This design comes from an exercise in tuning for small area on the open sky130 flow, not from production work.
At most, simulation tests tie the RTL to the original design; equivalence was not proved.
The series may have gaps, and a smaller design here may also do less where the tests do not look.
The RTL of run 2 was laid out without a check of its function.
The flow treats the clock pin as an ideal source, which a real chip does not have.
Power figures rest on the tool's default switching activity, not on a simulated workload.

### flow/run.sh
#!/bin/bash
# The standard layout (standard.sh), with one change: the clock tree is
# built without dummy loads (clock_tree_synthesis -dont_use_dummy_load) and
# with larger sink clusters. The make output goes to standard.log; ORFS
# writes each step's own log under orfs/logs/.
set -euo pipefail
export CTS_ARGS="-sink_clustering_enable -repair_clock_nets -dont_use_dummy_load -sink_clustering_size 24 -sink_clustering_max_diameter 60"
bash standard.sh finish > standard.log 2>&1
### standard.sh
#!/bin/bash
# synth_recipe.tcl (not shown) runs the flow's synth.tcl, then flattens the netlist and writes it again
# the make line also repeats each setting of config.mk as NAME=value (left out here)
make -C /OpenROAD-flow-scripts/flow DESIGN_CONFIG=/design/flow/config.mk WORK_HOME=/design/flow/orfs CLKGATE_MAP_FILE= SYNTH_SCRIPT=/design/flow/synth_recipe.tcl "${@:-finish}"
### design.v
`timescale 1ns / 1ps
module jt51_phinc_rom(
	input  		[9:0]	keycode,
	output reg	[11:0]	phinc
);
always @(*) begin : read_lut	
	case( keycode )   
        10'd0:   phinc = { 12'd1299 };  
        10'd1:   phinc = { 12'd1300 };  
        10'd2:   phinc = { 12'd1301 };  
        10'd3:   phinc = { 12'd1302 };  
        10'd4:   phinc = { 12'd1303 };  
        10'd5:   phinc = { 12'd1304 };  
        10'd6:   phinc = { 12'd1305 };  
        10'd7:   phinc = { 12'd1306 };  
        10'd8:   phinc = { 12'd1308 };  
        10'd9:   phinc = { 12'd1309 };  
        10'd10:  phinc = { 12'd1310 };  
        10'd11:  phinc = { 12'd1311 };  
        10'd12:  phinc = { 12'd1313 };  
        10'd13:  phinc = { 12'd1314 };  
        10'd14:  phinc = { 12'd1315 };  
        10'd15:  phinc = { 12'd1316 };  
        10'd16:  phinc = { 12'd1318 };  
        10'd17:  phinc = { 12'd1319 };  
        10'd18:  phinc = { 12'd1320 };  
        10'd19:  phinc = { 12'd1321 };  
        10'd20:  phinc = { 12'd1322 };  
        10'd21:  phinc = { 12'd1323 };  
        10'd22:  phinc = { 12'd1324 };  
        10'd23:  phinc = { 12'd1325 };  
        10'd24:  phinc = { 12'd1327 };  
        10'd25:  phinc = { 12'd1328 };  
        10'd26:  phinc = { 12'd1329 };  
        10'd27:  phinc = { 12'd1330 };  
        10'd28:  phinc = { 12'd1332 };  
        10'd29:  phinc = { 12'd1333 };  
        10'd30:  phinc = { 12'd1334 };  
        10'd31:  phinc = { 12'd1335 };  
        10'd32:  phinc = { 12'd1337 };  
        10'd33:  phinc = { 12'd1338 };  
        10'd34:  phinc = { 12'd1339 };  
        10'd35:  phinc = { 12'd1340 };  
        10'd36:  phinc = { 12'd1341 };  
        10'd37:  phinc = { 12'd1342 };  
        10'd38:  phinc = { 12'd1343 };  
        10'd39:  phinc = { 12'd1344 };  
        10'd40:  phinc = { 12'd1346 };  
        10'd41:  phinc = { 12'd1347 };  
        10'd42:  phinc = { 12'd1348 };  
        10'd43:  phinc = { 12'd1349 };  
        10'd44:  phinc = { 12'd1351 };  
        10'd45:  phinc = { 12'd1352 };  
        10'd46:  phinc = { 12'd1353 };  
        10'd47:  phinc = { 12'd1354 };  
        10'd48:  phinc = { 12'd1356 };  
        10'd49:  phinc = { 12'd1357 };  
        10'd50:  phinc = { 12'd1358 };  
        10'd51:  phinc = { 12'd1359 };  
        10'd52:  phinc = { 12'd1361 };  
        10'd53:  phinc = { 12'd1362 };  
        10'd54:  phinc = { 12'd1363 };  
        10'd55:  phinc = { 12'd1364 };  
        10'd56:  phinc = { 12'd1366 };  
        10'd57:  phinc = { 12'd1367 };  
        10'd58:  phinc = { 12'd1368 };  
        10'd59:  phinc = { 12'd1369 };  
        10'd60:  phinc = { 12'd1371 };  
        10'd61:  phinc = { 12'd1372 };  
        10'd62:  phinc = { 12'd1373 };  
        10'd63:  phinc = { 12'd1374 };  
        10'd64:  phinc = { 12'd1376 };  
        10'd65:  phinc = { 12'd1377 };  
        10'd66:  phinc = { 12'd1378 };  
        10'd67:  phinc = { 12'd1379 };  
        10'd68:  phinc = { 12'd1381 };  
        10'd69:  phinc = { 12'd1382 };  
        10'd70:  phinc = { 12'd1383 };  
        10'd71:  phinc = { 12'd1384 };  
        10'd72:  phinc = { 12'd1386 };  
        10'd73:  phinc = { 12'd1387 };  
        10'd74:  phinc = { 12'd1388 };  
        10'd75:  phinc = { 12'd1389 };  
        10'd76:  phinc = { 12'd1391 };  
        10'd77:  phinc = { 12'd1392 };  
        10'd78:  phinc = { 12'd1393 };  
        10'd79:  phinc = { 12'd1394 };  
        10'd80:  phinc = { 12'd1396 };  
        10'd81:  phinc = { 12'd1397 };  
        10'd82:  phinc = { 12'd1398 };  
        10'd83:  phinc = { 12'd1399 };  
        10'd84:  phinc = { 12'd1401 };  
        10'd85:  phinc = { 12'd1402 };  
        10'd86:  phinc = { 12'd1403 };  
        10'd87:  phinc = { 12'd1404 };  
        10'd88:  phinc = { 12'd1406 };  
        10'd89:  phinc = { 12'd1407 };  
        10'd90:  phinc = { 12'd1408 };  
        10'd91:  phinc = { 12'd1409 };  
        10'd92:  phinc = { 12'd1411 };  
        10'd93:  phinc = { 12'd1412 };  
        10'd94:  phinc = { 12'd1413 };  
        10'd95:  phinc = { 12'd1414 };  
        10'd96:  phinc = { 12'd1416 };  
        10'd97:  phinc = { 12'd1417 };  
        10'd98:  phinc = { 12'd1418 };  
        10'd99:  phinc = { 12'd1419 };  
        10'd100:     phinc = { 12'd1421 };  
        10'd101:     phinc = { 12'd1422 };  
        10'd102:     phinc = { 12'd1423 };  
        10'd103:     phinc = { 12'd1424 };  
        10'd104:     phinc = { 12'd1426 };  
        10'd105:     phinc = { 12'd1427 };  
        10'd106:     phinc = { 12'd1429 };  
        10'd107:     phinc = { 12'd1430 };  
        10'd108:     phinc = { 12'd1431 };  
        10'd109:     phinc = { 12'd1432 };  
        10'd110:     phinc = { 12'd1434 };  
        10'd111:     phinc = { 12'd1435 };  
        10'd112:     phinc = { 12'd1437 };  
        10'd113:     phinc = { 12'd1438 };  
        10'd114:     phinc = { 12'd1439 };  
        10'd115:     phinc = { 12'd1440 };  
        10'd116:     phinc = { 12'd1442 };  
        10'd117:     phinc = { 12'd1443 };  
        10'd118:     phinc = { 12'd1444 };  
        10'd119:     phinc = { 12'd1445 };  
        10'd120:     phinc = { 12'd1447 };  
        10'd121:     phinc = { 12'd1448 };  
        10'd122:     phinc = { 12'd1449 };  
        10'd123:     phinc = { 12'd1450 };  
        10'd124:     phinc = { 12'd1452 };  
        10'd125:     phinc = { 12'd1453 };  
        10'd126:     phinc = { 12'd1454 };  
        10'd127:     phinc = { 12'd1455 };  
        10'd128:     phinc = { 12'd1458 };  
        10'd129:     phinc = { 12'd1459 };  
        10'd130:     phinc = { 12'd1460 };  
        10'd131:     phinc = { 12'd1461 };  
        10'd132:     phinc = { 12'd1463 };  
        10'd133:     phinc = { 12'd1464 };  
        10'd134:     phinc = { 12'd1465 };  
        10'd135:     phinc = { 12'd1466 };  
        10'd136:     phinc = { 12'd1468 };  
        10'd137:     phinc = { 12'd1469 };  
        10'd138:     phinc = { 12'd1471 };  
        10'd139:     phinc = { 12'd1472 };  
        10'd140:     phinc = { 12'd1473 };  
        10'd141:     phinc = { 12'd1474 };  
        10'd142:     phinc = { 12'd1476 };  
        10'd143:     phinc = { 12'd1477 };  
        10'd144:     phinc = { 12'd1479 };  
        10'd145:     phinc = { 12'd1480 };  
        10'd146:     phinc = { 12'd1481 };  
        10'd147:     phinc = { 12'd1482 };  
        10'd148:     phinc = { 12'd1484 };  
        10'd149:     phinc = { 12'd1485 };  
        10'd150:     phinc = { 12'd1486 };  
        10'd151:     phinc = { 12'd1487 };  
        10'd152:     phinc = { 12'd1489 };  
        10'd153:     phinc = { 12'd1490 };  
        10'd154:     phinc = { 12'd1492 };  
        10'd155:     phinc = { 12'd1493 };  
        10'd156:     phinc = { 12'd1494 };  
        10'd157:     phinc = { 12'd1495 };  
        10'd158:     phinc = { 12'd1497 };  
        10'd159:     phinc = { 12'd1498 };  
        10'd160:     phinc = { 12'd1501 };  
        10'd161:     phinc = { 12'd1502 };  
        10'd162:     phinc = { 12'd1503 };  
        10'd163:     phinc = { 12'd1504 };  
        10'd164:     phinc = { 12'd1506 };  
        10'd165:     phinc = { 12'd1507 };  
        10'd166:     phinc = { 12'd1509 };  
        10'd167:     phinc = { 12'd1510 };  
        10'd168:     phinc = { 12'd1512 };  
        10'd169:     phinc = { 12'd1513 };  
        10'd170:     phinc = { 12'd1514 };  
        10'd171:     phinc = { 12'd1515 };  
        10'd172:     phinc = { 12'd1517 };  
        10'd173:     phinc = { 12'd1518 };  
        10'd174:     phinc = { 12'd1520 };  
        10'd175:     phinc = { 12'd1521 };  
        10'd176:     phinc = { 12'd1523 };  
        10'd177:     phinc = { 12'd1524 };  
        10'd178:     phinc = { 12'd1525 };  
        10'd179:     phinc = { 12'd1526 };  
        10'd180:     phinc = { 12'd1528 };  
        10'd181:     phinc = { 12'd1529 };  
        10'd182:     phinc = { 12'd1531 };  
        10'd183:     phinc = { 12'd1532 };  
        10'd184:     phinc = { 12'd1534 };  
        10'd185:     phinc = { 12'd1535 };  
        10'd186:     phinc = { 12'd1536 };  
        10'd187:     phinc = { 12'd1537 };  
        10'd188:     phinc = { 12'd1539 };  
        10'd189:     phinc = { 12'd1540 };  
        10'd190:     phinc = { 12'd1542 };  
        10'd191:     phinc = { 12'd1543 };  
        10'd192:     phinc = { 12'd1458 };  
        10'd193:     phinc = { 12'd1459 };  
        10'd194:     phinc = { 12'd1460 };  
        10'd195:     phinc = { 12'd1461 };  
        10'd196:     phinc = { 12'd1463 };  
        10'd197:     phinc = { 12'd1464 };  
        10'd198:     phinc = { 12'd1465 };  
        10'd199:     phinc = { 12'd1466 };  
        10'd200:     phinc = { 12'd1468 };  
        10'd201:     phinc = { 12'd1469 };  
        10'd202:     phinc = { 12'd1471 };  
        10'd203:     phinc = { 12'd1472 };  
        10'd204:     phinc = { 12'd1473 };  
        10'd205:     phinc = { 12'd1474 };  
        10'd206:     phinc = { 12'd1476 };  
        10'd207:     phinc = { 12'd1477 };  
        10'd208:     phinc = { 12'd1479 };  
        10'd209:     phinc = { 12'd1480 };  
        10'd210:     phinc = { 12'd1481 };  
        10'd211:     phinc = { 12'd1482 };  
        10'd212:     phinc = { 12'd1484 };  
        10'd213:     phinc = { 12'd1485 };  
        10'd214:     phinc = { 12'd1486 };  
        10'd215:     phinc = { 12'd1487 };  
        10'd216:     phinc = { 12'd1489 };  
        10'd217:     phinc = { 12'd1490 };  
        10'd218:     phinc = { 12'd1492 };  
        10'd219:     phinc = { 12'd1493 };  
        10'd220:     phinc = { 12'd1494 };  
        10'd221:     phinc = { 12'd1495 };  
        10'd222:     phinc = { 12'd1497 };  
        10'd223:     phinc = { 12'd1498 };  
        10'd224:     phinc = { 12'd1501 };  
        10'd225:     phinc = { 12'd1502 };  
        10'd226:     phinc = { 12'd1503 };  
        10'd227:     phinc = { 12'd1504 };  
        10'd228:     phinc = { 12'd1506 };  
        10'd229:     phinc = { 12'd1507 };  
        10'd230:     phinc = { 12'd1509 };  
        10'd231:     phinc = { 12'd1510 };  
        10'd232:     phinc = { 12'd1512 };  
        10'd233:     phinc = { 12'd1513 };  
        10'd234:     phinc = { 12'd1514 };  
        10'd235:     phinc = { 12'd1515 };  
        10'd236:     phinc = { 12'd1517 };  
        10'd237:     phinc = { 12'd1518 };  
        10'd238:     phinc = { 12'd1520 };  
        10'd239:     phinc = { 12'd1521 };  
        10'd240:     phinc = { 12'd1523 };  
        10'd241:     phinc = { 12'd1524 };  
        10'd242:     phinc = { 12'd1525 };  
        10'd243:     phinc = { 12'd1526 };  
        10'd244:     phinc = { 12'd1528 };  
        10'd245:     phinc = { 12'd1529 };  
        10'd246:     phinc = { 12'd1531 };  
        10'd247:     phinc = { 12'd1532 };  
        10'd248:     phinc = { 12'd1534 };  
        10'd249:     phinc = { 12'd1535 };  
        10'd250:     phinc = { 12'd1536 };  
        10'd251:     phinc = { 12'd1537 };  
        10'd252:     phinc = { 12'd1539 };  
        10'd253:     phinc = { 12'd1540 };  
        10'd254:     phinc = { 12'd1542 };  
        10'd255:     phinc = { 12'd1543 };  
        10'd256:     phinc = { 12'd1545 };  
        10'd257:     phinc = { 12'd1546 };  
        10'd258:     phinc = { 12'd1547 };  
        10'd259:     phinc = { 12'd1548 };  
        10'd260:     phinc = { 12'd1550 };  
        10'd261:     phinc = { 12'd1551 };  
        10'd262:     phinc = { 12'd1553 };  
        10'd263:     phinc = { 12'd1554 };  
        10'd264:     phinc = { 12'd1556 };  
        10'd265:     phinc = { 12'd1557 };  
        10'd266:     phinc = { 12'd1558 };  
        10'd267:     phinc = { 12'd1559 };  
        10'd268:     phinc = { 12'd1561 };  
        10'd269:     phinc = { 12'd1562 };  
        10'd270:     phinc = { 12'd1564 };  
        10'd271:     phinc = { 12'd1565 };  
        10'd272:     phinc = { 12'd1567 };  
        10'd273:     phinc = { 12'd1568 };  
        10'd274:     phinc = { 12'd1569 };  
        10'd275:     phinc = { 12'd1570 };  
        10'd276:     phinc = { 12'd1572 };  
        10'd277:     phinc = { 12'd1573 };  
        10'd278:     phinc = { 12'd1575 };  
        10'd279:     phinc = { 12'd1576 };  
        10'd280:     phinc = { 12'd1578 };  
        10'd281:     phinc = { 12'd1579 };  
        10'd282:     phinc = { 12'd1580 };  
        10'd283:     phinc = { 12'd1581 };  
        10'd284:     phinc = { 12'd1583 };  
        10'd285:     phinc = { 12'd1584 };  
        10'd286:     phinc = { 12'd1586 };  
        10'd287:     phinc = { 12'd1587 };  
        10'd288:     phinc = { 12'd1590 };  
        10'd289:     phinc = { 12'd1591 };  
        10'd290:     phinc = { 12'd1592 };  
        10'd291:     phinc = { 12'd1593 };  
        10'd292:     phinc = { 12'd1595 };  
        10'd293:     phinc = { 12'd1596 };  
        10'd294:     phinc = { 12'd1598 };  
        10'd295:     phinc = { 12'd1599 };  
        10'd296:     phinc = { 12'd1601 };  
        10'd297:     phinc = { 12'd1602 };  
        10'd298:     phinc = { 12'd1604 };  
        10'd299:     phinc = { 12'd1605 };  
        10'd300:     phinc = { 12'd1607 };  
        10'd301:     phinc = { 12'd1608 };  
        10'd302:     phinc = { 12'd1609 };  
        10'd303:     phinc = { 12'd1610 };  
        10'd304:     phinc = { 12'd1613 };  
        10'd305:     phinc = { 12'd1614 };  
        10'd306:     phinc = { 12'd1615 };  
        10'd307:     phinc = { 12'd1616 };  
        10'd308:     phinc = { 12'd1618 };  
        10'd309:     phinc = { 12'd1619 };  
        10'd310:     phinc = { 12'd1621 };  
        10'd311:     phinc = { 12'd1622 };  
        10'd312:     phinc = { 12'd1624 };  
        10'd313:     phinc = { 12'd1625 };  
        10'd314:     phinc = { 12'd1627 };  
        10'd315:     phinc = { 12'd1628 };  
        10'd316:     phinc = { 12'd1630 };  
        10'd317:     phinc = { 12'd1631 };  
        10'd318:     phinc = { 12'd1632 };  
        10'd319:     phinc = { 12'd1633 };  
        10'd320:     phinc = { 12'd1637 };  
        10'd321:     phinc = { 12'd1638 };  
        10'd322:     phinc = { 12'd1639 };  
        10'd323:     phinc = { 12'd1640 };  
        10'd324:     phinc = { 12'd1642 };  
        10'd325:     phinc = { 12'd1643 };  
        10'd326:     phinc = { 12'd1645 };  
        10'd327:     phinc = { 12'd1646 };  
        10'd328:     phinc = { 12'd1648 };  
        10'd329:     phinc = { 12'd1649 };  
        10'd330:     phinc = { 12'd1651 };  
        10'd331:     phinc = { 12'd1652 };  
        10'd332:     phinc = { 12'd1654 };  
        10'd333:     phinc = { 12'd1655 };  
        10'd334:     phinc = { 12'd1656 };  
        10'd335:     phinc = { 12'd1657 };  
        10'd336:     phinc = { 12'd1660 };  
        10'd337:     phinc = { 12'd1661 };  
        10'd338:     phinc = { 12'd1663 };  
        10'd339:     phinc = { 12'd1664 };  
        10'd340:     phinc = { 12'd1666 };  
        10'd341:     phinc = { 12'd1667 };  
        10'd342:     phinc = { 12'd1669 };  
        10'd343:     phinc = { 12'd1670 };  
        10'd344:     phinc = { 12'd1672 };  
        10'd345:     phinc = { 12'd1673 };  
        10'd346:     phinc = { 12'd1675 };  
        10'd347:     phinc = { 12'd1676 };  
        10'd348:     phinc = { 12'd1678 };  
        10'd349:     phinc = { 12'd1679 };  
        10'd350:     phinc = { 12'd1681 };  
        10'd351:     phinc = { 12'd1682 };  
        10'd352:     phinc = { 12'd1685 };  
        10'd353:     phinc = { 12'd1686 };  
        10'd354:     phinc = { 12'd1688 };  
        10'd355:     phinc = { 12'd1689 };  
        10'd356:     phinc = { 12'd1691 };  
        10'd357:     phinc = { 12'd1692 };  
        10'd358:     phinc = { 12'd1694 };  
        10'd359:     phinc = { 12'd1695 };  
        10'd360:     phinc = { 12'd1697 };  
        10'd361:     phinc = { 12'd1698 };  
        10'd362:     phinc = { 12'd1700 };  
        10'd363:     phinc = { 12'd1701 };  
        10'd364:     phinc = { 12'd1703 };  
        10'd365:     phinc = { 12'd1704 };  
        10'd366:     phinc = { 12'd1706 };  
        10'd367:     phinc = { 12'd1707 };  
        10'd368:     phinc = { 12'd1709 };  
        10'd369:     phinc = { 12'd1710 };  
        10'd370:     phinc = { 12'd1712 };  
        10'd371:     phinc = { 12'd1713 };  
        10'd372:     phinc = { 12'd1715 };  
        10'd373:     phinc = { 12'd1716 };  
        10'd374:     phinc = { 12'd1718 };  
        10'd375:     phinc = { 12'd1719 };  
        10'd376:     phinc = { 12'd1721 };  
        10'd377:     phinc = { 12'd1722 };  
        10'd378:     phinc = { 12'd1724 };  
        10'd379:     phinc = { 12'd1725 };  
        10'd380:     phinc = { 12'd1727 };  
        10'd381:     phinc = { 12'd1728 };  
        10'd382:     phinc = { 12'd1730 };  
        10'd383:     phinc = { 12'd1731 };  
        10'd384:     phinc = { 12'd1734 };  
        10'd385:     phinc = { 12'd1735 };  
        10'd386:     phinc = { 12'd1737 };  
        10'd387:     phinc = { 12'd1738 };  
        10'd388:     phinc = { 12'd1740 };  
        10'd389:     phinc = { 12'd1741 };  
        10'd390:     phinc = { 12'd1743 };  
        10'd391:     phinc = { 12'd1744 };  
        10'd392:     phinc = { 12'd1746 };  
        10'd393:     phinc = { 12'd1748 };  
        10'd394:     phinc = { 12'd1749 };  
        10'd395:     phinc = { 12'd1751 };  
        10'd396:     phinc = { 12'd1752 };  
        10'd397:     phinc = { 12'd1754 };  
        10'd398:     phinc = { 12'd1755 };  
        10'd399:     phinc = { 12'd1757 };  
        10'd400:     phinc = { 12'd1759 };  
        10'd401:     phinc = { 12'd1760 };  
        10'd402:     phinc = { 12'd1762 };  
        10'd403:     phinc = { 12'd1763 };  
        10'd404:     phinc = { 12'd1765 };  
        10'd405:     phinc = { 12'd1766 };  
        10'd406:     phinc = { 12'd1768 };  
        10'd407:     phinc = { 12'd1769 };  
        10'd408:     phinc = { 12'd1771 };  
        10'd409:     phinc = { 12'd1773 };  
        10'd410:     phinc = { 12'd1774 };  
        10'd411:     phinc = { 12'd1776 };  
        10'd412:     phinc = { 12'd1777 };  
        10'd413:     phinc = { 12'd1779 };  
        10'd414:     phinc = { 12'd1780 };  
        10'd415:     phinc = { 12'd1782 };  
        10'd416:     phinc = { 12'd1785 };  
        10'd417:     phinc = { 12'd1786 };  
        10'd418:     phinc = { 12'd1788 };  
        10'd419:     phinc = { 12'd1789 };  
        10'd420:     phinc = { 12'd1791 };  
        10'd421:     phinc = { 12'd1793 };  
        10'd422:     phinc = { 12'd1794 };  
        10'd423:     phinc = { 12'd1796 };  
        10'd424:     phinc = { 12'd1798 };  
        10'd425:     phinc = { 12'd1799 };  
        10'd426:     phinc = { 12'd1801 };  
        10'd427:     phinc = { 12'd1802 };  
        10'd428:     phinc = { 12'd1804 };  
        10'd429:     phinc = { 12'd1806 };  
        10'd430:     phinc = { 12'd1807 };  
        10'd431:     phinc = { 12'd1809 };  
        10'd432:     phinc = { 12'd1811 };  
        10'd433:     phinc = { 12'd1812 };  
        10'd434:     phinc = { 12'd1814 };  
        10'd435:     phinc = { 12'd1815 };  
        10'd436:     phinc = { 12'd1817 };  
        10'd437:     phinc = { 12'd1819 };  
        10'd438:     phinc = { 12'd1820 };  
        10'd439:     phinc = { 12'd1822 };  
        10'd440:     phinc = { 12'd1824 };  
        10'd441:     phinc = { 12'd1825 };  
        10'd442:     phinc = { 12'd1827 };  
        10'd443:     phinc = { 12'd1828 };  
        10'd444:     phinc = { 12'd1830 };  
        10'd445:     phinc = { 12'd1832 };  
        10'd446:     phinc = { 12'd1833 };  
        10'd447:     phinc = { 12'd1835 };  
        10'd448:     phinc = { 12'd1734 };  
        10'd449:     phinc = { 12'd1735 };  
        10'd450:     phinc = { 12'd1737 };  
        10'd451:     phinc = { 12'd1738 };  
        10'd452:     phinc = { 12'd1740 };  
        10'd453:     phinc = { 12'd1741 };  
        10'd454:     phinc = { 12'd1743 };  
        10'd455:     phinc = { 12'd1744 };  
        10'd456:     phinc = { 12'd1746 };  
        10'd457:     phinc = { 12'd1748 };  
        10'd458:     phinc = { 12'd1749 };  
        10'd459:     phinc = { 12'd1751 };  
        10'd460:     phinc = { 12'd1752 };  
        10'd461:     phinc = { 12'd1754 };  
        10'd462:     phinc = { 12'd1755 };  
        10'd463:     phinc = { 12'd1757 };  
        10'd464:     phinc = { 12'd1759 };  
        10'd465:     phinc = { 12'd1760 };  
        10'd466:     phinc = { 12'd1762 };  
        10'd467:     phinc = { 12'd1763 };  
        10'd468:     phinc = { 12'd1765 };  
        10'd469:     phinc = { 12'd1766 };  
        10'd470:     phinc = { 12'd1768 };  
        10'd471:     phinc = { 12'd1769 };  
        10'd472:     phinc = { 12'd1771 };  
        10'd473:     phinc = { 12'd1773 };  
        10'd474:     phinc = { 12'd1774 };  
        10'd475:     phinc = { 12'd1776 };  
        10'd476:     phinc = { 12'd1777 };  
        10'd477:     phinc = { 12'd1779 };  
        10'd478:     phinc = { 12'd1780 };  
        10'd479:     phinc = { 12'd1782 };  
        10'd480:     phinc = { 12'd1785 };  
        10'd481:     phinc = { 12'd1786 };  
        10'd482:     phinc = { 12'd1788 };  
        10'd483:     phinc = { 12'd1789 };  
        10'd484:     phinc = { 12'd1791 };  
        10'd485:     phinc = { 12'd1793 };  
        10'd486:     phinc = { 12'd1794 };  
        10'd487:     phinc = { 12'd1796 };  
        10'd488:     phinc = { 12'd1798 };  
        10'd489:     phinc = { 12'd1799 };  
        10'd490:     phinc = { 12'd1801 };  
        10'd491:     phinc = { 12'd1802 };  
        10'd492:     phinc = { 12'd1804 };  
        10'd493:     phinc = { 12'd1806 };  
        10'd494:     phinc = { 12'd1807 };  
        10'd495:     phinc = { 12'd1809 };  
        10'd496:     phinc = { 12'd1811 };  
        10'd497:     phinc = { 12'd1812 };  
        10'd498:     phinc = { 12'd1814 };  
        10'd499:     phinc = { 12'd1815 };  
        10'd500:     phinc = { 12'd1817 };  
        10'd501:     phinc = { 12'd1819 };  
        10'd502:     phinc = { 12'd1820 };  
        10'd503:     phinc = { 12'd1822 };  
        10'd504:     phinc = { 12'd1824 };  
        10'd505:     phinc = { 12'd1825 };  
        10'd506:     phinc = { 12'd1827 };  
        10'd507:     phinc = { 12'd1828 };  
        10'd508:     phinc = { 12'd1830 };  
        10'd509:     phinc = { 12'd1832 };  
        10'd510:     phinc = { 12'd1833 };  
        10'd511:     phinc = { 12'd1835 };  
        10'd512:     phinc = { 12'd1837 };  
        10'd513:     phinc = { 12'd1838 };  
        10'd514:     phinc = { 12'd1840 };  
        10'd515:     phinc = { 12'd1841 };  
        10'd516:     phinc = { 12'd1843 };  
        10'd517:     phinc = { 12'd1845 };  
        10'd518:     phinc = { 12'd1846 };  
        10'd519:     phinc = { 12'd1848 };  
        10'd520:     phinc = { 12'd1850 };  
        10'd521:     phinc = { 12'd1851 };  
        10'd522:     phinc = { 12'd1853 };  
        10'd523:     phinc = { 12'd1854 };  
        10'd524:     phinc = { 12'd1856 };  
        10'd525:     phinc = { 12'd1858 };  
        10'd526:     phinc = { 12'd1859 };  
        10'd527:     phinc = { 12'd1861 };  
        10'd528:     phinc = { 12'd1864 };  
        10'd529:     phinc = { 12'd1865 };  
        10'd530:     phinc = { 12'd1867 };  
        10'd531:     phinc = { 12'd1868 };  
        10'd532:     phinc = { 12'd1870 };  
        10'd533:     phinc = { 12'd1872 };  
        10'd534:     phinc = { 12'd1873 };  
        10'd535:     phinc = { 12'd1875 };  
        10'd536:     phinc = { 12'd1877 };  
        10'd537:     phinc = { 12'd1879 };  
        10'd538:     phinc = { 12'd1880 };  
        10'd539:     phinc = { 12'd1882 };  
        10'd540:     phinc = { 12'd1884 };  
        10'd541:     phinc = { 12'd1885 };  
        10'd542:     phinc = { 12'd1887 };  
        10'd543:     phinc = { 12'd1888 };  
        10'd544:     phinc = { 12'd1891 };  
        10'd545:     phinc = { 12'd1892 };  
        10'd546:     phinc = { 12'd1894 };  
        10'd547:     phinc = { 12'd1895 };  
        10'd548:     phinc = { 12'd1897 };  
        10'd549:     phinc = { 12'd1899 };  
        10'd550:     phinc = { 12'd1900 };  
        10'd551:     phinc = { 12'd1902 };  
        10'd552:     phinc = { 12'd1904 };  
        10'd553:     phinc = { 12'd1906 };  
        10'd554:     phinc = { 12'd1907 };  
        10'd555:     phinc = { 12'd1909 };  
        10'd556:     phinc = { 12'd1911 };  
        10'd557:     phinc = { 12'd1912 };  
        10'd558:     phinc = { 12'd1914 };  
        10'd559:     phinc = { 12'd1915 };  
        10'd560:     phinc = { 12'd1918 };  
        10'd561:     phinc = { 12'd1919 };  
        10'd562:     phinc = { 12'd1921 };  
        10'd563:     phinc = { 12'd1923 };  
        10'd564:     phinc = { 12'd1925 };  
        10'd565:     phinc = { 12'd1926 };  
        10'd566:     phinc = { 12'd1928 };  
        10'd567:     phinc = { 12'd1930 };  
        10'd568:     phinc = { 12'd1932 };  
        10'd569:     phinc = { 12'd1933 };  
        10'd570:     phinc = { 12'd1935 };  
        10'd571:     phinc = { 12'd1937 };  
        10'd572:     phinc = { 12'd1939 };  
        10'd573:     phinc = { 12'd1940 };  
        10'd574:     phinc = { 12'd1942 };  
        10'd575:     phinc = { 12'd1944 };  
        10'd576:     phinc = { 12'd1946 };  
        10'd577:     phinc = { 12'd1947 };  
        10'd578:     phinc = { 12'd1949 };  
        10'd579:     phinc = { 12'd1951 };  
        10'd580:     phinc = { 12'd1953 };  
        10'd581:     phinc = { 12'd1954 };  
        10'd582:     phinc = { 12'd1956 };  
        10'd583:     phinc = { 12'd1958 };  
        10'd584:     phinc = { 12'd1960 };  
        10'd585:     phinc = { 12'd1961 };  
        10'd586:     phinc = { 12'd1963 };  
        10'd587:     phinc = { 12'd1965 };  
        10'd588:     phinc = { 12'd1967 };  
        10'd589:     phinc = { 12'd1968 };  
        10'd590:     phinc = { 12'd1970 };  
        10'd591:     phinc = { 12'd1972 };  
        10'd592:     phinc = { 12'd1975 };  
        10'd593:     phinc = { 12'd1976 };  
        10'd594:     phinc = { 12'd1978 };  
        10'd595:     phinc = { 12'd1980 };  
        10'd596:     phinc = { 12'd1982 };  
        10'd597:     phinc = { 12'd1983 };  
        10'd598:     phinc = { 12'd1985 };  
        10'd599:     phinc = { 12'd1987 };  
        10'd600:     phinc = { 12'd1989 };  
        10'd601:     phinc = { 12'd1990 };  
        10'd602:     phinc = { 12'd1992 };  
        10'd603:     phinc = { 12'd1994 };  
        10'd604:     phinc = { 12'd1996 };  
        10'd605:     phinc = { 12'd1997 };  
        10'd606:     phinc = { 12'd1999 };  
        10'd607:     phinc = { 12'd2001 };  
        10'd608:     phinc = { 12'd2003 };  
        10'd609:     phinc = { 12'd2004 };  
        10'd610:     phinc = { 12'd2006 };  
        10'd611:     phinc = { 12'd2008 };  
        10'd612:     phinc = { 12'd2010 };  
        10'd613:     phinc = { 12'd2011 };  
        10'd614:     phinc = { 12'd2013 };  
        10'd615:     phinc = { 12'd2015 };  
        10'd616:     phinc = { 12'd2017 };  
        10'd617:     phinc = { 12'd2019 };  
        10'd618:     phinc = { 12'd2021 };  
        10'd619:     phinc = { 12'd2022 };  
        10'd620:     phinc = { 12'd2024 };  
        10'd621:     phinc = { 12'd2026 };  
        10'd622:     phinc = { 12'd2028 };  
        10'd623:     phinc = { 12'd2029 };  
        10'd624:     phinc = { 12'd2032 };  
        10'd625:     phinc = { 12'd2033 };  
        10'd626:     phinc = { 12'd2035 };  
        10'd627:     phinc = { 12'd2037 };  
        10'd628:     phinc = { 12'd2039 };  
        10'd629:     phinc = { 12'd2041 };  
        10'd630:     phinc = { 12'd2043 };  
        10'd631:     phinc = { 12'd2044 };  
        10'd632:     phinc = { 12'd2047 };  
        10'd633:     phinc = { 12'd2048 };  
        10'd634:     phinc = { 12'd2050 };  
        10'd635:     phinc = { 12'd2052 };  
        10'd636:     phinc = { 12'd2054 };  
        10'd637:     phinc = { 12'd2056 };  
        10'd638:     phinc = { 12'd2058 };  
        10'd639:     phinc = { 12'd2059 };  
        10'd640:     phinc = { 12'd2062 };  
        10'd641:     phinc = { 12'd2063 };  
        10'd642:     phinc = { 12'd2065 };  
        10'd643:     phinc = { 12'd2067 };  
        10'd644:     phinc = { 12'd2069 };  
        10'd645:     phinc = { 12'd2071 };  
        10'd646:     phinc = { 12'd2073 };  
        10'd647:     phinc = { 12'd2074 };  
        10'd648:     phinc = { 12'd2077 };  
        10'd649:     phinc = { 12'd2078 };  
        10'd650:     phinc = { 12'd2080 };  
        10'd651:     phinc = { 12'd2082 };  
        10'd652:     phinc = { 12'd2084 };  
        10'd653:     phinc = { 12'd2086 };  
        10'd654:     phinc = { 12'd2088 };  
        10'd655:     phinc = { 12'd2089 };  
        10'd656:     phinc = { 12'd2092 };  
        10'd657:     phinc = { 12'd2093 };  
        10'd658:     phinc = { 12'd2095 };  
        10'd659:     phinc = { 12'd2097 };  
        10'd660:     phinc = { 12'd2099 };  
        10'd661:     phinc = { 12'd2101 };  
        10'd662:     phinc = { 12'd2103 };  
        10'd663:     phinc = { 12'd2104 };  
        10'd664:     phinc = { 12'd2107 };  
        10'd665:     phinc = { 12'd2108 };  
        10'd666:     phinc = { 12'd2110 };  
        10'd667:     phinc = { 12'd2112 };  
        10'd668:     phinc = { 12'd2114 };  
        10'd669:     phinc = { 12'd2116 };  
        10'd670:     phinc = { 12'd2118 };  
        10'd671:     phinc = { 12'd2119 };  
        10'd672:     phinc = { 12'd2122 };  
        10'd673:     phinc = { 12'd2123 };  
        10'd674:     phinc = { 12'd2125 };  
        10'd675:     phinc = { 12'd2127 };  
        10'd676:     phinc = { 12'd2129 };  
        10'd677:     phinc = { 12'd2131 };  
        10'd678:     phinc = { 12'd2133 };  
        10'd679:     phinc = { 12'd2134 };  
        10'd680:     phinc = { 12'd2137 };  
        10'd681:     phinc = { 12'd2139 };  
        10'd682:     phinc = { 12'd2141 };  
        10'd683:     phinc = { 12'd2142 };  
        10'd684:     phinc = { 12'd2145 };  
        10'd685:     phinc = { 12'd2146 };  
        10'd686:     phinc = { 12'd2148 };  
        10'd687:     phinc = { 12'd2150 };  
        10'd688:     phinc = { 12'd2153 };  
        10'd689:     phinc = { 12'd2154 };  
        10'd690:     phinc = { 12'd2156 };  
        10'd691:     phinc = { 12'd2158 };  
        10'd692:     phinc = { 12'd2160 };  
        10'd693:     phinc = { 12'd2162 };  
        10'd694:     phinc = { 12'd2164 };  
        10'd695:     phinc = { 12'd2165 };  
        10'd696:     phinc = { 12'd2168 };  
        10'd697:     phinc = { 12'd2170 };  
        10'd698:     phinc = { 12'd2172 };  
        10'd699:     phinc = { 12'd2173 };  
        10'd700:     phinc = { 12'd2176 };  
        10'd701:     phinc = { 12'd2177 };  
        10'd702:     phinc = { 12'd2179 };  
        10'd703:     phinc = { 12'd2181 };  
        10'd704:     phinc = { 12'd2062 };  
        10'd705:     phinc = { 12'd2063 };  
        10'd706:     phinc = { 12'd2065 };  
        10'd707:     phinc = { 12'd2067 };  
        10'd708:     phinc = { 12'd2069 };  
        10'd709:     phinc = { 12'd2071 };  
        10'd710:     phinc = { 12'd2073 };  
        10'd711:     phinc = { 12'd2074 };  
        10'd712:     phinc = { 12'd2077 };  
        10'd713:     phinc = { 12'd2078 };  
        10'd714:     phinc = { 12'd2080 };  
        10'd715:     phinc = { 12'd2082 };  
        10'd716:     phinc = { 12'd2084 };  
        10'd717:     phinc = { 12'd2086 };  
        10'd718:     phinc = { 12'd2088 };  
        10'd719:     phinc = { 12'd2089 };  
        10'd720:     phinc = { 12'd2092 };  
        10'd721:     phinc = { 12'd2093 };  
        10'd722:     phinc = { 12'd2095 };  
        10'd723:     phinc = { 12'd2097 };  
        10'd724:     phinc = { 12'd2099 };  
        10'd725:     phinc = { 12'd2101 };  
        10'd726:     phinc = { 12'd2103 };  
        10'd727:     phinc = { 12'd2104 };  
        10'd728:     phinc = { 12'd2107 };  
        10'd729:     phinc = { 12'd2108 };  
        10'd730:     phinc = { 12'd2110 };  
        10'd731:     phinc = { 12'd2112 };  
        10'd732:     phinc = { 12'd2114 };  
        10'd733:     phinc = { 12'd2116 };  
        10'd734:     phinc = { 12'd2118 };  
        10'd735:     phinc = { 12'd2119 };  
        10'd736:     phinc = { 12'd2122 };  
        10'd737:     phinc = { 12'd2123 };  
        10'd738:     phinc = { 12'd2125 };  
        10'd739:     phinc = { 12'd2127 };  
        10'd740:     phinc = { 12'd2129 };  
        10'd741:     phinc = { 12'd2131 };  
        10'd742:     phinc = { 12'd2133 };  
        10'd743:     phinc = { 12'd2134 };  
        10'd744:     phinc = { 12'd2137 };  
        10'd745:     phinc = { 12'd2139 };  
        10'd746:     phinc = { 12'd2141 };  
        10'd747:     phinc = { 12'd2142 };  
        10'd748:     phinc = { 12'd2145 };  
        10'd749:     phinc = { 12'd2146 };  
        10'd750:     phinc = { 12'd2148 };  
        10'd751:     phinc = { 12'd2150 };  
        10'd752:     phinc = { 12'd2153 };  
        10'd753:     phinc = { 12'd2154 };  
        10'd754:     phinc = { 12'd2156 };  
        10'd755:     phinc = { 12'd2158 };  
        10'd756:     phinc = { 12'd2160 };  
        10'd757:     phinc = { 12'd2162 };  
        10'd758:     phinc = { 12'd2164 };  
        10'd759:     phinc = { 12'd2165 };  
        10'd760:     phinc = { 12'd2168 };  
        10'd761:     phinc = { 12'd2170 };  
        10'd762:     phinc = { 12'd2172 };  
        10'd763:     phinc = { 12'd2173 };  
        10'd764:     phinc = { 12'd2176 };  
        10'd765:     phinc = { 12'd2177 };  
        10'd766:     phinc = { 12'd2179 };  
        10'd767:     phinc = { 12'd2181 };  
        10'd768:     phinc = { 12'd2185 };  
        10'd769:     phinc = { 12'd2186 };  
        10'd770:     phinc = { 12'd2188 };  
        10'd771:     phinc = { 12'd2190 };  
        10'd772:     phinc = { 12'd2192 };  
        10'd773:     phinc = { 12'd2194 };  
        10'd774:     phinc = { 12'd2196 };  
        10'd775:     phinc = { 12'd2197 };  
        10'd776:     phinc = { 12'd2200 };  
        10'd777:     phinc = { 12'd2202 };  
        10'd778:     phinc = { 12'd2204 };  
        10'd779:     phinc = { 12'd2205 };  
        10'd780:     phinc = { 12'd2208 };  
        10'd781:     phinc = { 12'd2209 };  
        10'd782:     phinc = { 12'd2211 };  
        10'd783:     phinc = { 12'd2213 };  
        10'd784:     phinc = { 12'd2216 };  
        10'd785:     phinc = { 12'd2218 };  
        10'd786:     phinc = { 12'd2220 };  
        10'd787:     phinc = { 12'd2222 };  
        10'd788:     phinc = { 12'd2223 };  
        10'd789:     phinc = { 12'd2226 };  
        10'd790:     phinc = { 12'd2227 };  
        10'd791:     phinc = { 12'd2230 };  
        10'd792:     phinc = { 12'd2232 };  
        10'd793:     phinc = { 12'd2234 };  
        10'd794:     phinc = { 12'd2236 };  
        10'd795:     phinc = { 12'd2238 };  
        10'd796:     phinc = { 12'd2239 };  
        10'd797:     phinc = { 12'd2242 };  
        10'd798:     phinc = { 12'd2243 };  
        10'd799:     phinc = { 12'd2246 };  
        10'd800:     phinc = { 12'd2249 };  
        10'd801:     phinc = { 12'd2251 };  
        10'd802:     phinc = { 12'd2253 };  
        10'd803:     phinc = { 12'd2255 };  
        10'd804:     phinc = { 12'd2256 };  
        10'd805:     phinc = { 12'd2259 };  
        10'd806:     phinc = { 12'd2260 };  
        10'd807:     phinc = { 12'd2263 };  
        10'd808:     phinc = { 12'd2265 };  
        10'd809:     phinc = { 12'd2267 };  
        10'd810:     phinc = { 12'd2269 };  
        10'd811:     phinc = { 12'd2271 };  
        10'd812:     phinc = { 12'd2272 };  
        10'd813:     phinc = { 12'd2275 };  
        10'd814:     phinc = { 12'd2276 };  
        10'd815:     phinc = { 12'd2279 };  
        10'd816:     phinc = { 12'd2281 };  
        10'd817:     phinc = { 12'd2283 };  
        10'd818:     phinc = { 12'd2285 };  
        10'd819:     phinc = { 12'd2287 };  
        10'd820:     phinc = { 12'd2288 };  
        10'd821:     phinc = { 12'd2291 };  
        10'd822:     phinc = { 12'd2292 };  
        10'd823:     phinc = { 12'd2295 };  
        10'd824:     phinc = { 12'd2297 };  
        10'd825:     phinc = { 12'd2299 };  
        10'd826:     phinc = { 12'd2301 };  
        10'd827:     phinc = { 12'd2303 };  
        10'd828:     phinc = { 12'd2304 };  
        10'd829:     phinc = { 12'd2307 };  
        10'd830:     phinc = { 12'd2308 };  
        10'd831:     phinc = { 12'd2311 };  
        10'd832:     phinc = { 12'd2315 };  
        10'd833:     phinc = { 12'd2317 };  
        10'd834:     phinc = { 12'd2319 };  
        10'd835:     phinc = { 12'd2321 };  
        10'd836:     phinc = { 12'd2322 };  
        10'd837:     phinc = { 12'd2325 };  
        10'd838:     phinc = { 12'd2326 };  
        10'd839:     phinc = { 12'd2329 };  
        10'd840:     phinc = { 12'd2331 };  
        10'd841:     phinc = { 12'd2333 };  
        10'd842:     phinc = { 12'd2335 };  
        10'd843:     phinc = { 12'd2337 };  
        10'd844:     phinc = { 12'd2338 };  
        10'd845:     phinc = { 12'd2341 };  
        10'd846:     phinc = { 12'd2342 };  
        10'd847:     phinc = { 12'd2345 };  
        10'd848:     phinc = { 12'd2348 };  
        10'd849:     phinc = { 12'd2350 };  
        10'd850:     phinc = { 12'd2352 };  
        10'd851:     phinc = { 12'd2354 };  
        10'd852:     phinc = { 12'd2355 };  
        10'd853:     phinc = { 12'd2358 };  
        10'd854:     phinc = { 12'd2359 };  
        10'd855:     phinc = { 12'd2362 };  
        10'd856:     phinc = { 12'd2364 };  
        10'd857:     phinc = { 12'd2366 };  
        10'd858:     phinc = { 12'd2368 };  
        10'd859:     phinc = { 12'd2370 };  
        10'd860:     phinc = { 12'd2371 };  
        10'd861:     phinc = { 12'd2374 };  
        10'd862:     phinc = { 12'd2375 };  
        10'd863:     phinc = { 12'd2378 };  
        10'd864:     phinc = { 12'd2382 };  
        10'd865:     phinc = { 12'd2384 };  
        10'd866:     phinc = { 12'd2386 };  
        10'd867:     phinc = { 12'd2388 };  
        10'd868:     phinc = { 12'd2389 };  
        10'd869:     phinc = { 12'd2392 };  
        10'd870:     phinc = { 12'd2393 };  
        10'd871:     phinc = { 12'd2396 };  
        10'd872:     phinc = { 12'd2398 };  
        10'd873:     phinc = { 12'd2400 };  
        10'd874:     phinc = { 12'd2402 };  
        10'd875:     phinc = { 12'd2404 };  
        10'd876:     phinc = { 12'd2407 };  
        10'd877:     phinc = { 12'd2410 };  
        10'd878:     phinc = { 12'd2411 };  
        10'd879:     phinc = { 12'd2414 };  
        10'd880:     phinc = { 12'd2417 };  
        10'd881:     phinc = { 12'd2419 };  
        10'd882:     phinc = { 12'd2421 };  
        10'd883:     phinc = { 12'd2423 };  
        10'd884:     phinc = { 12'd2424 };  
        10'd885:     phinc = { 12'd2427 };  
        10'd886:     phinc = { 12'd2428 };  
        10'd887:     phinc = { 12'd2431 };  
        10'd888:     phinc = { 12'd2433 };  
        10'd889:     phinc = { 12'd2435 };  
        10'd890:     phinc = { 12'd2437 };  
        10'd891:     phinc = { 12'd2439 };  
        10'd892:     phinc = { 12'd2442 };  
        10'd893:     phinc = { 12'd2445 };  
        10'd894:     phinc = { 12'd2446 };  
        10'd895:     phinc = { 12'd2449 };  
        10'd896:     phinc = { 12'd2452 };  
        10'd897:     phinc = { 12'd2454 };  
        10'd898:     phinc = { 12'd2456 };  
        10'd899:     phinc = { 12'd2458 };  
        10'd900:     phinc = { 12'd2459 };  
        10'd901:     phinc = { 12'd2462 };  
        10'd902:     phinc = { 12'd2463 };  
        10'd903:     phinc = { 12'd2466 };  
        10'd904:     phinc = { 12'd2468 };  
        10'd905:     phinc = { 12'd2470 };  
        10'd906:     phinc = { 12'd2472 };  
        10'd907:     phinc = { 12'd2474 };  
        10'd908:     phinc = { 12'd2477 };  
        10'd909:     phinc = { 12'd2480 };  
        10'd910:     phinc = { 12'd2481 };  
        10'd911:     phinc = { 12'd2484 };  
        10'd912:     phinc = { 12'd2488 };  
        10'd913:     phinc = { 12'd2490 };  
        10'd914:     phinc = { 12'd2492 };  
        10'd915:     phinc = { 12'd2494 };  
        10'd916:     phinc = { 12'd2495 };  
        10'd917:     phinc = { 12'd2498 };  
        10'd918:     phinc = { 12'd2499 };  
        10'd919:     phinc = { 12'd2502 };  
        10'd920:     phinc = { 12'd2504 };  
        10'd921:     phinc = { 12'd2506 };  
        10'd922:     phinc = { 12'd2508 };  
        10'd923:     phinc = { 12'd2510 };  
        10'd924:     phinc = { 12'd2513 };  
        10'd925:     phinc = { 12'd2516 };  
        10'd926:     phinc = { 12'd2517 };  
        10'd927:     phinc = { 12'd2520 };  
        10'd928:     phinc = { 12'd2524 };  
        10'd929:     phinc = { 12'd2526 };  
        10'd930:     phinc = { 12'd2528 };  
        10'd931:     phinc = { 12'd2530 };  
        10'd932:     phinc = { 12'd2531 };  
        10'd933:     phinc = { 12'd2534 };  
        10'd934:     phinc = { 12'd2535 };  
        10'd935:     phinc = { 12'd2538 };  
        10'd936:     phinc = { 12'd2540 };  
        10'd937:     phinc = { 12'd2542 };  
        10'd938:     phinc = { 12'd2544 };  
        10'd939:     phinc = { 12'd2546 };  
        10'd940:     phinc = { 12'd2549 };  
        10'd941:     phinc = { 12'd2552 };  
        10'd942:     phinc = { 12'd2553 };  
        10'd943:     phinc = { 12'd2556 };  
        10'd944:     phinc = { 12'd2561 };  
        10'd945:     phinc = { 12'd2563 };  
        10'd946:     phinc = { 12'd2565 };  
        10'd947:     phinc = { 12'd2567 };  
        10'd948:     phinc = { 12'd2568 };  
        10'd949:     phinc = { 12'd2571 };  
        10'd950:     phinc = { 12'd2572 };  
        10'd951:     phinc = { 12'd2575 };  
        10'd952:     phinc = { 12'd2577 };  
        10'd953:     phinc = { 12'd2579 };  
        10'd954:     phinc = { 12'd2581 };  
        10'd955:     phinc = { 12'd2583 };  
        10'd956:     phinc = { 12'd2586 };  
        10'd957:     phinc = { 12'd2589 };  
        10'd958:     phinc = { 12'd2590 };  
        10'd959:     phinc = { 12'd2593 };  
        10'd960:     phinc = { 12'd2452 };  
        10'd961:     phinc = { 12'd2454 };  
        10'd962:     phinc = { 12'd2456 };  
        10'd963:     phinc = { 12'd2458 };  
        10'd964:     phinc = { 12'd2459 };  
        10'd965:     phinc = { 12'd2462 };  
        10'd966:     phinc = { 12'd2463 };  
        10'd967:     phinc = { 12'd2466 };  
        10'd968:     phinc = { 12'd2468 };  
        10'd969:     phinc = { 12'd2470 };  
        10'd970:     phinc = { 12'd2472 };  
        10'd971:     phinc = { 12'd2474 };  
        10'd972:     phinc = { 12'd2477 };  
        10'd973:     phinc = { 12'd2480 };  
        10'd974:     phinc = { 12'd2481 };  
        10'd975:     phinc = { 12'd2484 };  
        10'd976:     phinc = { 12'd2488 };  
        10'd977:     phinc = { 12'd2490 };  
        10'd978:     phinc = { 12'd2492 };  
        10'd979:     phinc = { 12'd2494 };  
        10'd980:     phinc = { 12'd2495 };  
        10'd981:     phinc = { 12'd2498 };  
        10'd982:     phinc = { 12'd2499 };  
        10'd983:     phinc = { 12'd2502 };  
        10'd984:     phinc = { 12'd2504 };  
        10'd985:     phinc = { 12'd2506 };  
        10'd986:     phinc = { 12'd2508 };  
        10'd987:     phinc = { 12'd2510 };  
        10'd988:     phinc = { 12'd2513 };  
        10'd989:     phinc = { 12'd2516 };  
        10'd990:     phinc = { 12'd2517 };  
        10'd991:     phinc = { 12'd2520 };  
        10'd992:     phinc = { 12'd2524 };  
        10'd993:     phinc = { 12'd2526 };  
        10'd994:     phinc = { 12'd2528 };  
        10'd995:     phinc = { 12'd2530 };  
        10'd996:     phinc = { 12'd2531 };  
        10'd997:     phinc = { 12'd2534 };  
        10'd998:     phinc = { 12'd2535 };  
        10'd999:     phinc = { 12'd2538 };  
        10'd1000:    phinc = { 12'd2540 };  
        10'd1001:    phinc = { 12'd2542 };  
        10'd1002:    phinc = { 12'd2544 };  
        10'd1003:    phinc = { 12'd2546 };  
        10'd1004:    phinc = { 12'd2549 };  
        10'd1005:    phinc = { 12'd2552 };  
        10'd1006:    phinc = { 12'd2553 };  
        10'd1007:    phinc = { 12'd2556 };  
        10'd1008:    phinc = { 12'd2561 };  
        10'd1009:    phinc = { 12'd2563 };  
        10'd1010:    phinc = { 12'd2565 };  
        10'd1011:    phinc = { 12'd2567 };  
        10'd1012:    phinc = { 12'd2568 };  
        10'd1013:    phinc = { 12'd2571 };  
        10'd1014:    phinc = { 12'd2572 };  
        10'd1015:    phinc = { 12'd2575 };  
        10'd1016:    phinc = { 12'd2577 };  
        10'd1017:    phinc = { 12'd2579 };  
        10'd1018:    phinc = { 12'd2581 };  
        10'd1019:    phinc = { 12'd2583 };  
        10'd1020:    phinc = { 12'd2586 };  
        10'd1021:    phinc = { 12'd2589 };  
        10'd1022:    phinc = { 12'd2590 };  
        10'd1023:    phinc = { 12'd2593 };  
    endcase
end
endmodule
`timescale 1ns / 1ps
module jt51_exprom
(
    input      [4:0]        addr,
    output reg [44:0]   exp
);
always @(*) begin
    case( addr )
        5'd0: exp = 45'b111110101011010110001011010000010010111011011;
        5'd1: exp = 45'b111101010011010101000011001100101110110101011;
        5'd2: exp = 45'b111011111011010011110111001000110010101110011;
        5'd3: exp = 45'b111010100101010010101111000100110010101000011;
        5'd4: exp = 45'b111001001101010001100111000000110010100001011;
        5'd5: exp = 45'b110111111011010000011110111101010010011011011;
        5'd6: exp = 45'b110110100011001111010110111001010010010100100;
        5'd7: exp = 45'b110101001011001110001110110101110010001110011;
        5'd8: exp = 45'b110011111011001101000110110001110010001000011;
        5'd9: exp = 45'b110010100011001011111110101110010010000010011;
        5'd10: exp = 45'b110001010011001010111010101010010001111011011;
        5'd11: exp = 45'b101111111011001001110010100110110001110101011;
        5'd12: exp = 45'b101110101011001000101010100011001101101111011;
        5'd13: exp = 45'b101101010101000111100110011111010001101001011;
        5'd14: exp = 45'b101100000011000110100010011011110001100011011;
        5'd15: exp = 45'b101010110011000101011110011000010001011101011;
        5'd16: exp = 45'b101001100011000100011010010100101101010111011;
        5'd17: exp = 45'b101000010011000011010010010001001101010001011;
        5'd18: exp = 45'b100111000011000010010010001101101101001011011;
        5'd19: exp = 45'b100101110011000001001110001010001101000101011;
        5'd20: exp = 45'b100100100011000000001010000110010000111111011;
        5'd21: exp = 45'b100011010010111111001010000011001100111001011;
        5'd22: exp = 45'b100010000010111110000101111111101100110011011;
        5'd23: exp = 45'b100000110010111101000001111100001100101101011;
        5'd24: exp = 45'b011111101010111100000001111000101100101000010;
        5'd25: exp = 45'b011110011010111011000001110101001100100010011;
        5'd26: exp = 45'b011101001010111010000001110001110000011100011;
        5'd27: exp = 45'b011100000010111001000001101110010000010110011;
        5'd28: exp = 45'b011010110010111000000001101011001100010001011;
        5'd29: exp = 45'b011001101010110111000001100111101100001011011;
        5'd30: exp = 45'b011000100000110110000001100100010000000110010;
        5'd31: exp = 45'b010111010010110101000001100001001100000000011;
    endcase
end
endmodule
`timescale 1ns / 1ps
module jt51_phrom
(
    input      [4:0]        addr,
    output reg [45:0]   ph
);
always @(*) begin
    case( addr )
        5'd0: ph = 46'b0001100000100100010001000010101010101001010010;
        5'd1: ph = 46'b0001100000110100000100000010010001001101000001;
        5'd2: ph = 46'b0001100000110100000100110010001011001101100000;
        5'd3: ph = 46'b0001110000010000000000110010110001001101110010;
        5'd4: ph = 46'b0001110000010000001100000010111010001101101001;
        5'd5: ph = 46'b0001110000010100001001100010000000101101111010;
        5'd6: ph = 46'b0001110000010100001101100010010011001101011010;
        5'd7: ph = 46'b0001110000011100000101010010111000101111111100;
        5'd8: ph = 46'b0001110000111000000001110010101110001101110111;
        5'd9: ph = 46'b0001110000111000010100111000011101011010100110;
        5'd10: ph = 46'b0001110000111100011000011000111100001001111010;
        5'd11: ph = 46'b0001110000111100011100111001101011001001110111;
        5'd12: ph = 46'b0100100001010000010001011001001000111010110111;
        5'd13: ph = 46'b0100100001010100010001001001110001111100101010;
        5'd14: ph = 46'b0100100001010100010101101101111110100101000110;
        5'd15: ph = 46'b0100100011100000001000011001010110101101111001;
        5'd16: ph = 46'b0100100011100100001000101011100101001011101111;
        5'd17: ph = 46'b0100100011101100000111011010000001011010110001;
        5'd18: ph = 46'b0100110011001000000111101010000010111010111111;
        5'd19: ph = 46'b0100110011001100001011011110101110110110000001;
        5'd20: ph = 46'b0100110011101000011010111011001010001101110001;
        5'd21: ph = 46'b0100110011101101011010110101111001010100001111;
        5'd22: ph = 46'b0111000010000001010111000101010101010110010111;
        5'd23: ph = 46'b0111000010000101010111110111110101010010111011;
        5'd24: ph = 46'b0111000010110101101000101100001000010000011001;
        5'd25: ph = 46'b0111010010011001100100011110100100010010010010;
        5'd26: ph = 46'b0111010010111010100101100101000000110100100011;
        5'd27: ph = 46'b1010000010011010101101011101100001110010011010;
        5'd28: ph = 46'b1010000010111111111100100111010100010000111001;
        5'd29: ph = 46'b1010010111110100110010001100111001010110100000;
        5'd30: ph = 46'b1011010111010011111011011110000100110010100001;
        5'd31: ph = 46'b1110011011110001111011100111100001110110100111;
    endcase
end
endmodule
`timescale 1ns / 1ps
module jt51_lin2exp(
  input      [15:0] lin,
  output reg [9:0] man,
  output reg [2:0] exp
);
always @(*) begin
  casez( lin[15:9] )
    7'b10?????: begin
        man = lin[15:6];
        exp = 3'd7;
      end
    7'b110????: begin
        man = lin[14:5];
        exp = 3'd6;
      end
    7'b1110???: begin
        man = lin[13:4];
        exp = 3'd5;
      end
    7'b11110??: begin
        man = lin[12:3];
        exp = 3'd4;
      end
    7'b111110?: begin
        man = lin[11:2];
        exp = 3'd3;
      end
    7'b1111110: begin
        man = lin[10:1];
        exp = 3'd2;
      end
    7'b1111111: begin
        man = lin[ 9:0];
        exp = 3'd1;
      end    
    7'b01?????: begin
        man = lin[15:6];
        exp = 3'd7;
      end
    7'b001????: begin
        man = lin[14:5];
        exp = 3'd6;
      end
    7'b0001???: begin
        man = lin[13:4];
        exp = 3'd5;
      end
    7'b00001??: begin
        man = lin[12:3];
        exp = 3'd4;
      end
    7'b000001?: begin
        man = lin[11:2];
        exp = 3'd3;
      end
    7'b0000001: begin
        man = lin[10:1];
        exp = 3'd2;
      end
    7'b0000000: begin
        man = lin[ 9:0];
        exp = 3'd1;
      end
    default: begin
        man = lin[9:0];
        exp = 3'd1;
      end
  endcase
end
endmodule
`timescale 1ns / 1ps
module jt51_exp2lin(
  output	reg signed 	[15:0] 	lin,
  input 		signed	[9:0] 	man,
  input			[2:0] 	exp
);
always @(*) begin
	case( exp )
		3'd7: lin = { man, 6'b0 };
		3'd6: lin = { {1{man[9]}}, man, 5'b0 };
		3'd5: lin = { {2{man[9]}}, man, 4'b0 };
		3'd4: lin = { {3{man[9]}}, man, 3'b0 };
		3'd3: lin = { {4{man[9]}}, man, 2'b0 };
		3'd2: lin = { {5{man[9]}}, man, 1'b0 };
		3'd1: lin = { {6{man[9]}}, man };
		3'd0: lin = 16'd0;		
	endcase	
end
endmodule
`timescale 1ns / 1ps
module jt51_mmr(
    input           rst,
    input           clk,
    input           cen,         
    input   [7:0]   din,
    input           write,
    input           a0,
    output  reg     busy,
    output  reg     ct1,
    output  reg     ct2,
    output  reg         ne,
    output  reg [4:0]   nfrq,
    output  reg [7:0]   lfo_freq,
    output  reg [1:0]   lfo_w,
    output  reg [6:0]   lfo_amd,
    output  reg [6:0]   lfo_pmd,
    output  reg         lfo_rst,
    output  reg [9:0]   value_A,
    output  reg [7:0]   value_B,
    output  reg         load_A,
    output  reg         load_B,
    output  reg         enable_irq_A,
    output  reg         enable_irq_B,
    output  reg         clr_flag_A,
    output  reg         clr_flag_B,
    input               overflow_A,
    output  [1:0]   rl_I,
    output  [2:0]   fb_II,
    output  [2:0]   con_I,
    output  [6:0]   kc_I,
    output  [5:0]   kf_I,
    output  [2:0]   pms_I,
    output  [1:0]   ams_VII,
    output  [2:0]   dt1_II,
    output  [3:0]   mul_VI,
    output  [6:0]   tl_VII,
    output  [1:0]   ks_III,
    output  [4:0]   arate_II,
    output          amsen_VII,
    output  [4:0]   rate1_II,
    output  [1:0]   dt2_I,
    output  [4:0]   rate2_II,
    output  [3:0]   d1l_I,
    output  [3:0]   rrate_II,
    output          keyon_II,
    output  [1:0]   cur_op,
    output          op31_no,
    output          op31_acc,
    output          zero,
    output          m1_enters,
    output          m2_enters,
    output          c1_enters,
    output          c2_enters,
    output          use_prevprev1,
    output          use_internal_x,
    output          use_internal_y,
    output          use_prev2,
    output          use_prev1,
    output  [41:0]  csrop_din,
    input   [41:0]  csrop_q,
    output  [25:0]  csrch_din,
    input   [25:0]  csrch_q,
    output          kon_din,
    input           kon_q
);
reg [7:0] selected_register, din_copy ;
reg       up_keyon;
reg [2:0] up_grp;
reg [1:0] up_op;
reg [2:0] up_ch;
wire      up_chreg = up_grp == 3'd1;
wire      up_rl    = up_chreg && up_op == 2'd0;
wire      up_kc    = up_chreg && up_op == 2'd1;
wire      up_kf    = up_chreg && up_op == 2'd2;
wire      up_pms   = up_chreg && up_op == 2'd3;
wire      up_dt1   = up_grp == 3'd2;
wire      up_tl    = up_grp == 3'd3;
wire      up_ks    = up_grp == 3'd4;
wire      up_amsen = up_grp == 3'd5;
wire      up_dt2   = up_grp == 3'd6;
wire      up_d1l   = up_grp == 3'd7;
wire    busy_reg;
parameter   REG_TEST    =   8'h01,
            REG_TEST2   =   8'h02,
            REG_KON     =   8'h08,
            REG_NOISE   =   8'h0f,
            REG_CLKA1   =   8'h10,
            REG_CLKA2   =   8'h11,
            REG_CLKB    =   8'h12,
            REG_TIMER   =   8'h14,
            REG_LFRQ    =   8'h18,
            REG_PMDAMD  =   8'h19,
            REG_CTW     =   8'h1b,
            REG_DUMP    =   8'h1f;
reg csm;
always @(posedge clk, posedge rst) begin : memory_mapped_registers
    if( rst ) begin
        selected_register   <= 8'h0;
        up_grp   <= 3'd0;
        up_keyon <= 1'b0;
        nfrq <= 5'b0;
        ne   <= 1'b0;
        { value_A, value_B } <= 18'd0;
        { clr_flag_B, clr_flag_A,
        enable_irq_B, enable_irq_A, load_B, load_A } <= 6'd0;
        { lfo_amd, lfo_pmd }    <= 14'h0;
        lfo_freq        <= 8'd0;
        lfo_w           <= 2'd0;
        lfo_rst         <= 1'b0;
        { ct2, ct1 }    <= 2'd0;
        csm             <= 1'b0;
        din_copy        <= 8'd0;
        up_op           <= 2'd0;
        up_ch           <= 3'd0;
    end else begin
        if( write ) begin
            if( !a0 )
                selected_register <= din;
            else begin
                din_copy <= din;
                up_op    <= selected_register[4:3];  
                up_ch    <= selected_register[2:0];  
                up_grp   <= selected_register[7:5];
                up_keyon <= 1'b0;
                if( selected_register < 8'h20 ) begin
                    case( selected_register)
                    REG_TEST:   lfo_rst <= 1'b1;  
                    REG_KON:    up_keyon     <= 1'b1;
                    REG_NOISE:  { ne, nfrq } <= { din[7], din[4:0] };
                    REG_CLKA1:  value_A[9:2] <= din;
                    REG_CLKA2:  value_A[1:0] <= din[1:0];
                    REG_CLKB:   value_B      <= din;
                    REG_TIMER: begin
                        csm <= din[7];
                        { clr_flag_B, clr_flag_A,
                          enable_irq_B, enable_irq_A,
                          load_B, load_A } <= din[5:0];
                        end
                    REG_LFRQ:   lfo_freq <= din;
                    REG_PMDAMD: begin
                        if( !din[7] )
                            lfo_amd <= din[6:0];
                        else
                            lfo_pmd <= din[6:0];
                        end
                    REG_CTW: begin
                        { ct2, ct1 } <= din[7:6];
                        lfo_w        <= din[1:0];
                        end
                    default:;
                    endcase
                end
            end
        end
        else begin  
            csm     <= 1'b0;
            lfo_rst <= 1'b0;
            { clr_flag_B, clr_flag_A } <= 2'd0;
        end
    end
end
reg [4:0] busy_cnt;  
reg       old_write;
always @(posedge clk, posedge rst) if( rst ) begin busy <= 0; busy_cnt <= 0; old_write <= 0; end else
    if( rst ) begin
        busy <= 1'b0;
        busy_cnt <= 5'd0;
    end
    else begin
        old_write <= write;
        if (!old_write && write && a0 ) begin  
            busy <= 1'b1;
            busy_cnt <= 5'd0;
        end
        else if(cen) begin
            if( busy_cnt == 5'd31 ) busy <= 1'b0;
            busy_cnt <= busy_cnt+5'd1;
        end
    end
jt51_reg u_reg(
    .rst        ( rst       ),
    .clk        ( clk       ),       
    .cen        ( cen       ),       
    .din        ( din_copy  ),
    .up_rl      ( up_rl     ),
    .up_kc      ( up_kc     ),
    .up_kf      ( up_kf     ),
    .up_pms     ( up_pms    ),
    .up_dt1     ( up_dt1    ),
    .up_tl      ( up_tl     ),
    .up_ks      ( up_ks     ),
    .up_amsen   ( up_amsen  ),
    .up_dt2     ( up_dt2    ),
    .up_d1l     ( up_d1l    ),
    .up_keyon   ( up_keyon  ),
    .op         ( up_op     ),       
    .ch         ( up_ch     ),       
    .csm        ( csm       ),
    .overflow_A ( overflow_A),
    .busy       ( busy_reg  ),
    .rl_I       ( rl_I      ),
    .fb_II      ( fb_II     ),
    .con_I      ( con_I     ),
    .kc_I       ( kc_I      ),
    .kf_I       ( kf_I      ),
    .pms_I      ( pms_I     ),
    .ams_VII    ( ams_VII   ),
    .dt1_II     ( dt1_II    ),
    .dt2_I      ( dt2_I     ),
    .mul_VI     ( mul_VI    ),
    .tl_VII     ( tl_VII    ),
    .ks_III     ( ks_III    ),
    .arate_II   ( arate_II  ),
    .amsen_VII  ( amsen_VII ),
    .rate1_II   ( rate1_II  ),
    .rate2_II   ( rate2_II  ),
    .rrate_II   ( rrate_II  ),
    .d1l_I      ( d1l_I     ),
    .keyon_II   ( keyon_II  ),
    .cur_op     ( cur_op    ),
    .op31_no    ( op31_no   ),
    .op31_acc   ( op31_acc  ),
    .zero       ( zero      ),
    .m1_enters  ( m1_enters ),
    .m2_enters  ( m2_enters ),
    .c1_enters  ( c1_enters ),
    .c2_enters  ( c2_enters ),
    .use_prevprev1  ( use_prevprev1     ),
    .use_internal_x ( use_internal_x    ),
    .use_internal_y ( use_internal_y    ),
    .use_prev2      ( use_prev2         ),
    .use_prev1      ( use_prev1         ),
    .csrop_din      ( csrop_din         ),
    .csrop_q        ( csrop_q           ),
    .csrch_din      ( csrch_din         ),
    .csrch_q        ( csrch_q           ),
    .kon_din        ( kon_din           ),
    .kon_q          ( kon_q             )
);
endmodule
`timescale 1ns / 1ps
module jt51_reg(
    input           rst,
    input           clk,
    input           cen,         
    input   [7:0]   din,
    input           up_rl,
    input           up_kc,
    input           up_kf,
    input           up_pms,
    input           up_dt1,
    input           up_tl,
    input           up_ks,
    input           up_amsen,
    input           up_dt2,
    input           up_d1l,
    input           up_keyon,
    input   [1:0]   op,      
    input   [2:0]   ch,      
    input           csm,
    input           overflow_A,
    output  reg     busy,
    output  [1:0]   rl_I,
    output  [2:0]   fb_II,
    output  [2:0]   con_I,
    output  [6:0]   kc_I,
    output  [5:0]   kf_I,
    output  [2:0]   pms_I,
    output  [1:0]   ams_VII,
    output  [2:0]   dt1_II,
    output  [3:0]   mul_VI,
    output  [6:0]   tl_VII,
    output  [1:0]   ks_III,
    output          amsen_VII,
    output  [4:0]   arate_II,
    output  [4:0]   rate1_II,
    output  [4:0]   rate2_II,
    output  [3:0]   rrate_II,
    output  [1:0]   dt2_I,
    output  [3:0]   d1l_I,
    output          keyon_II,
    output  reg     zero,
    output  reg     m1_enters,
    output  reg     m2_enters,
    output  reg     c1_enters,
    output  reg     c2_enters,
    output          use_prevprev1,
    output          use_internal_x,
    output          use_internal_y,
    output          use_prev2,
    output          use_prev1,
    output  [1:0]   cur_op,
    output  reg     op31_no,
    output  reg     op31_acc,
    output  [41:0]  csrop_din,
    input   [41:0]  csrop_q,
    output  [25:0]  csrch_din,
    input   [25:0]  csrch_q,
    output          kon_din,
    input           kon_q
);
reg     kon, koff;
reg [1:0] csm_state;
reg [4:0] csm_cnt;
wire csm_kon  = csm_state[0];
wire csm_koff = csm_state[1];
always @(*) begin
    m1_enters = cur_op == 2'b00;
    m2_enters = cur_op == 2'b01;
    c1_enters = cur_op == 2'b10;
    c2_enters = cur_op == 2'b11;
end
wire up =   up_rl | up_kc | up_kf | up_pms | up_dt1 | up_tl |
            up_ks | up_amsen | up_dt2 | up_d1l | up_keyon;
reg [4:0]   cur;
always @(posedge clk, posedge rst) if( rst ) begin op31_no <= 0; op31_acc <= 0; end else if(cen) begin
    op31_no  <= cur == 5'o10;
    op31_acc <= cur == 5'o16;
end
assign cur_op = cur[4:3];
wire [4:0] req_I   = { op, ch };
wire [4:0] req_II  = req_I   + 5'd1;
wire [4:0] req_III = req_II  + 5'd1;
wire [4:0] req_IV  = req_III + 5'd1;
wire [4:0] req_V   = req_IV  + 5'd1;
wire [4:0] req_VI  = req_V   + 5'd1;
wire [4:0] req_VII = req_VI  + 5'd1;
wire    update_op_I     = cur == req_I;
wire    update_op_II    = cur == req_II;
wire    update_op_III   = cur == req_III;
wire    update_op_IV    = cur == req_IV;
wire    update_op_V     = cur == req_V;
wire    update_op_VI    = cur == req_VI;
wire    update_op_VII   = cur == req_VII;
wire up_rl_ch   = up_rl     & update_op_I;
wire up_fb_ch   = up_rl     & update_op_II;
wire up_con_ch  = up_rl     & update_op_I;
wire up_kc_ch   = up_kc     & update_op_I;
wire up_kf_ch   = up_kf     & update_op_I;
wire up_pms_ch  = up_pms    & update_op_I;
wire up_ams_ch  = up_pms    & update_op_VII;
wire up_dt1_op  = up_dt1    & update_op_II;  
wire up_mul_op  = up_dt1    & update_op_VI;  
wire up_tl_op   = up_tl     & update_op_VII;
wire up_ks_op   = up_ks     & update_op_III;  
wire up_amsen_op= up_amsen  & update_op_VII;  
wire up_dt2_op  = up_dt2    & update_op_I;  
wire up_d1l_op  = up_d1l    & update_op_I;  
wire up_ar_op   = up_ks     & update_op_II;  
wire up_d1r_op  = up_amsen  & update_op_II;  
wire up_d2r_op  = up_dt2    & update_op_II;  
wire up_rr_op   = up_d1l    & update_op_II;  
wire [4:0] next = cur+5'd1;
always @(posedge clk, posedge rst) begin : up_counter
    if( rst ) begin
        cur     <= 5'h0;
        zero    <= 1'b0;
        busy    <= 1'b0;
    end
    else if(cen) begin
        cur     <= next;
        zero    <= next== 5'd0;
        if( &cur ) busy <= up && !busy;
    end
end
wire [2:0] cur_ch =  cur[2:0];
wire [3:0] keyon_op = din[6:3];
wire [2:0] keyon_ch = din[2:0];
jt51_kon u_kon (
    .rst       (rst       ),
    .clk       (clk       ),
    .cen       (cen       ),
    .keyon_op  (keyon_op  ),
    .keyon_ch  (keyon_ch  ),
    .cur_op    (cur_op    ),
    .cur_ch    (cur_ch    ),
    .up_keyon  (up_keyon && busy ),
    .csm       (csm       ),
    .overflow_A(overflow_A),
    .kon_din   (kon_din   ),
    .kon_q     (kon_q     ),
    .keyon_II  (keyon_II  )
);
jt51_mod u_mod(
    .alg_I      ( con_I ),
    .m1_enters  ( m1_enters ),
    .m2_enters  ( m2_enters ),
    .c1_enters  ( c1_enters ),
    .c2_enters  ( c2_enters ),
    .use_prevprev1 ( use_prevprev1  ),
    .use_internal_x( use_internal_x ),
    .use_internal_y( use_internal_y ),
    .use_prev2   ( use_prev2      ),
    .use_prev1   ( use_prev1      )
);
jt51_csr_op u_csr_op(
    .rst            (  rst          ),
    .clk            (  clk          ),
    .cen            (  cen          ),   
    .din            (  din          ),
    .up_dt1_op      (  up_dt1_op    ),
    .up_mul_op      (  up_mul_op    ),
    .up_tl_op       (  up_tl_op     ),
    .up_ks_op       (  up_ks_op     ),
    .up_amsen_op    (  up_amsen_op  ),
    .up_dt2_op      (  up_dt2_op    ),
    .up_d1l_op      (  up_d1l_op    ),
    .up_ar_op       (  up_ar_op     ),
    .up_d1r_op      (  up_d1r_op    ),
    .up_d2r_op      (  up_d2r_op    ),
    .up_rr_op       (  up_rr_op     ),
    .dt1            (  dt1_II       ),
    .mul            (  mul_VI       ),
    .tl             (  tl_VII       ),
    .ks             (  ks_III       ),
    .amsen          (  amsen_VII    ),
    .dt2            (  dt2_I        ),
    .d1l            (  d1l_I        ),
    .arate          (  arate_II     ),
    .rate1          (  rate1_II     ),
    .rate2          (  rate2_II     ),
    .rrate          (  rrate_II     ),
    .ring_din       (  csrop_din    ),
    .ring_q         (  csrop_q      )
);
jt51_csr_ch u_csr_ch(
    .rst        (  rst          ),
    .clk        (  clk          ),
    .cen        (  cen          ),
    .din        (  din          ),
    .up_rl_ch   (  up_rl_ch     ),
    .up_fb_ch   (  up_fb_ch     ),
    .up_con_ch  (  up_con_ch    ),
    .up_kc_ch   (  up_kc_ch     ),
    .up_kf_ch   (  up_kf_ch     ),
    .up_ams_ch  (  up_ams_ch    ),
    .up_pms_ch  (  up_pms_ch    ),
    .rl         (  rl_I         ),
    .fb         (  fb_II        ),
    .con        (  con_I        ),
    .kc         (  kc_I         ),
    .kf         (  kf_I         ),
    .ams        (  ams_VII      ),
    .pms        (  pms_I        ),
    .ring_din   (  csrch_din    ),
    .ring_q     (  csrch_q      )
);
endmodule
`timescale 1ns / 1ps
module jt51(
    input               rst,     
    input               clk,     
    input               cen,     
    input               cen_p1,  
    input               cs_n,    
    input               wr_n,    
    input               a0,
    input       [7:0]   din,  
    output      [7:0]   dout,  
    output              ct1,
    output              ct2,
    output              irq_n,   
    output              sample,  
    output  signed  [15:0] left,
    output  signed  [15:0] right,
    output  signed  [15:0] xleft,
    output  signed  [15:0] xright,
    output  [15:0] dacleft,
    output  [15:0] dacright
);
assign dacleft  = { ~xleft [15],  xleft[14:0] };
assign dacright = { ~xright[15], xright[14:0] };
wire            keyon_II;
wire            pg_rst_III;
reg [5:0] rcnt;
always @(posedge clk, posedge rst)
    if( rst )
        rcnt <= 6'd0;
    else if( cen_p1 && !rcnt[5] )
        rcnt <= rcnt + 6'd1;
wire v1  = rcnt != 6'd0;
wire v2  = rcnt >= 6'd2;
wire v3  = rcnt >= 6'd3;
wire v4  = rcnt >= 6'd4;
wire v8  = rcnt >= 6'd8;
wire v28 = rcnt >= 6'd28;
wire v31 = rcnt >= 6'd31;
wire v32 = rcnt[5];
wire r27 = rcnt == 6'd27;
wire r31 = rcnt == 6'd31;
wire [41:0] csrop_din, csrop_q;
wire [19:0] ph_din, ph_VII;
wire [ 9:0] ph_X_q;
wire [ 9:0] eg_din, eg_VII, eg_II, eg_VI;
wire [ 1:0] state_in_III, state_II;
wire        kon_din, kon_q, keyon_last_II, cnt_V0, cnt_out;
wire        ar_off_II, ar_off_VI, pg_rst_VII, signbit_din, signbit_XIII;
wire [79:0] r32_din = { signbit_din, pg_rst_III, ar_off_II, cnt_V0, keyon_II,
    kon_din, state_in_III, eg_din, ph_din, csrop_din };
wire [16*32*5-1:0] r32;
wire [79:0] r32_t1, r32_t2, r32_t3, r32_t4, r32_t28, r32_t31, r32_t32;
jt51_ring #(.R(5),.S(32)) u_r32( .clk(clk), .ld(cen_p1), .din(r32_din), .q(r32) );
jt51_rtap #(.R(5),.S(32),.M( 1)) u_r32t1 ( .q(r32), .w(r32_t1 ) );
jt51_rtap #(.R(5),.S(32),.M( 2)) u_r32t2 ( .q(r32), .w(r32_t2 ) );
jt51_rtap #(.R(5),.S(32),.M( 3)) u_r32t3 ( .q(r32), .w(r32_t3 ) );
jt51_rtap #(.R(5),.S(32),.M( 4)) u_r32t4 ( .q(r32), .w(r32_t4 ) );
jt51_rtap #(.R(5),.S(32),.M(28)) u_r32t28( .q(r32), .w(r32_t28) );
jt51_rtap #(.R(5),.S(32),.M(31)) u_r32t31( .q(r32), .w(r32_t31) );
jt51_rtap #(.R(5),.S(32),.M(32)) u_r32t32( .q(r32), .w(r32_t32) );
assign csrop_q      = v32 ? r32_t32[41:0] : { 31'd0, 11'h7ff };
assign ph_VII       = v32 ? r32_t32[61:42] : 20'd0;
assign ph_X_q       = v3  ? r32_t3[61:52]  : 10'd0;
assign eg_VII       = v1  ? r32_t1[71:62]  : 10'd0;
assign eg_II        = v28 ? r32_t28[71:62] : (r27 ? 10'd0 : 10'h3ff);
assign eg_VI        = v32 ? r32_t32[71:62] : (r31 ? 10'd0 : 10'h3ff);
assign state_II     = v31 ? r32_t31[73:72] : 2'd3;
wire [1:0] state_in_IV = v1 ? r32_t1[73:72] : 2'd0;
wire [1:0] state_in_V  = v2 ? r32_t2[73:72] : 2'd0;
wire [1:0] state_in_VI = v3 ? r32_t3[73:72] : 2'd0;
assign kon_q        = v32 & r32_t32[74];
assign keyon_last_II= v32 & r32_t32[75];
assign cnt_out      = v32 & r32_t32[76];
assign ar_off_VI    = v4  & r32_t4[77];
assign pg_rst_VII   = v4  & r32_t4[78];
assign signbit_XIII = v3  & r32_t3[79];
wire [25:0] csrch_din, csrch_q;
wire [15:0] acc_din, acc_total;
wire [13:0] prev1_din, prevprev1_din, prev2_din, prev1, prevprev1, prev2;
wire [ 9:0] phasemod_din, phasemod_X;
wire [95:0] r8_din = { 2'd0, phasemod_din, prev2_din, prevprev1_din, prev1_din,
    acc_din, csrch_din };
wire [16*8*6-1:0] r8;
wire [95:0] r8_t8;
jt51_ring #(.R(6),.S(8)) u_r8( .clk(clk), .ld(cen_p1), .din(r8_din), .q(r8) );
jt51_rtap #(.R(6),.S(8),.M(8)) u_r8t8( .q(r8), .w(r8_t8) );
assign { phasemod_X, prev2, prevprev1, prev1, acc_total, csrch_q } =
    v8 ? r8_t8[93:0] : 94'd0;
wire [13:0] op_din, op_q;
wire [16*4-1:0] r4;
wire [15:0] r4_t4;
jt51_ring #(.R(1),.S(4)) u_r4( .clk(clk), .ld(cen_p1), .din({2'd0,op_din}), .q(r4) );
jt51_rtap #(.R(1),.S(4),.M(4)) u_r4t4( .q(r4), .w(r4_t4) );
assign op_q = v4 ? r4_t4[13:0] : 14'd0;
wire [9:0]  value_A;
wire [7:0]  value_B;
wire        load_A, load_B;
wire        enable_irq_A, enable_irq_B;
wire        clr_flag_A, clr_flag_B;
wire        flag_A, flag_B, overflow_A;
wire        zero;
jt51_timers u_timers( 
    .clk        ( clk           ),
    .cen        ( cen_p1        ),
    .rst        ( rst           ),
    .zero       ( zero          ),
    .value_A    ( value_A       ),
    .value_B    ( value_B       ),
    .load_A     ( load_A        ),
    .load_B     ( load_B        ),
    .enable_irq_A( enable_irq_A ),
    .enable_irq_B( enable_irq_B ),
    .clr_flag_A ( clr_flag_A    ),
    .clr_flag_B ( clr_flag_B    ),
    .flag_A     ( flag_A        ),
    .flag_B     ( flag_B        ),
    .overflow_A ( overflow_A    ),
    .irq_n      ( irq_n         )
);
/*verilator tracing_off*/
wire    [1:0]   rl_I;
wire    [2:0]   fb_II;
wire    [2:0]   con_I;
wire    [6:0]   kc_I;
wire    [5:0]   kf_I;
wire    [2:0]   pms_I;
wire    [1:0]   ams_VII;
wire    [2:0]   dt1_II;
wire    [3:0]   mul_VI;
wire    [6:0]   tl_VII;
wire    [1:0]   ks_III;
wire    [4:0]   arate_II;
wire            amsen_VII;
wire    [4:0]   rate1_II;
wire    [1:0]   dt2_I;
wire    [4:0]   rate2_II;
wire    [3:0]   d1l_I;
wire    [3:0]   rrate_II;
wire    [1:0]   cur_op;
assign  sample =zero;
wire    [7:0]   lfo_freq;
wire    [1:0]   lfo_w;
wire            lfo_rst;
wire    [6:0]   am;
wire    [7:0]   pm;
wire    [6:0]   amd, pmd;
wire m1_enters, m2_enters, c1_enters, c2_enters;
wire use_prevprev1,use_internal_x,use_internal_y, use_prev2,use_prev1;
jt51_lfo u_lfo(
    .rst        ( rst       ),
    .clk        ( clk       ),
    .cen        ( cen       ),   
    .zero       ( zero      ),
    .lfo_rst    ( lfo_rst   ),
    .lfo_freq   ( lfo_freq  ),
    .lfo_w      ( lfo_w     ),
    .lfo_amd    ( amd       ),
    .lfo_pmd    ( pmd       ),
    .am         ( am        ),
    .pm_u       ( pm        )
);
wire    [ 4:0]  keycode_III;
wire    [ 9:0]  ph_X;
jt51_pg u_pg(
    .rst        ( rst       ),
    .clk        ( clk       ),               
    .cen        ( cen_p1    ),
    .zero       ( zero      ),
    .kc_I       ( kc_I      ),
    .kf_I       ( kf_I      ),
    .mul_VI     ( mul_VI    ),
    .dt1_II     ( dt1_II    ),
    .dt2_I      ( dt2_I     ),
    .pms_I      ( pms_I     ),
    .pm         ( pm        ),
    .pg_rst_III ( pg_rst_III    ),
    .keycode_III( keycode_III   ),
    .pg_phase_X ( ph_X          ),
    .ph_din     ( ph_din        ),
    .ph_VII     ( ph_VII        ),
    .ph_X_q     ( ph_X_q        ),
    .pg_rst_VII ( pg_rst_VII    )
);
wire [9:0]  eg_XI;
jt51_eg u_eg(
    .rst        ( rst       ),
    .clk        ( clk       ),
    .cen        ( cen_p1    ),
    .zero       ( zero      ),
    .keycode_III(keycode_III),   
    .arate_II   ( arate_II  ),
    .rate1_II   ( rate1_II  ),
    .rate2_II   ( rate2_II  ),
    .rrate_II   ( rrate_II  ),
    .d1l_I      ( d1l_I     ),
    .ks_III     ( ks_III    ),
    .keyon_II   ( keyon_II  ),
    .pg_rst_III ( pg_rst_III),
    .tl_VII     ( tl_VII    ),
    .am         ( am        ),
    .ams_VII    ( ams_VII   ),
    .amsen_VII  ( amsen_VII ),
    .eg_XI      ( eg_XI ),
    .eg_din     ( eg_din        ),
    .eg_VII     ( eg_VII        ),
    .eg_II      ( eg_II         ),
    .eg_VI      ( eg_VI         ),
    .ar_off_II  ( ar_off_II     ),
    .ar_off_VI  ( ar_off_VI     ),
    .keyon_last_II( keyon_last_II ),
    .cnt_V0     ( cnt_V0        ),
    .cnt_out    ( cnt_out       ),
    .state_in_III( state_in_III ),
    .state_II   ( state_II      ),
    .state_in_IV( state_in_IV   ),
    .state_in_V ( state_in_V    ),
    .state_in_VI( state_in_VI   )
);
wire signed [13:0] op_out;
jt51_op u_op(
    .rst            ( rst               ),
    .clk            ( clk               ),
    .cen            ( cen_p1            ),
    .pg_phase_X     ( ph_X              ),
    .con_I          ( con_I             ),
    .fb_II          ( fb_II             ),
    .eg_atten_XI    ( eg_XI             ),
    .m1_enters      ( m1_enters         ),
    .c1_enters      ( c1_enters         ),
    .use_prevprev1  ( use_prevprev1     ),
    .use_internal_x ( use_internal_x    ),
    .use_internal_y ( use_internal_y    ),
    .use_prev2      ( use_prev2         ),
    .use_prev1      ( use_prev1         ),  
    .test_214       ( 1'b0              ),
    .op_XVII        ( op_out            ),
    .prev1_din      ( prev1_din         ),
    .prevprev1_din  ( prevprev1_din     ),
    .prev2_din      ( prev2_din         ),
    .prev1          ( prev1             ),
    .prevprev1      ( prevprev1         ),
    .prev2          ( prev2             ),
    .phasemod_din   ( phasemod_din      ),
    .phasemod_X     ( phasemod_X        ),
    .op_din         ( op_din            ),
    .op_q           ( op_q              ),
    .signbit_din    ( signbit_din       ),
    .signbit_XIII   ( signbit_XIII      ),
    .v1             ( v1                )
);
wire    [4:0] nfrq;
wire    [10:0] noise_out;
wire          ne, op31_acc, op31_no;
jt51_noise u_noise(
    .rst    ( rst       ),
    .clk    ( clk       ),
    .cen    ( cen_p1    ),
    .nfrq   ( nfrq      ),  
    .eg     ( eg_XI     ),
    .out    ( noise_out ),
    .op31_no( op31_no   )
);
jt51_acc u_acc(
    .rst        ( rst           ),
    .clk        ( clk           ),
    .cen        ( cen_p1        ),
    .m1_enters  ( m1_enters     ),
    .m2_enters  ( m2_enters     ),
    .c1_enters  ( c1_enters     ),
    .c2_enters  ( c2_enters     ),
    .op31_acc   ( op31_acc      ),
    .rl_I       ( rl_I          ),
    .con_I      ( con_I         ),
    .op_out     ( op_out        ),
    .ne         ( ne            ),
    .noise      ( noise_out     ),
    .left       ( left          ),
    .right      ( right         ),
    .xleft      ( xleft         ),
    .xright     ( xright        ),
    .acc_din    ( acc_din       ),
    .total      ( acc_total     )
);
wire    busy;
wire    write = !cs_n && !wr_n;
assign  dout = { busy, 5'h0, flag_B, flag_A };
/*verilator tracing_on*/
jt51_mmr u_mmr(
    .rst        ( rst           ),
    .clk        ( clk           ),
    .cen        ( cen_p1        ),
    .a0         ( a0            ),
    .write      ( write         ),
    .din        ( din           ),
    .busy       ( busy          ),
    .ct1        ( ct1           ),
    .ct2        ( ct2           ),
    .lfo_freq   ( lfo_freq      ),
    .lfo_w      ( lfo_w         ),
    .lfo_amd    ( amd           ),
    .lfo_pmd    ( pmd           ),
    .lfo_rst    ( lfo_rst       ),
    .ne         ( ne            ),
    .nfrq       ( nfrq          ),
    .value_A    ( value_A       ),
    .value_B    ( value_B       ),
    .load_A     ( load_A        ),
    .load_B     ( load_B        ),
    .enable_irq_A( enable_irq_A ),
    .enable_irq_B( enable_irq_B ),
    .clr_flag_A ( clr_flag_A    ),
    .clr_flag_B ( clr_flag_B    ),  
    .overflow_A ( overflow_A    ),
    .rl_I       ( rl_I          ),
    .fb_II      ( fb_II         ),
    .con_I      ( con_I         ),
    .kc_I       ( kc_I          ),
    .kf_I       ( kf_I          ),
    .pms_I      ( pms_I         ),
    .ams_VII    ( ams_VII       ),
    .dt1_II     ( dt1_II        ),
    .mul_VI     ( mul_VI        ),
    .tl_VII     ( tl_VII        ),
    .ks_III     ( ks_III        ),
    .arate_II   ( arate_II      ),
    .amsen_VII  ( amsen_VII     ),
    .rate1_II   ( rate1_II      ),
    .dt2_I      ( dt2_I         ),
    .rate2_II   ( rate2_II      ),
    .d1l_I      ( d1l_I         ),
    .rrate_II   ( rrate_II      ),
    .keyon_II   ( keyon_II      ),
    .cur_op     ( cur_op        ),
    .op31_no    ( op31_no       ),
    .op31_acc   ( op31_acc      ),
    .zero       ( zero          ),
    .m1_enters  ( m1_enters     ),
    .m2_enters  ( m2_enters     ),
    .c1_enters  ( c1_enters     ),
    .c2_enters  ( c2_enters     ),
    .use_prevprev1  ( use_prevprev1     ),
    .use_internal_x ( use_internal_x    ),
    .use_internal_y ( use_internal_y    ),
    .use_prev2      ( use_prev2         ),
    .use_prev1      ( use_prev1         ),
    .csrop_din      ( csrop_din         ),
    .csrop_q        ( csrop_q           ),
    .csrch_din      ( csrch_din         ),
    .csrch_q        ( csrch_q           ),
    .kon_din        ( kon_din           ),
    .kon_q          ( kon_q             )
);
endmodule
`timescale 1ns / 1ps
module jt51_acc(
    input                   rst,
    input                   clk,
    input                   cen,
    input                   m1_enters,
    input                   m2_enters,
    input                   c1_enters,
    input                   c2_enters,
    input                   op31_acc,
    input           [1:0]   rl_I,
    input           [2:0]   con_I,
    input   signed  [13:0]  op_out,
    input                   ne,      
    input   signed  [10:0]  noise,
    output  signed  [15:0]  left,
    output  signed  [15:0]  right,
    output  reg signed  [15:0]  xleft,   
    output  reg signed  [15:0]  xright,
    output  signed      [15:0]  acc_din,
    input   signed      [15:0]  total
);
reg signed [13:0] op_val;
always @(*) begin
    if( ne && op31_acc )  
        op_val = { {2{noise[10]}}, noise, 1'd0 };
    else
        op_val = op_out;
end
reg sum_en;
always @(*) begin
    case ( con_I )
        3'd0,3'd1,3'd2,3'd3:    sum_en = m2_enters;
        3'd4:                   sum_en = m1_enters | m2_enters;
        3'd5,3'd6:              sum_en = ~c1_enters;        
        3'd7:                   sum_en = 1'b1;
        default:                sum_en = 1'bx;
    endcase
end
wire ren = rl_I[1];
wire len = rl_I[0];
reg signed [16:0] pre_left, pre_right;
wire signed [16:0] total_ex = {total[15],total};
reg sum_all;
wire rst_sum = c2_enters;
function signed [15:0] lim16;
    input signed [16:0] din;
    lim16 = !din[16] &&  din[15] ? 16'h7fff : 
           ( din[16] && !din[15] ? 16'h8000 : din[15:0] );
endfunction
always @(posedge clk, posedge rst) if( rst ) begin sum_all <= 0; pre_right <= 0; pre_left <= 0; xleft <= 0; xright <= 0; end else begin
    if( rst ) begin
        sum_all <= 1'b0;
    end
    else if(cen) begin
        if( rst_sum )  begin
            sum_all <= 1'b1;
            if( !sum_all ) begin
                pre_right <= ren ? total_ex : 17'd0;
                pre_left  <= len ? total_ex : 17'd0;
            end
            else begin
                pre_right <= pre_right + (ren ? total_ex : 17'd0);
                pre_left  <= pre_left  + (len ? total_ex : 17'd0);
            end
        end
        if( c1_enters ) begin
            sum_all <= 1'b0;
            xleft  <= lim16(pre_left);
            xright <= lim16(pre_right);
        end
    end
end
reg  signed [15:0] opsum;
wire signed [16:0] opsum10 = {{3{op_val[13]}},op_val}+{total[15],total};
always @(*) begin
    if( rst_sum )
        opsum = sum_en ? { {2{op_val[13]}}, op_val } : 16'd0;
    else begin
        if( sum_en )
            if( opsum10[16]==opsum10[15] )
                opsum = opsum10[15:0];
            else begin
                opsum = opsum10[16] ? 16'h8000 : 16'h7fff;
            end
        else
            opsum = total;
    end
end
assign acc_din = opsum;
wire signed [9:0] left_man, right_man;
wire [2:0] left_exp, right_exp;
jt51_exp2lin left_reconstruct(
    .lin( left      ),
    .man( left_man  ),
    .exp( left_exp  )
);
jt51_exp2lin right_reconstruct(
    .lin( right     ),
    .man( right_man ),
    .exp( right_exp )
);
jt51_lin2exp left2exp(
  .lin( xleft    ),
  .man( left_man ),
  .exp( left_exp ) );
jt51_lin2exp right2exp(
  .lin( xright    ),
  .man( right_man ),
  .exp( right_exp ) );
endmodule
`timescale 1ns / 1ps
module jt51_timers(
    input         rst,
    input         clk,
    input         cen,
    input         zero,
    input [9:0]   value_A,
    input [7:0]   value_B,
    input         load_A,
    input         load_B,
    input         clr_flag_A,
    input         clr_flag_B,
    input         enable_irq_A,
    input         enable_irq_B,
    output        flag_A,
    output        flag_B,
    output        overflow_A,
    output        irq_n
);
assign irq_n = ~( (flag_A&enable_irq_A) | (flag_B&enable_irq_B) );
jt51_timer #(.counter_width(10)) timer_A(
    .rst        ( rst       ),
    .clk        ( clk       ), 
    .cen        ( cen       ), 
    .zero       ( zero      ),
    .start_value( value_A   ),  
    .load       ( load_A    ),
    .clr_flag   ( clr_flag_A),
    .flag       ( flag_A    ),
    .overflow   ( overflow_A)
);
jt51_timer #(.counter_width(12)) timer_B(
    .rst        ( rst           ),
    .clk        ( clk           ), 
    .cen        ( cen           ), 
    .zero       ( zero          ),
    .start_value( {value_B,4'b0}),  
    .load       ( load_B        ),
    .clr_flag   ( clr_flag_B    ),
    .flag       ( flag_B        ),
    .overflow   (               )
);
endmodule
module jt51_timer #(parameter counter_width = 10 )
(
    input   rst,
    input   clk, 
    input   cen, 
    input   zero, 
    input   [counter_width-1:0] start_value,
    input   load,
    input   clr_flag,
    output reg flag,
    output reg overflow
);
reg last_load;
reg [counter_width-1:0] cnt, next;
always@(posedge clk, posedge rst)
    if( rst )
        flag <= 1'b0;
    else   begin
        if( clr_flag )
            flag <= 1'b0;
        else if(overflow) flag<=1'b1;
    end
always @(*) begin
    {overflow, next } = { 1'b0, cnt } + 1'b1;
end
always @(posedge clk, posedge rst) if( rst ) begin
    last_load <= 1'b0;
    cnt       <= {counter_width{1'b0}};
end else if(cen && zero) begin : counter
    last_load <= load;
    if( (load && !last_load) || overflow ) begin
      cnt  <= start_value;
    end     
    else if( last_load ) cnt <= next;
end
endmodule
`timescale 1ns / 1ps
module jt51_eg(
    input               rst,
    input               clk,
    input               cen,
    input               zero,
    input       [4:0]   keycode_III,
    input       [4:0]   arate_II,
    input       [4:0]   rate1_II,
    input       [4:0]   rate2_II,
    input       [3:0]   rrate_II,
    input       [3:0]   d1l_I,
    input       [1:0]   ks_III,
    input               keyon_II,
    output  reg         pg_rst_III,
    input       [6:0]   tl_VII,
    input       [6:0]   am,
    input       [1:0]   ams_VII,
    input               amsen_VII,
    output      [9:0]   eg_XI,
    output reg  [9:0]   eg_din,      
    input       [9:0]   eg_VII,
    input       [9:0]   eg_II,
    input       [9:0]   eg_VI,
    output              ar_off_II,
    input               ar_off_VI,
    input               keyon_last_II,
    output              cnt_V0,
    input               cnt_out,
    output reg  [1:0]   state_in_III,
    input       [1:0]   state_II,
    input       [1:0]   state_in_IV,
    input       [1:0]   state_in_V,
    input       [1:0]   state_in_VI
);
localparam ATTACK=2'd0,
           DECAY1=2'd1,
           DECAY2=2'd2,
           RELEASE=2'd3;
reg     [4:0]   d1level_II;
reg     [2:0]   cnt_V;
reg     [5:0]   rate_IV;
reg     [9:0]   eg_VIII;
reg     [11:0]  sum_eg_tl_VII;
reg     step_V, step_VI;
reg     sum_up;
reg     [5:0]   rate_V;
reg     [5:1]   rate_VI;
reg     [1:0]   eg_cnt_base;
reg     [14:0]  eg_cnt;
reg     [8:0]   am_final_VII;
always @(posedge clk) begin : envelope_counter
    if( rst ) begin
        eg_cnt_base <= 2'd0;
        eg_cnt      <=15'd0;
    end
    else if(cen) begin
        if( zero ) begin
            if( eg_cnt_base == 2'd2 ) begin
                eg_cnt      <= eg_cnt + 1'b1;
                eg_cnt_base <= 2'd0;
            end
            else eg_cnt_base <= eg_cnt_base + 1'b1;
        end
    end
end
reg     [6:0]   pre_rate_III;
reg     [4:0]   cfg_III;
always @(*) begin : pre_rate_calc
    if( cfg_III == 5'd0 )
        pre_rate_III = 7'd0;
    else
        case( ks_III )
            2'd3:   pre_rate_III = { 1'b0, cfg_III, 1'b0 } + { 2'b0, keycode_III      };
            2'd2:   pre_rate_III = { 1'b0, cfg_III, 1'b0 } + { 3'b0, keycode_III[4:1] };
            2'd1:   pre_rate_III = { 1'b0, cfg_III, 1'b0 } + { 4'b0, keycode_III[4:2] };
            2'd0:   pre_rate_III = { 1'b0, cfg_III, 1'b0 } + { 5'b0, keycode_III[4:3] };
        endcase
end
reg [7:0]   step_idx;
assign cnt_V0 = cnt_V[0];
always @(*) begin : rate_step
    if( rate_V[5:4]==2'b11 ) begin  
        if( rate_V[5:2]==4'hf && state_in_V == ATTACK)
            step_idx = 8'b11111111;  
        else
        case( rate_V[1:0] )
            2'd0: step_idx = 8'b00000000;
            2'd1: step_idx = 8'b10001000;  
            2'd2: step_idx = 8'b10101010;  
            2'd3: step_idx = 8'b11101110;  
        endcase
    end
    else begin
        if( rate_V[5:2]==4'd0 && state_in_V != ATTACK)
            step_idx = 8'b11111110;  
        else
        case( rate_V[1:0] )
            2'd0: step_idx = 8'b10101010;  
            2'd1: step_idx = 8'b11101010;  
            2'd2: step_idx = 8'b11101110;  
            2'd3: step_idx = 8'b11111110;  
        endcase
    end
    step_V = rate_V[5:1]==5'd0 ? 1'b0 : step_idx[ cnt_V ];
end
always @(posedge clk, posedge rst) if( rst ) begin d1level_II <= 0; end else if(cen) begin
    if( d1l_I == 4'd15 )
        d1level_II <= 5'h10;  
    else
        d1level_II <= {1'b0,d1l_I};
end
wire    keyon_now_II  = !keyon_last_II && keyon_II;
wire    keyoff_now_II = keyon_last_II && !keyon_II;
assign  ar_off_II = keyon_now_II && (arate_II == 5'h1f);
always @(posedge clk, posedge rst) if( rst ) begin pg_rst_III <= 0; cfg_III <= 0; state_in_III <= 0; end else if(cen) begin
    pg_rst_III <= keyon_now_II;
    if( keyoff_now_II ) begin
        cfg_III <= { rrate_II, 1'b1 };
        state_in_III <= RELEASE;
    end
    else begin
        if( keyon_now_II ) begin
            cfg_III <= arate_II;
            state_in_III <= ATTACK;
        end
        else begin : sel_rate
            case ( state_II )
                ATTACK: begin
                    if( eg_II==10'd0 ) begin
                        state_in_III <= DECAY1;
                        cfg_III      <= rate1_II;
                    end
                    else begin
                        state_in_III <= state_II;  
                        cfg_III      <= arate_II;
                    end
                end
                DECAY1: begin
                    if( eg_II[9:5] >= d1level_II ) begin
                        cfg_III      <= rate2_II;
                        state_in_III <= DECAY2;
                    end
                    else begin
                        cfg_III      <= rate1_II;
                        state_in_III <= state_II;    
                    end
                end
                DECAY2: begin
                        cfg_III      <= rate2_II;
                        state_in_III <= state_II;    
                    end
                RELEASE: begin
                        cfg_III      <= { rrate_II, 1'b1 };
                        state_in_III <= state_II;    
                    end
            endcase
        end
    end
end
always @(posedge clk, posedge rst) if( rst ) begin rate_IV <= 0; end else if(cen) begin
    rate_IV <= pre_rate_III[6] ? 6'd63 : pre_rate_III[5:0];
end
always @(posedge clk, posedge rst) if( rst ) begin rate_V <= 0; cnt_V <= 0; end else if(cen) begin
    rate_V <= rate_IV;
    if( state_in_IV == ATTACK )
        case( rate_IV[5:2] )
            4'h0: cnt_V <= eg_cnt[13:11];
            4'h1: cnt_V <= eg_cnt[12:10];
            4'h2: cnt_V <= eg_cnt[11: 9];
            4'h3: cnt_V <= eg_cnt[10: 8];
            4'h4: cnt_V <= eg_cnt[ 9: 7];
            4'h5: cnt_V <= eg_cnt[ 8: 6];
            4'h6: cnt_V <= eg_cnt[ 7: 5];
            4'h7: cnt_V <= eg_cnt[ 6: 4];
            4'h8: cnt_V <= eg_cnt[ 5: 3];
            4'h9: cnt_V <= eg_cnt[ 4: 2];
            4'ha: cnt_V <= eg_cnt[ 3: 1];
            default: cnt_V <= eg_cnt[ 2: 0];
        endcase
    else
        case( rate_IV[5:2] )
            4'h0: cnt_V <= eg_cnt[14:12];
            4'h1: cnt_V <= eg_cnt[13:11];
            4'h2: cnt_V <= eg_cnt[12:10];
            4'h3: cnt_V <= eg_cnt[11: 9];
            4'h4: cnt_V <= eg_cnt[10: 8];
            4'h5: cnt_V <= eg_cnt[ 9: 7];
            4'h6: cnt_V <= eg_cnt[ 8: 6];
            4'h7: cnt_V <= eg_cnt[ 7: 5];
            4'h8: cnt_V <= eg_cnt[ 6: 4];
            4'h9: cnt_V <= eg_cnt[ 5: 3];
            4'ha: cnt_V <= eg_cnt[ 4: 2];
            4'hb: cnt_V <= eg_cnt[ 3: 1];
            default: cnt_V <= eg_cnt[ 2: 0];
        endcase
end
always @(posedge clk, posedge rst) if( rst ) begin rate_VI <= 0; sum_up <= 0; step_VI <= 0; end else if(cen) begin
    rate_VI     <= rate_V[5:1];
    sum_up      <= cnt_V[0] != cnt_out;
    step_VI     <= step_V;
end
reg [8:0] ar_sum0_VI;
reg [9:0] ar_result_VI, ar_sum_VI;
always @(*) begin : ar_calculation
    casez( rate_VI[5:2] )
        default: ar_sum0_VI = { 3'd0, eg_VI[9:4] } + 9'd1;
        4'b1100: ar_sum0_VI = { 3'd0, eg_VI[9:4] } + 9'd1;
        4'b1101: ar_sum0_VI = { 2'd0, eg_VI[9:3] } + 9'd1;
        4'b111?: ar_sum0_VI = { 1'd0, eg_VI[9:2] } + 9'd1;
    endcase
    if( rate_VI[5:4] == 2'b11 )
        ar_sum_VI = step_VI ? { ar_sum0_VI, 1'b0 } : { 1'b0, ar_sum0_VI };
    else
        ar_sum_VI = step_VI ? { 1'b0, ar_sum0_VI } : 10'd0;
    ar_result_VI = ar_sum_VI<eg_VI ? eg_VI-ar_sum_VI : 10'd0;
end
always @(*) begin
    if( ar_off_VI )
        eg_din = 10'd0;
    else
    if( state_in_VI == ATTACK ) begin
        if( sum_up && eg_VI != 10'd0 )
            if( rate_VI[5:1]==5'hf )
                eg_din = 10'd0;
            else
                eg_din = ar_result_VI;
        else
            eg_din = eg_VI;
    end
    else begin : DECAY_SUM
        if( sum_up ) begin
            if ( eg_VI<= (10'd1023-10'd8) )
                case( rate_VI[5:2] )
                    4'b1100: eg_din = eg_VI + { 8'd0, step_VI, ~step_VI };  
                    4'b1101: eg_din = eg_VI + { 7'd0, step_VI, ~step_VI, 1'b0 };  
                    4'b1110: eg_din = eg_VI + { 6'd0, step_VI, ~step_VI, 2'b0 };  
                    4'b1111: eg_din = eg_VI + 10'd8; 
                    default: eg_din = eg_VI + { 8'd0, step_VI, 1'b0 };
                endcase
            else eg_din = 10'h3FF;
        end
        else eg_din = eg_VI;
    end
end
always @(*) begin : sum_eg_and_tl
    casez( {amsen_VII, ams_VII } )
        3'b0??,3'b100: am_final_VII = 9'd0;
        3'b101: am_final_VII = { 2'b00, am };
        3'b110: am_final_VII = { 1'b0, am, 1'b0};
        3'b111: am_final_VII = { am, 2'b0      };
    endcase
    sum_eg_tl_VII = { 2'b0, tl_VII,   3'd0 }
               + {2'b0, eg_VII}
               + {2'b0, am_final_VII, 1'b0 };
end
always @(posedge clk, posedge rst) if( rst ) begin eg_VIII <= 0; end else if(cen) begin
    eg_VIII <= sum_eg_tl_VII[11:10] > 2'b0 ? {10{1'b1}} : sum_eg_tl_VII[9:0];
end
jt51_sh #( .width(10), .stages(3) ) u_egpadding (
    .rst    ( rst       ),
    .clk    ( clk       ),
    .cen    ( cen       ),
    .din    ( eg_VIII   ),
    .drop   ( eg_XI     )
);
endmodule
`timescale 1ns / 1ps
module jt51_op(
    input               rst,
    input               clk,
    input               cen,             
    input       [9:0]   pg_phase_X,
    input       [2:0]   con_I,
    input       [2:0]   fb_II,
    input       [9:0]   eg_atten_XI,
    input               use_prevprev1,
    input               use_internal_x,
    input               use_internal_y,    
    input               use_prev2,
    input               use_prev1,
    input               test_214,
    input               m1_enters,
    input               c1_enters,
    output signed   [13:0]  op_XVII,
    output          [13:0]  prev1_din,
    output          [13:0]  prevprev1_din,
    output          [13:0]  prev2_din,
    input   signed  [13:0]  prev1,
    input   signed  [13:0]  prevprev1,
    input   signed  [13:0]  prev2,
    output          [ 9:0]  phasemod_din,
    input           [ 9:0]  phasemod_X,
    output          [13:0]  op_din,
    input           [13:0]  op_q,
    output                  signbit_din,
    input                   signbit_XIII,
    input                   v1           
);
assign prev1_din     = c1_enters ? op_XVII : prev1;
assign prevprev1_din = c1_enters ? prev1   : prevprev1;
assign prev2_din     = m1_enters ? op_XVII : prev2;
reg [13:0]  x,  y;
reg [14:0]  xs, ys, pm_preshift_II;
reg         m1_II;
always @(*) begin
    x  = ( {14{use_prevprev1}}  & prevprev1 ) |
          ( {14{use_internal_x}} & op_XVII ) |
          ( {14{use_prev2}}      & prev2 );
    y  = ( {14{use_prev1}}      & prev1 ) |
          ( {14{use_internal_y}} & op_XVII );
    xs = { x[13], x };  
    ys = { y[13], y };  
end
always @(posedge clk, posedge rst) if( rst ) begin pm_preshift_II <= 0; m1_II <= 0; end else if(cen) begin
    pm_preshift_II <= xs + ys;  
    m1_II <= m1_enters;
end
reg  [9:0]  phasemod_II;
assign phasemod_din = phasemod_II;
always @(*) begin
    if (!m1_II )  
        phasemod_II = pm_preshift_II[10:1];  
    else  
        case( fb_II )
            3'd0: phasemod_II = 10'd0;      
            3'd1: phasemod_II = { {4{pm_preshift_II[14]}}, pm_preshift_II[14:9] };
            3'd2: phasemod_II = { {3{pm_preshift_II[14]}}, pm_preshift_II[14:8] };
            3'd3: phasemod_II = { {2{pm_preshift_II[14]}}, pm_preshift_II[14:7] };
            3'd4: phasemod_II = {    pm_preshift_II[14],   pm_preshift_II[14:6] };
            3'd5: phasemod_II = pm_preshift_II[14:5];
            3'd6: phasemod_II = pm_preshift_II[13:4];
            3'd7: phasemod_II = pm_preshift_II[12:3];
            default: phasemod_II = 10'dx;
        endcase
end
reg [ 9:0]  phase;
reg [ 7:0]  phaselo_XI, aux_X;
reg signbit_X;
always @(*) begin
    phase   = phasemod_X + pg_phase_X;
    aux_X   = phase[7:0] ^ {8{~phase[8]}};
    signbit_X = phase[9];
end
always @(posedge clk, posedge rst) if( rst ) begin phaselo_XI <= 0; end else if(cen) begin    
    phaselo_XI <= aux_X;
end
wire [45:0] sta_XI;
jt51_phrom u_phrom(
    .addr   ( phaselo_XI[5:1] ),
    .ph     ( sta_XI    )
);
reg [18:0]  stb;
reg [10:0]  stf, stg;
reg [11:0]  logsin;
reg [10:0]  subtresult;
reg [11:0]  atten_internal_XI;
always @(*) begin
    case( phaselo_XI[7:6] )
        2'b00: stb = { 10'b0, sta_XI[29], sta_XI[25], 2'b0, sta_XI[18], 
            sta_XI[14], 1'b0, sta_XI[7] , sta_XI[3] };
        2'b01: stb = { 6'b0 , sta_XI[37], sta_XI[34], 2'b0, sta_XI[28], 
            sta_XI[24], 2'b0, sta_XI[17], sta_XI[13], sta_XI[10], sta_XI[6], sta_XI[2] };
        2'b10: stb = { 2'b0, sta_XI[43], sta_XI[41], 2'b0, sta_XI[36],
            sta_XI[33], 2'b0, sta_XI[27], sta_XI[23], 1'b0, sta_XI[20],
            sta_XI[16], sta_XI[12], sta_XI[9], sta_XI[5], sta_XI[1] };
        2'b11: stb = {
              sta_XI[45], sta_XI[44], sta_XI[42], sta_XI[40]
            , sta_XI[39], sta_XI[38], sta_XI[35], sta_XI[32]
            , sta_XI[31], sta_XI[30], sta_XI[26], sta_XI[22]
            , sta_XI[21], sta_XI[19], sta_XI[15], sta_XI[11]
            , sta_XI[8], sta_XI[4], sta_XI[0] };
        default: stb = 19'dx;
    endcase
    stf = { stb[18:15], stb[12:11], stb[8:7], stb[4:3], stb[0] };
    if( phaselo_XI[0] )
        stg = { 2'b0, stb[14], stb[14:13], stb[10:9], stb[6:5], stb[2:1] };
    else
        stg = 11'd0;
    logsin = stf + stg;  
    if( !v1 ) logsin = 12'd0;
    subtresult = eg_atten_XI + logsin[11:2];
    atten_internal_XI = { subtresult[9:0], logsin[1:0] } | {12{subtresult[10]}};
end
wire [44:0] exp_XII;
reg  [11:0] totalatten_XII;
reg  [12:0] etb;
reg  [ 9:0] etf;
reg  [ 2:0] etg;
jt51_exprom u_exprom(
    .addr   ( totalatten_XII[5:1] ),
    .exp    ( exp_XII       )
);
always @(posedge clk, posedge rst) if( rst ) begin totalatten_XII <= 0; end else if(cen) begin
    totalatten_XII <= atten_internal_XI;
end
always @(*) begin    
    case( totalatten_XII[7:6] )
        2'b00: begin
                etf = { 1'b1, exp_XII[44:36]  };
                etg = { 1'b1, exp_XII[35:34] };             
            end
        2'b01: begin
                etf = exp_XII[33:24];
                etg = { 2'b10, exp_XII[23] };               
            end
        2'b10: begin
                etf = { 1'b0, exp_XII[22:14]  };
                etg = exp_XII[13:11];               
            end
        2'b11: begin
                etf = { 2'b00, exp_XII[10:3]  };
                etg = exp_XII[2:0];
            end
    endcase 
end
reg [9:0]   mantissa_XIII;
reg [3:0]   exponent_XIII;
always @(posedge clk, posedge rst) if( rst ) begin mantissa_XIII <= 0; exponent_XIII <= 0; end else if(cen) begin
    mantissa_XIII <= !v1 ? 10'h204 : etf + { 7'd0, totalatten_XII[0] ? 3'd0 : etg };  
    exponent_XIII <= totalatten_XII[11:8];
end
reg [12:0]  shifter, shifter_2, shifter_3;
always @(*) begin    
    shifter = { 3'b001, mantissa_XIII };
    case( ~exponent_XIII[1:0] )
        2'b00: shifter_2 = { 1'b0, shifter[12:1] };  
        2'b01: shifter_2 = shifter;
        2'b10: shifter_2 = { shifter[11:0], 1'b0 };
        2'b11: shifter_2 = { shifter[10:0], 2'b0 };
    endcase
    case( ~exponent_XIII[3:2] )
        2'b00: shifter_3 = {12'b0, shifter_2[12]   };
        2'b01: shifter_3 = { 8'b0, shifter_2[12:8] };
        2'b10: shifter_3 = { 4'b0, shifter_2[12:4] };
        2'b11: shifter_3 = shifter_2;
    endcase
end
reg signed [13:0] op_XIII;
always @(*) begin
    op_XIII = ({ test_214, shifter_3 } ^ {14{signbit_XIII}}) + {13'd0, signbit_XIII};               
end
assign op_din      = op_XIII;
assign op_XVII     = op_q;
assign signbit_din = signbit_X;
endmodule
`timescale 1ns / 1ps
module jt51_sh #(parameter width=5, stages=32, rstval=1'b0 ) (
    input                           rst,
    input                           clk,
    input                           cen,
    input       [width-1:0]         din,
    output      [width-1:0]         drop
);
reg [stages-1:0] bits[width-1:0];
genvar i;
generate
    for (i=0; i < width; i=i+1) begin: bit_shifter
        always @(posedge clk, posedge rst) begin
            if(rst)
                bits[i] <= {stages{rstval}};
            else if(cen)
                bits[i] <= {bits[i][stages-2:0], din[i]};
        end
        assign drop[i] = bits[i][stages-1];
    end
endgenerate
endmodule
`timescale 1ns / 1ps
module jt51_pg(
    input               rst,
    input               clk,
    input               cen  ,
    input               zero,
    input       [6:0]   kc_I,
    input       [5:0]   kf_I,
    input       [3:0]   mul_VI,
    input       [2:0]   dt1_II,
    input       [1:0]   dt2_I,
    input       [7:0]   pm,
    input       [2:0]   pms_I,
    input               pg_rst_III,
    output      [ 4:0]  keycode_III,
    output      [ 9:0]  pg_phase_X,
    output      [19:0]  ph_din,
    input       [19:0]  ph_VII,
    input       [ 9:0]  ph_X_q,
    input               pg_rst_VII
);
reg [19:0]  phase_base_VI, phase_step_VII;
reg [17:0]  phase_base_IV, phase_base_V;
wire        [11:0]  phinc_III;
wire [ 9:0] phinc_addr_III;
reg [13:0]  keycode_II;
reg [5:0]   dt1_kf_III;
reg [13:0]  keycode_II_III;  
reg [ 2:0]  dt1_kf_IV;
reg [4:0]   pow2;
reg [4:0]   dt1_offset_V;
reg [2:0]   pow2ind_IV;
reg  [2:0]  dt1_III, dt1_IV, dt1_V;
jt51_phinc_rom u_phinctable(
    .keycode( phinc_addr_III[9:0]  ),
    .phinc  ( phinc_III    )
);
always @(*) begin : calcpow2
    case( pow2ind_IV )
        3'd0: pow2 = 5'd16;
        3'd1: pow2 = 5'd17;
        3'd2: pow2 = 5'd19;
        3'd3: pow2 = 5'd20;
        3'd4: pow2 = 5'd22;
        3'd5: pow2 = 5'd24;
        3'd6: pow2 = 5'd26;
        3'd7: pow2 = 5'd29;
    endcase
end
reg [5:0] dt1_limit, dt1_unlimited;
reg [4:0] dt1_limited_IV;
always @(*) begin : dt1_limit_mux
    case( dt1_IV[1:0] )
        default: dt1_limit = 6'd8;
        2'd1: dt1_limit    = 6'd8;
        2'd2: dt1_limit    = 6'd16;
        2'd3: dt1_limit    = 6'd22;
    endcase
    case( dt1_kf_IV )
        3'd0:   dt1_unlimited = { 5'd0, pow2[4]   };  
        3'd1:   dt1_unlimited = { 4'd0, pow2[4:3] };  
        3'd2:   dt1_unlimited = { 3'd0, pow2[4:2] };  
        3'd3:   dt1_unlimited = { 2'd0, pow2[4:1] };
        3'd4:   dt1_unlimited = { 1'd0, pow2[4:0] };
        3'd5:   dt1_unlimited = { pow2[4:0], 1'd0 };
        default:dt1_unlimited = 6'd0;
    endcase
    dt1_limited_IV = dt1_unlimited > dt1_limit ? 
                            dt1_limit[4:0] : dt1_unlimited[4:0]; 
end
reg signed [8:0] mod_I;
always @(*) begin
    case( pms_I )  
        3'd0: mod_I = 9'd0;
        3'd1: mod_I = { 7'd0, pm[6:5] };
        3'd2: mod_I = { 6'd0, pm[6:4] };
        3'd3: mod_I = { 5'd0, pm[6:3] };
        3'd4: mod_I = { 4'd0, pm[6:2] };
        3'd5: mod_I = { 3'd0, pm[6:1] };
        3'd6: mod_I = { 1'd0, pm[6:0], 1'b0 };
        3'd7: mod_I = {      pm[6:0], 2'b0 };
    endcase     
end
wire [3:0]  octave_III;
wire [12:0] keycode_I;
jt51_pm u_pm(
    .kc_I   ( kc_I      ),
    .kf_I   ( kf_I      ),
    .add    ( ~pm[7]    ),
    .mod_I  ( mod_I     ),
    .kcex   ( keycode_I )
);
parameter dt2_lim2 = 8'd11 + 8'd64;
parameter dt2_lim3 = 8'd31 + 8'd64;
always @(posedge clk, posedge rst) if( rst ) begin keycode_II <= 0; end else if(cen) begin : phase_calculation
    case ( dt2_I )
        2'd0: keycode_II <=  { 1'b0, keycode_I } +
            (keycode_I[7:6]==2'd3 ? 14'd64:14'd0);
        2'd1: keycode_II <= { 1'b0, keycode_I } + 14'd512 +
            (keycode_I[7:6]==2'd3 ? 14'd64:14'd0);
        2'd2: keycode_II <= { 1'b0, keycode_I } + 14'd628 +
            (keycode_I[7:0]>dt2_lim2 ? 14'd64:14'd0);
        2'd3: keycode_II <= { 1'b0, keycode_I } + 14'd800 + 
            (keycode_I[7:0]>dt2_lim3  ? 14'd64:14'd0);
    endcase
end
always @(posedge clk, posedge rst) if( rst ) begin keycode_II_III <= 0; dt1_III <= 0; end else if(cen) begin
    keycode_II_III <= keycode_II;
    dt1_III   <= dt1_II;
end
assign phinc_addr_III = keycode_II_III[9:0];
assign octave_III     = keycode_II_III[13:10];
assign keycode_III    = keycode_II_III[12:8];
always @(*) begin
    case( dt1_III[1:0] )
        2'd1:   dt1_kf_III  =  keycode_II_III[13:8]    - (6'b1<<2);
        2'd2:   dt1_kf_III  =  keycode_II_III[13:8]    + (6'b1<<2);
        2'd3:   dt1_kf_III  =  keycode_II_III[13:8]    + (6'b1<<3);
        default:dt1_kf_III  =  keycode_II_III[13:8];
    endcase
end
always @(posedge clk, posedge rst) if( rst ) begin phase_base_IV <= 0; pow2ind_IV <= 0; dt1_IV <= 0; dt1_kf_IV <= 0; end else if(cen) begin
    case( octave_III )
        4'd0:   phase_base_IV   <=  { 8'd0, phinc_III[11:2] };
        4'd1:   phase_base_IV   <=  { 7'd0, phinc_III[11:1] };
        4'd2:   phase_base_IV   <=  { 6'd0, phinc_III[11:0] };
        4'd3:   phase_base_IV   <=  { 5'd0, phinc_III[11:0], 1'b0 };
        4'd4:   phase_base_IV   <=  { 4'd0, phinc_III[11:0], 2'b0 };
        4'd5:   phase_base_IV   <=  { 3'd0, phinc_III[11:0], 3'b0 };
        4'd6:   phase_base_IV   <=  { 2'd0, phinc_III[11:0], 4'b0 };
        4'd7:   phase_base_IV   <=  { 1'd0, phinc_III[11:0], 5'b0 };
        4'd8:   phase_base_IV   <=  {       phinc_III[11:0], 6'b0 };
        default:phase_base_IV   <=  18'd0;
    endcase
    pow2ind_IV  <= dt1_kf_III[2:0];
    dt1_IV      <= dt1_III;
    dt1_kf_IV   <= dt1_kf_III[5:3];
end
always @(posedge clk, posedge rst) if( rst ) begin phase_base_V <= 0; dt1_offset_V <= 0; dt1_V <= 0; end else if(cen) begin
    if( phase_base_IV > 18'd82976 ) 
        phase_base_V <= 18'd82976;
    else
        phase_base_V <= phase_base_IV;
    dt1_offset_V <= dt1_limited_IV;
    dt1_V <= dt1_IV;
end
always @(posedge clk, posedge rst) if( rst ) begin phase_base_VI <= 0; end else if(cen) begin
    if( dt1_V[1:0]==2'd0 )
        phase_base_VI   <=  {2'b0, phase_base_V};
    else begin
        if( !dt1_V[2] )
            phase_base_VI   <= {2'b0, phase_base_V} + { 15'd0, dt1_offset_V };
        else
            phase_base_VI   <= {2'b0, phase_base_V} - { 15'd0, dt1_offset_V };
    end
end
always @(posedge clk, posedge rst) if( rst ) begin phase_step_VII <= 0; end else if(cen) begin
    if( mul_VI==4'd0 )
        phase_step_VII  <= { 1'b0, phase_base_VI[19:1] };
    else
        phase_step_VII  <= phase_base_VI * mul_VI;
end
assign ph_din     = pg_rst_VII ? 20'd0 : ph_VII + phase_step_VII;
assign pg_phase_X = ph_X_q;
endmodule
`timescale 1ns / 1ps
module jt51_lfo(
    input               rst,
    input               clk,
    input               cen,
    input               zero,
    input               lfo_rst,
    input       [7:0]   lfo_freq,
    input       [6:0]   lfo_amd,
    input       [6:0]   lfo_pmd,    
    input       [1:0]   lfo_w,
    output  reg [6:0]   am,
    output  reg [7:0]   pm_u
);
reg signed [7:0] pm;
always @(*) begin: signed_to_unsigned
    if( pm[7] ) begin
        pm_u[7] = pm[7];
        pm_u[6:0] = ~pm[6:0];
    end
    else pm_u = pm;
end
wire [6:0] noise_am;
wire [7:0] noise_pm;
parameter b0=3;
reg [15+b0:0] base;
always @(posedge clk) begin : base_counter
    if( rst ) begin
        base    <= {b0+16{1'b0}};
    end
    else if(cen) begin
        if( zero ) base <= base + 1'b1;
    end
end
reg sel_base;
reg [4:0] freq_sel;
always @(*) begin : base_mux
    freq_sel = {1'b0,lfo_freq[7:4]} 
        + ( lfo_w==2'd2 ? 5'b1 : 5'b0 );
    case( freq_sel )
        5'h10: sel_base = base[b0-1]; 
        5'hf: sel_base = base[b0+0]; 
        5'he: sel_base = base[b0+1]; 
        5'hd: sel_base = base[b0+2]; 
        5'hc: sel_base = base[b0+3]; 
        5'hb: sel_base = base[b0+4]; 
        5'ha: sel_base = base[b0+5]; 
        5'h9: sel_base = base[b0+6]; 
        5'h8: sel_base = base[b0+7]; 
        5'h7: sel_base = base[b0+8]; 
        5'h6: sel_base = base[b0+9]; 
        5'h5: sel_base = base[b0+10]; 
        5'h4: sel_base = base[b0+11]; 
        5'h3: sel_base = base[b0+12]; 
        5'h2: sel_base = base[b0+13]; 
        5'h1: sel_base = base[b0+14]; 
        5'h0: sel_base = base[b0+15]; 
        default: sel_base = base[b0-1]; 
    endcase
end
reg [7:0] cnt, cnt_lim;
reg signed [10:0] am_bresenham;
reg signed [ 9:0] pm_bresenham;
always @(*) begin : counter_limit
    case( lfo_freq[3:0] )
        4'hf: cnt_lim = 8'd66;
        4'he: cnt_lim = 8'd68;
        4'hd: cnt_lim = 8'd70;
        4'hc: cnt_lim = 8'd73;
        4'hb: cnt_lim = 8'd76;
        4'ha: cnt_lim = 8'd79;
        4'h9: cnt_lim = 8'd82;
        4'h8: cnt_lim = 8'd85;
        4'h7: cnt_lim = 8'd89;
        4'h6: cnt_lim = 8'd93;
        4'h5: cnt_lim = 8'd98;
        4'h4: cnt_lim = 8'd102;
        4'h3: cnt_lim = 8'd108;
        4'h2: cnt_lim = 8'd114;
        4'h1: cnt_lim = 8'd120;
        4'h0: cnt_lim = 8'd128;
    endcase
end
wire signed [7:0] pmd_min = (~{1'b0, lfo_pmd[6:0]})+8'b1;
reg lfo_clk, last_base, am_up, pm_up;
always @(posedge clk, posedge rst) 
    if( rst ) begin
        last_base   <= 1'd0;
        lfo_clk     <= 1'b0;
        cnt         <= 8'd0;
        am          <= 7'd0;
        pm          <= 8'd0;
        am_up       <= 1'b1;
        pm_up       <= 1'b1;
        am_bresenham <= 11'd0;
        pm_bresenham <= 10'd0;
    end else begin
        if( lfo_rst ) begin  
            last_base   <= 1'd0;
            lfo_clk     <= 1'b0;
            cnt         <= 8'd0;
            am          <= 7'd0;
            pm          <= 8'd0;
            am_up       <= 1'b1;
            pm_up       <= 1'b1;
            am_bresenham <= 11'd0;
            pm_bresenham <= 10'd0;
        end else if ( cen ) begin
        last_base <= sel_base;
        if( last_base != sel_base ) begin
            case( lfo_w )
            2'd0: begin  
                if( am_bresenham > 0 ) begin
                    if( am == lfo_amd ) begin
                        am <= 7'd0;
                        am_bresenham <= 11'd0;
                    end
                    else begin
                        am <= am + 1'b1;
                        am_bresenham <= am_bresenham 
                        - { 2'd0, cnt_lim, 1'b0} + {4'd0,lfo_amd};               
                    end
                end
                else am_bresenham <= am_bresenham + {4'd0,lfo_amd};
                if( pm_bresenham > 0 ) begin
                    if( pm == { 1'b0, lfo_pmd } ) begin
                        pm <= pmd_min;
                        pm_bresenham <= 10'd0;
                    end
                    else begin
                        pm <= pm + 1'b1;
                        pm_bresenham <= pm_bresenham 
                        - {2'd0,cnt_lim} + {3'd0,lfo_pmd};
                    end
                end
                else pm_bresenham <= pm_bresenham + {3'b0,lfo_pmd};
                end
            2'd1:  
                if( cnt == cnt_lim ) begin
                    cnt <= 8'd0;
                    lfo_clk <= ~lfo_clk;
                    am <= lfo_clk ? lfo_amd : 7'd0;
                    pm <= lfo_clk ? {1'b0, lfo_pmd } : pmd_min;
                end
                else cnt <= cnt + 1'd1;         
            2'd2:  begin  
                if( am_bresenham > 0 ) begin
                    if( am == lfo_amd && am_up) begin
                        am_up <= 1'b0;
                        am_bresenham <= 11'd0;
                    end
                    else if( am == 7'd0 && !am_up) begin
                        am_up <= 1'b1;
                        am_bresenham <= 11'd0;
                    end
                    else begin
                        am <= am_up ? am+1'b1 : am-1'b1;
                        am_bresenham <= am_bresenham 
                        - { 2'b0, cnt_lim, 1'b0} + {4'd0,lfo_amd};               
                    end
                end
                else am_bresenham <= am_bresenham + {4'd0,lfo_amd};
                if( pm_bresenham > 0 ) begin
                    if( pm == {1'b0, lfo_pmd} && pm_up) begin
                        pm_up <= 1'b0;
                        pm_bresenham <= 10'd0;
                    end
                    else if( pm == pmd_min && !pm_up) begin
                        pm_up <= 1'b1;
                        pm_bresenham <= 10'd0;
                    end
                    else begin
                        pm <= pm_up ? pm+1'b1 : pm-1'b1;
                        pm_bresenham <= pm_bresenham 
                        - {2'd0,cnt_lim} + {3'd0,lfo_pmd};
                    end
                end
                else pm_bresenham <= pm_bresenham + {3'd0,lfo_pmd};
                end
            2'd3: begin 
                casez( lfo_amd )  
                    7'b1??????: am <= noise_am[6:0];
                    7'b01?????: am <= { 1'b0, noise_am[5:0] };
                    7'b001????: am <= { 2'b0, noise_am[4:0] };
                    7'b0001???: am <= { 3'b0, noise_am[3:0] };
                    7'b00001??: am <= { 4'b0, noise_am[2:0] };
                    7'b000001?: am <= { 5'b0, noise_am[1:0] };
                    7'b0000001: am <= { 6'b0, noise_am[0]   };
                    default:    am <= 7'd0;
                endcase
                casez( lfo_pmd ) 
                    7'b1??????: pm <= noise_pm;
                    7'b01?????: pm <= { {2{noise_pm[7]}}, noise_pm[5:0] };
                    7'b001????: pm <= { {3{noise_pm[7]}}, noise_pm[4:0] };
                    7'b0001???: pm <= { {4{noise_pm[7]}}, noise_pm[3:0] };
                    7'b00001??: pm <= { {5{noise_pm[7]}}, noise_pm[2:0] };
                    7'b000001?: pm <= { {6{noise_pm[7]}}, noise_pm[1:0] };
                    7'b0000001: pm <= { {7{noise_pm[7]}}, noise_pm[0]   };
                    default:    pm <= 8'd0;
                endcase 
                end         
            endcase
        end
    end
end
reg [18:0] nbb;
reg        nlast_base;
always @(posedge clk, posedge rst) begin : noise_lfsr
    if( rst ) begin
        nbb        <= 19'd1;
        nlast_base <= 1'b0;
    end
    else if(cen) begin
        nlast_base <= sel_base;
        if( nlast_base != sel_base ) begin
            nbb[18:1] <= nbb[17:0];
            nbb[0]    <= ^{nbb[0],nbb[1],nbb[14],nbb[15],nbb[17],nbb[18]};
        end
    end
end
assign noise_am = {
    nbb[13]^nbb[14]^nbb[16]^nbb[18],             
    nbb[14]^nbb[16]^nbb[17],                     
    nbb[14]^nbb[15]^nbb[17]^nbb[18],             
    nbb[15]^nbb[18],                             
    nbb[16],                                     
    nbb[17]^nbb[18],                             
    1'b0 };                                      
assign noise_pm = {
    nbb[11]^nbb[15]^nbb[18],                     
    nbb[11]^nbb[12]^nbb[14]^nbb[15]^nbb[16],     
    nbb[12]^nbb[14]^nbb[15]^nbb[16],             
    nbb[12]^nbb[13]^nbb[16]^nbb[18],             
    nbb[12]^nbb[13]^nbb[14]^nbb[17],             
    nbb[13]^nbb[16]^nbb[17]^nbb[18],             
    nbb[13]^nbb[14]^nbb[16]^nbb[17]^nbb[18],     
    nbb[13]^nbb[14]^nbb[16]^nbb[17] };           
endmodule
`timescale 1ns / 1ps
module jt51_lfo_lfsr #(parameter init=220 )(
    input   rst,
    input   clk,
    input   cen,
    input   base,
    output  out
);
reg [18:0] bb;
assign out = bb[18];
reg last_base;
always @(posedge clk, posedge rst) begin : base_counter
    if( rst ) begin
        bb          <= init[18:0];
        last_base   <= 1'b0;
    end
    else if(cen) begin
        last_base <= base;
        if( last_base != base ) begin   
            bb[18:1]    <= bb[17:0];
            bb[0]       <= ^{bb[0],bb[1],bb[14],bb[15],bb[17],bb[18]};
        end
    end
end
endmodule
`timescale 1ns / 1ps
module jt51_pm(
	input	[6:0]	kc_I,
    input	[5:0]	kf_I,
    input	[8:0]	mod_I,
    input			add,
    output	reg [12:0] kcex
);
reg [9:0] lim;
reg [13:0] kcex0, kcex1;
reg [1:0] extra;
reg [6:0] kcin;
reg carry;
always @(*) begin: kc_input_cleaner
	{ carry, kcin } = kc_I[1:0]==2'd3 ? { 1'b0, kc_I } + 8'd1 : {1'b0,kc_I};
end
always @(*) begin : addition
	lim = { 1'd0, mod_I } +  { 4'd0, kf_I };
    case( kcin[3:0] )
		default:
        	if( lim>=10'd448 ) extra = 2'd2;
            else if( lim>=10'd256 ) extra = 2'd1;
            else extra = 2'd0;
         4'd1,4'd5,4'd9,4'd13:
        	if( lim>=10'd384 ) extra = 2'd2;
            else if( lim>=10'd192 ) extra = 2'd1;
            else extra = 2'd0;
         4'd2,4'd6,4'd10,4'd14:
        	if( lim>=10'd512 ) extra = 2'd3;
        	else if( lim>=10'd320 ) extra = 2'd2;
            else if( lim>=10'd128 ) extra = 2'd1;
            else extra = 2'd0;            
    endcase
    kcex0 = {1'b0,kcin,kf_I} + { 6'd0, extra, 6'd0 } + { 5'd0, mod_I };
    kcex1 = kcex0[7:6]==2'd3 ? kcex0 + 14'd64 : kcex0;    
end
reg signed [9:0] slim;
reg [1:0] sextra;
reg [13:0] skcex0, skcex1;
always @(*) begin : subtraction
	slim = { 1'd0, mod_I } - { 4'd0, kf_I };
    case( kcin[3:0] )
		default:
        	if( slim>=10'sd449 ) sextra = 2'd3;
        	else if( slim>=10'sd257 ) sextra = 2'd2;
            else if( slim>=10'sd65 ) sextra = 2'd1;
            else sextra = 2'd0;
         4'd1,4'd5,4'd9,4'd13:
	        if( slim>=10'sd321 ) sextra = 2'd2;
            else if( slim>=10'sd129 ) sextra = 2'd1;
            else sextra = 2'd0;
         4'd2,4'd6,4'd10,4'd14:
        	if( slim>=10'sd385 ) sextra = 2'd2;
            else if( slim>=10'sd193 ) sextra = 2'd1;
            else sextra = 2'd0;            
    endcase
    skcex0 = {1'b0,kcin,kf_I} - { 6'd0, sextra, 6'd0 } - { 5'd0, mod_I };
    skcex1 = skcex0[7:6]==2'd3 ? skcex0 - 14'd64 : skcex0;
end
always @(*) begin : mux
	if ( add )
	    kcex = kcex1[13] | carry ? {3'd7, 4'd14, 6'd63} : kcex1[12:0];
    else
	    kcex = carry ? {3'd7, 4'd14, 6'd63} : (skcex1[13] ? 13'd0 : skcex1[12:0]);
end
endmodule
`timescale 1ns / 1ps
module jt51_noise(
    input           rst,
    input           clk,
    input           cen,
    input   [4:0]   nfrq,
    input   [9:0]   eg,
    input           op31_no,
    output  reg [10:0]  out
);
reg         base;
reg [3:0]   cnt;
always @(posedge clk, posedge rst)
    if( rst ) begin
        cnt  <= 4'b0;
        base <= 1'b0;
    end
    else if(cen) begin
        if( op31_no ) begin
            if ( &cnt ) begin               
                cnt  <= nfrq[4:1];  
            end
            else cnt <= cnt + 4'b1;
            base <= &cnt;
        end
        else base <= 1'b0;
    end
wire rnd_sign;
always @(posedge clk, posedge rst) if( rst ) begin out <= 0; end else if(cen) begin
    if( op31_no )
        out <= { rnd_sign, {10{~rnd_sign}}^eg };
end
jt51_noise_lfsr #(.init(90)) u_lfsr (
    .rst    ( rst      ),
    .clk    ( clk      ),
    .cen    ( cen      ),
    .base   ( base     ),
    .out    ( rnd_sign )
);
endmodule
`timescale 1ns / 1ps
module jt51_noise_lfsr #(parameter init=14220 )(
    input   rst,
    input   clk,
    input   cen,
    input   base,
    output  out
);
reg [16:0] bb;
assign out = bb[16];
always @(posedge clk, posedge rst) begin : base_counter
    if( rst ) begin
        bb          <= init[16:0];
    end
    else if(cen) begin
        if(  base ) begin   
            bb[16:1]    <= bb[15:0];
            bb[0]       <= ~(bb[16]^bb[13]);
        end
    end
end
endmodule
`timescale 1ns / 1ps
module jt51_kon(
    input           rst,
    input           clk,
    input           cen,
    input   [3:0]   keyon_op,
    input   [2:0]   keyon_ch,
    input   [1:0]   cur_op,
    input   [2:0]   cur_ch,
    input           up_keyon,
    input           csm,
    input           overflow_A,
    output          kon_din,
    input           kon_q,
    output  reg     keyon_II
);
reg din;
wire drop;
reg [3:0] cur_op_hot;
always @(posedge clk, posedge rst) if( rst ) begin keyon_II <= 0; end else if (cen)
    keyon_II <= (csm&&overflow_A) || drop;
always @(*) begin
    case( cur_op )
        2'd0: cur_op_hot = 4'b0001;  
        2'd1: cur_op_hot = 4'b0100;  
        2'd2: cur_op_hot = 4'b0010;  
        2'd3: cur_op_hot = 4'b1000;  
    endcase
    din = keyon_ch==cur_ch && up_keyon ? |(keyon_op&cur_op_hot) : drop;
end
assign kon_din = din;
assign drop    = kon_q;
endmodule
`timescale 1ns / 1ps
module jt51_mod(
    input       m1_enters,
    input       m2_enters,
    input       c1_enters,
    input       c2_enters,
    input [2:0] alg_I,
    output reg  use_prevprev1,
    output reg  use_internal_x,
    output reg  use_internal_y,    
    output reg  use_prev2,
    output reg  use_prev1       
);
reg [7:0] alg_hot;
always @(*) begin
    case( alg_I )
        3'd0: alg_hot = 8'h1;   
        3'd1: alg_hot = 8'h2;   
        3'd2: alg_hot = 8'h4;   
        3'd3: alg_hot = 8'h8;   
        3'd4: alg_hot = 8'h10;  
        3'd5: alg_hot = 8'h20;  
        3'd6: alg_hot = 8'h40;  
        3'd7: alg_hot = 8'h80;  
        default: alg_hot = 8'hx;
    endcase
end
always @(*) begin
    use_prevprev1   = m1_enters | (m2_enters&alg_hot[5]);
    use_prev2       = (m2_enters&(|alg_hot[2:0])) | (c2_enters&alg_hot[3]);
    use_internal_x  = c2_enters & alg_hot[2];
    use_internal_y  = c2_enters & (|{alg_hot[4:3],alg_hot[1:0]});
    use_prev1       = m1_enters | (m2_enters&alg_hot[1]) |
        (c1_enters&(|{alg_hot[6:3],alg_hot[0]}) )|
        (c2_enters&(|{alg_hot[5],alg_hot[2]}));
end
endmodule
module jt51_csr_op(
    input               rst,
    input               clk,
    input               cen,
    input        [ 7:0] din,
    input               up_dt1_op,  
    input               up_mul_op,  
    input               up_tl_op,   
    input               up_ks_op,   
    input               up_amsen_op,
    input               up_dt2_op,  
    input               up_d1l_op,  
    input               up_ar_op,   
    input               up_d1r_op,  
    input               up_d2r_op,  
    input               up_rr_op, 
    output        [2:0] dt1,
    output        [3:0] mul,
    output        [6:0] tl,
    output        [1:0] ks,
    output              amsen, 
    output        [1:0] dt2,
    output        [3:0] d1l,
    output        [4:0] arate,
    output        [4:0] rate1,
    output        [4:0] rate2,
    output        [3:0] rrate,
    output       [41:0] ring_din,
    input        [41:0] ring_q
);
wire    [2:0]   dt1_in  = din[6:4];
wire    [3:0]   mul_in  = din[3:0];
wire    [6:0]   tl_in   = din[6:0];
wire    [1:0]   ks_in   = din[7:6];
wire            amsen_in= din[7];
wire    [1:0]   dt2_in  = din[7:6];
wire    [3:0]   d1l_in  = din[7:4];
wire    [4:0]   ar_in   = din[4:0];
wire    [4:0]   d1r_in  = din[4:0];
wire    [4:0]   d2r_in  = din[4:0];
wire    [3:0]   rr_in   = din[3:0];
wire [30:0] reg0_in = {   
        up_dt1_op   ? dt1_in    : dt1,           
        up_mul_op   ? mul_in    : mul,           
        up_ks_op    ? ks_in     : ks,            
        up_amsen_op ? amsen_in  : amsen,         
        up_dt2_op   ? dt2_in    : dt2,           
        up_d1l_op   ? d1l_in    : d1l,           
        up_ar_op    ? ar_in     : arate,         
        up_d1r_op   ? d1r_in    : rate1,         
        up_d2r_op   ? d2r_in    : rate2    };    
wire [10:0] reg1_in = {
        up_tl_op    ? tl_in     : tl,            
        up_rr_op    ? rr_in     : rrate    };    
wire [30:0] reg0_out;
wire [10:0] reg1_out;
assign { dt1, mul, ks, amsen, dt2, d1l, arate, rate1, rate2, tl, rrate  } 
    = {reg0_out, reg1_out};
assign ring_din = { reg0_in, reg1_in };
assign { reg0_out, reg1_out } = ring_q;
endmodule
module jt51_csr_ch(
    input         rst,
    input         clk,
    input         cen,
    input  [ 7:0] din,
    input         up_rl_ch,  
    input         up_fb_ch,  
    input         up_con_ch, 
    input         up_kc_ch,  
    input         up_kf_ch,  
    input         up_ams_ch, 
    input         up_pms_ch, 
    output  [1:0] rl,
    output  [2:0] fb,
    output  [2:0] con,
    output  [6:0] kc,
    output  [5:0] kf,
    output  [1:0] ams,
    output  [2:0] pms,
    output [25:0] ring_din,
    input  [25:0] ring_q
);
wire    [1:0]   rl_in   = din[7:6];
wire    [2:0]   fb_in   = din[5:3];
wire    [2:0]   con_in  = din[2:0];
wire    [6:0]   kc_in   = din[6:0];
wire    [5:0]   kf_in   = din[7:2];
wire    [1:0]   ams_in  = din[1:0];
wire    [2:0]   pms_in  = din[6:4];
wire [25:0] reg_in = {   
        up_rl_ch    ? rl_in     : rl,
        up_fb_ch    ? fb_in     : fb,
        up_con_ch   ? con_in    : con,
        up_kc_ch    ? kc_in     : kc,
        up_kf_ch    ? kf_in     : kf,
        up_ams_ch   ? ams_in    : ams,
        up_pms_ch   ? pms_in    : pms   };
wire [25:0] reg_out;
assign { rl, fb, con, kc, kf, ams, pms  } = reg_out;
assign ring_din = reg_in;
assign reg_out  = ring_q;
endmodule
module jt51_ring #(parameter R=1, S=32) (
    input                    clk,
    input                    ld,
    input      [16*R-1:0]    din,
    output reg [16*S*R-1:0]  q
);
localparam D = 16*S;
integer r;
always @(posedge clk) begin
    for( r=0; r<R; r=r+1 ) begin
        q[r*D +: D] <= { q[r*D +: D-1], q[r*D+D-1] };
        if( ld ) q[r*D +: 16] <= din[r*16 +: 16];
    end
end
endmodule
module jt51_rtap #(parameter R=1, S=32, M=1) (
    input  [16*S*R-1:0] q,
    output [16*R-1:0]   w
);
localparam D = 16*S;
genvar r, i;
generate
    for( r=0; r<R; r=r+1 ) begin : g_r
        for( i=0; i<16; i=i+1 ) begin : g_i
            assign w[16*r+i] = q[r*D + (16*M-1+i)%D];
        end
    end
endgenerate
endmodule
### constraint.sdc
create_clock -name core_clock -period 12.0 [get_ports {clk}]
set_input_delay 2.4000 -clock core_clock [delete_from_list [all_inputs] [get_ports {clk}]]
set_output_delay 2.4000 -clock core_clock [all_outputs]
set_load 0.01 [all_outputs]
### config.mk
export PLATFORM = sky130hd
export DESIGN_NAME = jt51
export DESIGN_NICKNAME = jt51
export VERILOG_FILES = /design/flow/design.v
export SDC_FILE = /design/flow/constraint.sdc
export NUM_CORES = 4
export LEC_CHECK = 0
export ABC_AREA = 1
export CAP_MARGIN = 0
export CORE_MARGIN = 2
export CORE_UTILIZATION = 60
export SLEW_MARGIN = 0
export SYNTH_MEMORY_MAX_BITS = 65536
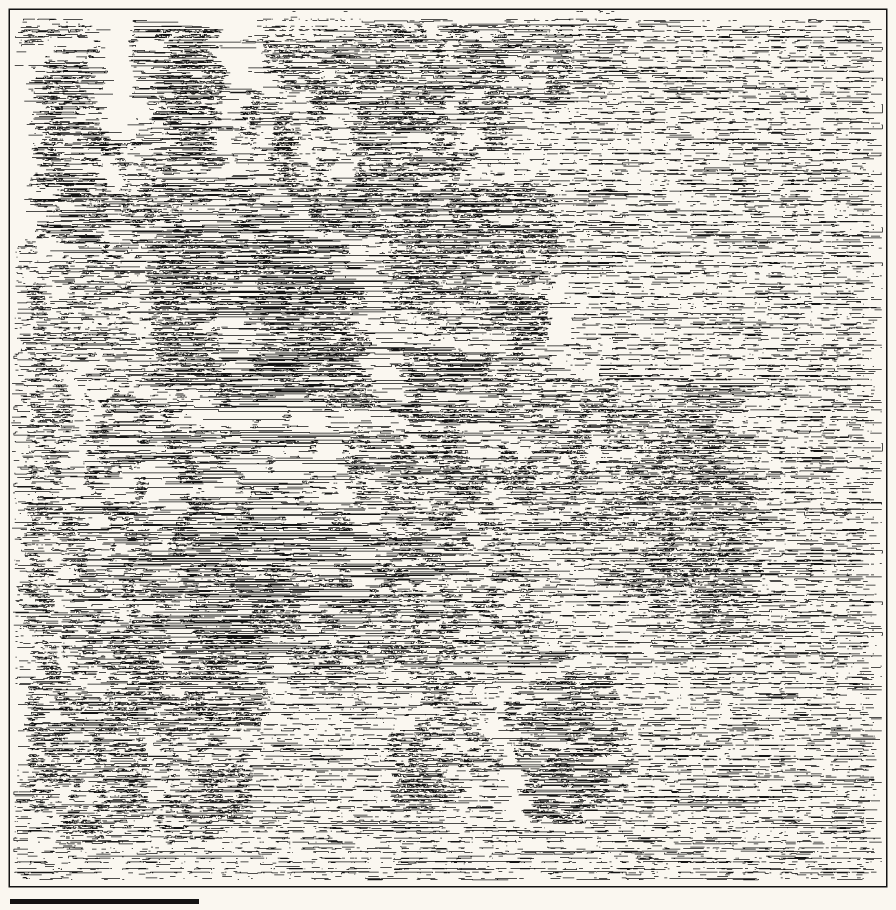
run_1/m1.png
Scale bar: 100 um.
main direction: horizontal
share of all routed wire: 44%
longest straight run: 137 um

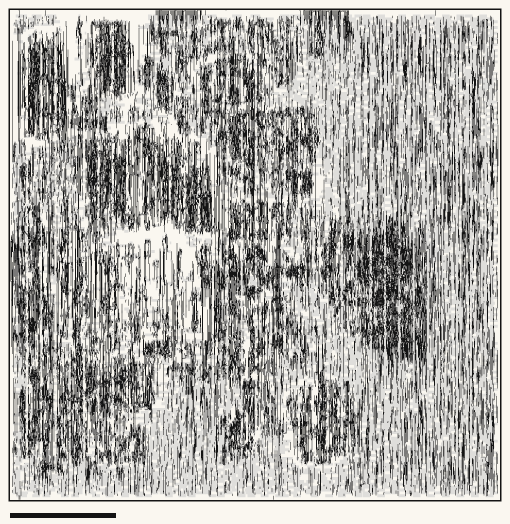
run_1/m2.png
Scale bar: 100 um.
wire length on this layer: 145 mm
main direction: vertical
share of all routed wire: 46%
longest straight run: 132 um
nets with wire on the layer: 11,052
number of vias in the routed layout: 85,300
M2 GR Usage: 46.7%
final WL: 312 mm

==> results.toml, run 1 <==
[yosys]
synthFlopType = "dfxtp_1"
post_synth.cell_area_avg_um2 = 10.1
yosysTopAreaCell = "dfxtp_1"
synth_top_area_share_pct = 54.1
yosys-top-cells-area = "dfxtp_1, dfrtp_1, nand2_1"
seq_area_frac_synth_pct = 64.9
yosys_warnings = 25

[power]
netSwitchingFraction_pct = 34.1
power.density_nw_per_um2 = 229
pwr-share-seq_pct = 49.5
power_frac_clock_pct = 23.2
p_leak_nw = 59.7
p_int_mw = 20.5
combinationalPowerShare_pct = 27.3

[floorplan]
core_um2 = 210000
num_io_pins = 123
fp.dieH_um = 464
rows = 168
fp.dieW_um = 464

[setup_path]
worstSetupEndpointType = "register"
cp_common_cell = "nand2_1"
worst_path_max_delay_cell = "inv_1"
path_class = "reg -> reg"
worstReg2RegStart = "rcnt[4]"
cp_max_fo = 15
startpoint_type = "register"
reg2reg_slack_ps = 1560

[placement]
numPortBuffers = 117
place_congestion = 0.960

[sta]
slew_headroom_pct = 19.3
setup_viol = 0
finalClockSkew_ps = 121
hold_viol_final = 0
tns_ps = 0
rsz0062_at_grt = "false"
slew_violations = 0

[routing]
first_pass_iters = 9
viasPerCell = 5.56
wl_per_cell_um = 20.3
drtIter0Drc = 7943
ant_nets = 0

[global_routing]
first_global_vias = 85200
grt_usage_pct = 28.6
antenna_found_initial = 10
gr-usage-met1_pct = 39.3
overflow = 0

[cells_and_area]
largest_reg_flops = 2560
final_common_cell = "dfxtp_1"
final_core_util_pct = 64.8
layout-drive-gt1-share_pct = 3.33
syn2layout_area_growth_pct = 7.16
mostFrequentLayoutCells = "dfxtp_1, nand2_1, inv_1, o21ai_0, nor2_1"
top_regs = "u_r32.q x2560, u_r8.q x768, u_r4.q x64"
largest_register = "u_r32.q"

[min_path]
holdCritPathClass = "reg -> reg"
hp-start = "u_r32.q[762]"

[cts]
clk_pin_slew_ps = 90
numCtsBuffers = 220
clock_sinks = 3975
cts_setup_buffers = 0
hold_buffers = 0

[flow_run]
maxCapViolations = 0

[run_status]
status = "timing/DRC/antenna clean"
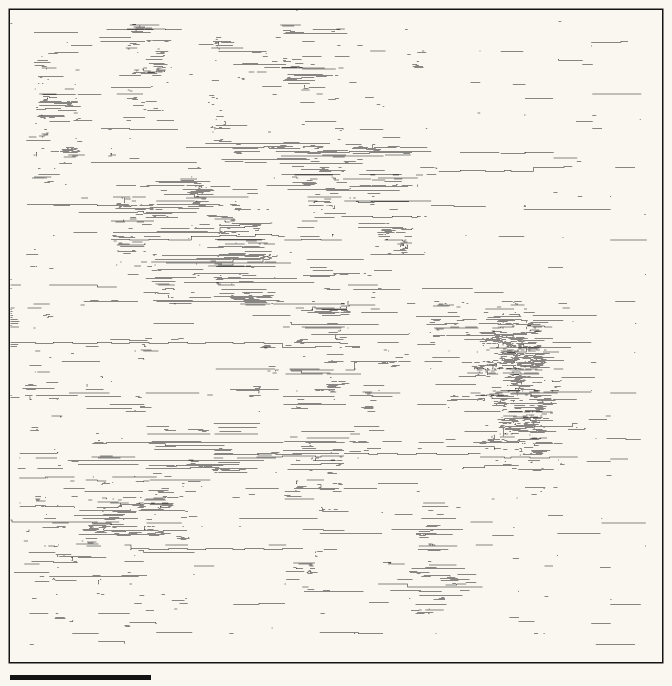
run_1/m3.png
Scale bar: 100 um.
longest straight run: 139 um
wire length on this layer: 19,300 um
share of all routed wire: 6.2%
nets with wire on the layer: 1,084
main direction: horizontal
M3 GR Usage: 4.03%

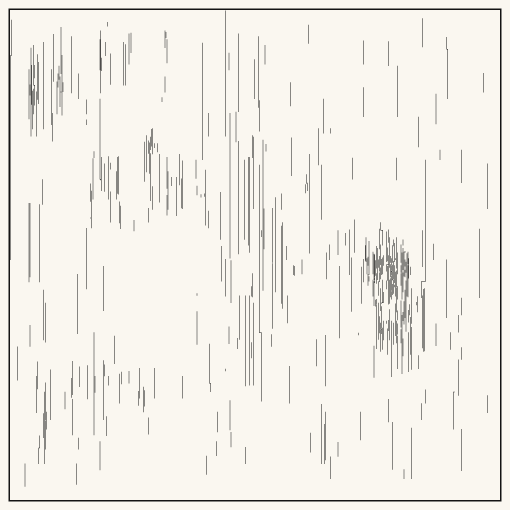
run_1/m4.png
main direction: vertical
longest straight run: 193 um
wire length on this layer: 11,200 um

-- run 1: kinds of logic (layout without fill, tap and decap cells) --
family / after synthesis / in the layout / share of synthesized area (%)
compound gates: 2401 / 2401 / 10.9
xor+xnor: 299 / 299 / 2.10
fa+ha+maj: 454 / 454 / 4.96
buf+inv: 1689 / 1691 / 5.17
flops: 3975 / 3975 / 64.9
mux: 11 / 11 / 0.0887
other cells: 1 / 11 / 0.00295
simple gates: 3693 / 3693 / 11.9
-- run 1: power groups by stage --
stage          logic, mW  clock network [mW]  registers [mW]
6_report            8.50                7.22            15.4
5_1_grt             9.38                7.79            15.5
4_1_cts             8.33                7.36            15.4
3_5_place_dp        8.20                   0            15.6
3_3_place_gp        8.11                   0            15.6
2_1_floorplan       5.81                   0            15.2
-- run 1: metal layers --
metal	share of wire (%)	vias to the layer above	wire, um
li1	-	40500	-
met1	44	40700	136000
met2	46	3264	145000
met3	6.2	832	19300
met4	3.6	4	11200
met5	0.0083	-	26
-- run 1: worst max-delay path: cells and delay by family, from the launching register on --
family / cells / cell delay, ps
simple gates: 28 / 3320
compound gates: 13 / 2250
fa+ha+maj: 6 / 2140
buf+inv: 11 / 1740
flops: 1 / 440
xor+xnor: 1 / 320
-- run 1: layout make-up --
| class | instances | area [um^2] | area share [%] |
|---|---|---|---|
| well taps | 2805 | 3510 | 2.58 |
| diodes | 6 | 15.0 | 0.0110 |
| flip-flops and latches | 3975 | 82300 | 60.5 |
| clock buffers | 220 | 5510 | 4.05 |
| inverters | 1282 | 4830 | 3.55 |
| repair buffers | 189 | 1740 | 1.28 |
| multi-input cells | 6863 | 38100 | 28.0 |
-- run 1: final timing paths --
path / cells after the start / endpoint
max in group asynchronous: 4 / u_pg.phase_base_V[17]
min: 0 / u_r32.q[763]
max: 59 / u_pg.keycode_II[11]
min in group asynchronous: 2 / u_eg.state_in_III[0]
min reg2reg: 0 / u_r32.q[763]
max reg2reg: 59 / u_pg.keycode_II[11]
-- run 1: per-stage QoR --
stage	std cells	setup WS (ps)	hold slack (ps)	power [mW]	cell area (um^2)
global route	15300	402	245	32.7	136000
finish	15300	1560	253	31.1	136000
CTS	15300	1660	233	31.1	136000
floorplan	12500	3780	310	21.0	127000
global placement	15100	1880	309	23.7	131000
detailed placement	15100	1810	312	23.8	131000
run_1/top_view.png
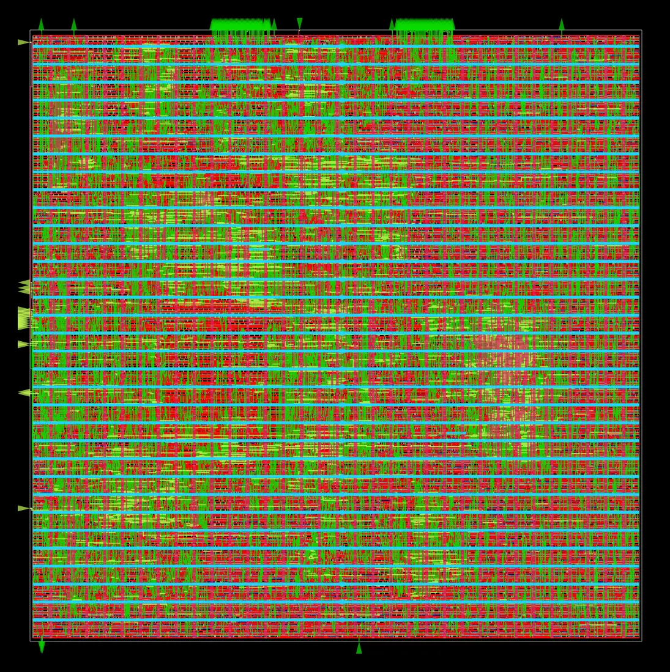

--- run 2 (diff from run 1) ---
--- a/design.v
+++ b/design.v
@@ -1749,7 +1749,16 @@
 wire [13:0] op_din, op_q;
-wire [16*4-1:0] r4;
-wire [15:0] r4_t4;
-jt51_ring #(.R(1),.S(4)) u_r4( .clk(clk), .ld(cen_p1), .din({2'd0,op_din}), .q(r4) );
-jt51_rtap #(.R(1),.S(4),.M(4)) u_r4t4( .q(r4), .w(r4_t4) );
-assign op_q = v4 ? r4_t4[13:0] : 14'd0;
+wire [ 9:0] eg_din_VIII, eg_XI;
+wire [ 5:0] rate_IV_q, rate_V;
+wire [ 5:1] rate_VI;
+wire [16*4*2-1:0] r4;
+wire [31:0] r4_t1, r4_t2, r4_t4;
+jt51_ring #(.R(2),.S(4)) u_r4( .clk(clk), .ld(cen_p1),
+    .din({2'd0, rate_IV_q, eg_din_VIII, op_din}), .q(r4) );
+jt51_rtap #(.R(2),.S(4),.M(1)) u_r4t1( .q(r4), .w(r4_t1) );
+jt51_rtap #(.R(2),.S(4),.M(2)) u_r4t2( .q(r4), .w(r4_t2) );
+jt51_rtap #(.R(2),.S(4),.M(4)) u_r4t4( .q(r4), .w(r4_t4) );
+assign op_q    = v4 ? r4_t4[13:0]  : 14'd0;
+assign eg_XI   = v4 ? r4_t4[23:14] : 10'd0;
+assign rate_V  = v1 ? r4_t1[29:24] : 6'd0;
+assign rate_VI = v2 ? r4_t2[29:25] : 5'd0;
 wire [9:0]  value_A;
@@ -1843,3 +1852,2 @@
 );
-wire [9:0]  eg_XI;
 jt51_eg u_eg(
@@ -1863,2 +1871,6 @@
     .eg_XI      ( eg_XI ),
+    .eg_din_VIII( eg_din_VIII   ),
+    .rate_IV_q  ( rate_IV_q     ),
+    .rate_V     ( rate_V        ),
+    .rate_VI    ( rate_VI       ),
     .eg_din     ( eg_din        ),
@@ -2222,3 +2234,7 @@
     input               amsen_VII,
-    output      [9:0]   eg_XI,
+    input       [9:0]   eg_XI,
+    output      [9:0]   eg_din_VIII,
+    output      [5:0]   rate_IV_q,
+    input       [5:0]   rate_V,
+    input       [5:1]   rate_VI,
     output reg  [9:0]   eg_din,      
@@ -2245,3 +2261,3 @@
 reg     [5:0]   rate_IV;
-reg     [9:0]   eg_VIII;
+assign rate_IV_q = rate_IV;
 reg     [11:0]  sum_eg_tl_VII;
@@ -2249,4 +2265,2 @@
 reg     sum_up;
-reg     [5:0]   rate_V;
-reg     [5:1]   rate_VI;
 reg     [1:0]   eg_cnt_base;
@@ -2366,4 +2380,3 @@
 end
-always @(posedge clk, posedge rst) if( rst ) begin rate_V <= 0; cnt_V <= 0; end else if(cen) begin
-    rate_V <= rate_IV;
+always @(posedge clk, posedge rst) if( rst ) begin cnt_V <= 0; end else if(cen) begin
     if( state_in_IV == ATTACK )
@@ -2400,4 +2413,3 @@
 end
-always @(posedge clk, posedge rst) if( rst ) begin rate_VI <= 0; sum_up <= 0; step_VI <= 0; end else if(cen) begin
-    rate_VI     <= rate_V[5:1];
+always @(posedge clk, posedge rst) if( rst ) begin sum_up <= 0; step_VI <= 0; end else if(cen) begin
     sum_up      <= cnt_V[0] != cnt_out;
@@ -2459,12 +2471,3 @@
 end
-always @(posedge clk, posedge rst) if( rst ) begin eg_VIII <= 0; end else if(cen) begin
-    eg_VIII <= sum_eg_tl_VII[11:10] > 2'b0 ? {10{1'b1}} : sum_eg_tl_VII[9:0];
-end
-jt51_sh #( .width(10), .stages(3) ) u_egpadding (
-    .rst    ( rst       ),
-    .clk    ( clk       ),
-    .cen    ( cen       ),
-    .din    ( eg_VIII   ),
-    .drop   ( eg_XI     )
-);
+assign eg_din_VIII = sum_eg_tl_VII[11:10] > 2'b0 ? {10{1'b1}} : sum_eg_tl_VII[9:0];
 endmodule
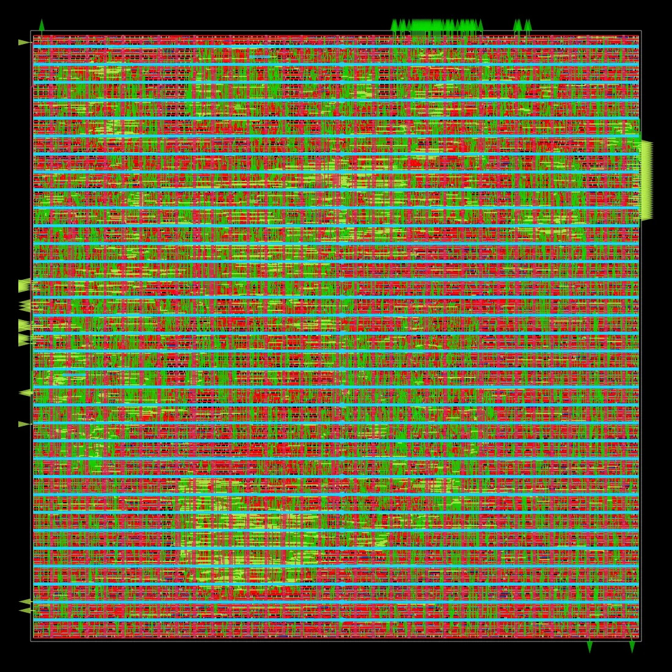
run_2/top_view.png
Final Cell Area: 136,000 um^2
final cell count without fillers: 15,300
Rows: 168
die area: 215,000 um^2

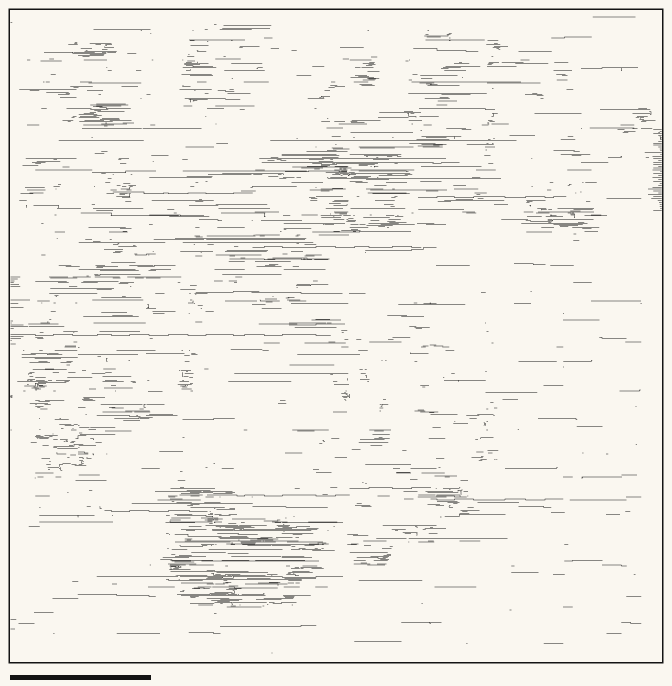
run_2/m3.png
Scale bar: 100 um.
main direction: horizontal
nets with wire on the layer: 976
share of all routed wire: 6.4%
longest straight run: 175 um
final WL: 296 mm
number of vias in the routed layout: 83,900
M3 GR Usage: 4.00%

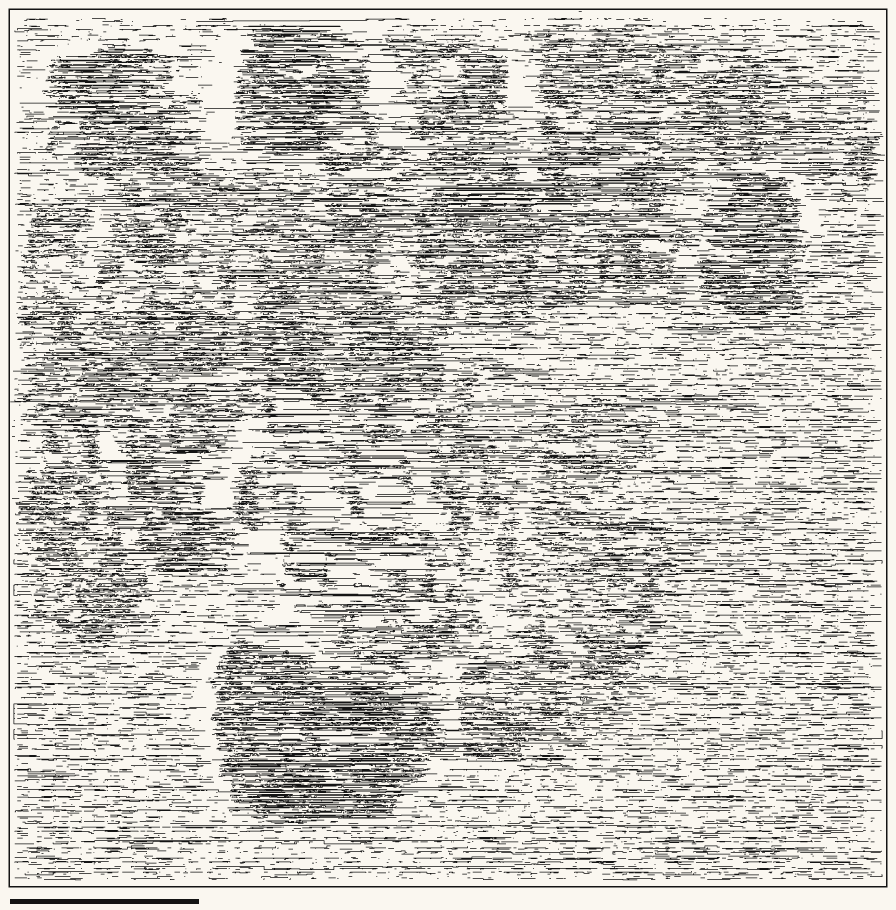
run_2/m1.png
Scale bar: 100 um.
wire length on this layer: 135 mm
share of all routed wire: 45%
main direction: horizontal
longest straight run: 170 um

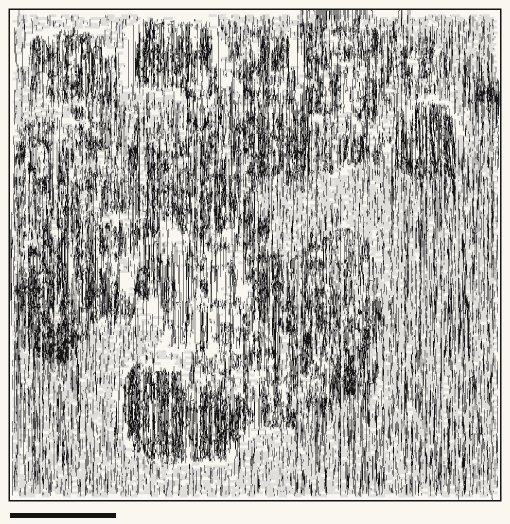
run_2/m2.png
Scale bar: 100 um.
main direction: vertical
wire length on this layer: 134 mm
nets with wire on the layer: 10,897

==> run 2 against run 1 <==
Largest cell class unchanged. Clock power hardly changed. Still clean. Largest power group unchanged. Hold slack got worse by 32 ps. Non-clock buffer count fell by 5. Maximum frequency is 7.0% higher. Critical path depth is 6 lower. Routed wire length shrank 4.9%.
==> results.toml, run 2 <==
[min_path]
holdCritPathClass = "reg -> reg"

[yosys]
synth_compound_area_share_pct = 11.0
yosys.area_share.simple_pct = 11.8
synth_top_family_by_area = "simple AND/OR/NAND/NOR gates"
yosys_warnings = 23
yosysTopAreaCell = "dfxtp_1"
yosys.area_share.adder_pct = 5.00
synth.mux.area_fraction_pct = 0.0898
seq_area_frac_synth_pct = 65.0
synth-xor-area-share_pct = 1.88
yosys-top-cells-area = "dfxtp_1, dfrtp_1, nand2_1"

[cts]
clk_pin_slew_ps = 90
numCtsBuffers = 221
hold_buffers = 0

[floorplan]
num_io_pins = 123
fp.dieH_um = 464
fp.dieW_um = 464

[placement]
place_congestion = 0.953
numPortBuffers = 117
placed_cell_area_um2 = 130000

[cells_and_area]
mostFrequentLayoutCells = "dfxtp_1, nand2_1, inv_1, o21ai_0, nor2_1"
syn2layout_area_growth_pct = 7.17
final_common_cell = "dfxtp_1"
top_regs = "u_r32.q x2560, u_r8.q x768, u_r4.q x128"
final_core_util_pct = 64.7

[flow_run]
maxCapViolations = 0

[setup_path]
path_class = "reg -> reg"
worstSetupEndpointType = "register"
startpoint_type = "register"
worst_path_max_delay_cell = "nor4_1"

[routing]
drtIter0Drc = 7868
first_pass_iters = 6
ant_nets = 0

[sta]
finalClockSkew_ps = 123
setup_viol = 0
worst_slack_ps = 2240
slew_violations = 0
rsz0062_at_grt = "false"
tns_ps = 0

[power]
power_mw = 30.6
power.density_nw_per_um2 = 225

[global_routing]
antenna_found_initial = 12
overflow = 0

[run_status]
status = "timing/DRC/antenna clean"
## run 2: cell types whose count changed in the layout (fill, tap and decap cells not counted), moves of 12 or more
| cell | delta |
|---|---|
| o211ai_1 | +14 |
| dfrtp_1 | -50 |
| o21ai_0 | +15 |
| inv_2 | +13 |
| o31ai_1 | +12 |
| a31oi_1 | +19 |
| dfxtp_1 | +64 |
| a21oi_1 | -54 |
| nor2_1 | -41 |
| xor2_1 | -24 |
| a221oi_1 | +13 |
| nand2_1 | -41 |
## run 2: per-layer routing
layer	track usage, %	wire, um	up-vias
li1	-	-	40400
met1	38.7	135000	40000
met2	43.2	134000	2942
met3	4.00	19000	579
met4	8.06	8680	4
met5	0	29	-
## run 2: final timing paths
path | from | to | slack, ps | depth (start not counted)
setup / recovery | u_lfo.pm[7] | u_pg.keycode_II[8] | 2240 | 53
hold / removal | u_r32.q[1655] | u_r32.q[1656] | 220 | 0
setup reg to reg | u_lfo.pm[7] | u_pg.keycode_II[8] | 2240 | 53
hold reg to reg | u_r32.q[1655] | u_r32.q[1656] | 220 | 0
max in group asynchronous | rst | u_pg.keycode_II_III[4] | 6900 | 4
min in group asynchronous | rst | u_mmr.value_B[1] | 2720 | 2
## run 2: kinds of logic (layout without fill, tap and decap cells)
group,Yosys count,after routing
adder cells (fa/ha/maj),457,457
multiplexers,11,11
AO/OA/AOI/OAI,2408,2408
other,1,11
buffers and inverters,1690,1691
flip-flops,3988,3988
AND/OR/NAND/NOR,3623,3623
XOR/XNOR,270,270
## run 2: power breakdown
group	switching, mW	internal (mW)
clock	3.99	3.24
combinational	5.32	2.64
sequential	0.851	14.5
total	10.2	20.4
## run 2: area by class of cell
type | instances | area, um^2 | area share (%)
antenna | 6 | 15.0 | 0.0111
sequential | 3988 | 82300 | 60.6
multi-input combinational | 6774 | 37900 | 27.9
tap | 2805 | 3510 | 2.58
inverter | 1286 | 4840 | 3.56
timing repair buffer | 184 | 1730 | 1.27
clock buffer | 221 | 5530 | 4.07
## run 2: critical path: cells and delay by family, from the launching register on
kind / cells / cell delay (ps)
AO/OA/AOI/OAI: 15 / 2080
buffers and inverters: 11 / 1110
AND/OR/NAND/NOR: 18 / 2690
XOR/XNOR: 2 / 990
adder cells (fa/ha/maj): 7 / 2070
flip-flops: 1 / 670
run_2/congestion_map.png
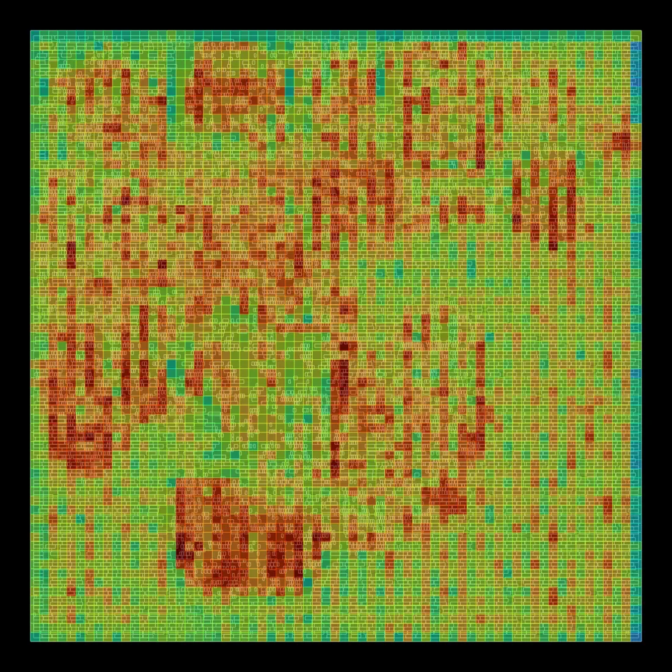

--- run 3 (diff from run 2) ---
--- a/design.v
+++ b/design.v
@@ -1740,7 +1740,11 @@
 wire [ 9:0] phasemod_din, phasemod_X;
-wire [95:0] r8_din = { 2'd0, phasemod_din, prev2_din, prevprev1_din, prev1_din,
+wire [ 2:0] dt1_II;
+wire [95:0] r8_din = { dt1_II[1:0], phasemod_din, prev2_din, prevprev1_din, prev1_din,
     acc_din, csrch_din };
 wire [16*8*6-1:0] r8;
-wire [95:0] r8_t8;
+wire [95:0] r8_t1, r8_t2, r8_t3, r8_t8;
 jt51_ring #(.R(6),.S(8)) u_r8( .clk(clk), .ld(cen_p1), .din(r8_din), .q(r8) );
+jt51_rtap #(.R(6),.S(8),.M(1)) u_r8t1( .q(r8), .w(r8_t1) );
+jt51_rtap #(.R(6),.S(8),.M(2)) u_r8t2( .q(r8), .w(r8_t2) );
+jt51_rtap #(.R(6),.S(8),.M(3)) u_r8t3( .q(r8), .w(r8_t3) );
 jt51_rtap #(.R(6),.S(8),.M(8)) u_r8t8( .q(r8), .w(r8_t8) );
@@ -1753,7 +1757,8 @@
 wire [16*4*2-1:0] r4;
-wire [31:0] r4_t1, r4_t2, r4_t4;
+wire [31:0] r4_t1, r4_t2, r4_t3, r4_t4;
 jt51_ring #(.R(2),.S(4)) u_r4( .clk(clk), .ld(cen_p1),
-    .din({2'd0, rate_IV_q, eg_din_VIII, op_din}), .q(r4) );
+    .din({1'b0, dt1_II[2], rate_IV_q, eg_din_VIII, op_din}), .q(r4) );
 jt51_rtap #(.R(2),.S(4),.M(1)) u_r4t1( .q(r4), .w(r4_t1) );
 jt51_rtap #(.R(2),.S(4),.M(2)) u_r4t2( .q(r4), .w(r4_t2) );
+jt51_rtap #(.R(2),.S(4),.M(3)) u_r4t3( .q(r4), .w(r4_t3) );
 jt51_rtap #(.R(2),.S(4),.M(4)) u_r4t4( .q(r4), .w(r4_t4) );
@@ -1763,2 +1768,5 @@
 assign rate_VI = v2 ? r4_t2[29:25] : 5'd0;
+wire [2:0] dt1_III = v1 ? { r4_t1[30], r8_t1[95:94] } : 3'd0;
+wire [2:0] dt1_IV  = v2 ? { r4_t2[30], r8_t2[95:94] } : 3'd0;
+wire [2:0] dt1_V   = v3 ? { r4_t3[30], r8_t3[95:94] } : 3'd0;
 wire [9:0]  value_A;
@@ -1796,3 +1804,2 @@
 wire    [1:0]   ams_VII;
-wire    [2:0]   dt1_II;
 wire    [3:0]   mul_VI;
@@ -1850,3 +1857,6 @@
     .ph_X_q     ( ph_X_q        ),
-    .pg_rst_VII ( pg_rst_VII    )
+    .pg_rst_VII ( pg_rst_VII    ),
+    .dt1_III    ( dt1_III       ),
+    .dt1_IV     ( dt1_IV        ),
+    .dt1_V      ( dt1_V         )
 );
@@ -2693,3 +2703,6 @@
     input       [ 9:0]  ph_X_q,
-    input               pg_rst_VII
+    input               pg_rst_VII,
+    input       [ 2:0]  dt1_III,
+    input       [ 2:0]  dt1_IV,
+    input       [ 2:0]  dt1_V
 );
@@ -2706,3 +2719,2 @@
 reg [2:0]   pow2ind_IV;
-reg  [2:0]  dt1_III, dt1_IV, dt1_V;
 jt51_phinc_rom u_phinctable(
@@ -2780,5 +2792,4 @@
 end
-always @(posedge clk, posedge rst) if( rst ) begin keycode_II_III <= 0; dt1_III <= 0; end else if(cen) begin
+always @(posedge clk, posedge rst) if( rst ) begin keycode_II_III <= 0; end else if(cen) begin
     keycode_II_III <= keycode_II;
-    dt1_III   <= dt1_II;
 end
@@ -2795,3 +2806,3 @@
 end
-always @(posedge clk, posedge rst) if( rst ) begin phase_base_IV <= 0; pow2ind_IV <= 0; dt1_IV <= 0; dt1_kf_IV <= 0; end else if(cen) begin
+always @(posedge clk, posedge rst) if( rst ) begin phase_base_IV <= 0; pow2ind_IV <= 0; dt1_kf_IV <= 0; end else if(cen) begin
     case( octave_III )
@@ -2809,6 +2820,5 @@
     pow2ind_IV  <= dt1_kf_III[2:0];
-    dt1_IV      <= dt1_III;
     dt1_kf_IV   <= dt1_kf_III[5:3];
 end
-always @(posedge clk, posedge rst) if( rst ) begin phase_base_V <= 0; dt1_offset_V <= 0; dt1_V <= 0; end else if(cen) begin
+always @(posedge clk, posedge rst) if( rst ) begin phase_base_V <= 0; dt1_offset_V <= 0; end else if(cen) begin
     if( phase_base_IV > 18'd82976 ) 
@@ -2818,3 +2828,2 @@
     dt1_offset_V <= dt1_limited_IV;
-    dt1_V <= dt1_IV;
 end
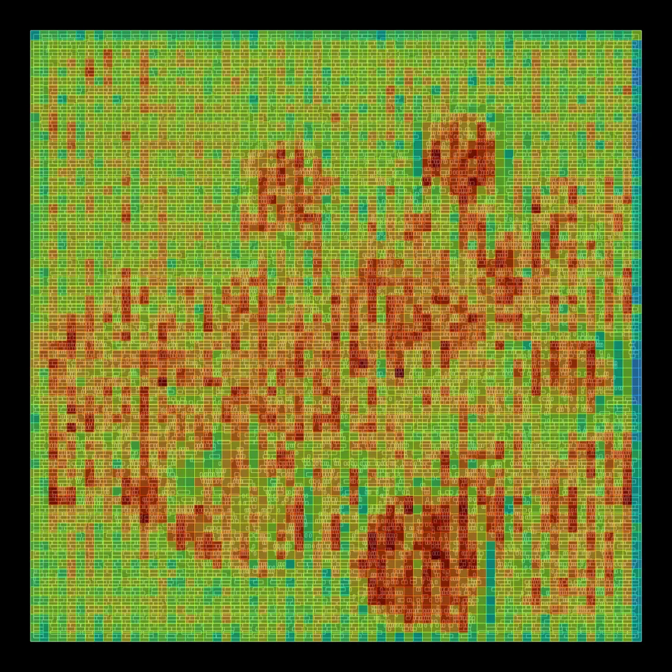
run_3/congestion_map.png
most used routing layer: met2
M3 GR Usage: 3.41%

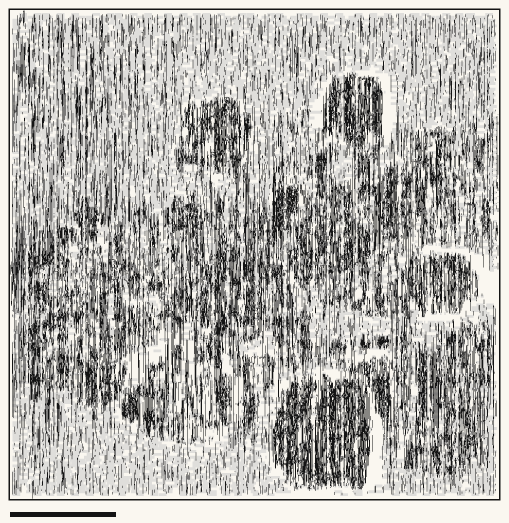
run_3/m2.png
Scale bar: 100 um.
share of all routed wire: 46%
longest straight run: 142 um
final WL: 282 mm
number of vias in the routed layout: 83,100

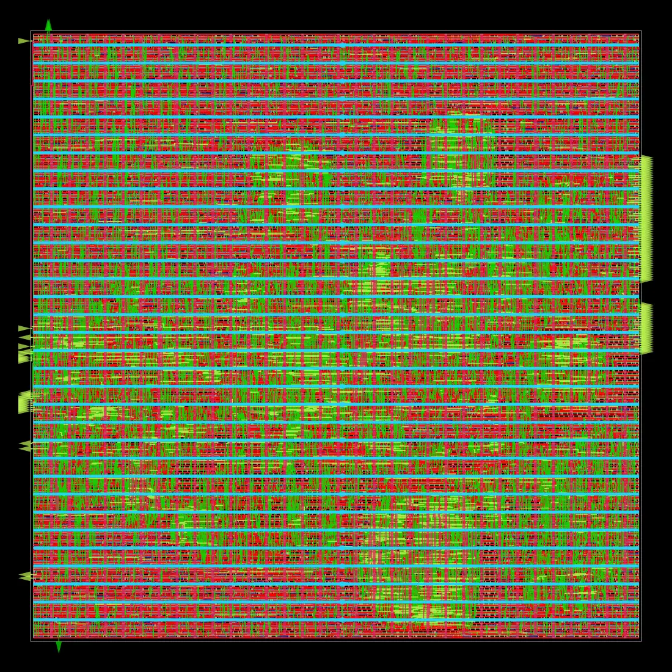
run_3/top_view.png
die area: 214,000 um^2
DIE WIDTH: 463 um

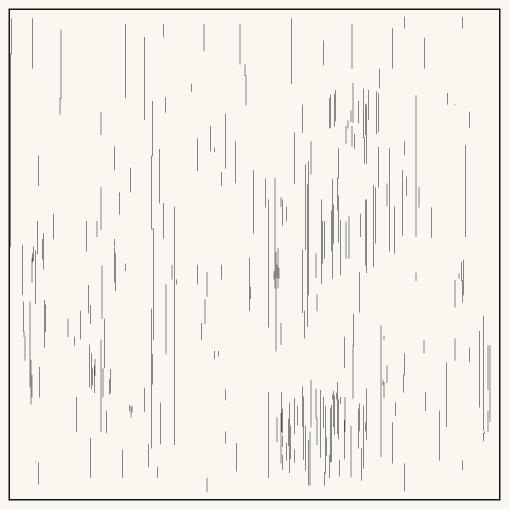
run_3/m4.png
share of all routed wire: 3.3%
main direction: vertical
nets with wire on the layer: 174

==> run 3 against run 2 <==
First-iteration DRC count shrank 1.2%. Critical path depth increased by 6. Sequential cell count is 9 lower. Count of clock-buffer cells in the layout down 3. Area after synthesis shrank 0.48%. Routed wire length is 4.8% lower. Sequential power about the same. Largest cell class unchanged.
==> results.toml, run 3 <==
[run_status]
status = "timing/DRC/antenna clean"

[flow_run]
maxCapViolations = 0

[power]
p_leak_nw = 59.2
power_mw = 34.0

[cts]
numCtsBuffers = 218
cts_setup_buffers = 0

[min_path]
holdCritPathClass = "reg -> reg"
hp-start = "u_r4.q[39]"

[yosys]
yosysTopAreaCell = "dfxtp_1"
seq_area_frac_synth_pct = 65.1
synth.mux.area_fraction_pct = 0.106
yosys_warnings = 23
yosys.area_share.simple_pct = 11.8
yosys-top-cells-area = "dfxtp_1, dfrtp_1, nand2_1"
synth_top_family_by_area = "simple AND/OR/NAND/NOR gates"
synth_compound_area_share_pct = 10.9
yosys.area_share.adder_pct = 4.99

[sta]
setup_viol = 0
slew_headroom_pct = 27.2
slew_violations = 0
hold_viol_final = 0
finalClockSkew_ps = 143
tns_ps = 0

[cells_and_area]
top_regs = "u_r32.q x2560, u_r8.q x768, u_r4.q x128"
final_common_cell = "dfxtp_1"
layout-drive-gt1-share_pct = 3.11
final_core_util_pct = 64.6
syn2layout_area_growth_pct = 7.21
largest_register = "u_r32.q"
mostFrequentLayoutCells = "dfxtp_1, nand2_1, inv_1, o21ai_0, nor2_1"

[global_routing]
overflow = 0
first_global_vias = 81800
grt_usage_pct = 25.9

[setup_path]
crit_start = "u_lfo.pm[7]"
cp_common_cell = "nand2_1"
worstSetupEndpointType = "register"
worstReg2RegStart = "u_lfo.pm[7]"
cp_max_fo = 12
critical-path-top-delay-family = "simple AND/OR/NAND/NOR gates"
path_class = "reg -> reg"

[routing]
wl_per_cell_um = 18.5
ant_nets = 0
drtIter0Drc = 7770

[floorplan]
core_um2 = 209000
[run 3: changes by cell type after synthesis, sizes merged, moves of 11 or more]
| cell | change |
|---|---|
| a21oi | +60 |
| a31oi | -23 |
| buf | -12 |
| nand2 | -14 |
| nand3 | +18 |
| nand4 | -13 |
| o211ai | -11 |
| o21ai | -63 |
| xor2 | +21 |
[run 3: layer usage]
layer | up-vias | routed length (um) | GRT usage [%]
li1 | 40300 | - | -
met1 | 39400 | 127000 | 36.3
met3 | 588 | 17400 | 3.41
met2 | 2891 | 129000 | 41.7
met5 | - | 0 | 0
met4 | 0 | 9290 | 8.78
[run 3: final cells by class]
class | instances | area, um^2
well taps | 2805 | 3510
multi-input cells | 6760 | 37600
clock buffers | 218 | 5460
fillers | 16400 | 74100
repair buffers | 186 | 1720
inverters | 1290 | 4860
diodes | 5 | 12.5
flip-flops and latches | 3979 | 82100
[run 3: path summary, 6_finish.rpt]
kind	cells past startpoint	slack (ps)	to
setup / recovery	59	2090	u_pg.keycode_II[10]
hold / removal	0	210	u_r4.q[40]
setup reg to reg	59	2090	u_pg.keycode_II[10]
hold reg to reg	0	210	u_r4.q[40]
max in group asynchronous	5	7570	u_acc.pre_right[4]
min in group asynchronous	3	2220	u_mmr.busy_cnt[2]
[run 3: through the flow]
stage / worst slack, ps / instance area, um^2 / hold slack (ps)
2_1_floorplan: 654 / 126000 / 310
3_3_place_gp: 2470 / 130000 / 310
3_5_place_dp: 2290 / 130000 / 312
4_1_cts: 2150 / 135000 / 194
5_1_grt: 1020 / 135000 / 191
6_report: 2090 / 135000 / 214
[run 3: kinds of logic (layout without fill, tap and decap cells)]
group | Yosys count | in the layout
buffers and inverters | 1681 | 1694
multiplexers | 13 | 13
other | 1 | 10
XOR/XNOR | 290 | 290
AO/OA/AOI/OAI | 2374 | 2374
adder cells (fa/ha/maj) | 454 | 454
AND/OR/NAND/NOR | 3624 | 3624
flip-flops | 3979 | 3979
[run 3: report_power, final]
part	switching, mW	total, mW	internal (mW)
clock	3.89	7.10	3.20
combinational	7.51	11.4	3.90
sequential	0.951	15.5	14.6
--- run 4 (diff from run 3) ---
--- a/config.mk
+++ b/config.mk
@@ -8,6 +8,6 @@
 export ABC_AREA = 1
-export CAP_MARGIN = 0
+export CAP_MARGIN = 20
 export CORE_MARGIN = 2
 export CORE_UTILIZATION = 60
-export SLEW_MARGIN = 0
+export SLEW_MARGIN = 20
 export SYNTH_MEMORY_MAX_BITS = 65536
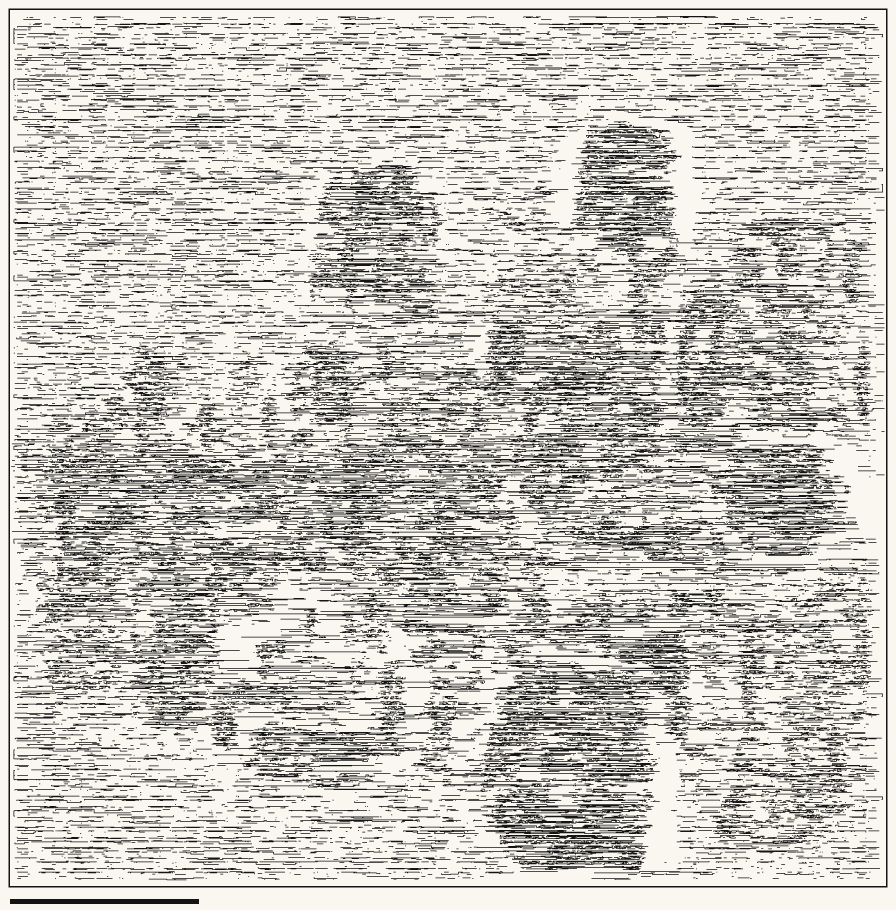
run_4/m1.png
Scale bar: 100 um.
share of all routed wire: 45%
longest straight run: 89.2 um
grt met1 use: 36.3%

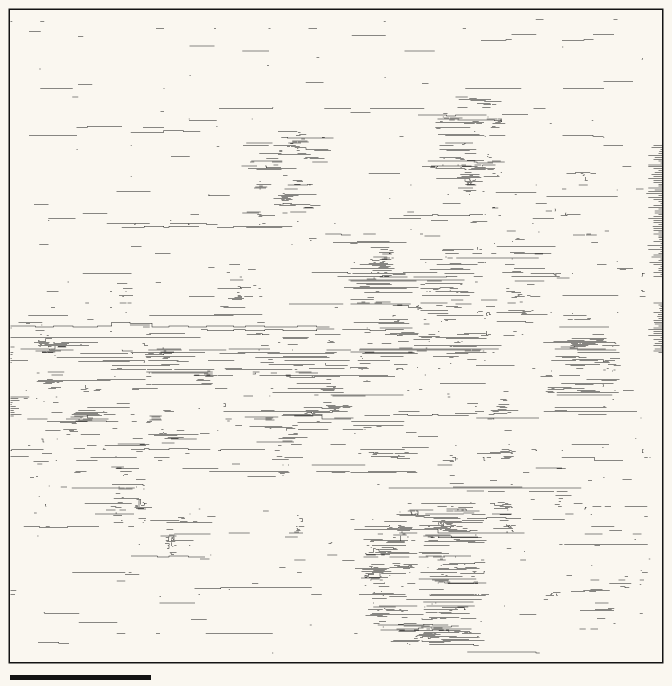
run_4/m3.png
Scale bar: 100 um.
main direction: horizontal
longest straight run: 136 um
nets with wire on the layer: 1,003

==> run 4 against run 3 <==
Global-route usage is the same. Routed wire length unchanged. Maximum frequency did not move. Critical endpoint unchanged. Setup slack unchanged. Register-to-register slack about the same. Highest routed layer unchanged. Sequential cell count is the same. Still clean on timing, DRC and antenna. Die area did not move. Largest power group unchanged. Combinational power about the same.
==> results.toml, run 4 <==
[placement]
dp_cells = 15000
preCtsSetupSlack_ps = 2290
place_congestion = 0.966
numPortBuffers = 117

[power]
power.density_nw_per_um2 = 252
combinationalPowerShare_pct = 33.5
p_int_mw = 21.7
pwr-share-seq_pct = 45.6
netSwitchingFraction_pct = 36.3
power_frac_clock_pct = 20.9
p_leak_nw = 59.2

[routing]
drtIter0Drc = 7770
first_pass_iters = 6

[cells_and_area]
fin_area_um2 = 135000
syn2layout_area_growth_pct = 7.21
filler_cell_count = 16400
layout-drive-gt1-share_pct = 3.11
mostFrequentLayoutCells = "dfxtp_1, nand2_1, inv_1, o21ai_0, nor2_1"

[floorplan]
fp.dieH_um = 463
num_io_pins = 123
core_um2 = 209000

[sta]
finalClockSkew_ps = 143
slew_violations = 0
setup_viol = 0
slew_headroom_pct = 27.2
tns_ps = 0

[global_routing]
grt_usage_pct = 25.9
overflow = 0
first_global_vias = 81800
antenna_found_initial = 4

[setup_path]
cp.depth = 59
critical-path-top-delay-family = "simple AND/OR/NAND/NOR gates"
crit_end = "u_pg.keycode_II[10]"
cp.buffers_inverters = 11
startpoint_type = "register"
cp_common_cell = "nand2_1"
worst_path_max_delay_cell = "nor4_1"
worstReg2RegStart = "u_lfo.pm[7]"

[yosys]
seq_area_frac_synth_pct = 65.1
synthFlopType = "dfxtp_1"
yosysTopAreaCell = "dfxtp_1"

[cts]
cts_setup_buffers = 0
clk_pin_slew_ps = 80
hold_buffers = 0

[run_status]
status = "timing/DRC/antenna clean"

[flow_run]
maxCapViolations = 0
## run 4: cell counts after synthesis
Identical to the previous run, type by type.
## run 4: power groups by stage
stage | Combinational [mW] | Clock [mW] | Sequential, mW
3_5_place_dp | 11.1 | 0 | 15.8
5_1_grt | 12.7 | 7.72 | 15.7
4_1_cts | 11.2 | 7.28 | 15.5
2_1_floorplan | 8.20 | 0 | 15.4
3_3_place_gp | 11.0 | 0 | 15.7
6_report | 11.4 | 7.10 | 15.5
## run 4: final cells by class
cell class              count  area [um^2]  share of cell area (%)
diodes                      5         12.5                 0.00925
clock buffers             218         5460                    4.03
inverters                1290         4860                    3.59
multi-input cells        6760        37600                    27.8
flip-flops and latches   3979        82100                    60.7
well taps                2805         3510                    2.60
repair buffers            186         1720                    1.27
## run 4: worst register-to-register path, delay by kind of cell (launching register included)
family / cells / cell delay, ps
AND/OR/NAND/NOR: 28 / 3650
buffers and inverters: 11 / 1050
flip-flops: 1 / 620
XOR/XNOR: 1 / 490
adder cells (fa/ha/maj): 7 / 2460
AO/OA/AOI/OAI: 12 / 1460
## run 4: how the worst min path moves through the flow
stage / from / endpoint / slack (ps) / cells after the start
finish: u_r4.q[39] / u_r4.q[40] / 210 / 0
detailed placement: u_r32.q[100] / u_r32.q[101] / 310 / 0
floorplan: u_r32.q[999] / u_r32.q[1000] / 310 / 0
global route: u_r4.q[39] / u_r4.q[40] / 190 / 0
global placement: u_r8.q[732] / u_r8.q[733] / 310 / 0
CTS: u_r4.q[39] / u_r4.q[40] / 190 / 0
## run 4: logic make-up after synthesis
family	synth area share, %
flip-flops	65.1
AND/OR/NAND/NOR	11.8
AO/OA/AOI/OAI	10.9
buffers and inverters	5.14
adder cells (fa/ha/maj)	4.99
XOR/XNOR	2.02
multiplexers	0.106
other	0.00297
## run 4: layer usage
| metal | routed length (um) | vias to the layer above | track usage, % |
|---|---|---|---|
| met5 | 0 | - | 0 |
| met4 | 9290 | 0 | 8.78 |
| met3 | 17400 | 588 | 3.41 |
| met2 | 129000 | 2891 | 41.7 |
| met1 | 127000 | 39400 | 36.3 |
| li1 | - | 40300 | - |
--- run 5 (diff from run 4) ---
--- a/flow/run.sh
+++ b/flow/run.sh
@@ -6,3 +6,3 @@
 set -euo pipefail
-export CTS_ARGS="-sink_clustering_enable -repair_clock_nets -dont_use_dummy_load -sink_clustering_size 24 -sink_clustering_max_diameter 60"
+export CTS_ARGS="-sink_clustering_enable -repair_clock_nets -dont_use_dummy_load -sink_clustering_size 28 -sink_clustering_max_diameter 60"
 bash standard.sh finish > standard.log 2>&1
--- a/config.mk
+++ b/config.mk
@@ -8,6 +8,6 @@
 export ABC_AREA = 1
-export CAP_MARGIN = 20
+export CAP_MARGIN = 0
 export CORE_MARGIN = 2
 export CORE_UTILIZATION = 60
-export SLEW_MARGIN = 20
+export SLEW_MARGIN = 0
 export SYNTH_MEMORY_MAX_BITS = 65536
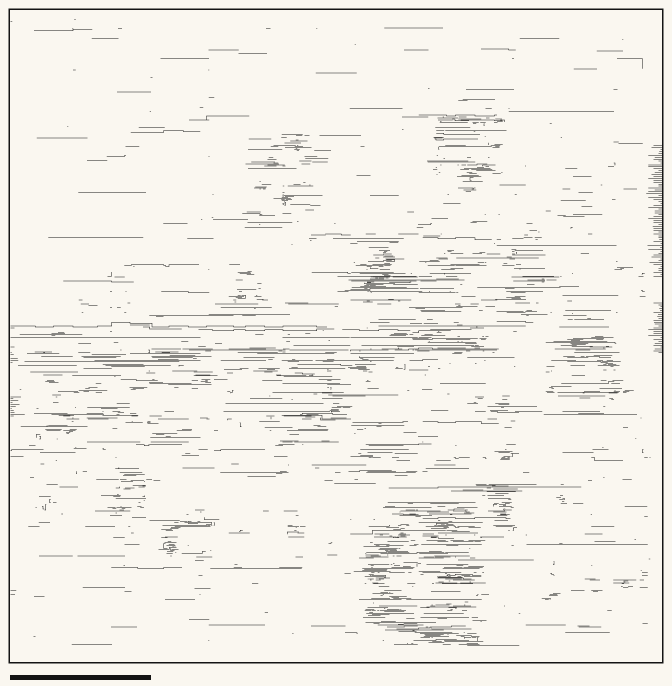
run_5/m3.png
Scale bar: 100 um.
nets with wire on the layer: 972
longest straight run: 135 um
share of all routed wire: 6.3%
main direction: horizontal

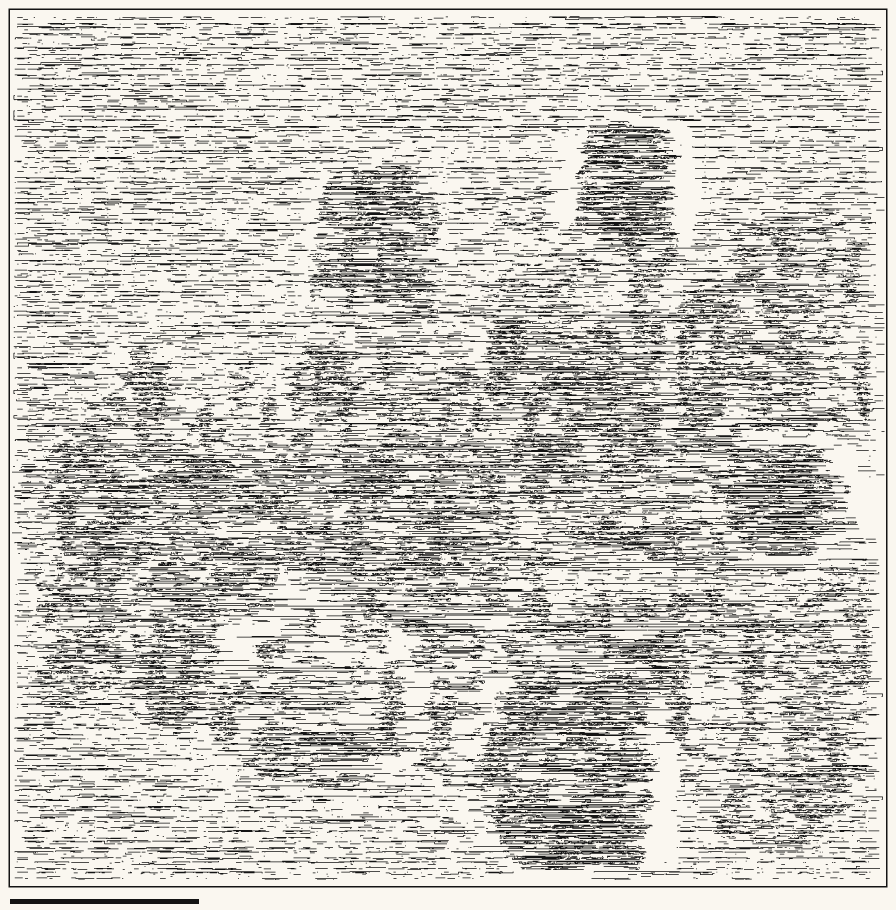
run_5/m1.png
Scale bar: 100 um.
share of all routed wire: 45%
wire length on this layer: 126 mm
main direction: horizontal

==> run 5 against run 4 <==
Global-route usage decreased by 0.34 points. Final cell count decreased by 0.12%. Clock skew decreased by 22 ps. Sequential cell count unchanged. Maximum frequency increased by 0.69%. Highest routed layer unchanged. Via count decreased by 0.38%. Design area decreased by 0.33%. Routed wire length decreased by 1.2%. Count of clock-buffer cells in the layout decreased by 18. Critical path depth decreased by 6. Register-to-register slack improved by 70 ps.
==> results.toml, run 5 <==
[yosys]
synth_seq_cells = 3979
synthTopCellsByCount = "dfxtp_1, nand2_1, inv_1, o21ai_0, nor2_1"
synth.most_common_cell = "dfxtp_1"
synth_top_area_share_pct = 55.4
syn_area_um2 = 126000
async_flop_share_pct = 12.2
seq_area_frac_synth_pct = 65.1
synth_cell_types = 83
yosys-top-cells-area = "dfxtp_1, dfrtp_1, nand2_1"
synth_cells = 12400
synthFlopType = "dfxtp_1"
yosys_warnings = 23
yosysTopAreaCell = "dfxtp_1"
post_synth.cell_area_avg_um2 = 10.2

[cells_and_area]
final_common_cell = "dfxtp_1"
nets = 12900
top_regs = "u_r32.q x2560, u_r8.q x768, u_r4.q x128"
largest_register = "u_r32.q"
filler_cell_count = 16400
regArea_um2 = 82100
largest_reg_flops = 2560
mostFrequentLayoutCells = "dfxtp_1, nand2_1, inv_1, o21ai_0, nor2_1"
multi_input_area_um2 = 37600
layout-drive-gt1-share_pct = 2.97
syn2layout_area_growth_pct = 6.85

[global_routing]
overflow = 0
grt_pass1_wl_mm = 444
grt_usage_pct = 25.6
antenna_found_initial = 3
first_global_vias = 80800

[sta]
max_freq_mhz = 102
hold_viol_final = 0
setup_viol = 0
tightestPinTransition_ps = 1090
slew_violations = 0
rsz0062_at_grt = "false"
tns_ps = 0
finalClockSkew_ps = 121
slew_headroom_pct = 27.0
fin_crit_sh_pct = 82.0
fin_crit_ps = 9840

[setup_path]
path_class = "reg -> reg"
max_stage_delay_ps = 810
crit_required_ps = 12690
cp_common_cell = "nand2_1"
arrival_ps = 10540
worstSetupEndpointType = "register"
worst_path_max_delay_cell = "nor4_1"
startpoint_type = "register"
cp_max_fo = 12

[cts]
cts_setup_buffers = 0
cts_resized = 0
clock_sinks = 3979
hold_buffers = 0
numCtsBuffers = 200
clk_latency_ps = 910
cts_tree = "done"
clk_pin_slew_ps = 90

[floorplan]
fp.dieW_um = 463
initial_core_util_pct = 60.2
die_area_um2 = 214000
core_um2 = 209000
rows = 168

[power]
p_leak_nw = 59.0
power_mw = 33.7
power.density_nw_per_um2 = 250

[routing]
wl_per_cell_um = 18.3
viasPerCell = 5.44
drc = 0
first_pass_iters = 8
ant_nets = 0
drtIter0Drc = 7123

[placement]
place_congestion = 0.966
numPortBuffers = 117

[flow_run]
maxCapViolations = 0

[min_path]
holdCritPathClass = "reg -> reg"

[run_status]
status = "timing/DRC/antenna clean"
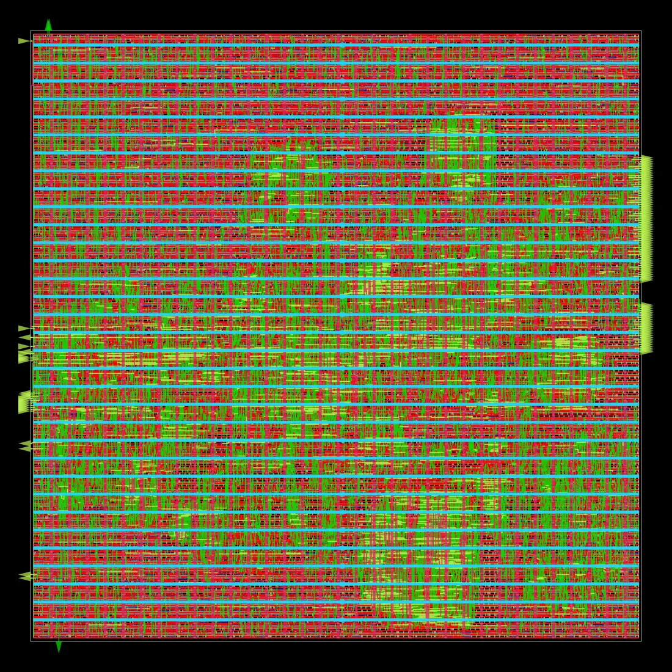
run_5/top_view.png
final cell count without fillers: 15,200
post-layout util: 64.4%
Final Cell Area: 135,000 um^2
IO Pins: 123
Die Span Y: 463 um

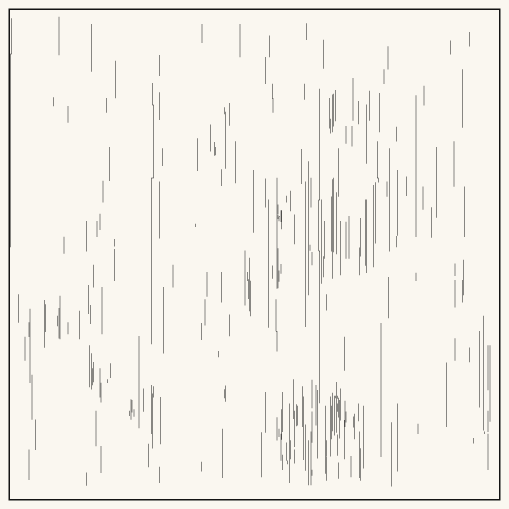
run_5/m4.png
share of all routed wire: 3.0%
nets with wire on the layer: 170
final WL: 279 mm
number of vias in the routed layout: 82,800

-- run 5: per-layer routing --
| metal | GRT usage (%) | wire length [um] |
|---|---|---|
| met1 | 36.1 | 126000 |
| met2 | 40.9 | 127000 |
| met3 | 3.68 | 17700 |
| met4 | 8.15 | 8470 |
| met5 | 0 | 0 |
-- run 5: cell type report --
class | count | area share (%)
clock buffers | 200 | 3.71
well taps | 2805 | 2.60
multi-input cells | 6760 | 27.9
inverters | 1290 | 3.60
diodes | 4 | 0.00743
repair buffers | 186 | 1.28
flip-flops and latches | 3979 | 60.9
-- run 5: through the flow --
step	setup WS [ps]	instance area, um^2	cells	hold WS (ps)
6_report	2160	135000	15200	242
5_1_grt	1020	135000	15200	219
4_1_cts	2150	135000	15200	228
3_5_place_dp	2290	130000	15000	312
3_3_place_gp	2470	130000	15000	310
2_1_floorplan	654	126000	12400	310
-- run 5: final timing paths --
check	depth (start not counted)	slack, ps	endpoint	start
setup / recovery	53	2160	u_pg.keycode_II[10]	u_lfo.pm[7]
min in group asynchronous	3	2230	u_lfo.nbb[5]	rst
hold reg to reg	0	240	u_r4.q[40]	u_r4.q[39]
hold / removal	0	240	u_r4.q[40]	u_r4.q[39]
max in group asynchronous	5	7570	u_acc.pre_right[4]	rst
setup reg to reg	53	2160	u_pg.keycode_II[10]	u_lfo.pm[7]
-- run 5: critical path: cells and delay by family (launching register included) --
kind	cells	cell delay, ps
buf+inv	9	790
flops	1	620
simple gates	23	3380
fa+ha+maj	6	2060
compound gates	13	2140
xor+xnor	2	680
-- run 5: cells by family (layout without fill, tap and decap cells) --
kind of cell               after synthesis  in the layout  share of synthesized area [%]
adders and majority gates              454            454                           4.99
muxes                                   13             13                          0.106
other                                    1              9                        0.00297
DFF                                   3979           3979                           65.1
and+or+nand+nor                       3624           3624                           11.8
buffers and inverters                 1681           1676                           5.14
AOI/OAI and AO/OA                     2374           2374                           10.9
xor gates and xnor gates               290            290                           2.02
-- run 5: power breakdown --
group	internal, mW	total (mW)	switching [mW]
Clock	2.95	6.77	3.82
Sequential	14.6	15.5	0.948
Combinational	3.90	11.4	7.51
Total	21.4	33.7	12.3
run_5/congestion_map.png
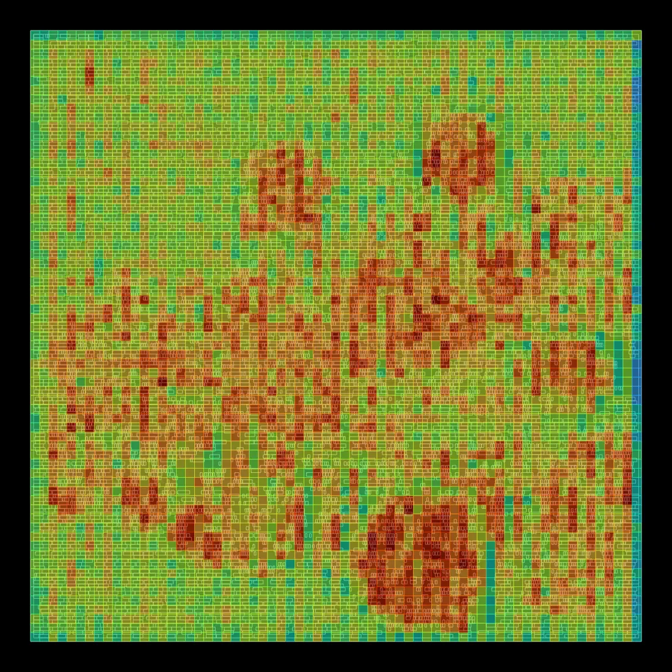

--- run 6 (diff from run 5) ---
--- a/flow/run.sh
+++ b/flow/run.sh
@@ -6,3 +6,3 @@
 set -euo pipefail
-export CTS_ARGS="-sink_clustering_enable -repair_clock_nets -dont_use_dummy_load -sink_clustering_size 28 -sink_clustering_max_diameter 60"
+export CTS_ARGS="-sink_clustering_enable -repair_clock_nets -dont_use_dummy_load -sink_clustering_size 30 -sink_clustering_max_diameter 60"
 bash standard.sh finish > standard.log 2>&1
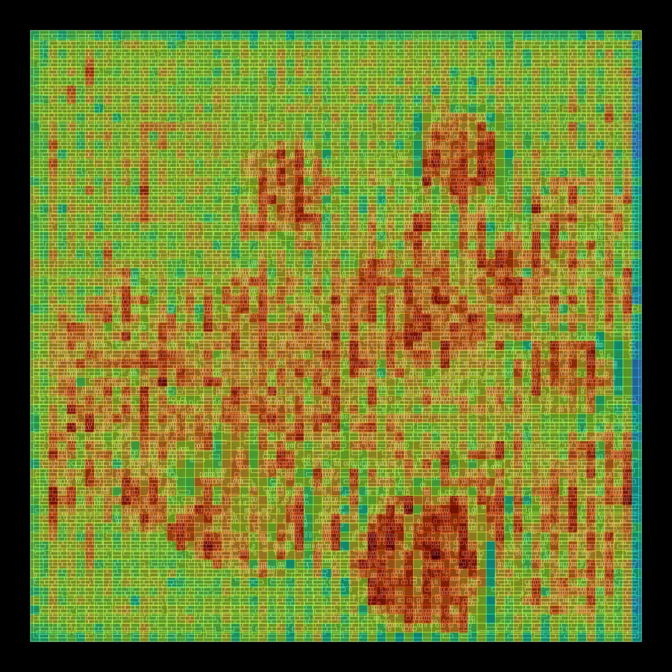
run_6/congestion_map.png
M2 GR Usage: 40.7%
Routed wire per std cell: 18.2 um
grt met1 use: 36.0%
post-layout util: 64.3%
all-layer global routing usage: 25.5%

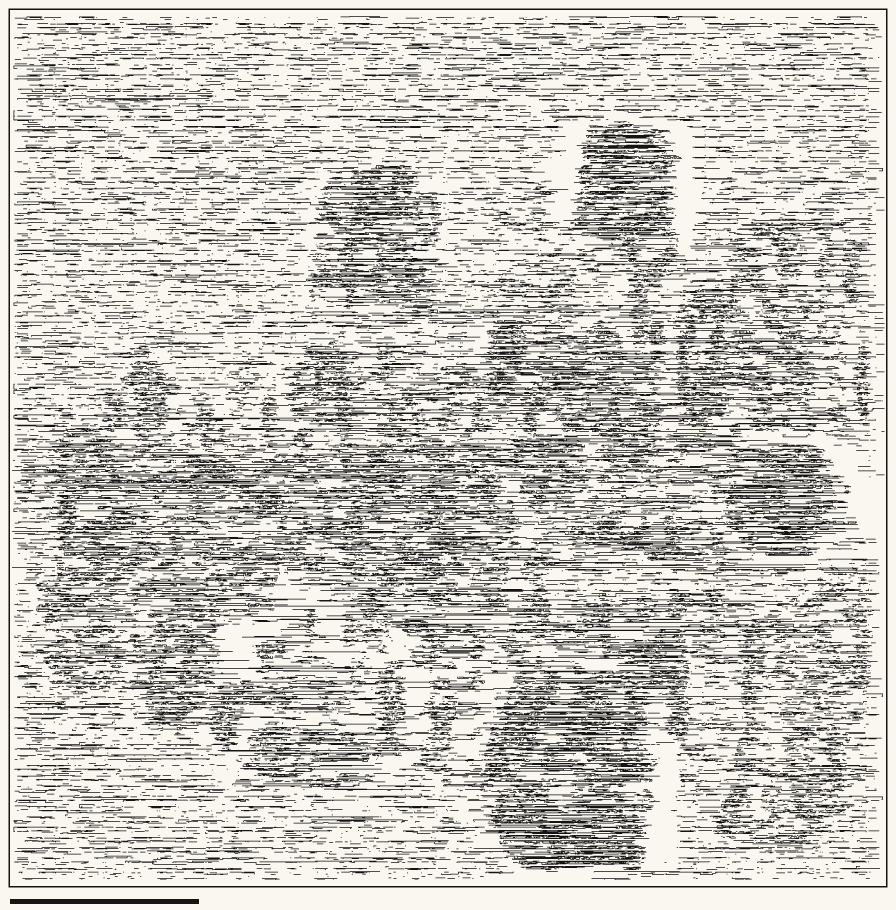
run_6/m1.png
Scale bar: 100 um.
wire length on this layer: 125 mm
main direction: horizontal
share of all routed wire: 45%
longest straight run: 95.3 um
nets with wire on the layer: 12,315
final WL: 278 mm
number of vias in the routed layout: 82,800

==> run 6 against run 5 <==
Largest power group unchanged. Global-route usage fell by 0.12 points. Hold slack got worse by 32 ps. Clock power fell by 1%. Critical endpoint unchanged. Area after synthesis did not move. Sequential share of layout area barely moved. Clock skew rose by 16 ps. Utilization barely moved. Routed wire length fell by 0.39%. Largest cell class unchanged. Sequential cell count did not move.
==> results.toml, run 6 <==
[yosys]
synth_top_area_share_pct = 55.4
yosysTopAreaCell = "dfxtp_1"
yosys_warnings = 23
synth.most_common_cell = "dfxtp_1"
seq_area_frac_synth_pct = 65.1
async_flop_share_pct = 12.2
post_synth.cell_area_avg_um2 = 10.2
synth_cells = 12400
syn_area_um2 = 126000
yosys-top-cells-area = "dfxtp_1, dfrtp_1, nand2_1"

[cells_and_area]
layout-drive-gt1-share_pct = 2.94
largest_reg_flops = 2560
final_common_cell = "dfxtp_1"
multi_input_area_um2 = 37600
mostFrequentLayoutCells = "dfxtp_1, nand2_1, inv_1, o21ai_0, nor2_1"
syn2layout_area_growth_pct = 6.78
largest_register = "u_r32.q"

[sta]
max_freq_mhz = 99.9
finalClockSkew_ps = 137
slew_violations = 0
hold_viol_final = 0
tns_ps = 0
tightestPinTransition_ps = 1110
fin_crit_sh_pct = 83.4
rsz0062_at_grt = "false"
fin_crit_ps = 10010
setup_viol = 0

[setup_path]
startpoint_type = "register"
max_stage_delay_ps = 870
worst_path_max_delay_cell = "nor4_1"
critical-path-top-delay-family = "simple AND/OR/NAND/NOR gates"
crit_required_ps = 12680

[routing]
drc = 0
ant_nets = 0
drtIter0Drc = 7532
viasPerCell = 5.44

[placement]
place_congestion = 0.966
numPortBuffers = 117
preCtsSetupSlack_ps = 2290

[cts]
clk_pin_slew_ps = 100
hold_buffers = 0
clock_sinks = 3979
cts_tree = "done"

[global_routing]
grt_pass1_wl_mm = 443

[min_path]
holdCritPathClass = "reg -> reg"

[floorplan]
initial_core_util_pct = 60.2
num_io_pins = 123
fp.dieH_um = 463
die_area_um2 = 214000
rows = 168

[power]
power.density_nw_per_um2 = 249
p_leak_nw = 58.9
pwr-share-seq_pct = 46.2
netSwitchingFraction_pct = 36.4
combinationalPowerShare_pct = 33.9

[flow_run]
maxCapViolations = 0

[run_status]
status = "timing/DRC/antenna clean"
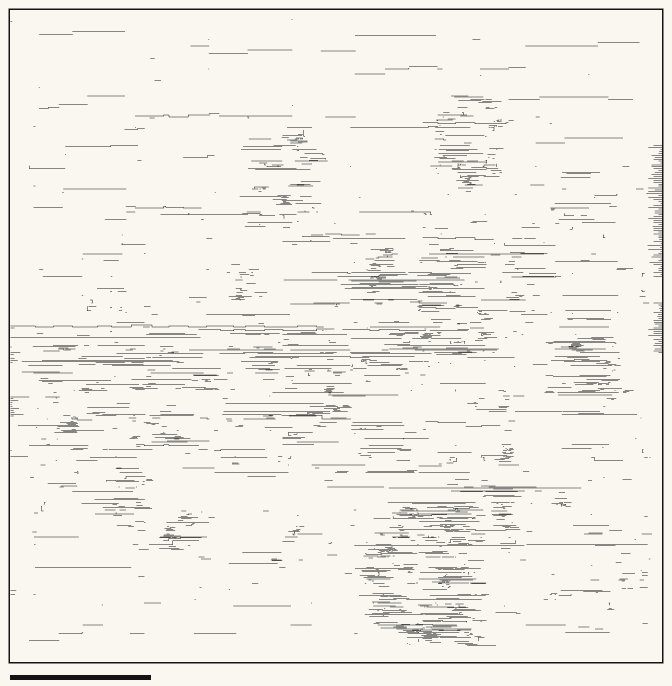
run_6/m3.png
Scale bar: 100 um.
share of all routed wire: 6.5%
nets with wire on the layer: 1,006

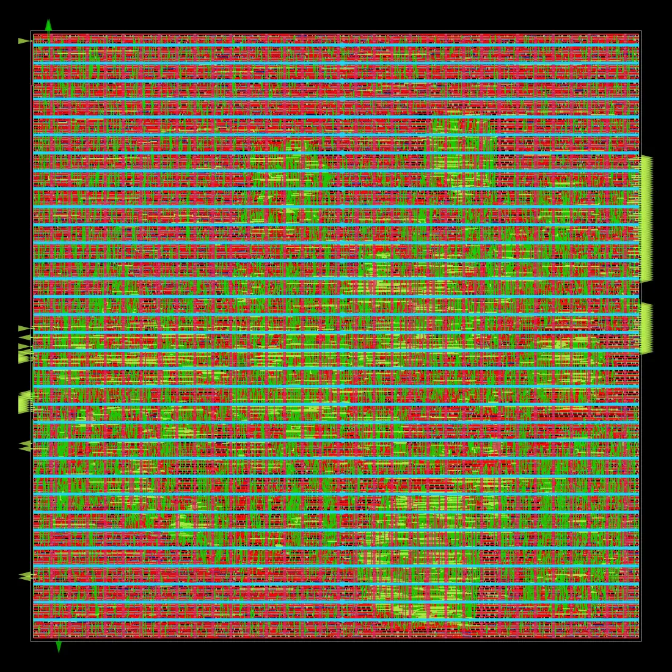
run_6/top_view.png
Final Cell Area: 135,000 um^2
final cell count without fillers: 15,200

==> run 6: cell count changes in the layout (fill, tap and decap cells not counted), sizes merged <==
| cell | change |
|---|---|
| clkbuf | -4 |
| diode | +1 |
==> run 6: kinds of logic (layout without fill, tap and decap cells) <==
family	after synthesis	count (layout)	synth area share (%)
DFF	3979	3979	65.1
and+or+nand+nor	3624	3624	11.8
AOI/OAI and AO/OA	2374	2374	10.9
buffers and inverters	1681	1672	5.14
adders and majority gates	454	454	4.99
xor gates and xnor gates	290	290	2.02
muxes	13	13	0.106
other	1	10	0.00297
==> run 6: final timing paths <==
check                      cells past startpoint     startpoint                  end
setup / recovery                              53    u_lfo.pm[7]  u_pg.keycode_II[10]
hold / removal                                 0  u_r32.q[2129]        u_r32.q[2130]
setup reg to reg                              53    u_lfo.pm[7]  u_pg.keycode_II[10]
hold reg to reg                                0  u_r32.q[2129]        u_r32.q[2130]
max in group asynchronous                      5            rst   u_acc.pre_right[4]
min in group asynchronous                      3            rst         u_lfo.nbb[2]
==> run 6: metal layers <==
| metal | wire (um) | share of wire [%] | vias to the layer above | global-route usage [%] |
|---|---|---|---|---|
| li1 | - | - | 40200 | - |
| met3 | 18100 | 6.5 | 529 | 3.51 |
| met4 | 8520 | 3.1 | 0 | 8.14 |
| met1 | 125000 | 45 | 39200 | 36.0 |
| met2 | 126000 | 45 | 2824 | 40.7 |
| met5 | 0 | 0 | - | 0 |
==> run 6: cell type report <==
class	instances	area share (%)
multi-input combinational	6760	27.9
inverter	1290	3.61
sequential	3979	61.0
timing repair buffer	186	1.28
clock buffer	196	3.64
antenna	5	0.00929
tap	2805	2.61
==> run 6: power by group through the flow <==
stage               Sequential, mW  Combinational [mW]  Clock, mW
floorplan                     15.4                8.20          0
global placement              15.7                11.0          0
detailed placement            15.8                11.1          0
CTS                           15.5                11.2       6.86
global route                  15.7                12.7       7.30
finish                        15.5                11.4       6.68
==> run 6: through the flow <==
step / area, um^2 / cells / hold slack [ps]
finish: 135000 / 15200 / 211
global route: 135000 / 15200 / 199
CTS: 135000 / 15200 / 199
detailed placement: 130000 / 15000 / 312
global placement: 130000 / 15000 / 310
floorplan: 126000 / 12400 / 310
run_6/m4.png
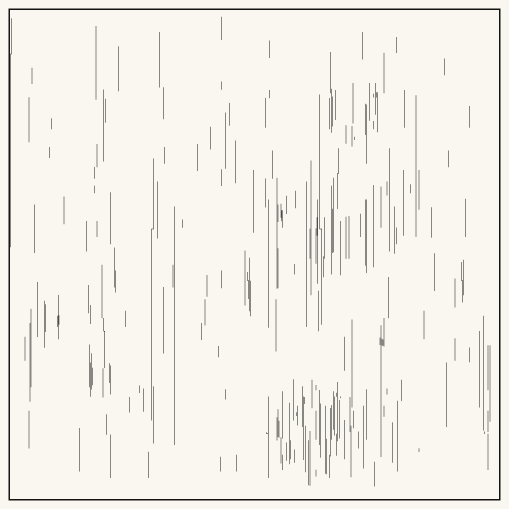

--- run 7 (diff from run 6) ---
--- a/flow/run.sh
+++ b/flow/run.sh
@@ -6,3 +6,3 @@
 set -euo pipefail
-export CTS_ARGS="-sink_clustering_enable -repair_clock_nets -dont_use_dummy_load -sink_clustering_size 30 -sink_clustering_max_diameter 60"
+export CTS_ARGS="-sink_clustering_enable -repair_clock_nets -dont_use_dummy_load -sink_clustering_size 32 -sink_clustering_max_diameter 50"
 bash standard.sh finish > standard.log 2>&1
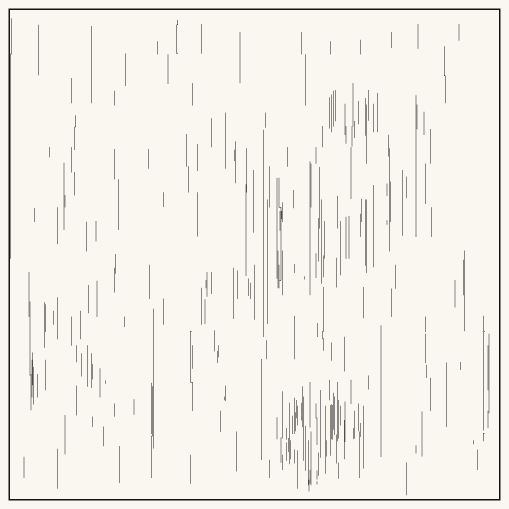
run_7/m4.png
main direction: vertical
longest straight run: 196 um
nets with wire on the layer: 165
share of all routed wire: 3.1%
final WL: 281 mm
number of vias in the routed layout: 83,100

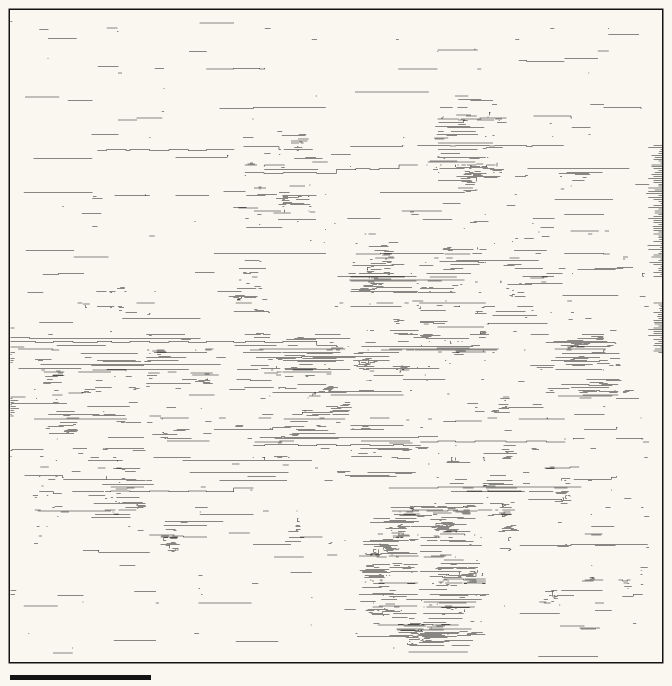
run_7/m3.png
Scale bar: 100 um.
nets with wire on the layer: 977
share of all routed wire: 6.2%
wire length on this layer: 17,500 um
longest straight run: 127 um

==> run 7 against run 6 <==
Clock skew fell by 3.4 ps. Still clean on timing, DRC and antenna. Critical endpoint is now u_pg.keycode_II[12]. Critical path type unchanged. Non-clock buffer count is the same. Combinational power about the same. Sequential share of layout area down 0.49 points. Area after synthesis is the same. Sequential cell count unchanged.
==> results.toml, run 7 <==
[setup_path]
worstReg2RegStart = "u_lfo.pm[7]"
crit_start = "u_lfo.pm[7]"
path_class = "reg -> reg"
cp_common_cell = "nand2_1"
cp.buffers_inverters = 11
cp_max_fo = 12
max_stage_delay_ps = 830
startpoint_type = "register"
arrival_ps = 10560
worst_path_max_delay_cell = "nor4_1"
worstSetupEndpointType = "register"
critical-path-top-delay-family = "simple AND/OR/NAND/NOR gates"
crit_required_ps = 12650

[cells_and_area]
top_regs = "u_r32.q x2560, u_r8.q x768, u_r4.q x128"
filler_cell_count = 16300
mostFrequentLayoutCells = "dfxtp_1, nand2_1, inv_1, o21ai_0, nor2_1"
nets = 12900
layout-drive-gt1-share_pct = 3.28
largest_register = "u_r32.q"
final_common_cell = "dfxtp_1"
syn2layout_area_growth_pct = 7.65

[yosys]
synth_seq_cells = 3979
synthFlopType = "dfxtp_1"
async_flop_share_pct = 12.2
syn_area_um2 = 126000
post_synth.cell_area_avg_um2 = 10.2
synth_cells = 12400
yosysTopAreaCell = "dfxtp_1"
synthTopCellsByCount = "dfxtp_1, nand2_1, inv_1, o21ai_0, nor2_1"
seq_area_frac_synth_pct = 65.1
synth_cell_types = 83
synth.most_common_cell = "dfxtp_1"

[floorplan]
num_io_pins = 123
initial_core_util_pct = 60.2
die_area_um2 = 214000
rows = 168

[global_routing]
grt_usage_pct = 25.8
grt_pass1_wl_mm = 448
antenna_found_initial = 6
overflow = 0

[placement]
numPortBuffers = 117
placed_cell_area_um2 = 130000
place_congestion = 0.966

[run_status]
status = "timing/DRC/antenna clean"

[power]
p_leak_nw = 59.4

[routing]
wl_per_cell_um = 18.4
drc = 0
drtIter0Drc = 7500
first_pass_iters = 7

[cts]
cts_resized = 0
cts_setup_buffers = 0
hold_buffers = 0
clock_sinks = 3979
clk_pin_slew_ps = 90
clk_latency_ps = 910

[min_path]
holdCritPathClass = "reg -> reg"
hp-start = "u_r8.q[732]"

[sta]
hold_viol_final = 0
setup_viol = 0
fin_crit_ps = 9910
rsz0062_at_grt = "false"
finalClockSkew_ps = 134
slew_violations = 0
max_freq_mhz = 101
tns_ps = 0
fin_crit_sh_pct = 82.6

[flow_run]
maxCapViolations = 0
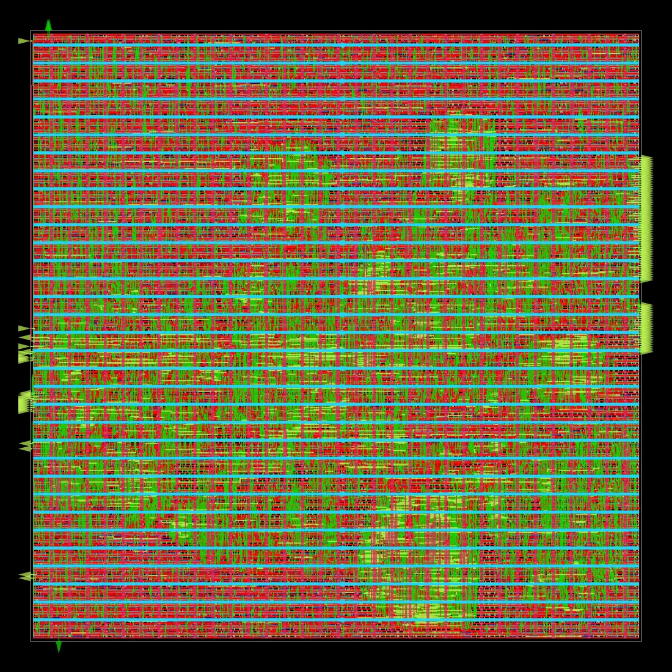
run_7/top_view.png
post-layout util: 64.9%
final cell count without fillers: 15,300
Final Cell Area: 136,000 um^2

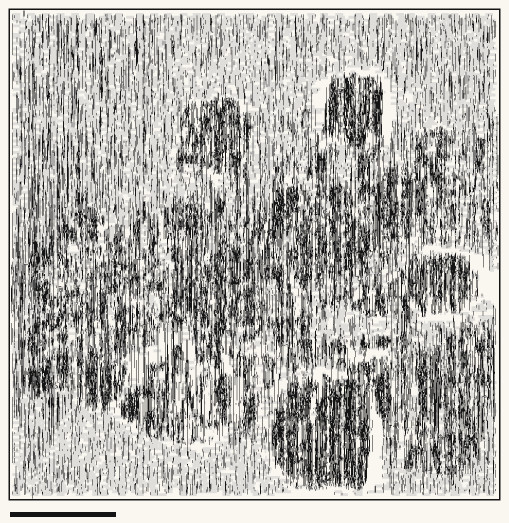
run_7/m2.png
Scale bar: 100 um.
share of all routed wire: 46%
wire length on this layer: 128 mm

==> run 7: path summary, 6_finish.rpt <==
kind | depth (start not counted) | to | slack [ps]
min | 0 | u_r8.q[733] | 190
min reg2reg | 0 | u_r8.q[733] | 190
min in group asynchronous | 3 | u_lfo.nbb[2] | 2170
max in group asynchronous | 5 | u_noise.out[8] | 7530
max reg2reg | 59 | u_pg.keycode_II[12] | 2090
max | 59 | u_pg.keycode_II[12] | 2090
==> run 7: metrics by stage <==
stage	total power, mW	worst slack, ps	hold WS, ps
finish	34.4	2090	193
global route	36.5	1030	191
CTS	34.4	2130	196
detailed placement	26.9	2290	312
global placement	26.8	2470	310
floorplan	23.6	654	310
==> run 7: logic make-up after synthesis <==
family	count (synthesis)	synth area share (%)
XOR/XNOR	290	2.02
other	1	0.00297
adder cells (fa/ha/maj)	454	4.99
multiplexers	13	0.106
AND/OR/NAND/NOR	3624	11.8
AO/OA/AOI/OAI	2374	10.9
flip-flops	3979	65.1
buffers and inverters	1681	5.14
==> run 7: power breakdown <==
group | switching [mW] | total [mW] | leakage, nW | internal, mW
Sequential | 0.955 | 15.5 | 34.5 | 14.6
Combinational | 7.50 | 11.4 | 22.0 | 3.90
Clock | 3.93 | 7.43 | 2.96 | 3.50
Total | 12.4 | 34.4 | 59.4 | 22.0
==> run 7: final cells by class <==
cell class	instances	area (um^2)	share of cell area [%]
timing repair buffer	186	1720	1.27
inverter	1290	4860	3.58
clock buffer	240	6010	4.42
multi-input combinational	6760	37600	27.7
tap	2805	3510	2.58
sequential	3979	82100	60.5
antenna	3	7.51	0.00553
==> run 7: worst reg2reg max path: cells and delay by family, from the launching register on <==
kind | cells | cell delay, ps
AO/OA/AOI/OAI | 11 | 1330
XOR/XNOR | 1 | 450
adder cells (fa/ha/maj) | 7 | 2460
buffers and inverters | 11 | 1060
flip-flops | 1 | 610
AND/OR/NAND/NOR | 29 | 3760
==> run 7: per-layer routing <==
layer | track usage, % | vias up | share of wire, %
met5 | 0 | - | 0
met4 | 8.17 | 0 | 3.1
met3 | 3.61 | 587 | 6.2
met2 | 41.3 | 2808 | 46
met1 | 36.4 | 39400 | 45
li1 | - | 40300 | -

## separate check: timing with driven ports
The results above use ideal ports. As a check the final layouts listed here were re-extracted and re-timed, cells and wires unchanged.
Step 1: set_driving_cell puts a clkbuf_16 on clk and a buf_2 on each other input, an assumption about the parent block.
Step 2 times the ports against the registers' clock, not the clock port: input delays grow and output delays shrink by t, the midpoint of the rising clock arrivals with the driver on.
a / b / c = ideal / step 1 / step 2; a / b = the first two.
run	t (ns)	setup WS [ns]	cell pins on the clock port's net
run 1	0.926	1.556 / 1.556 / 1.556	1
run 2	0.941	2.240 / 2.240 / 2.240	1
run 3	0.938	2.088 / 2.088 / 2.088	1
run 4	0.938	2.088 / 2.088 / 2.088	1
run 5	0.931	2.156 / 2.156 / 2.156	1
run 6	0.925	1.990 / 1.990 / 1.990	1
run 7	0.925	2.094 / 2.094 / 2.094	1
After both steps every run listed still meets setup and hold.
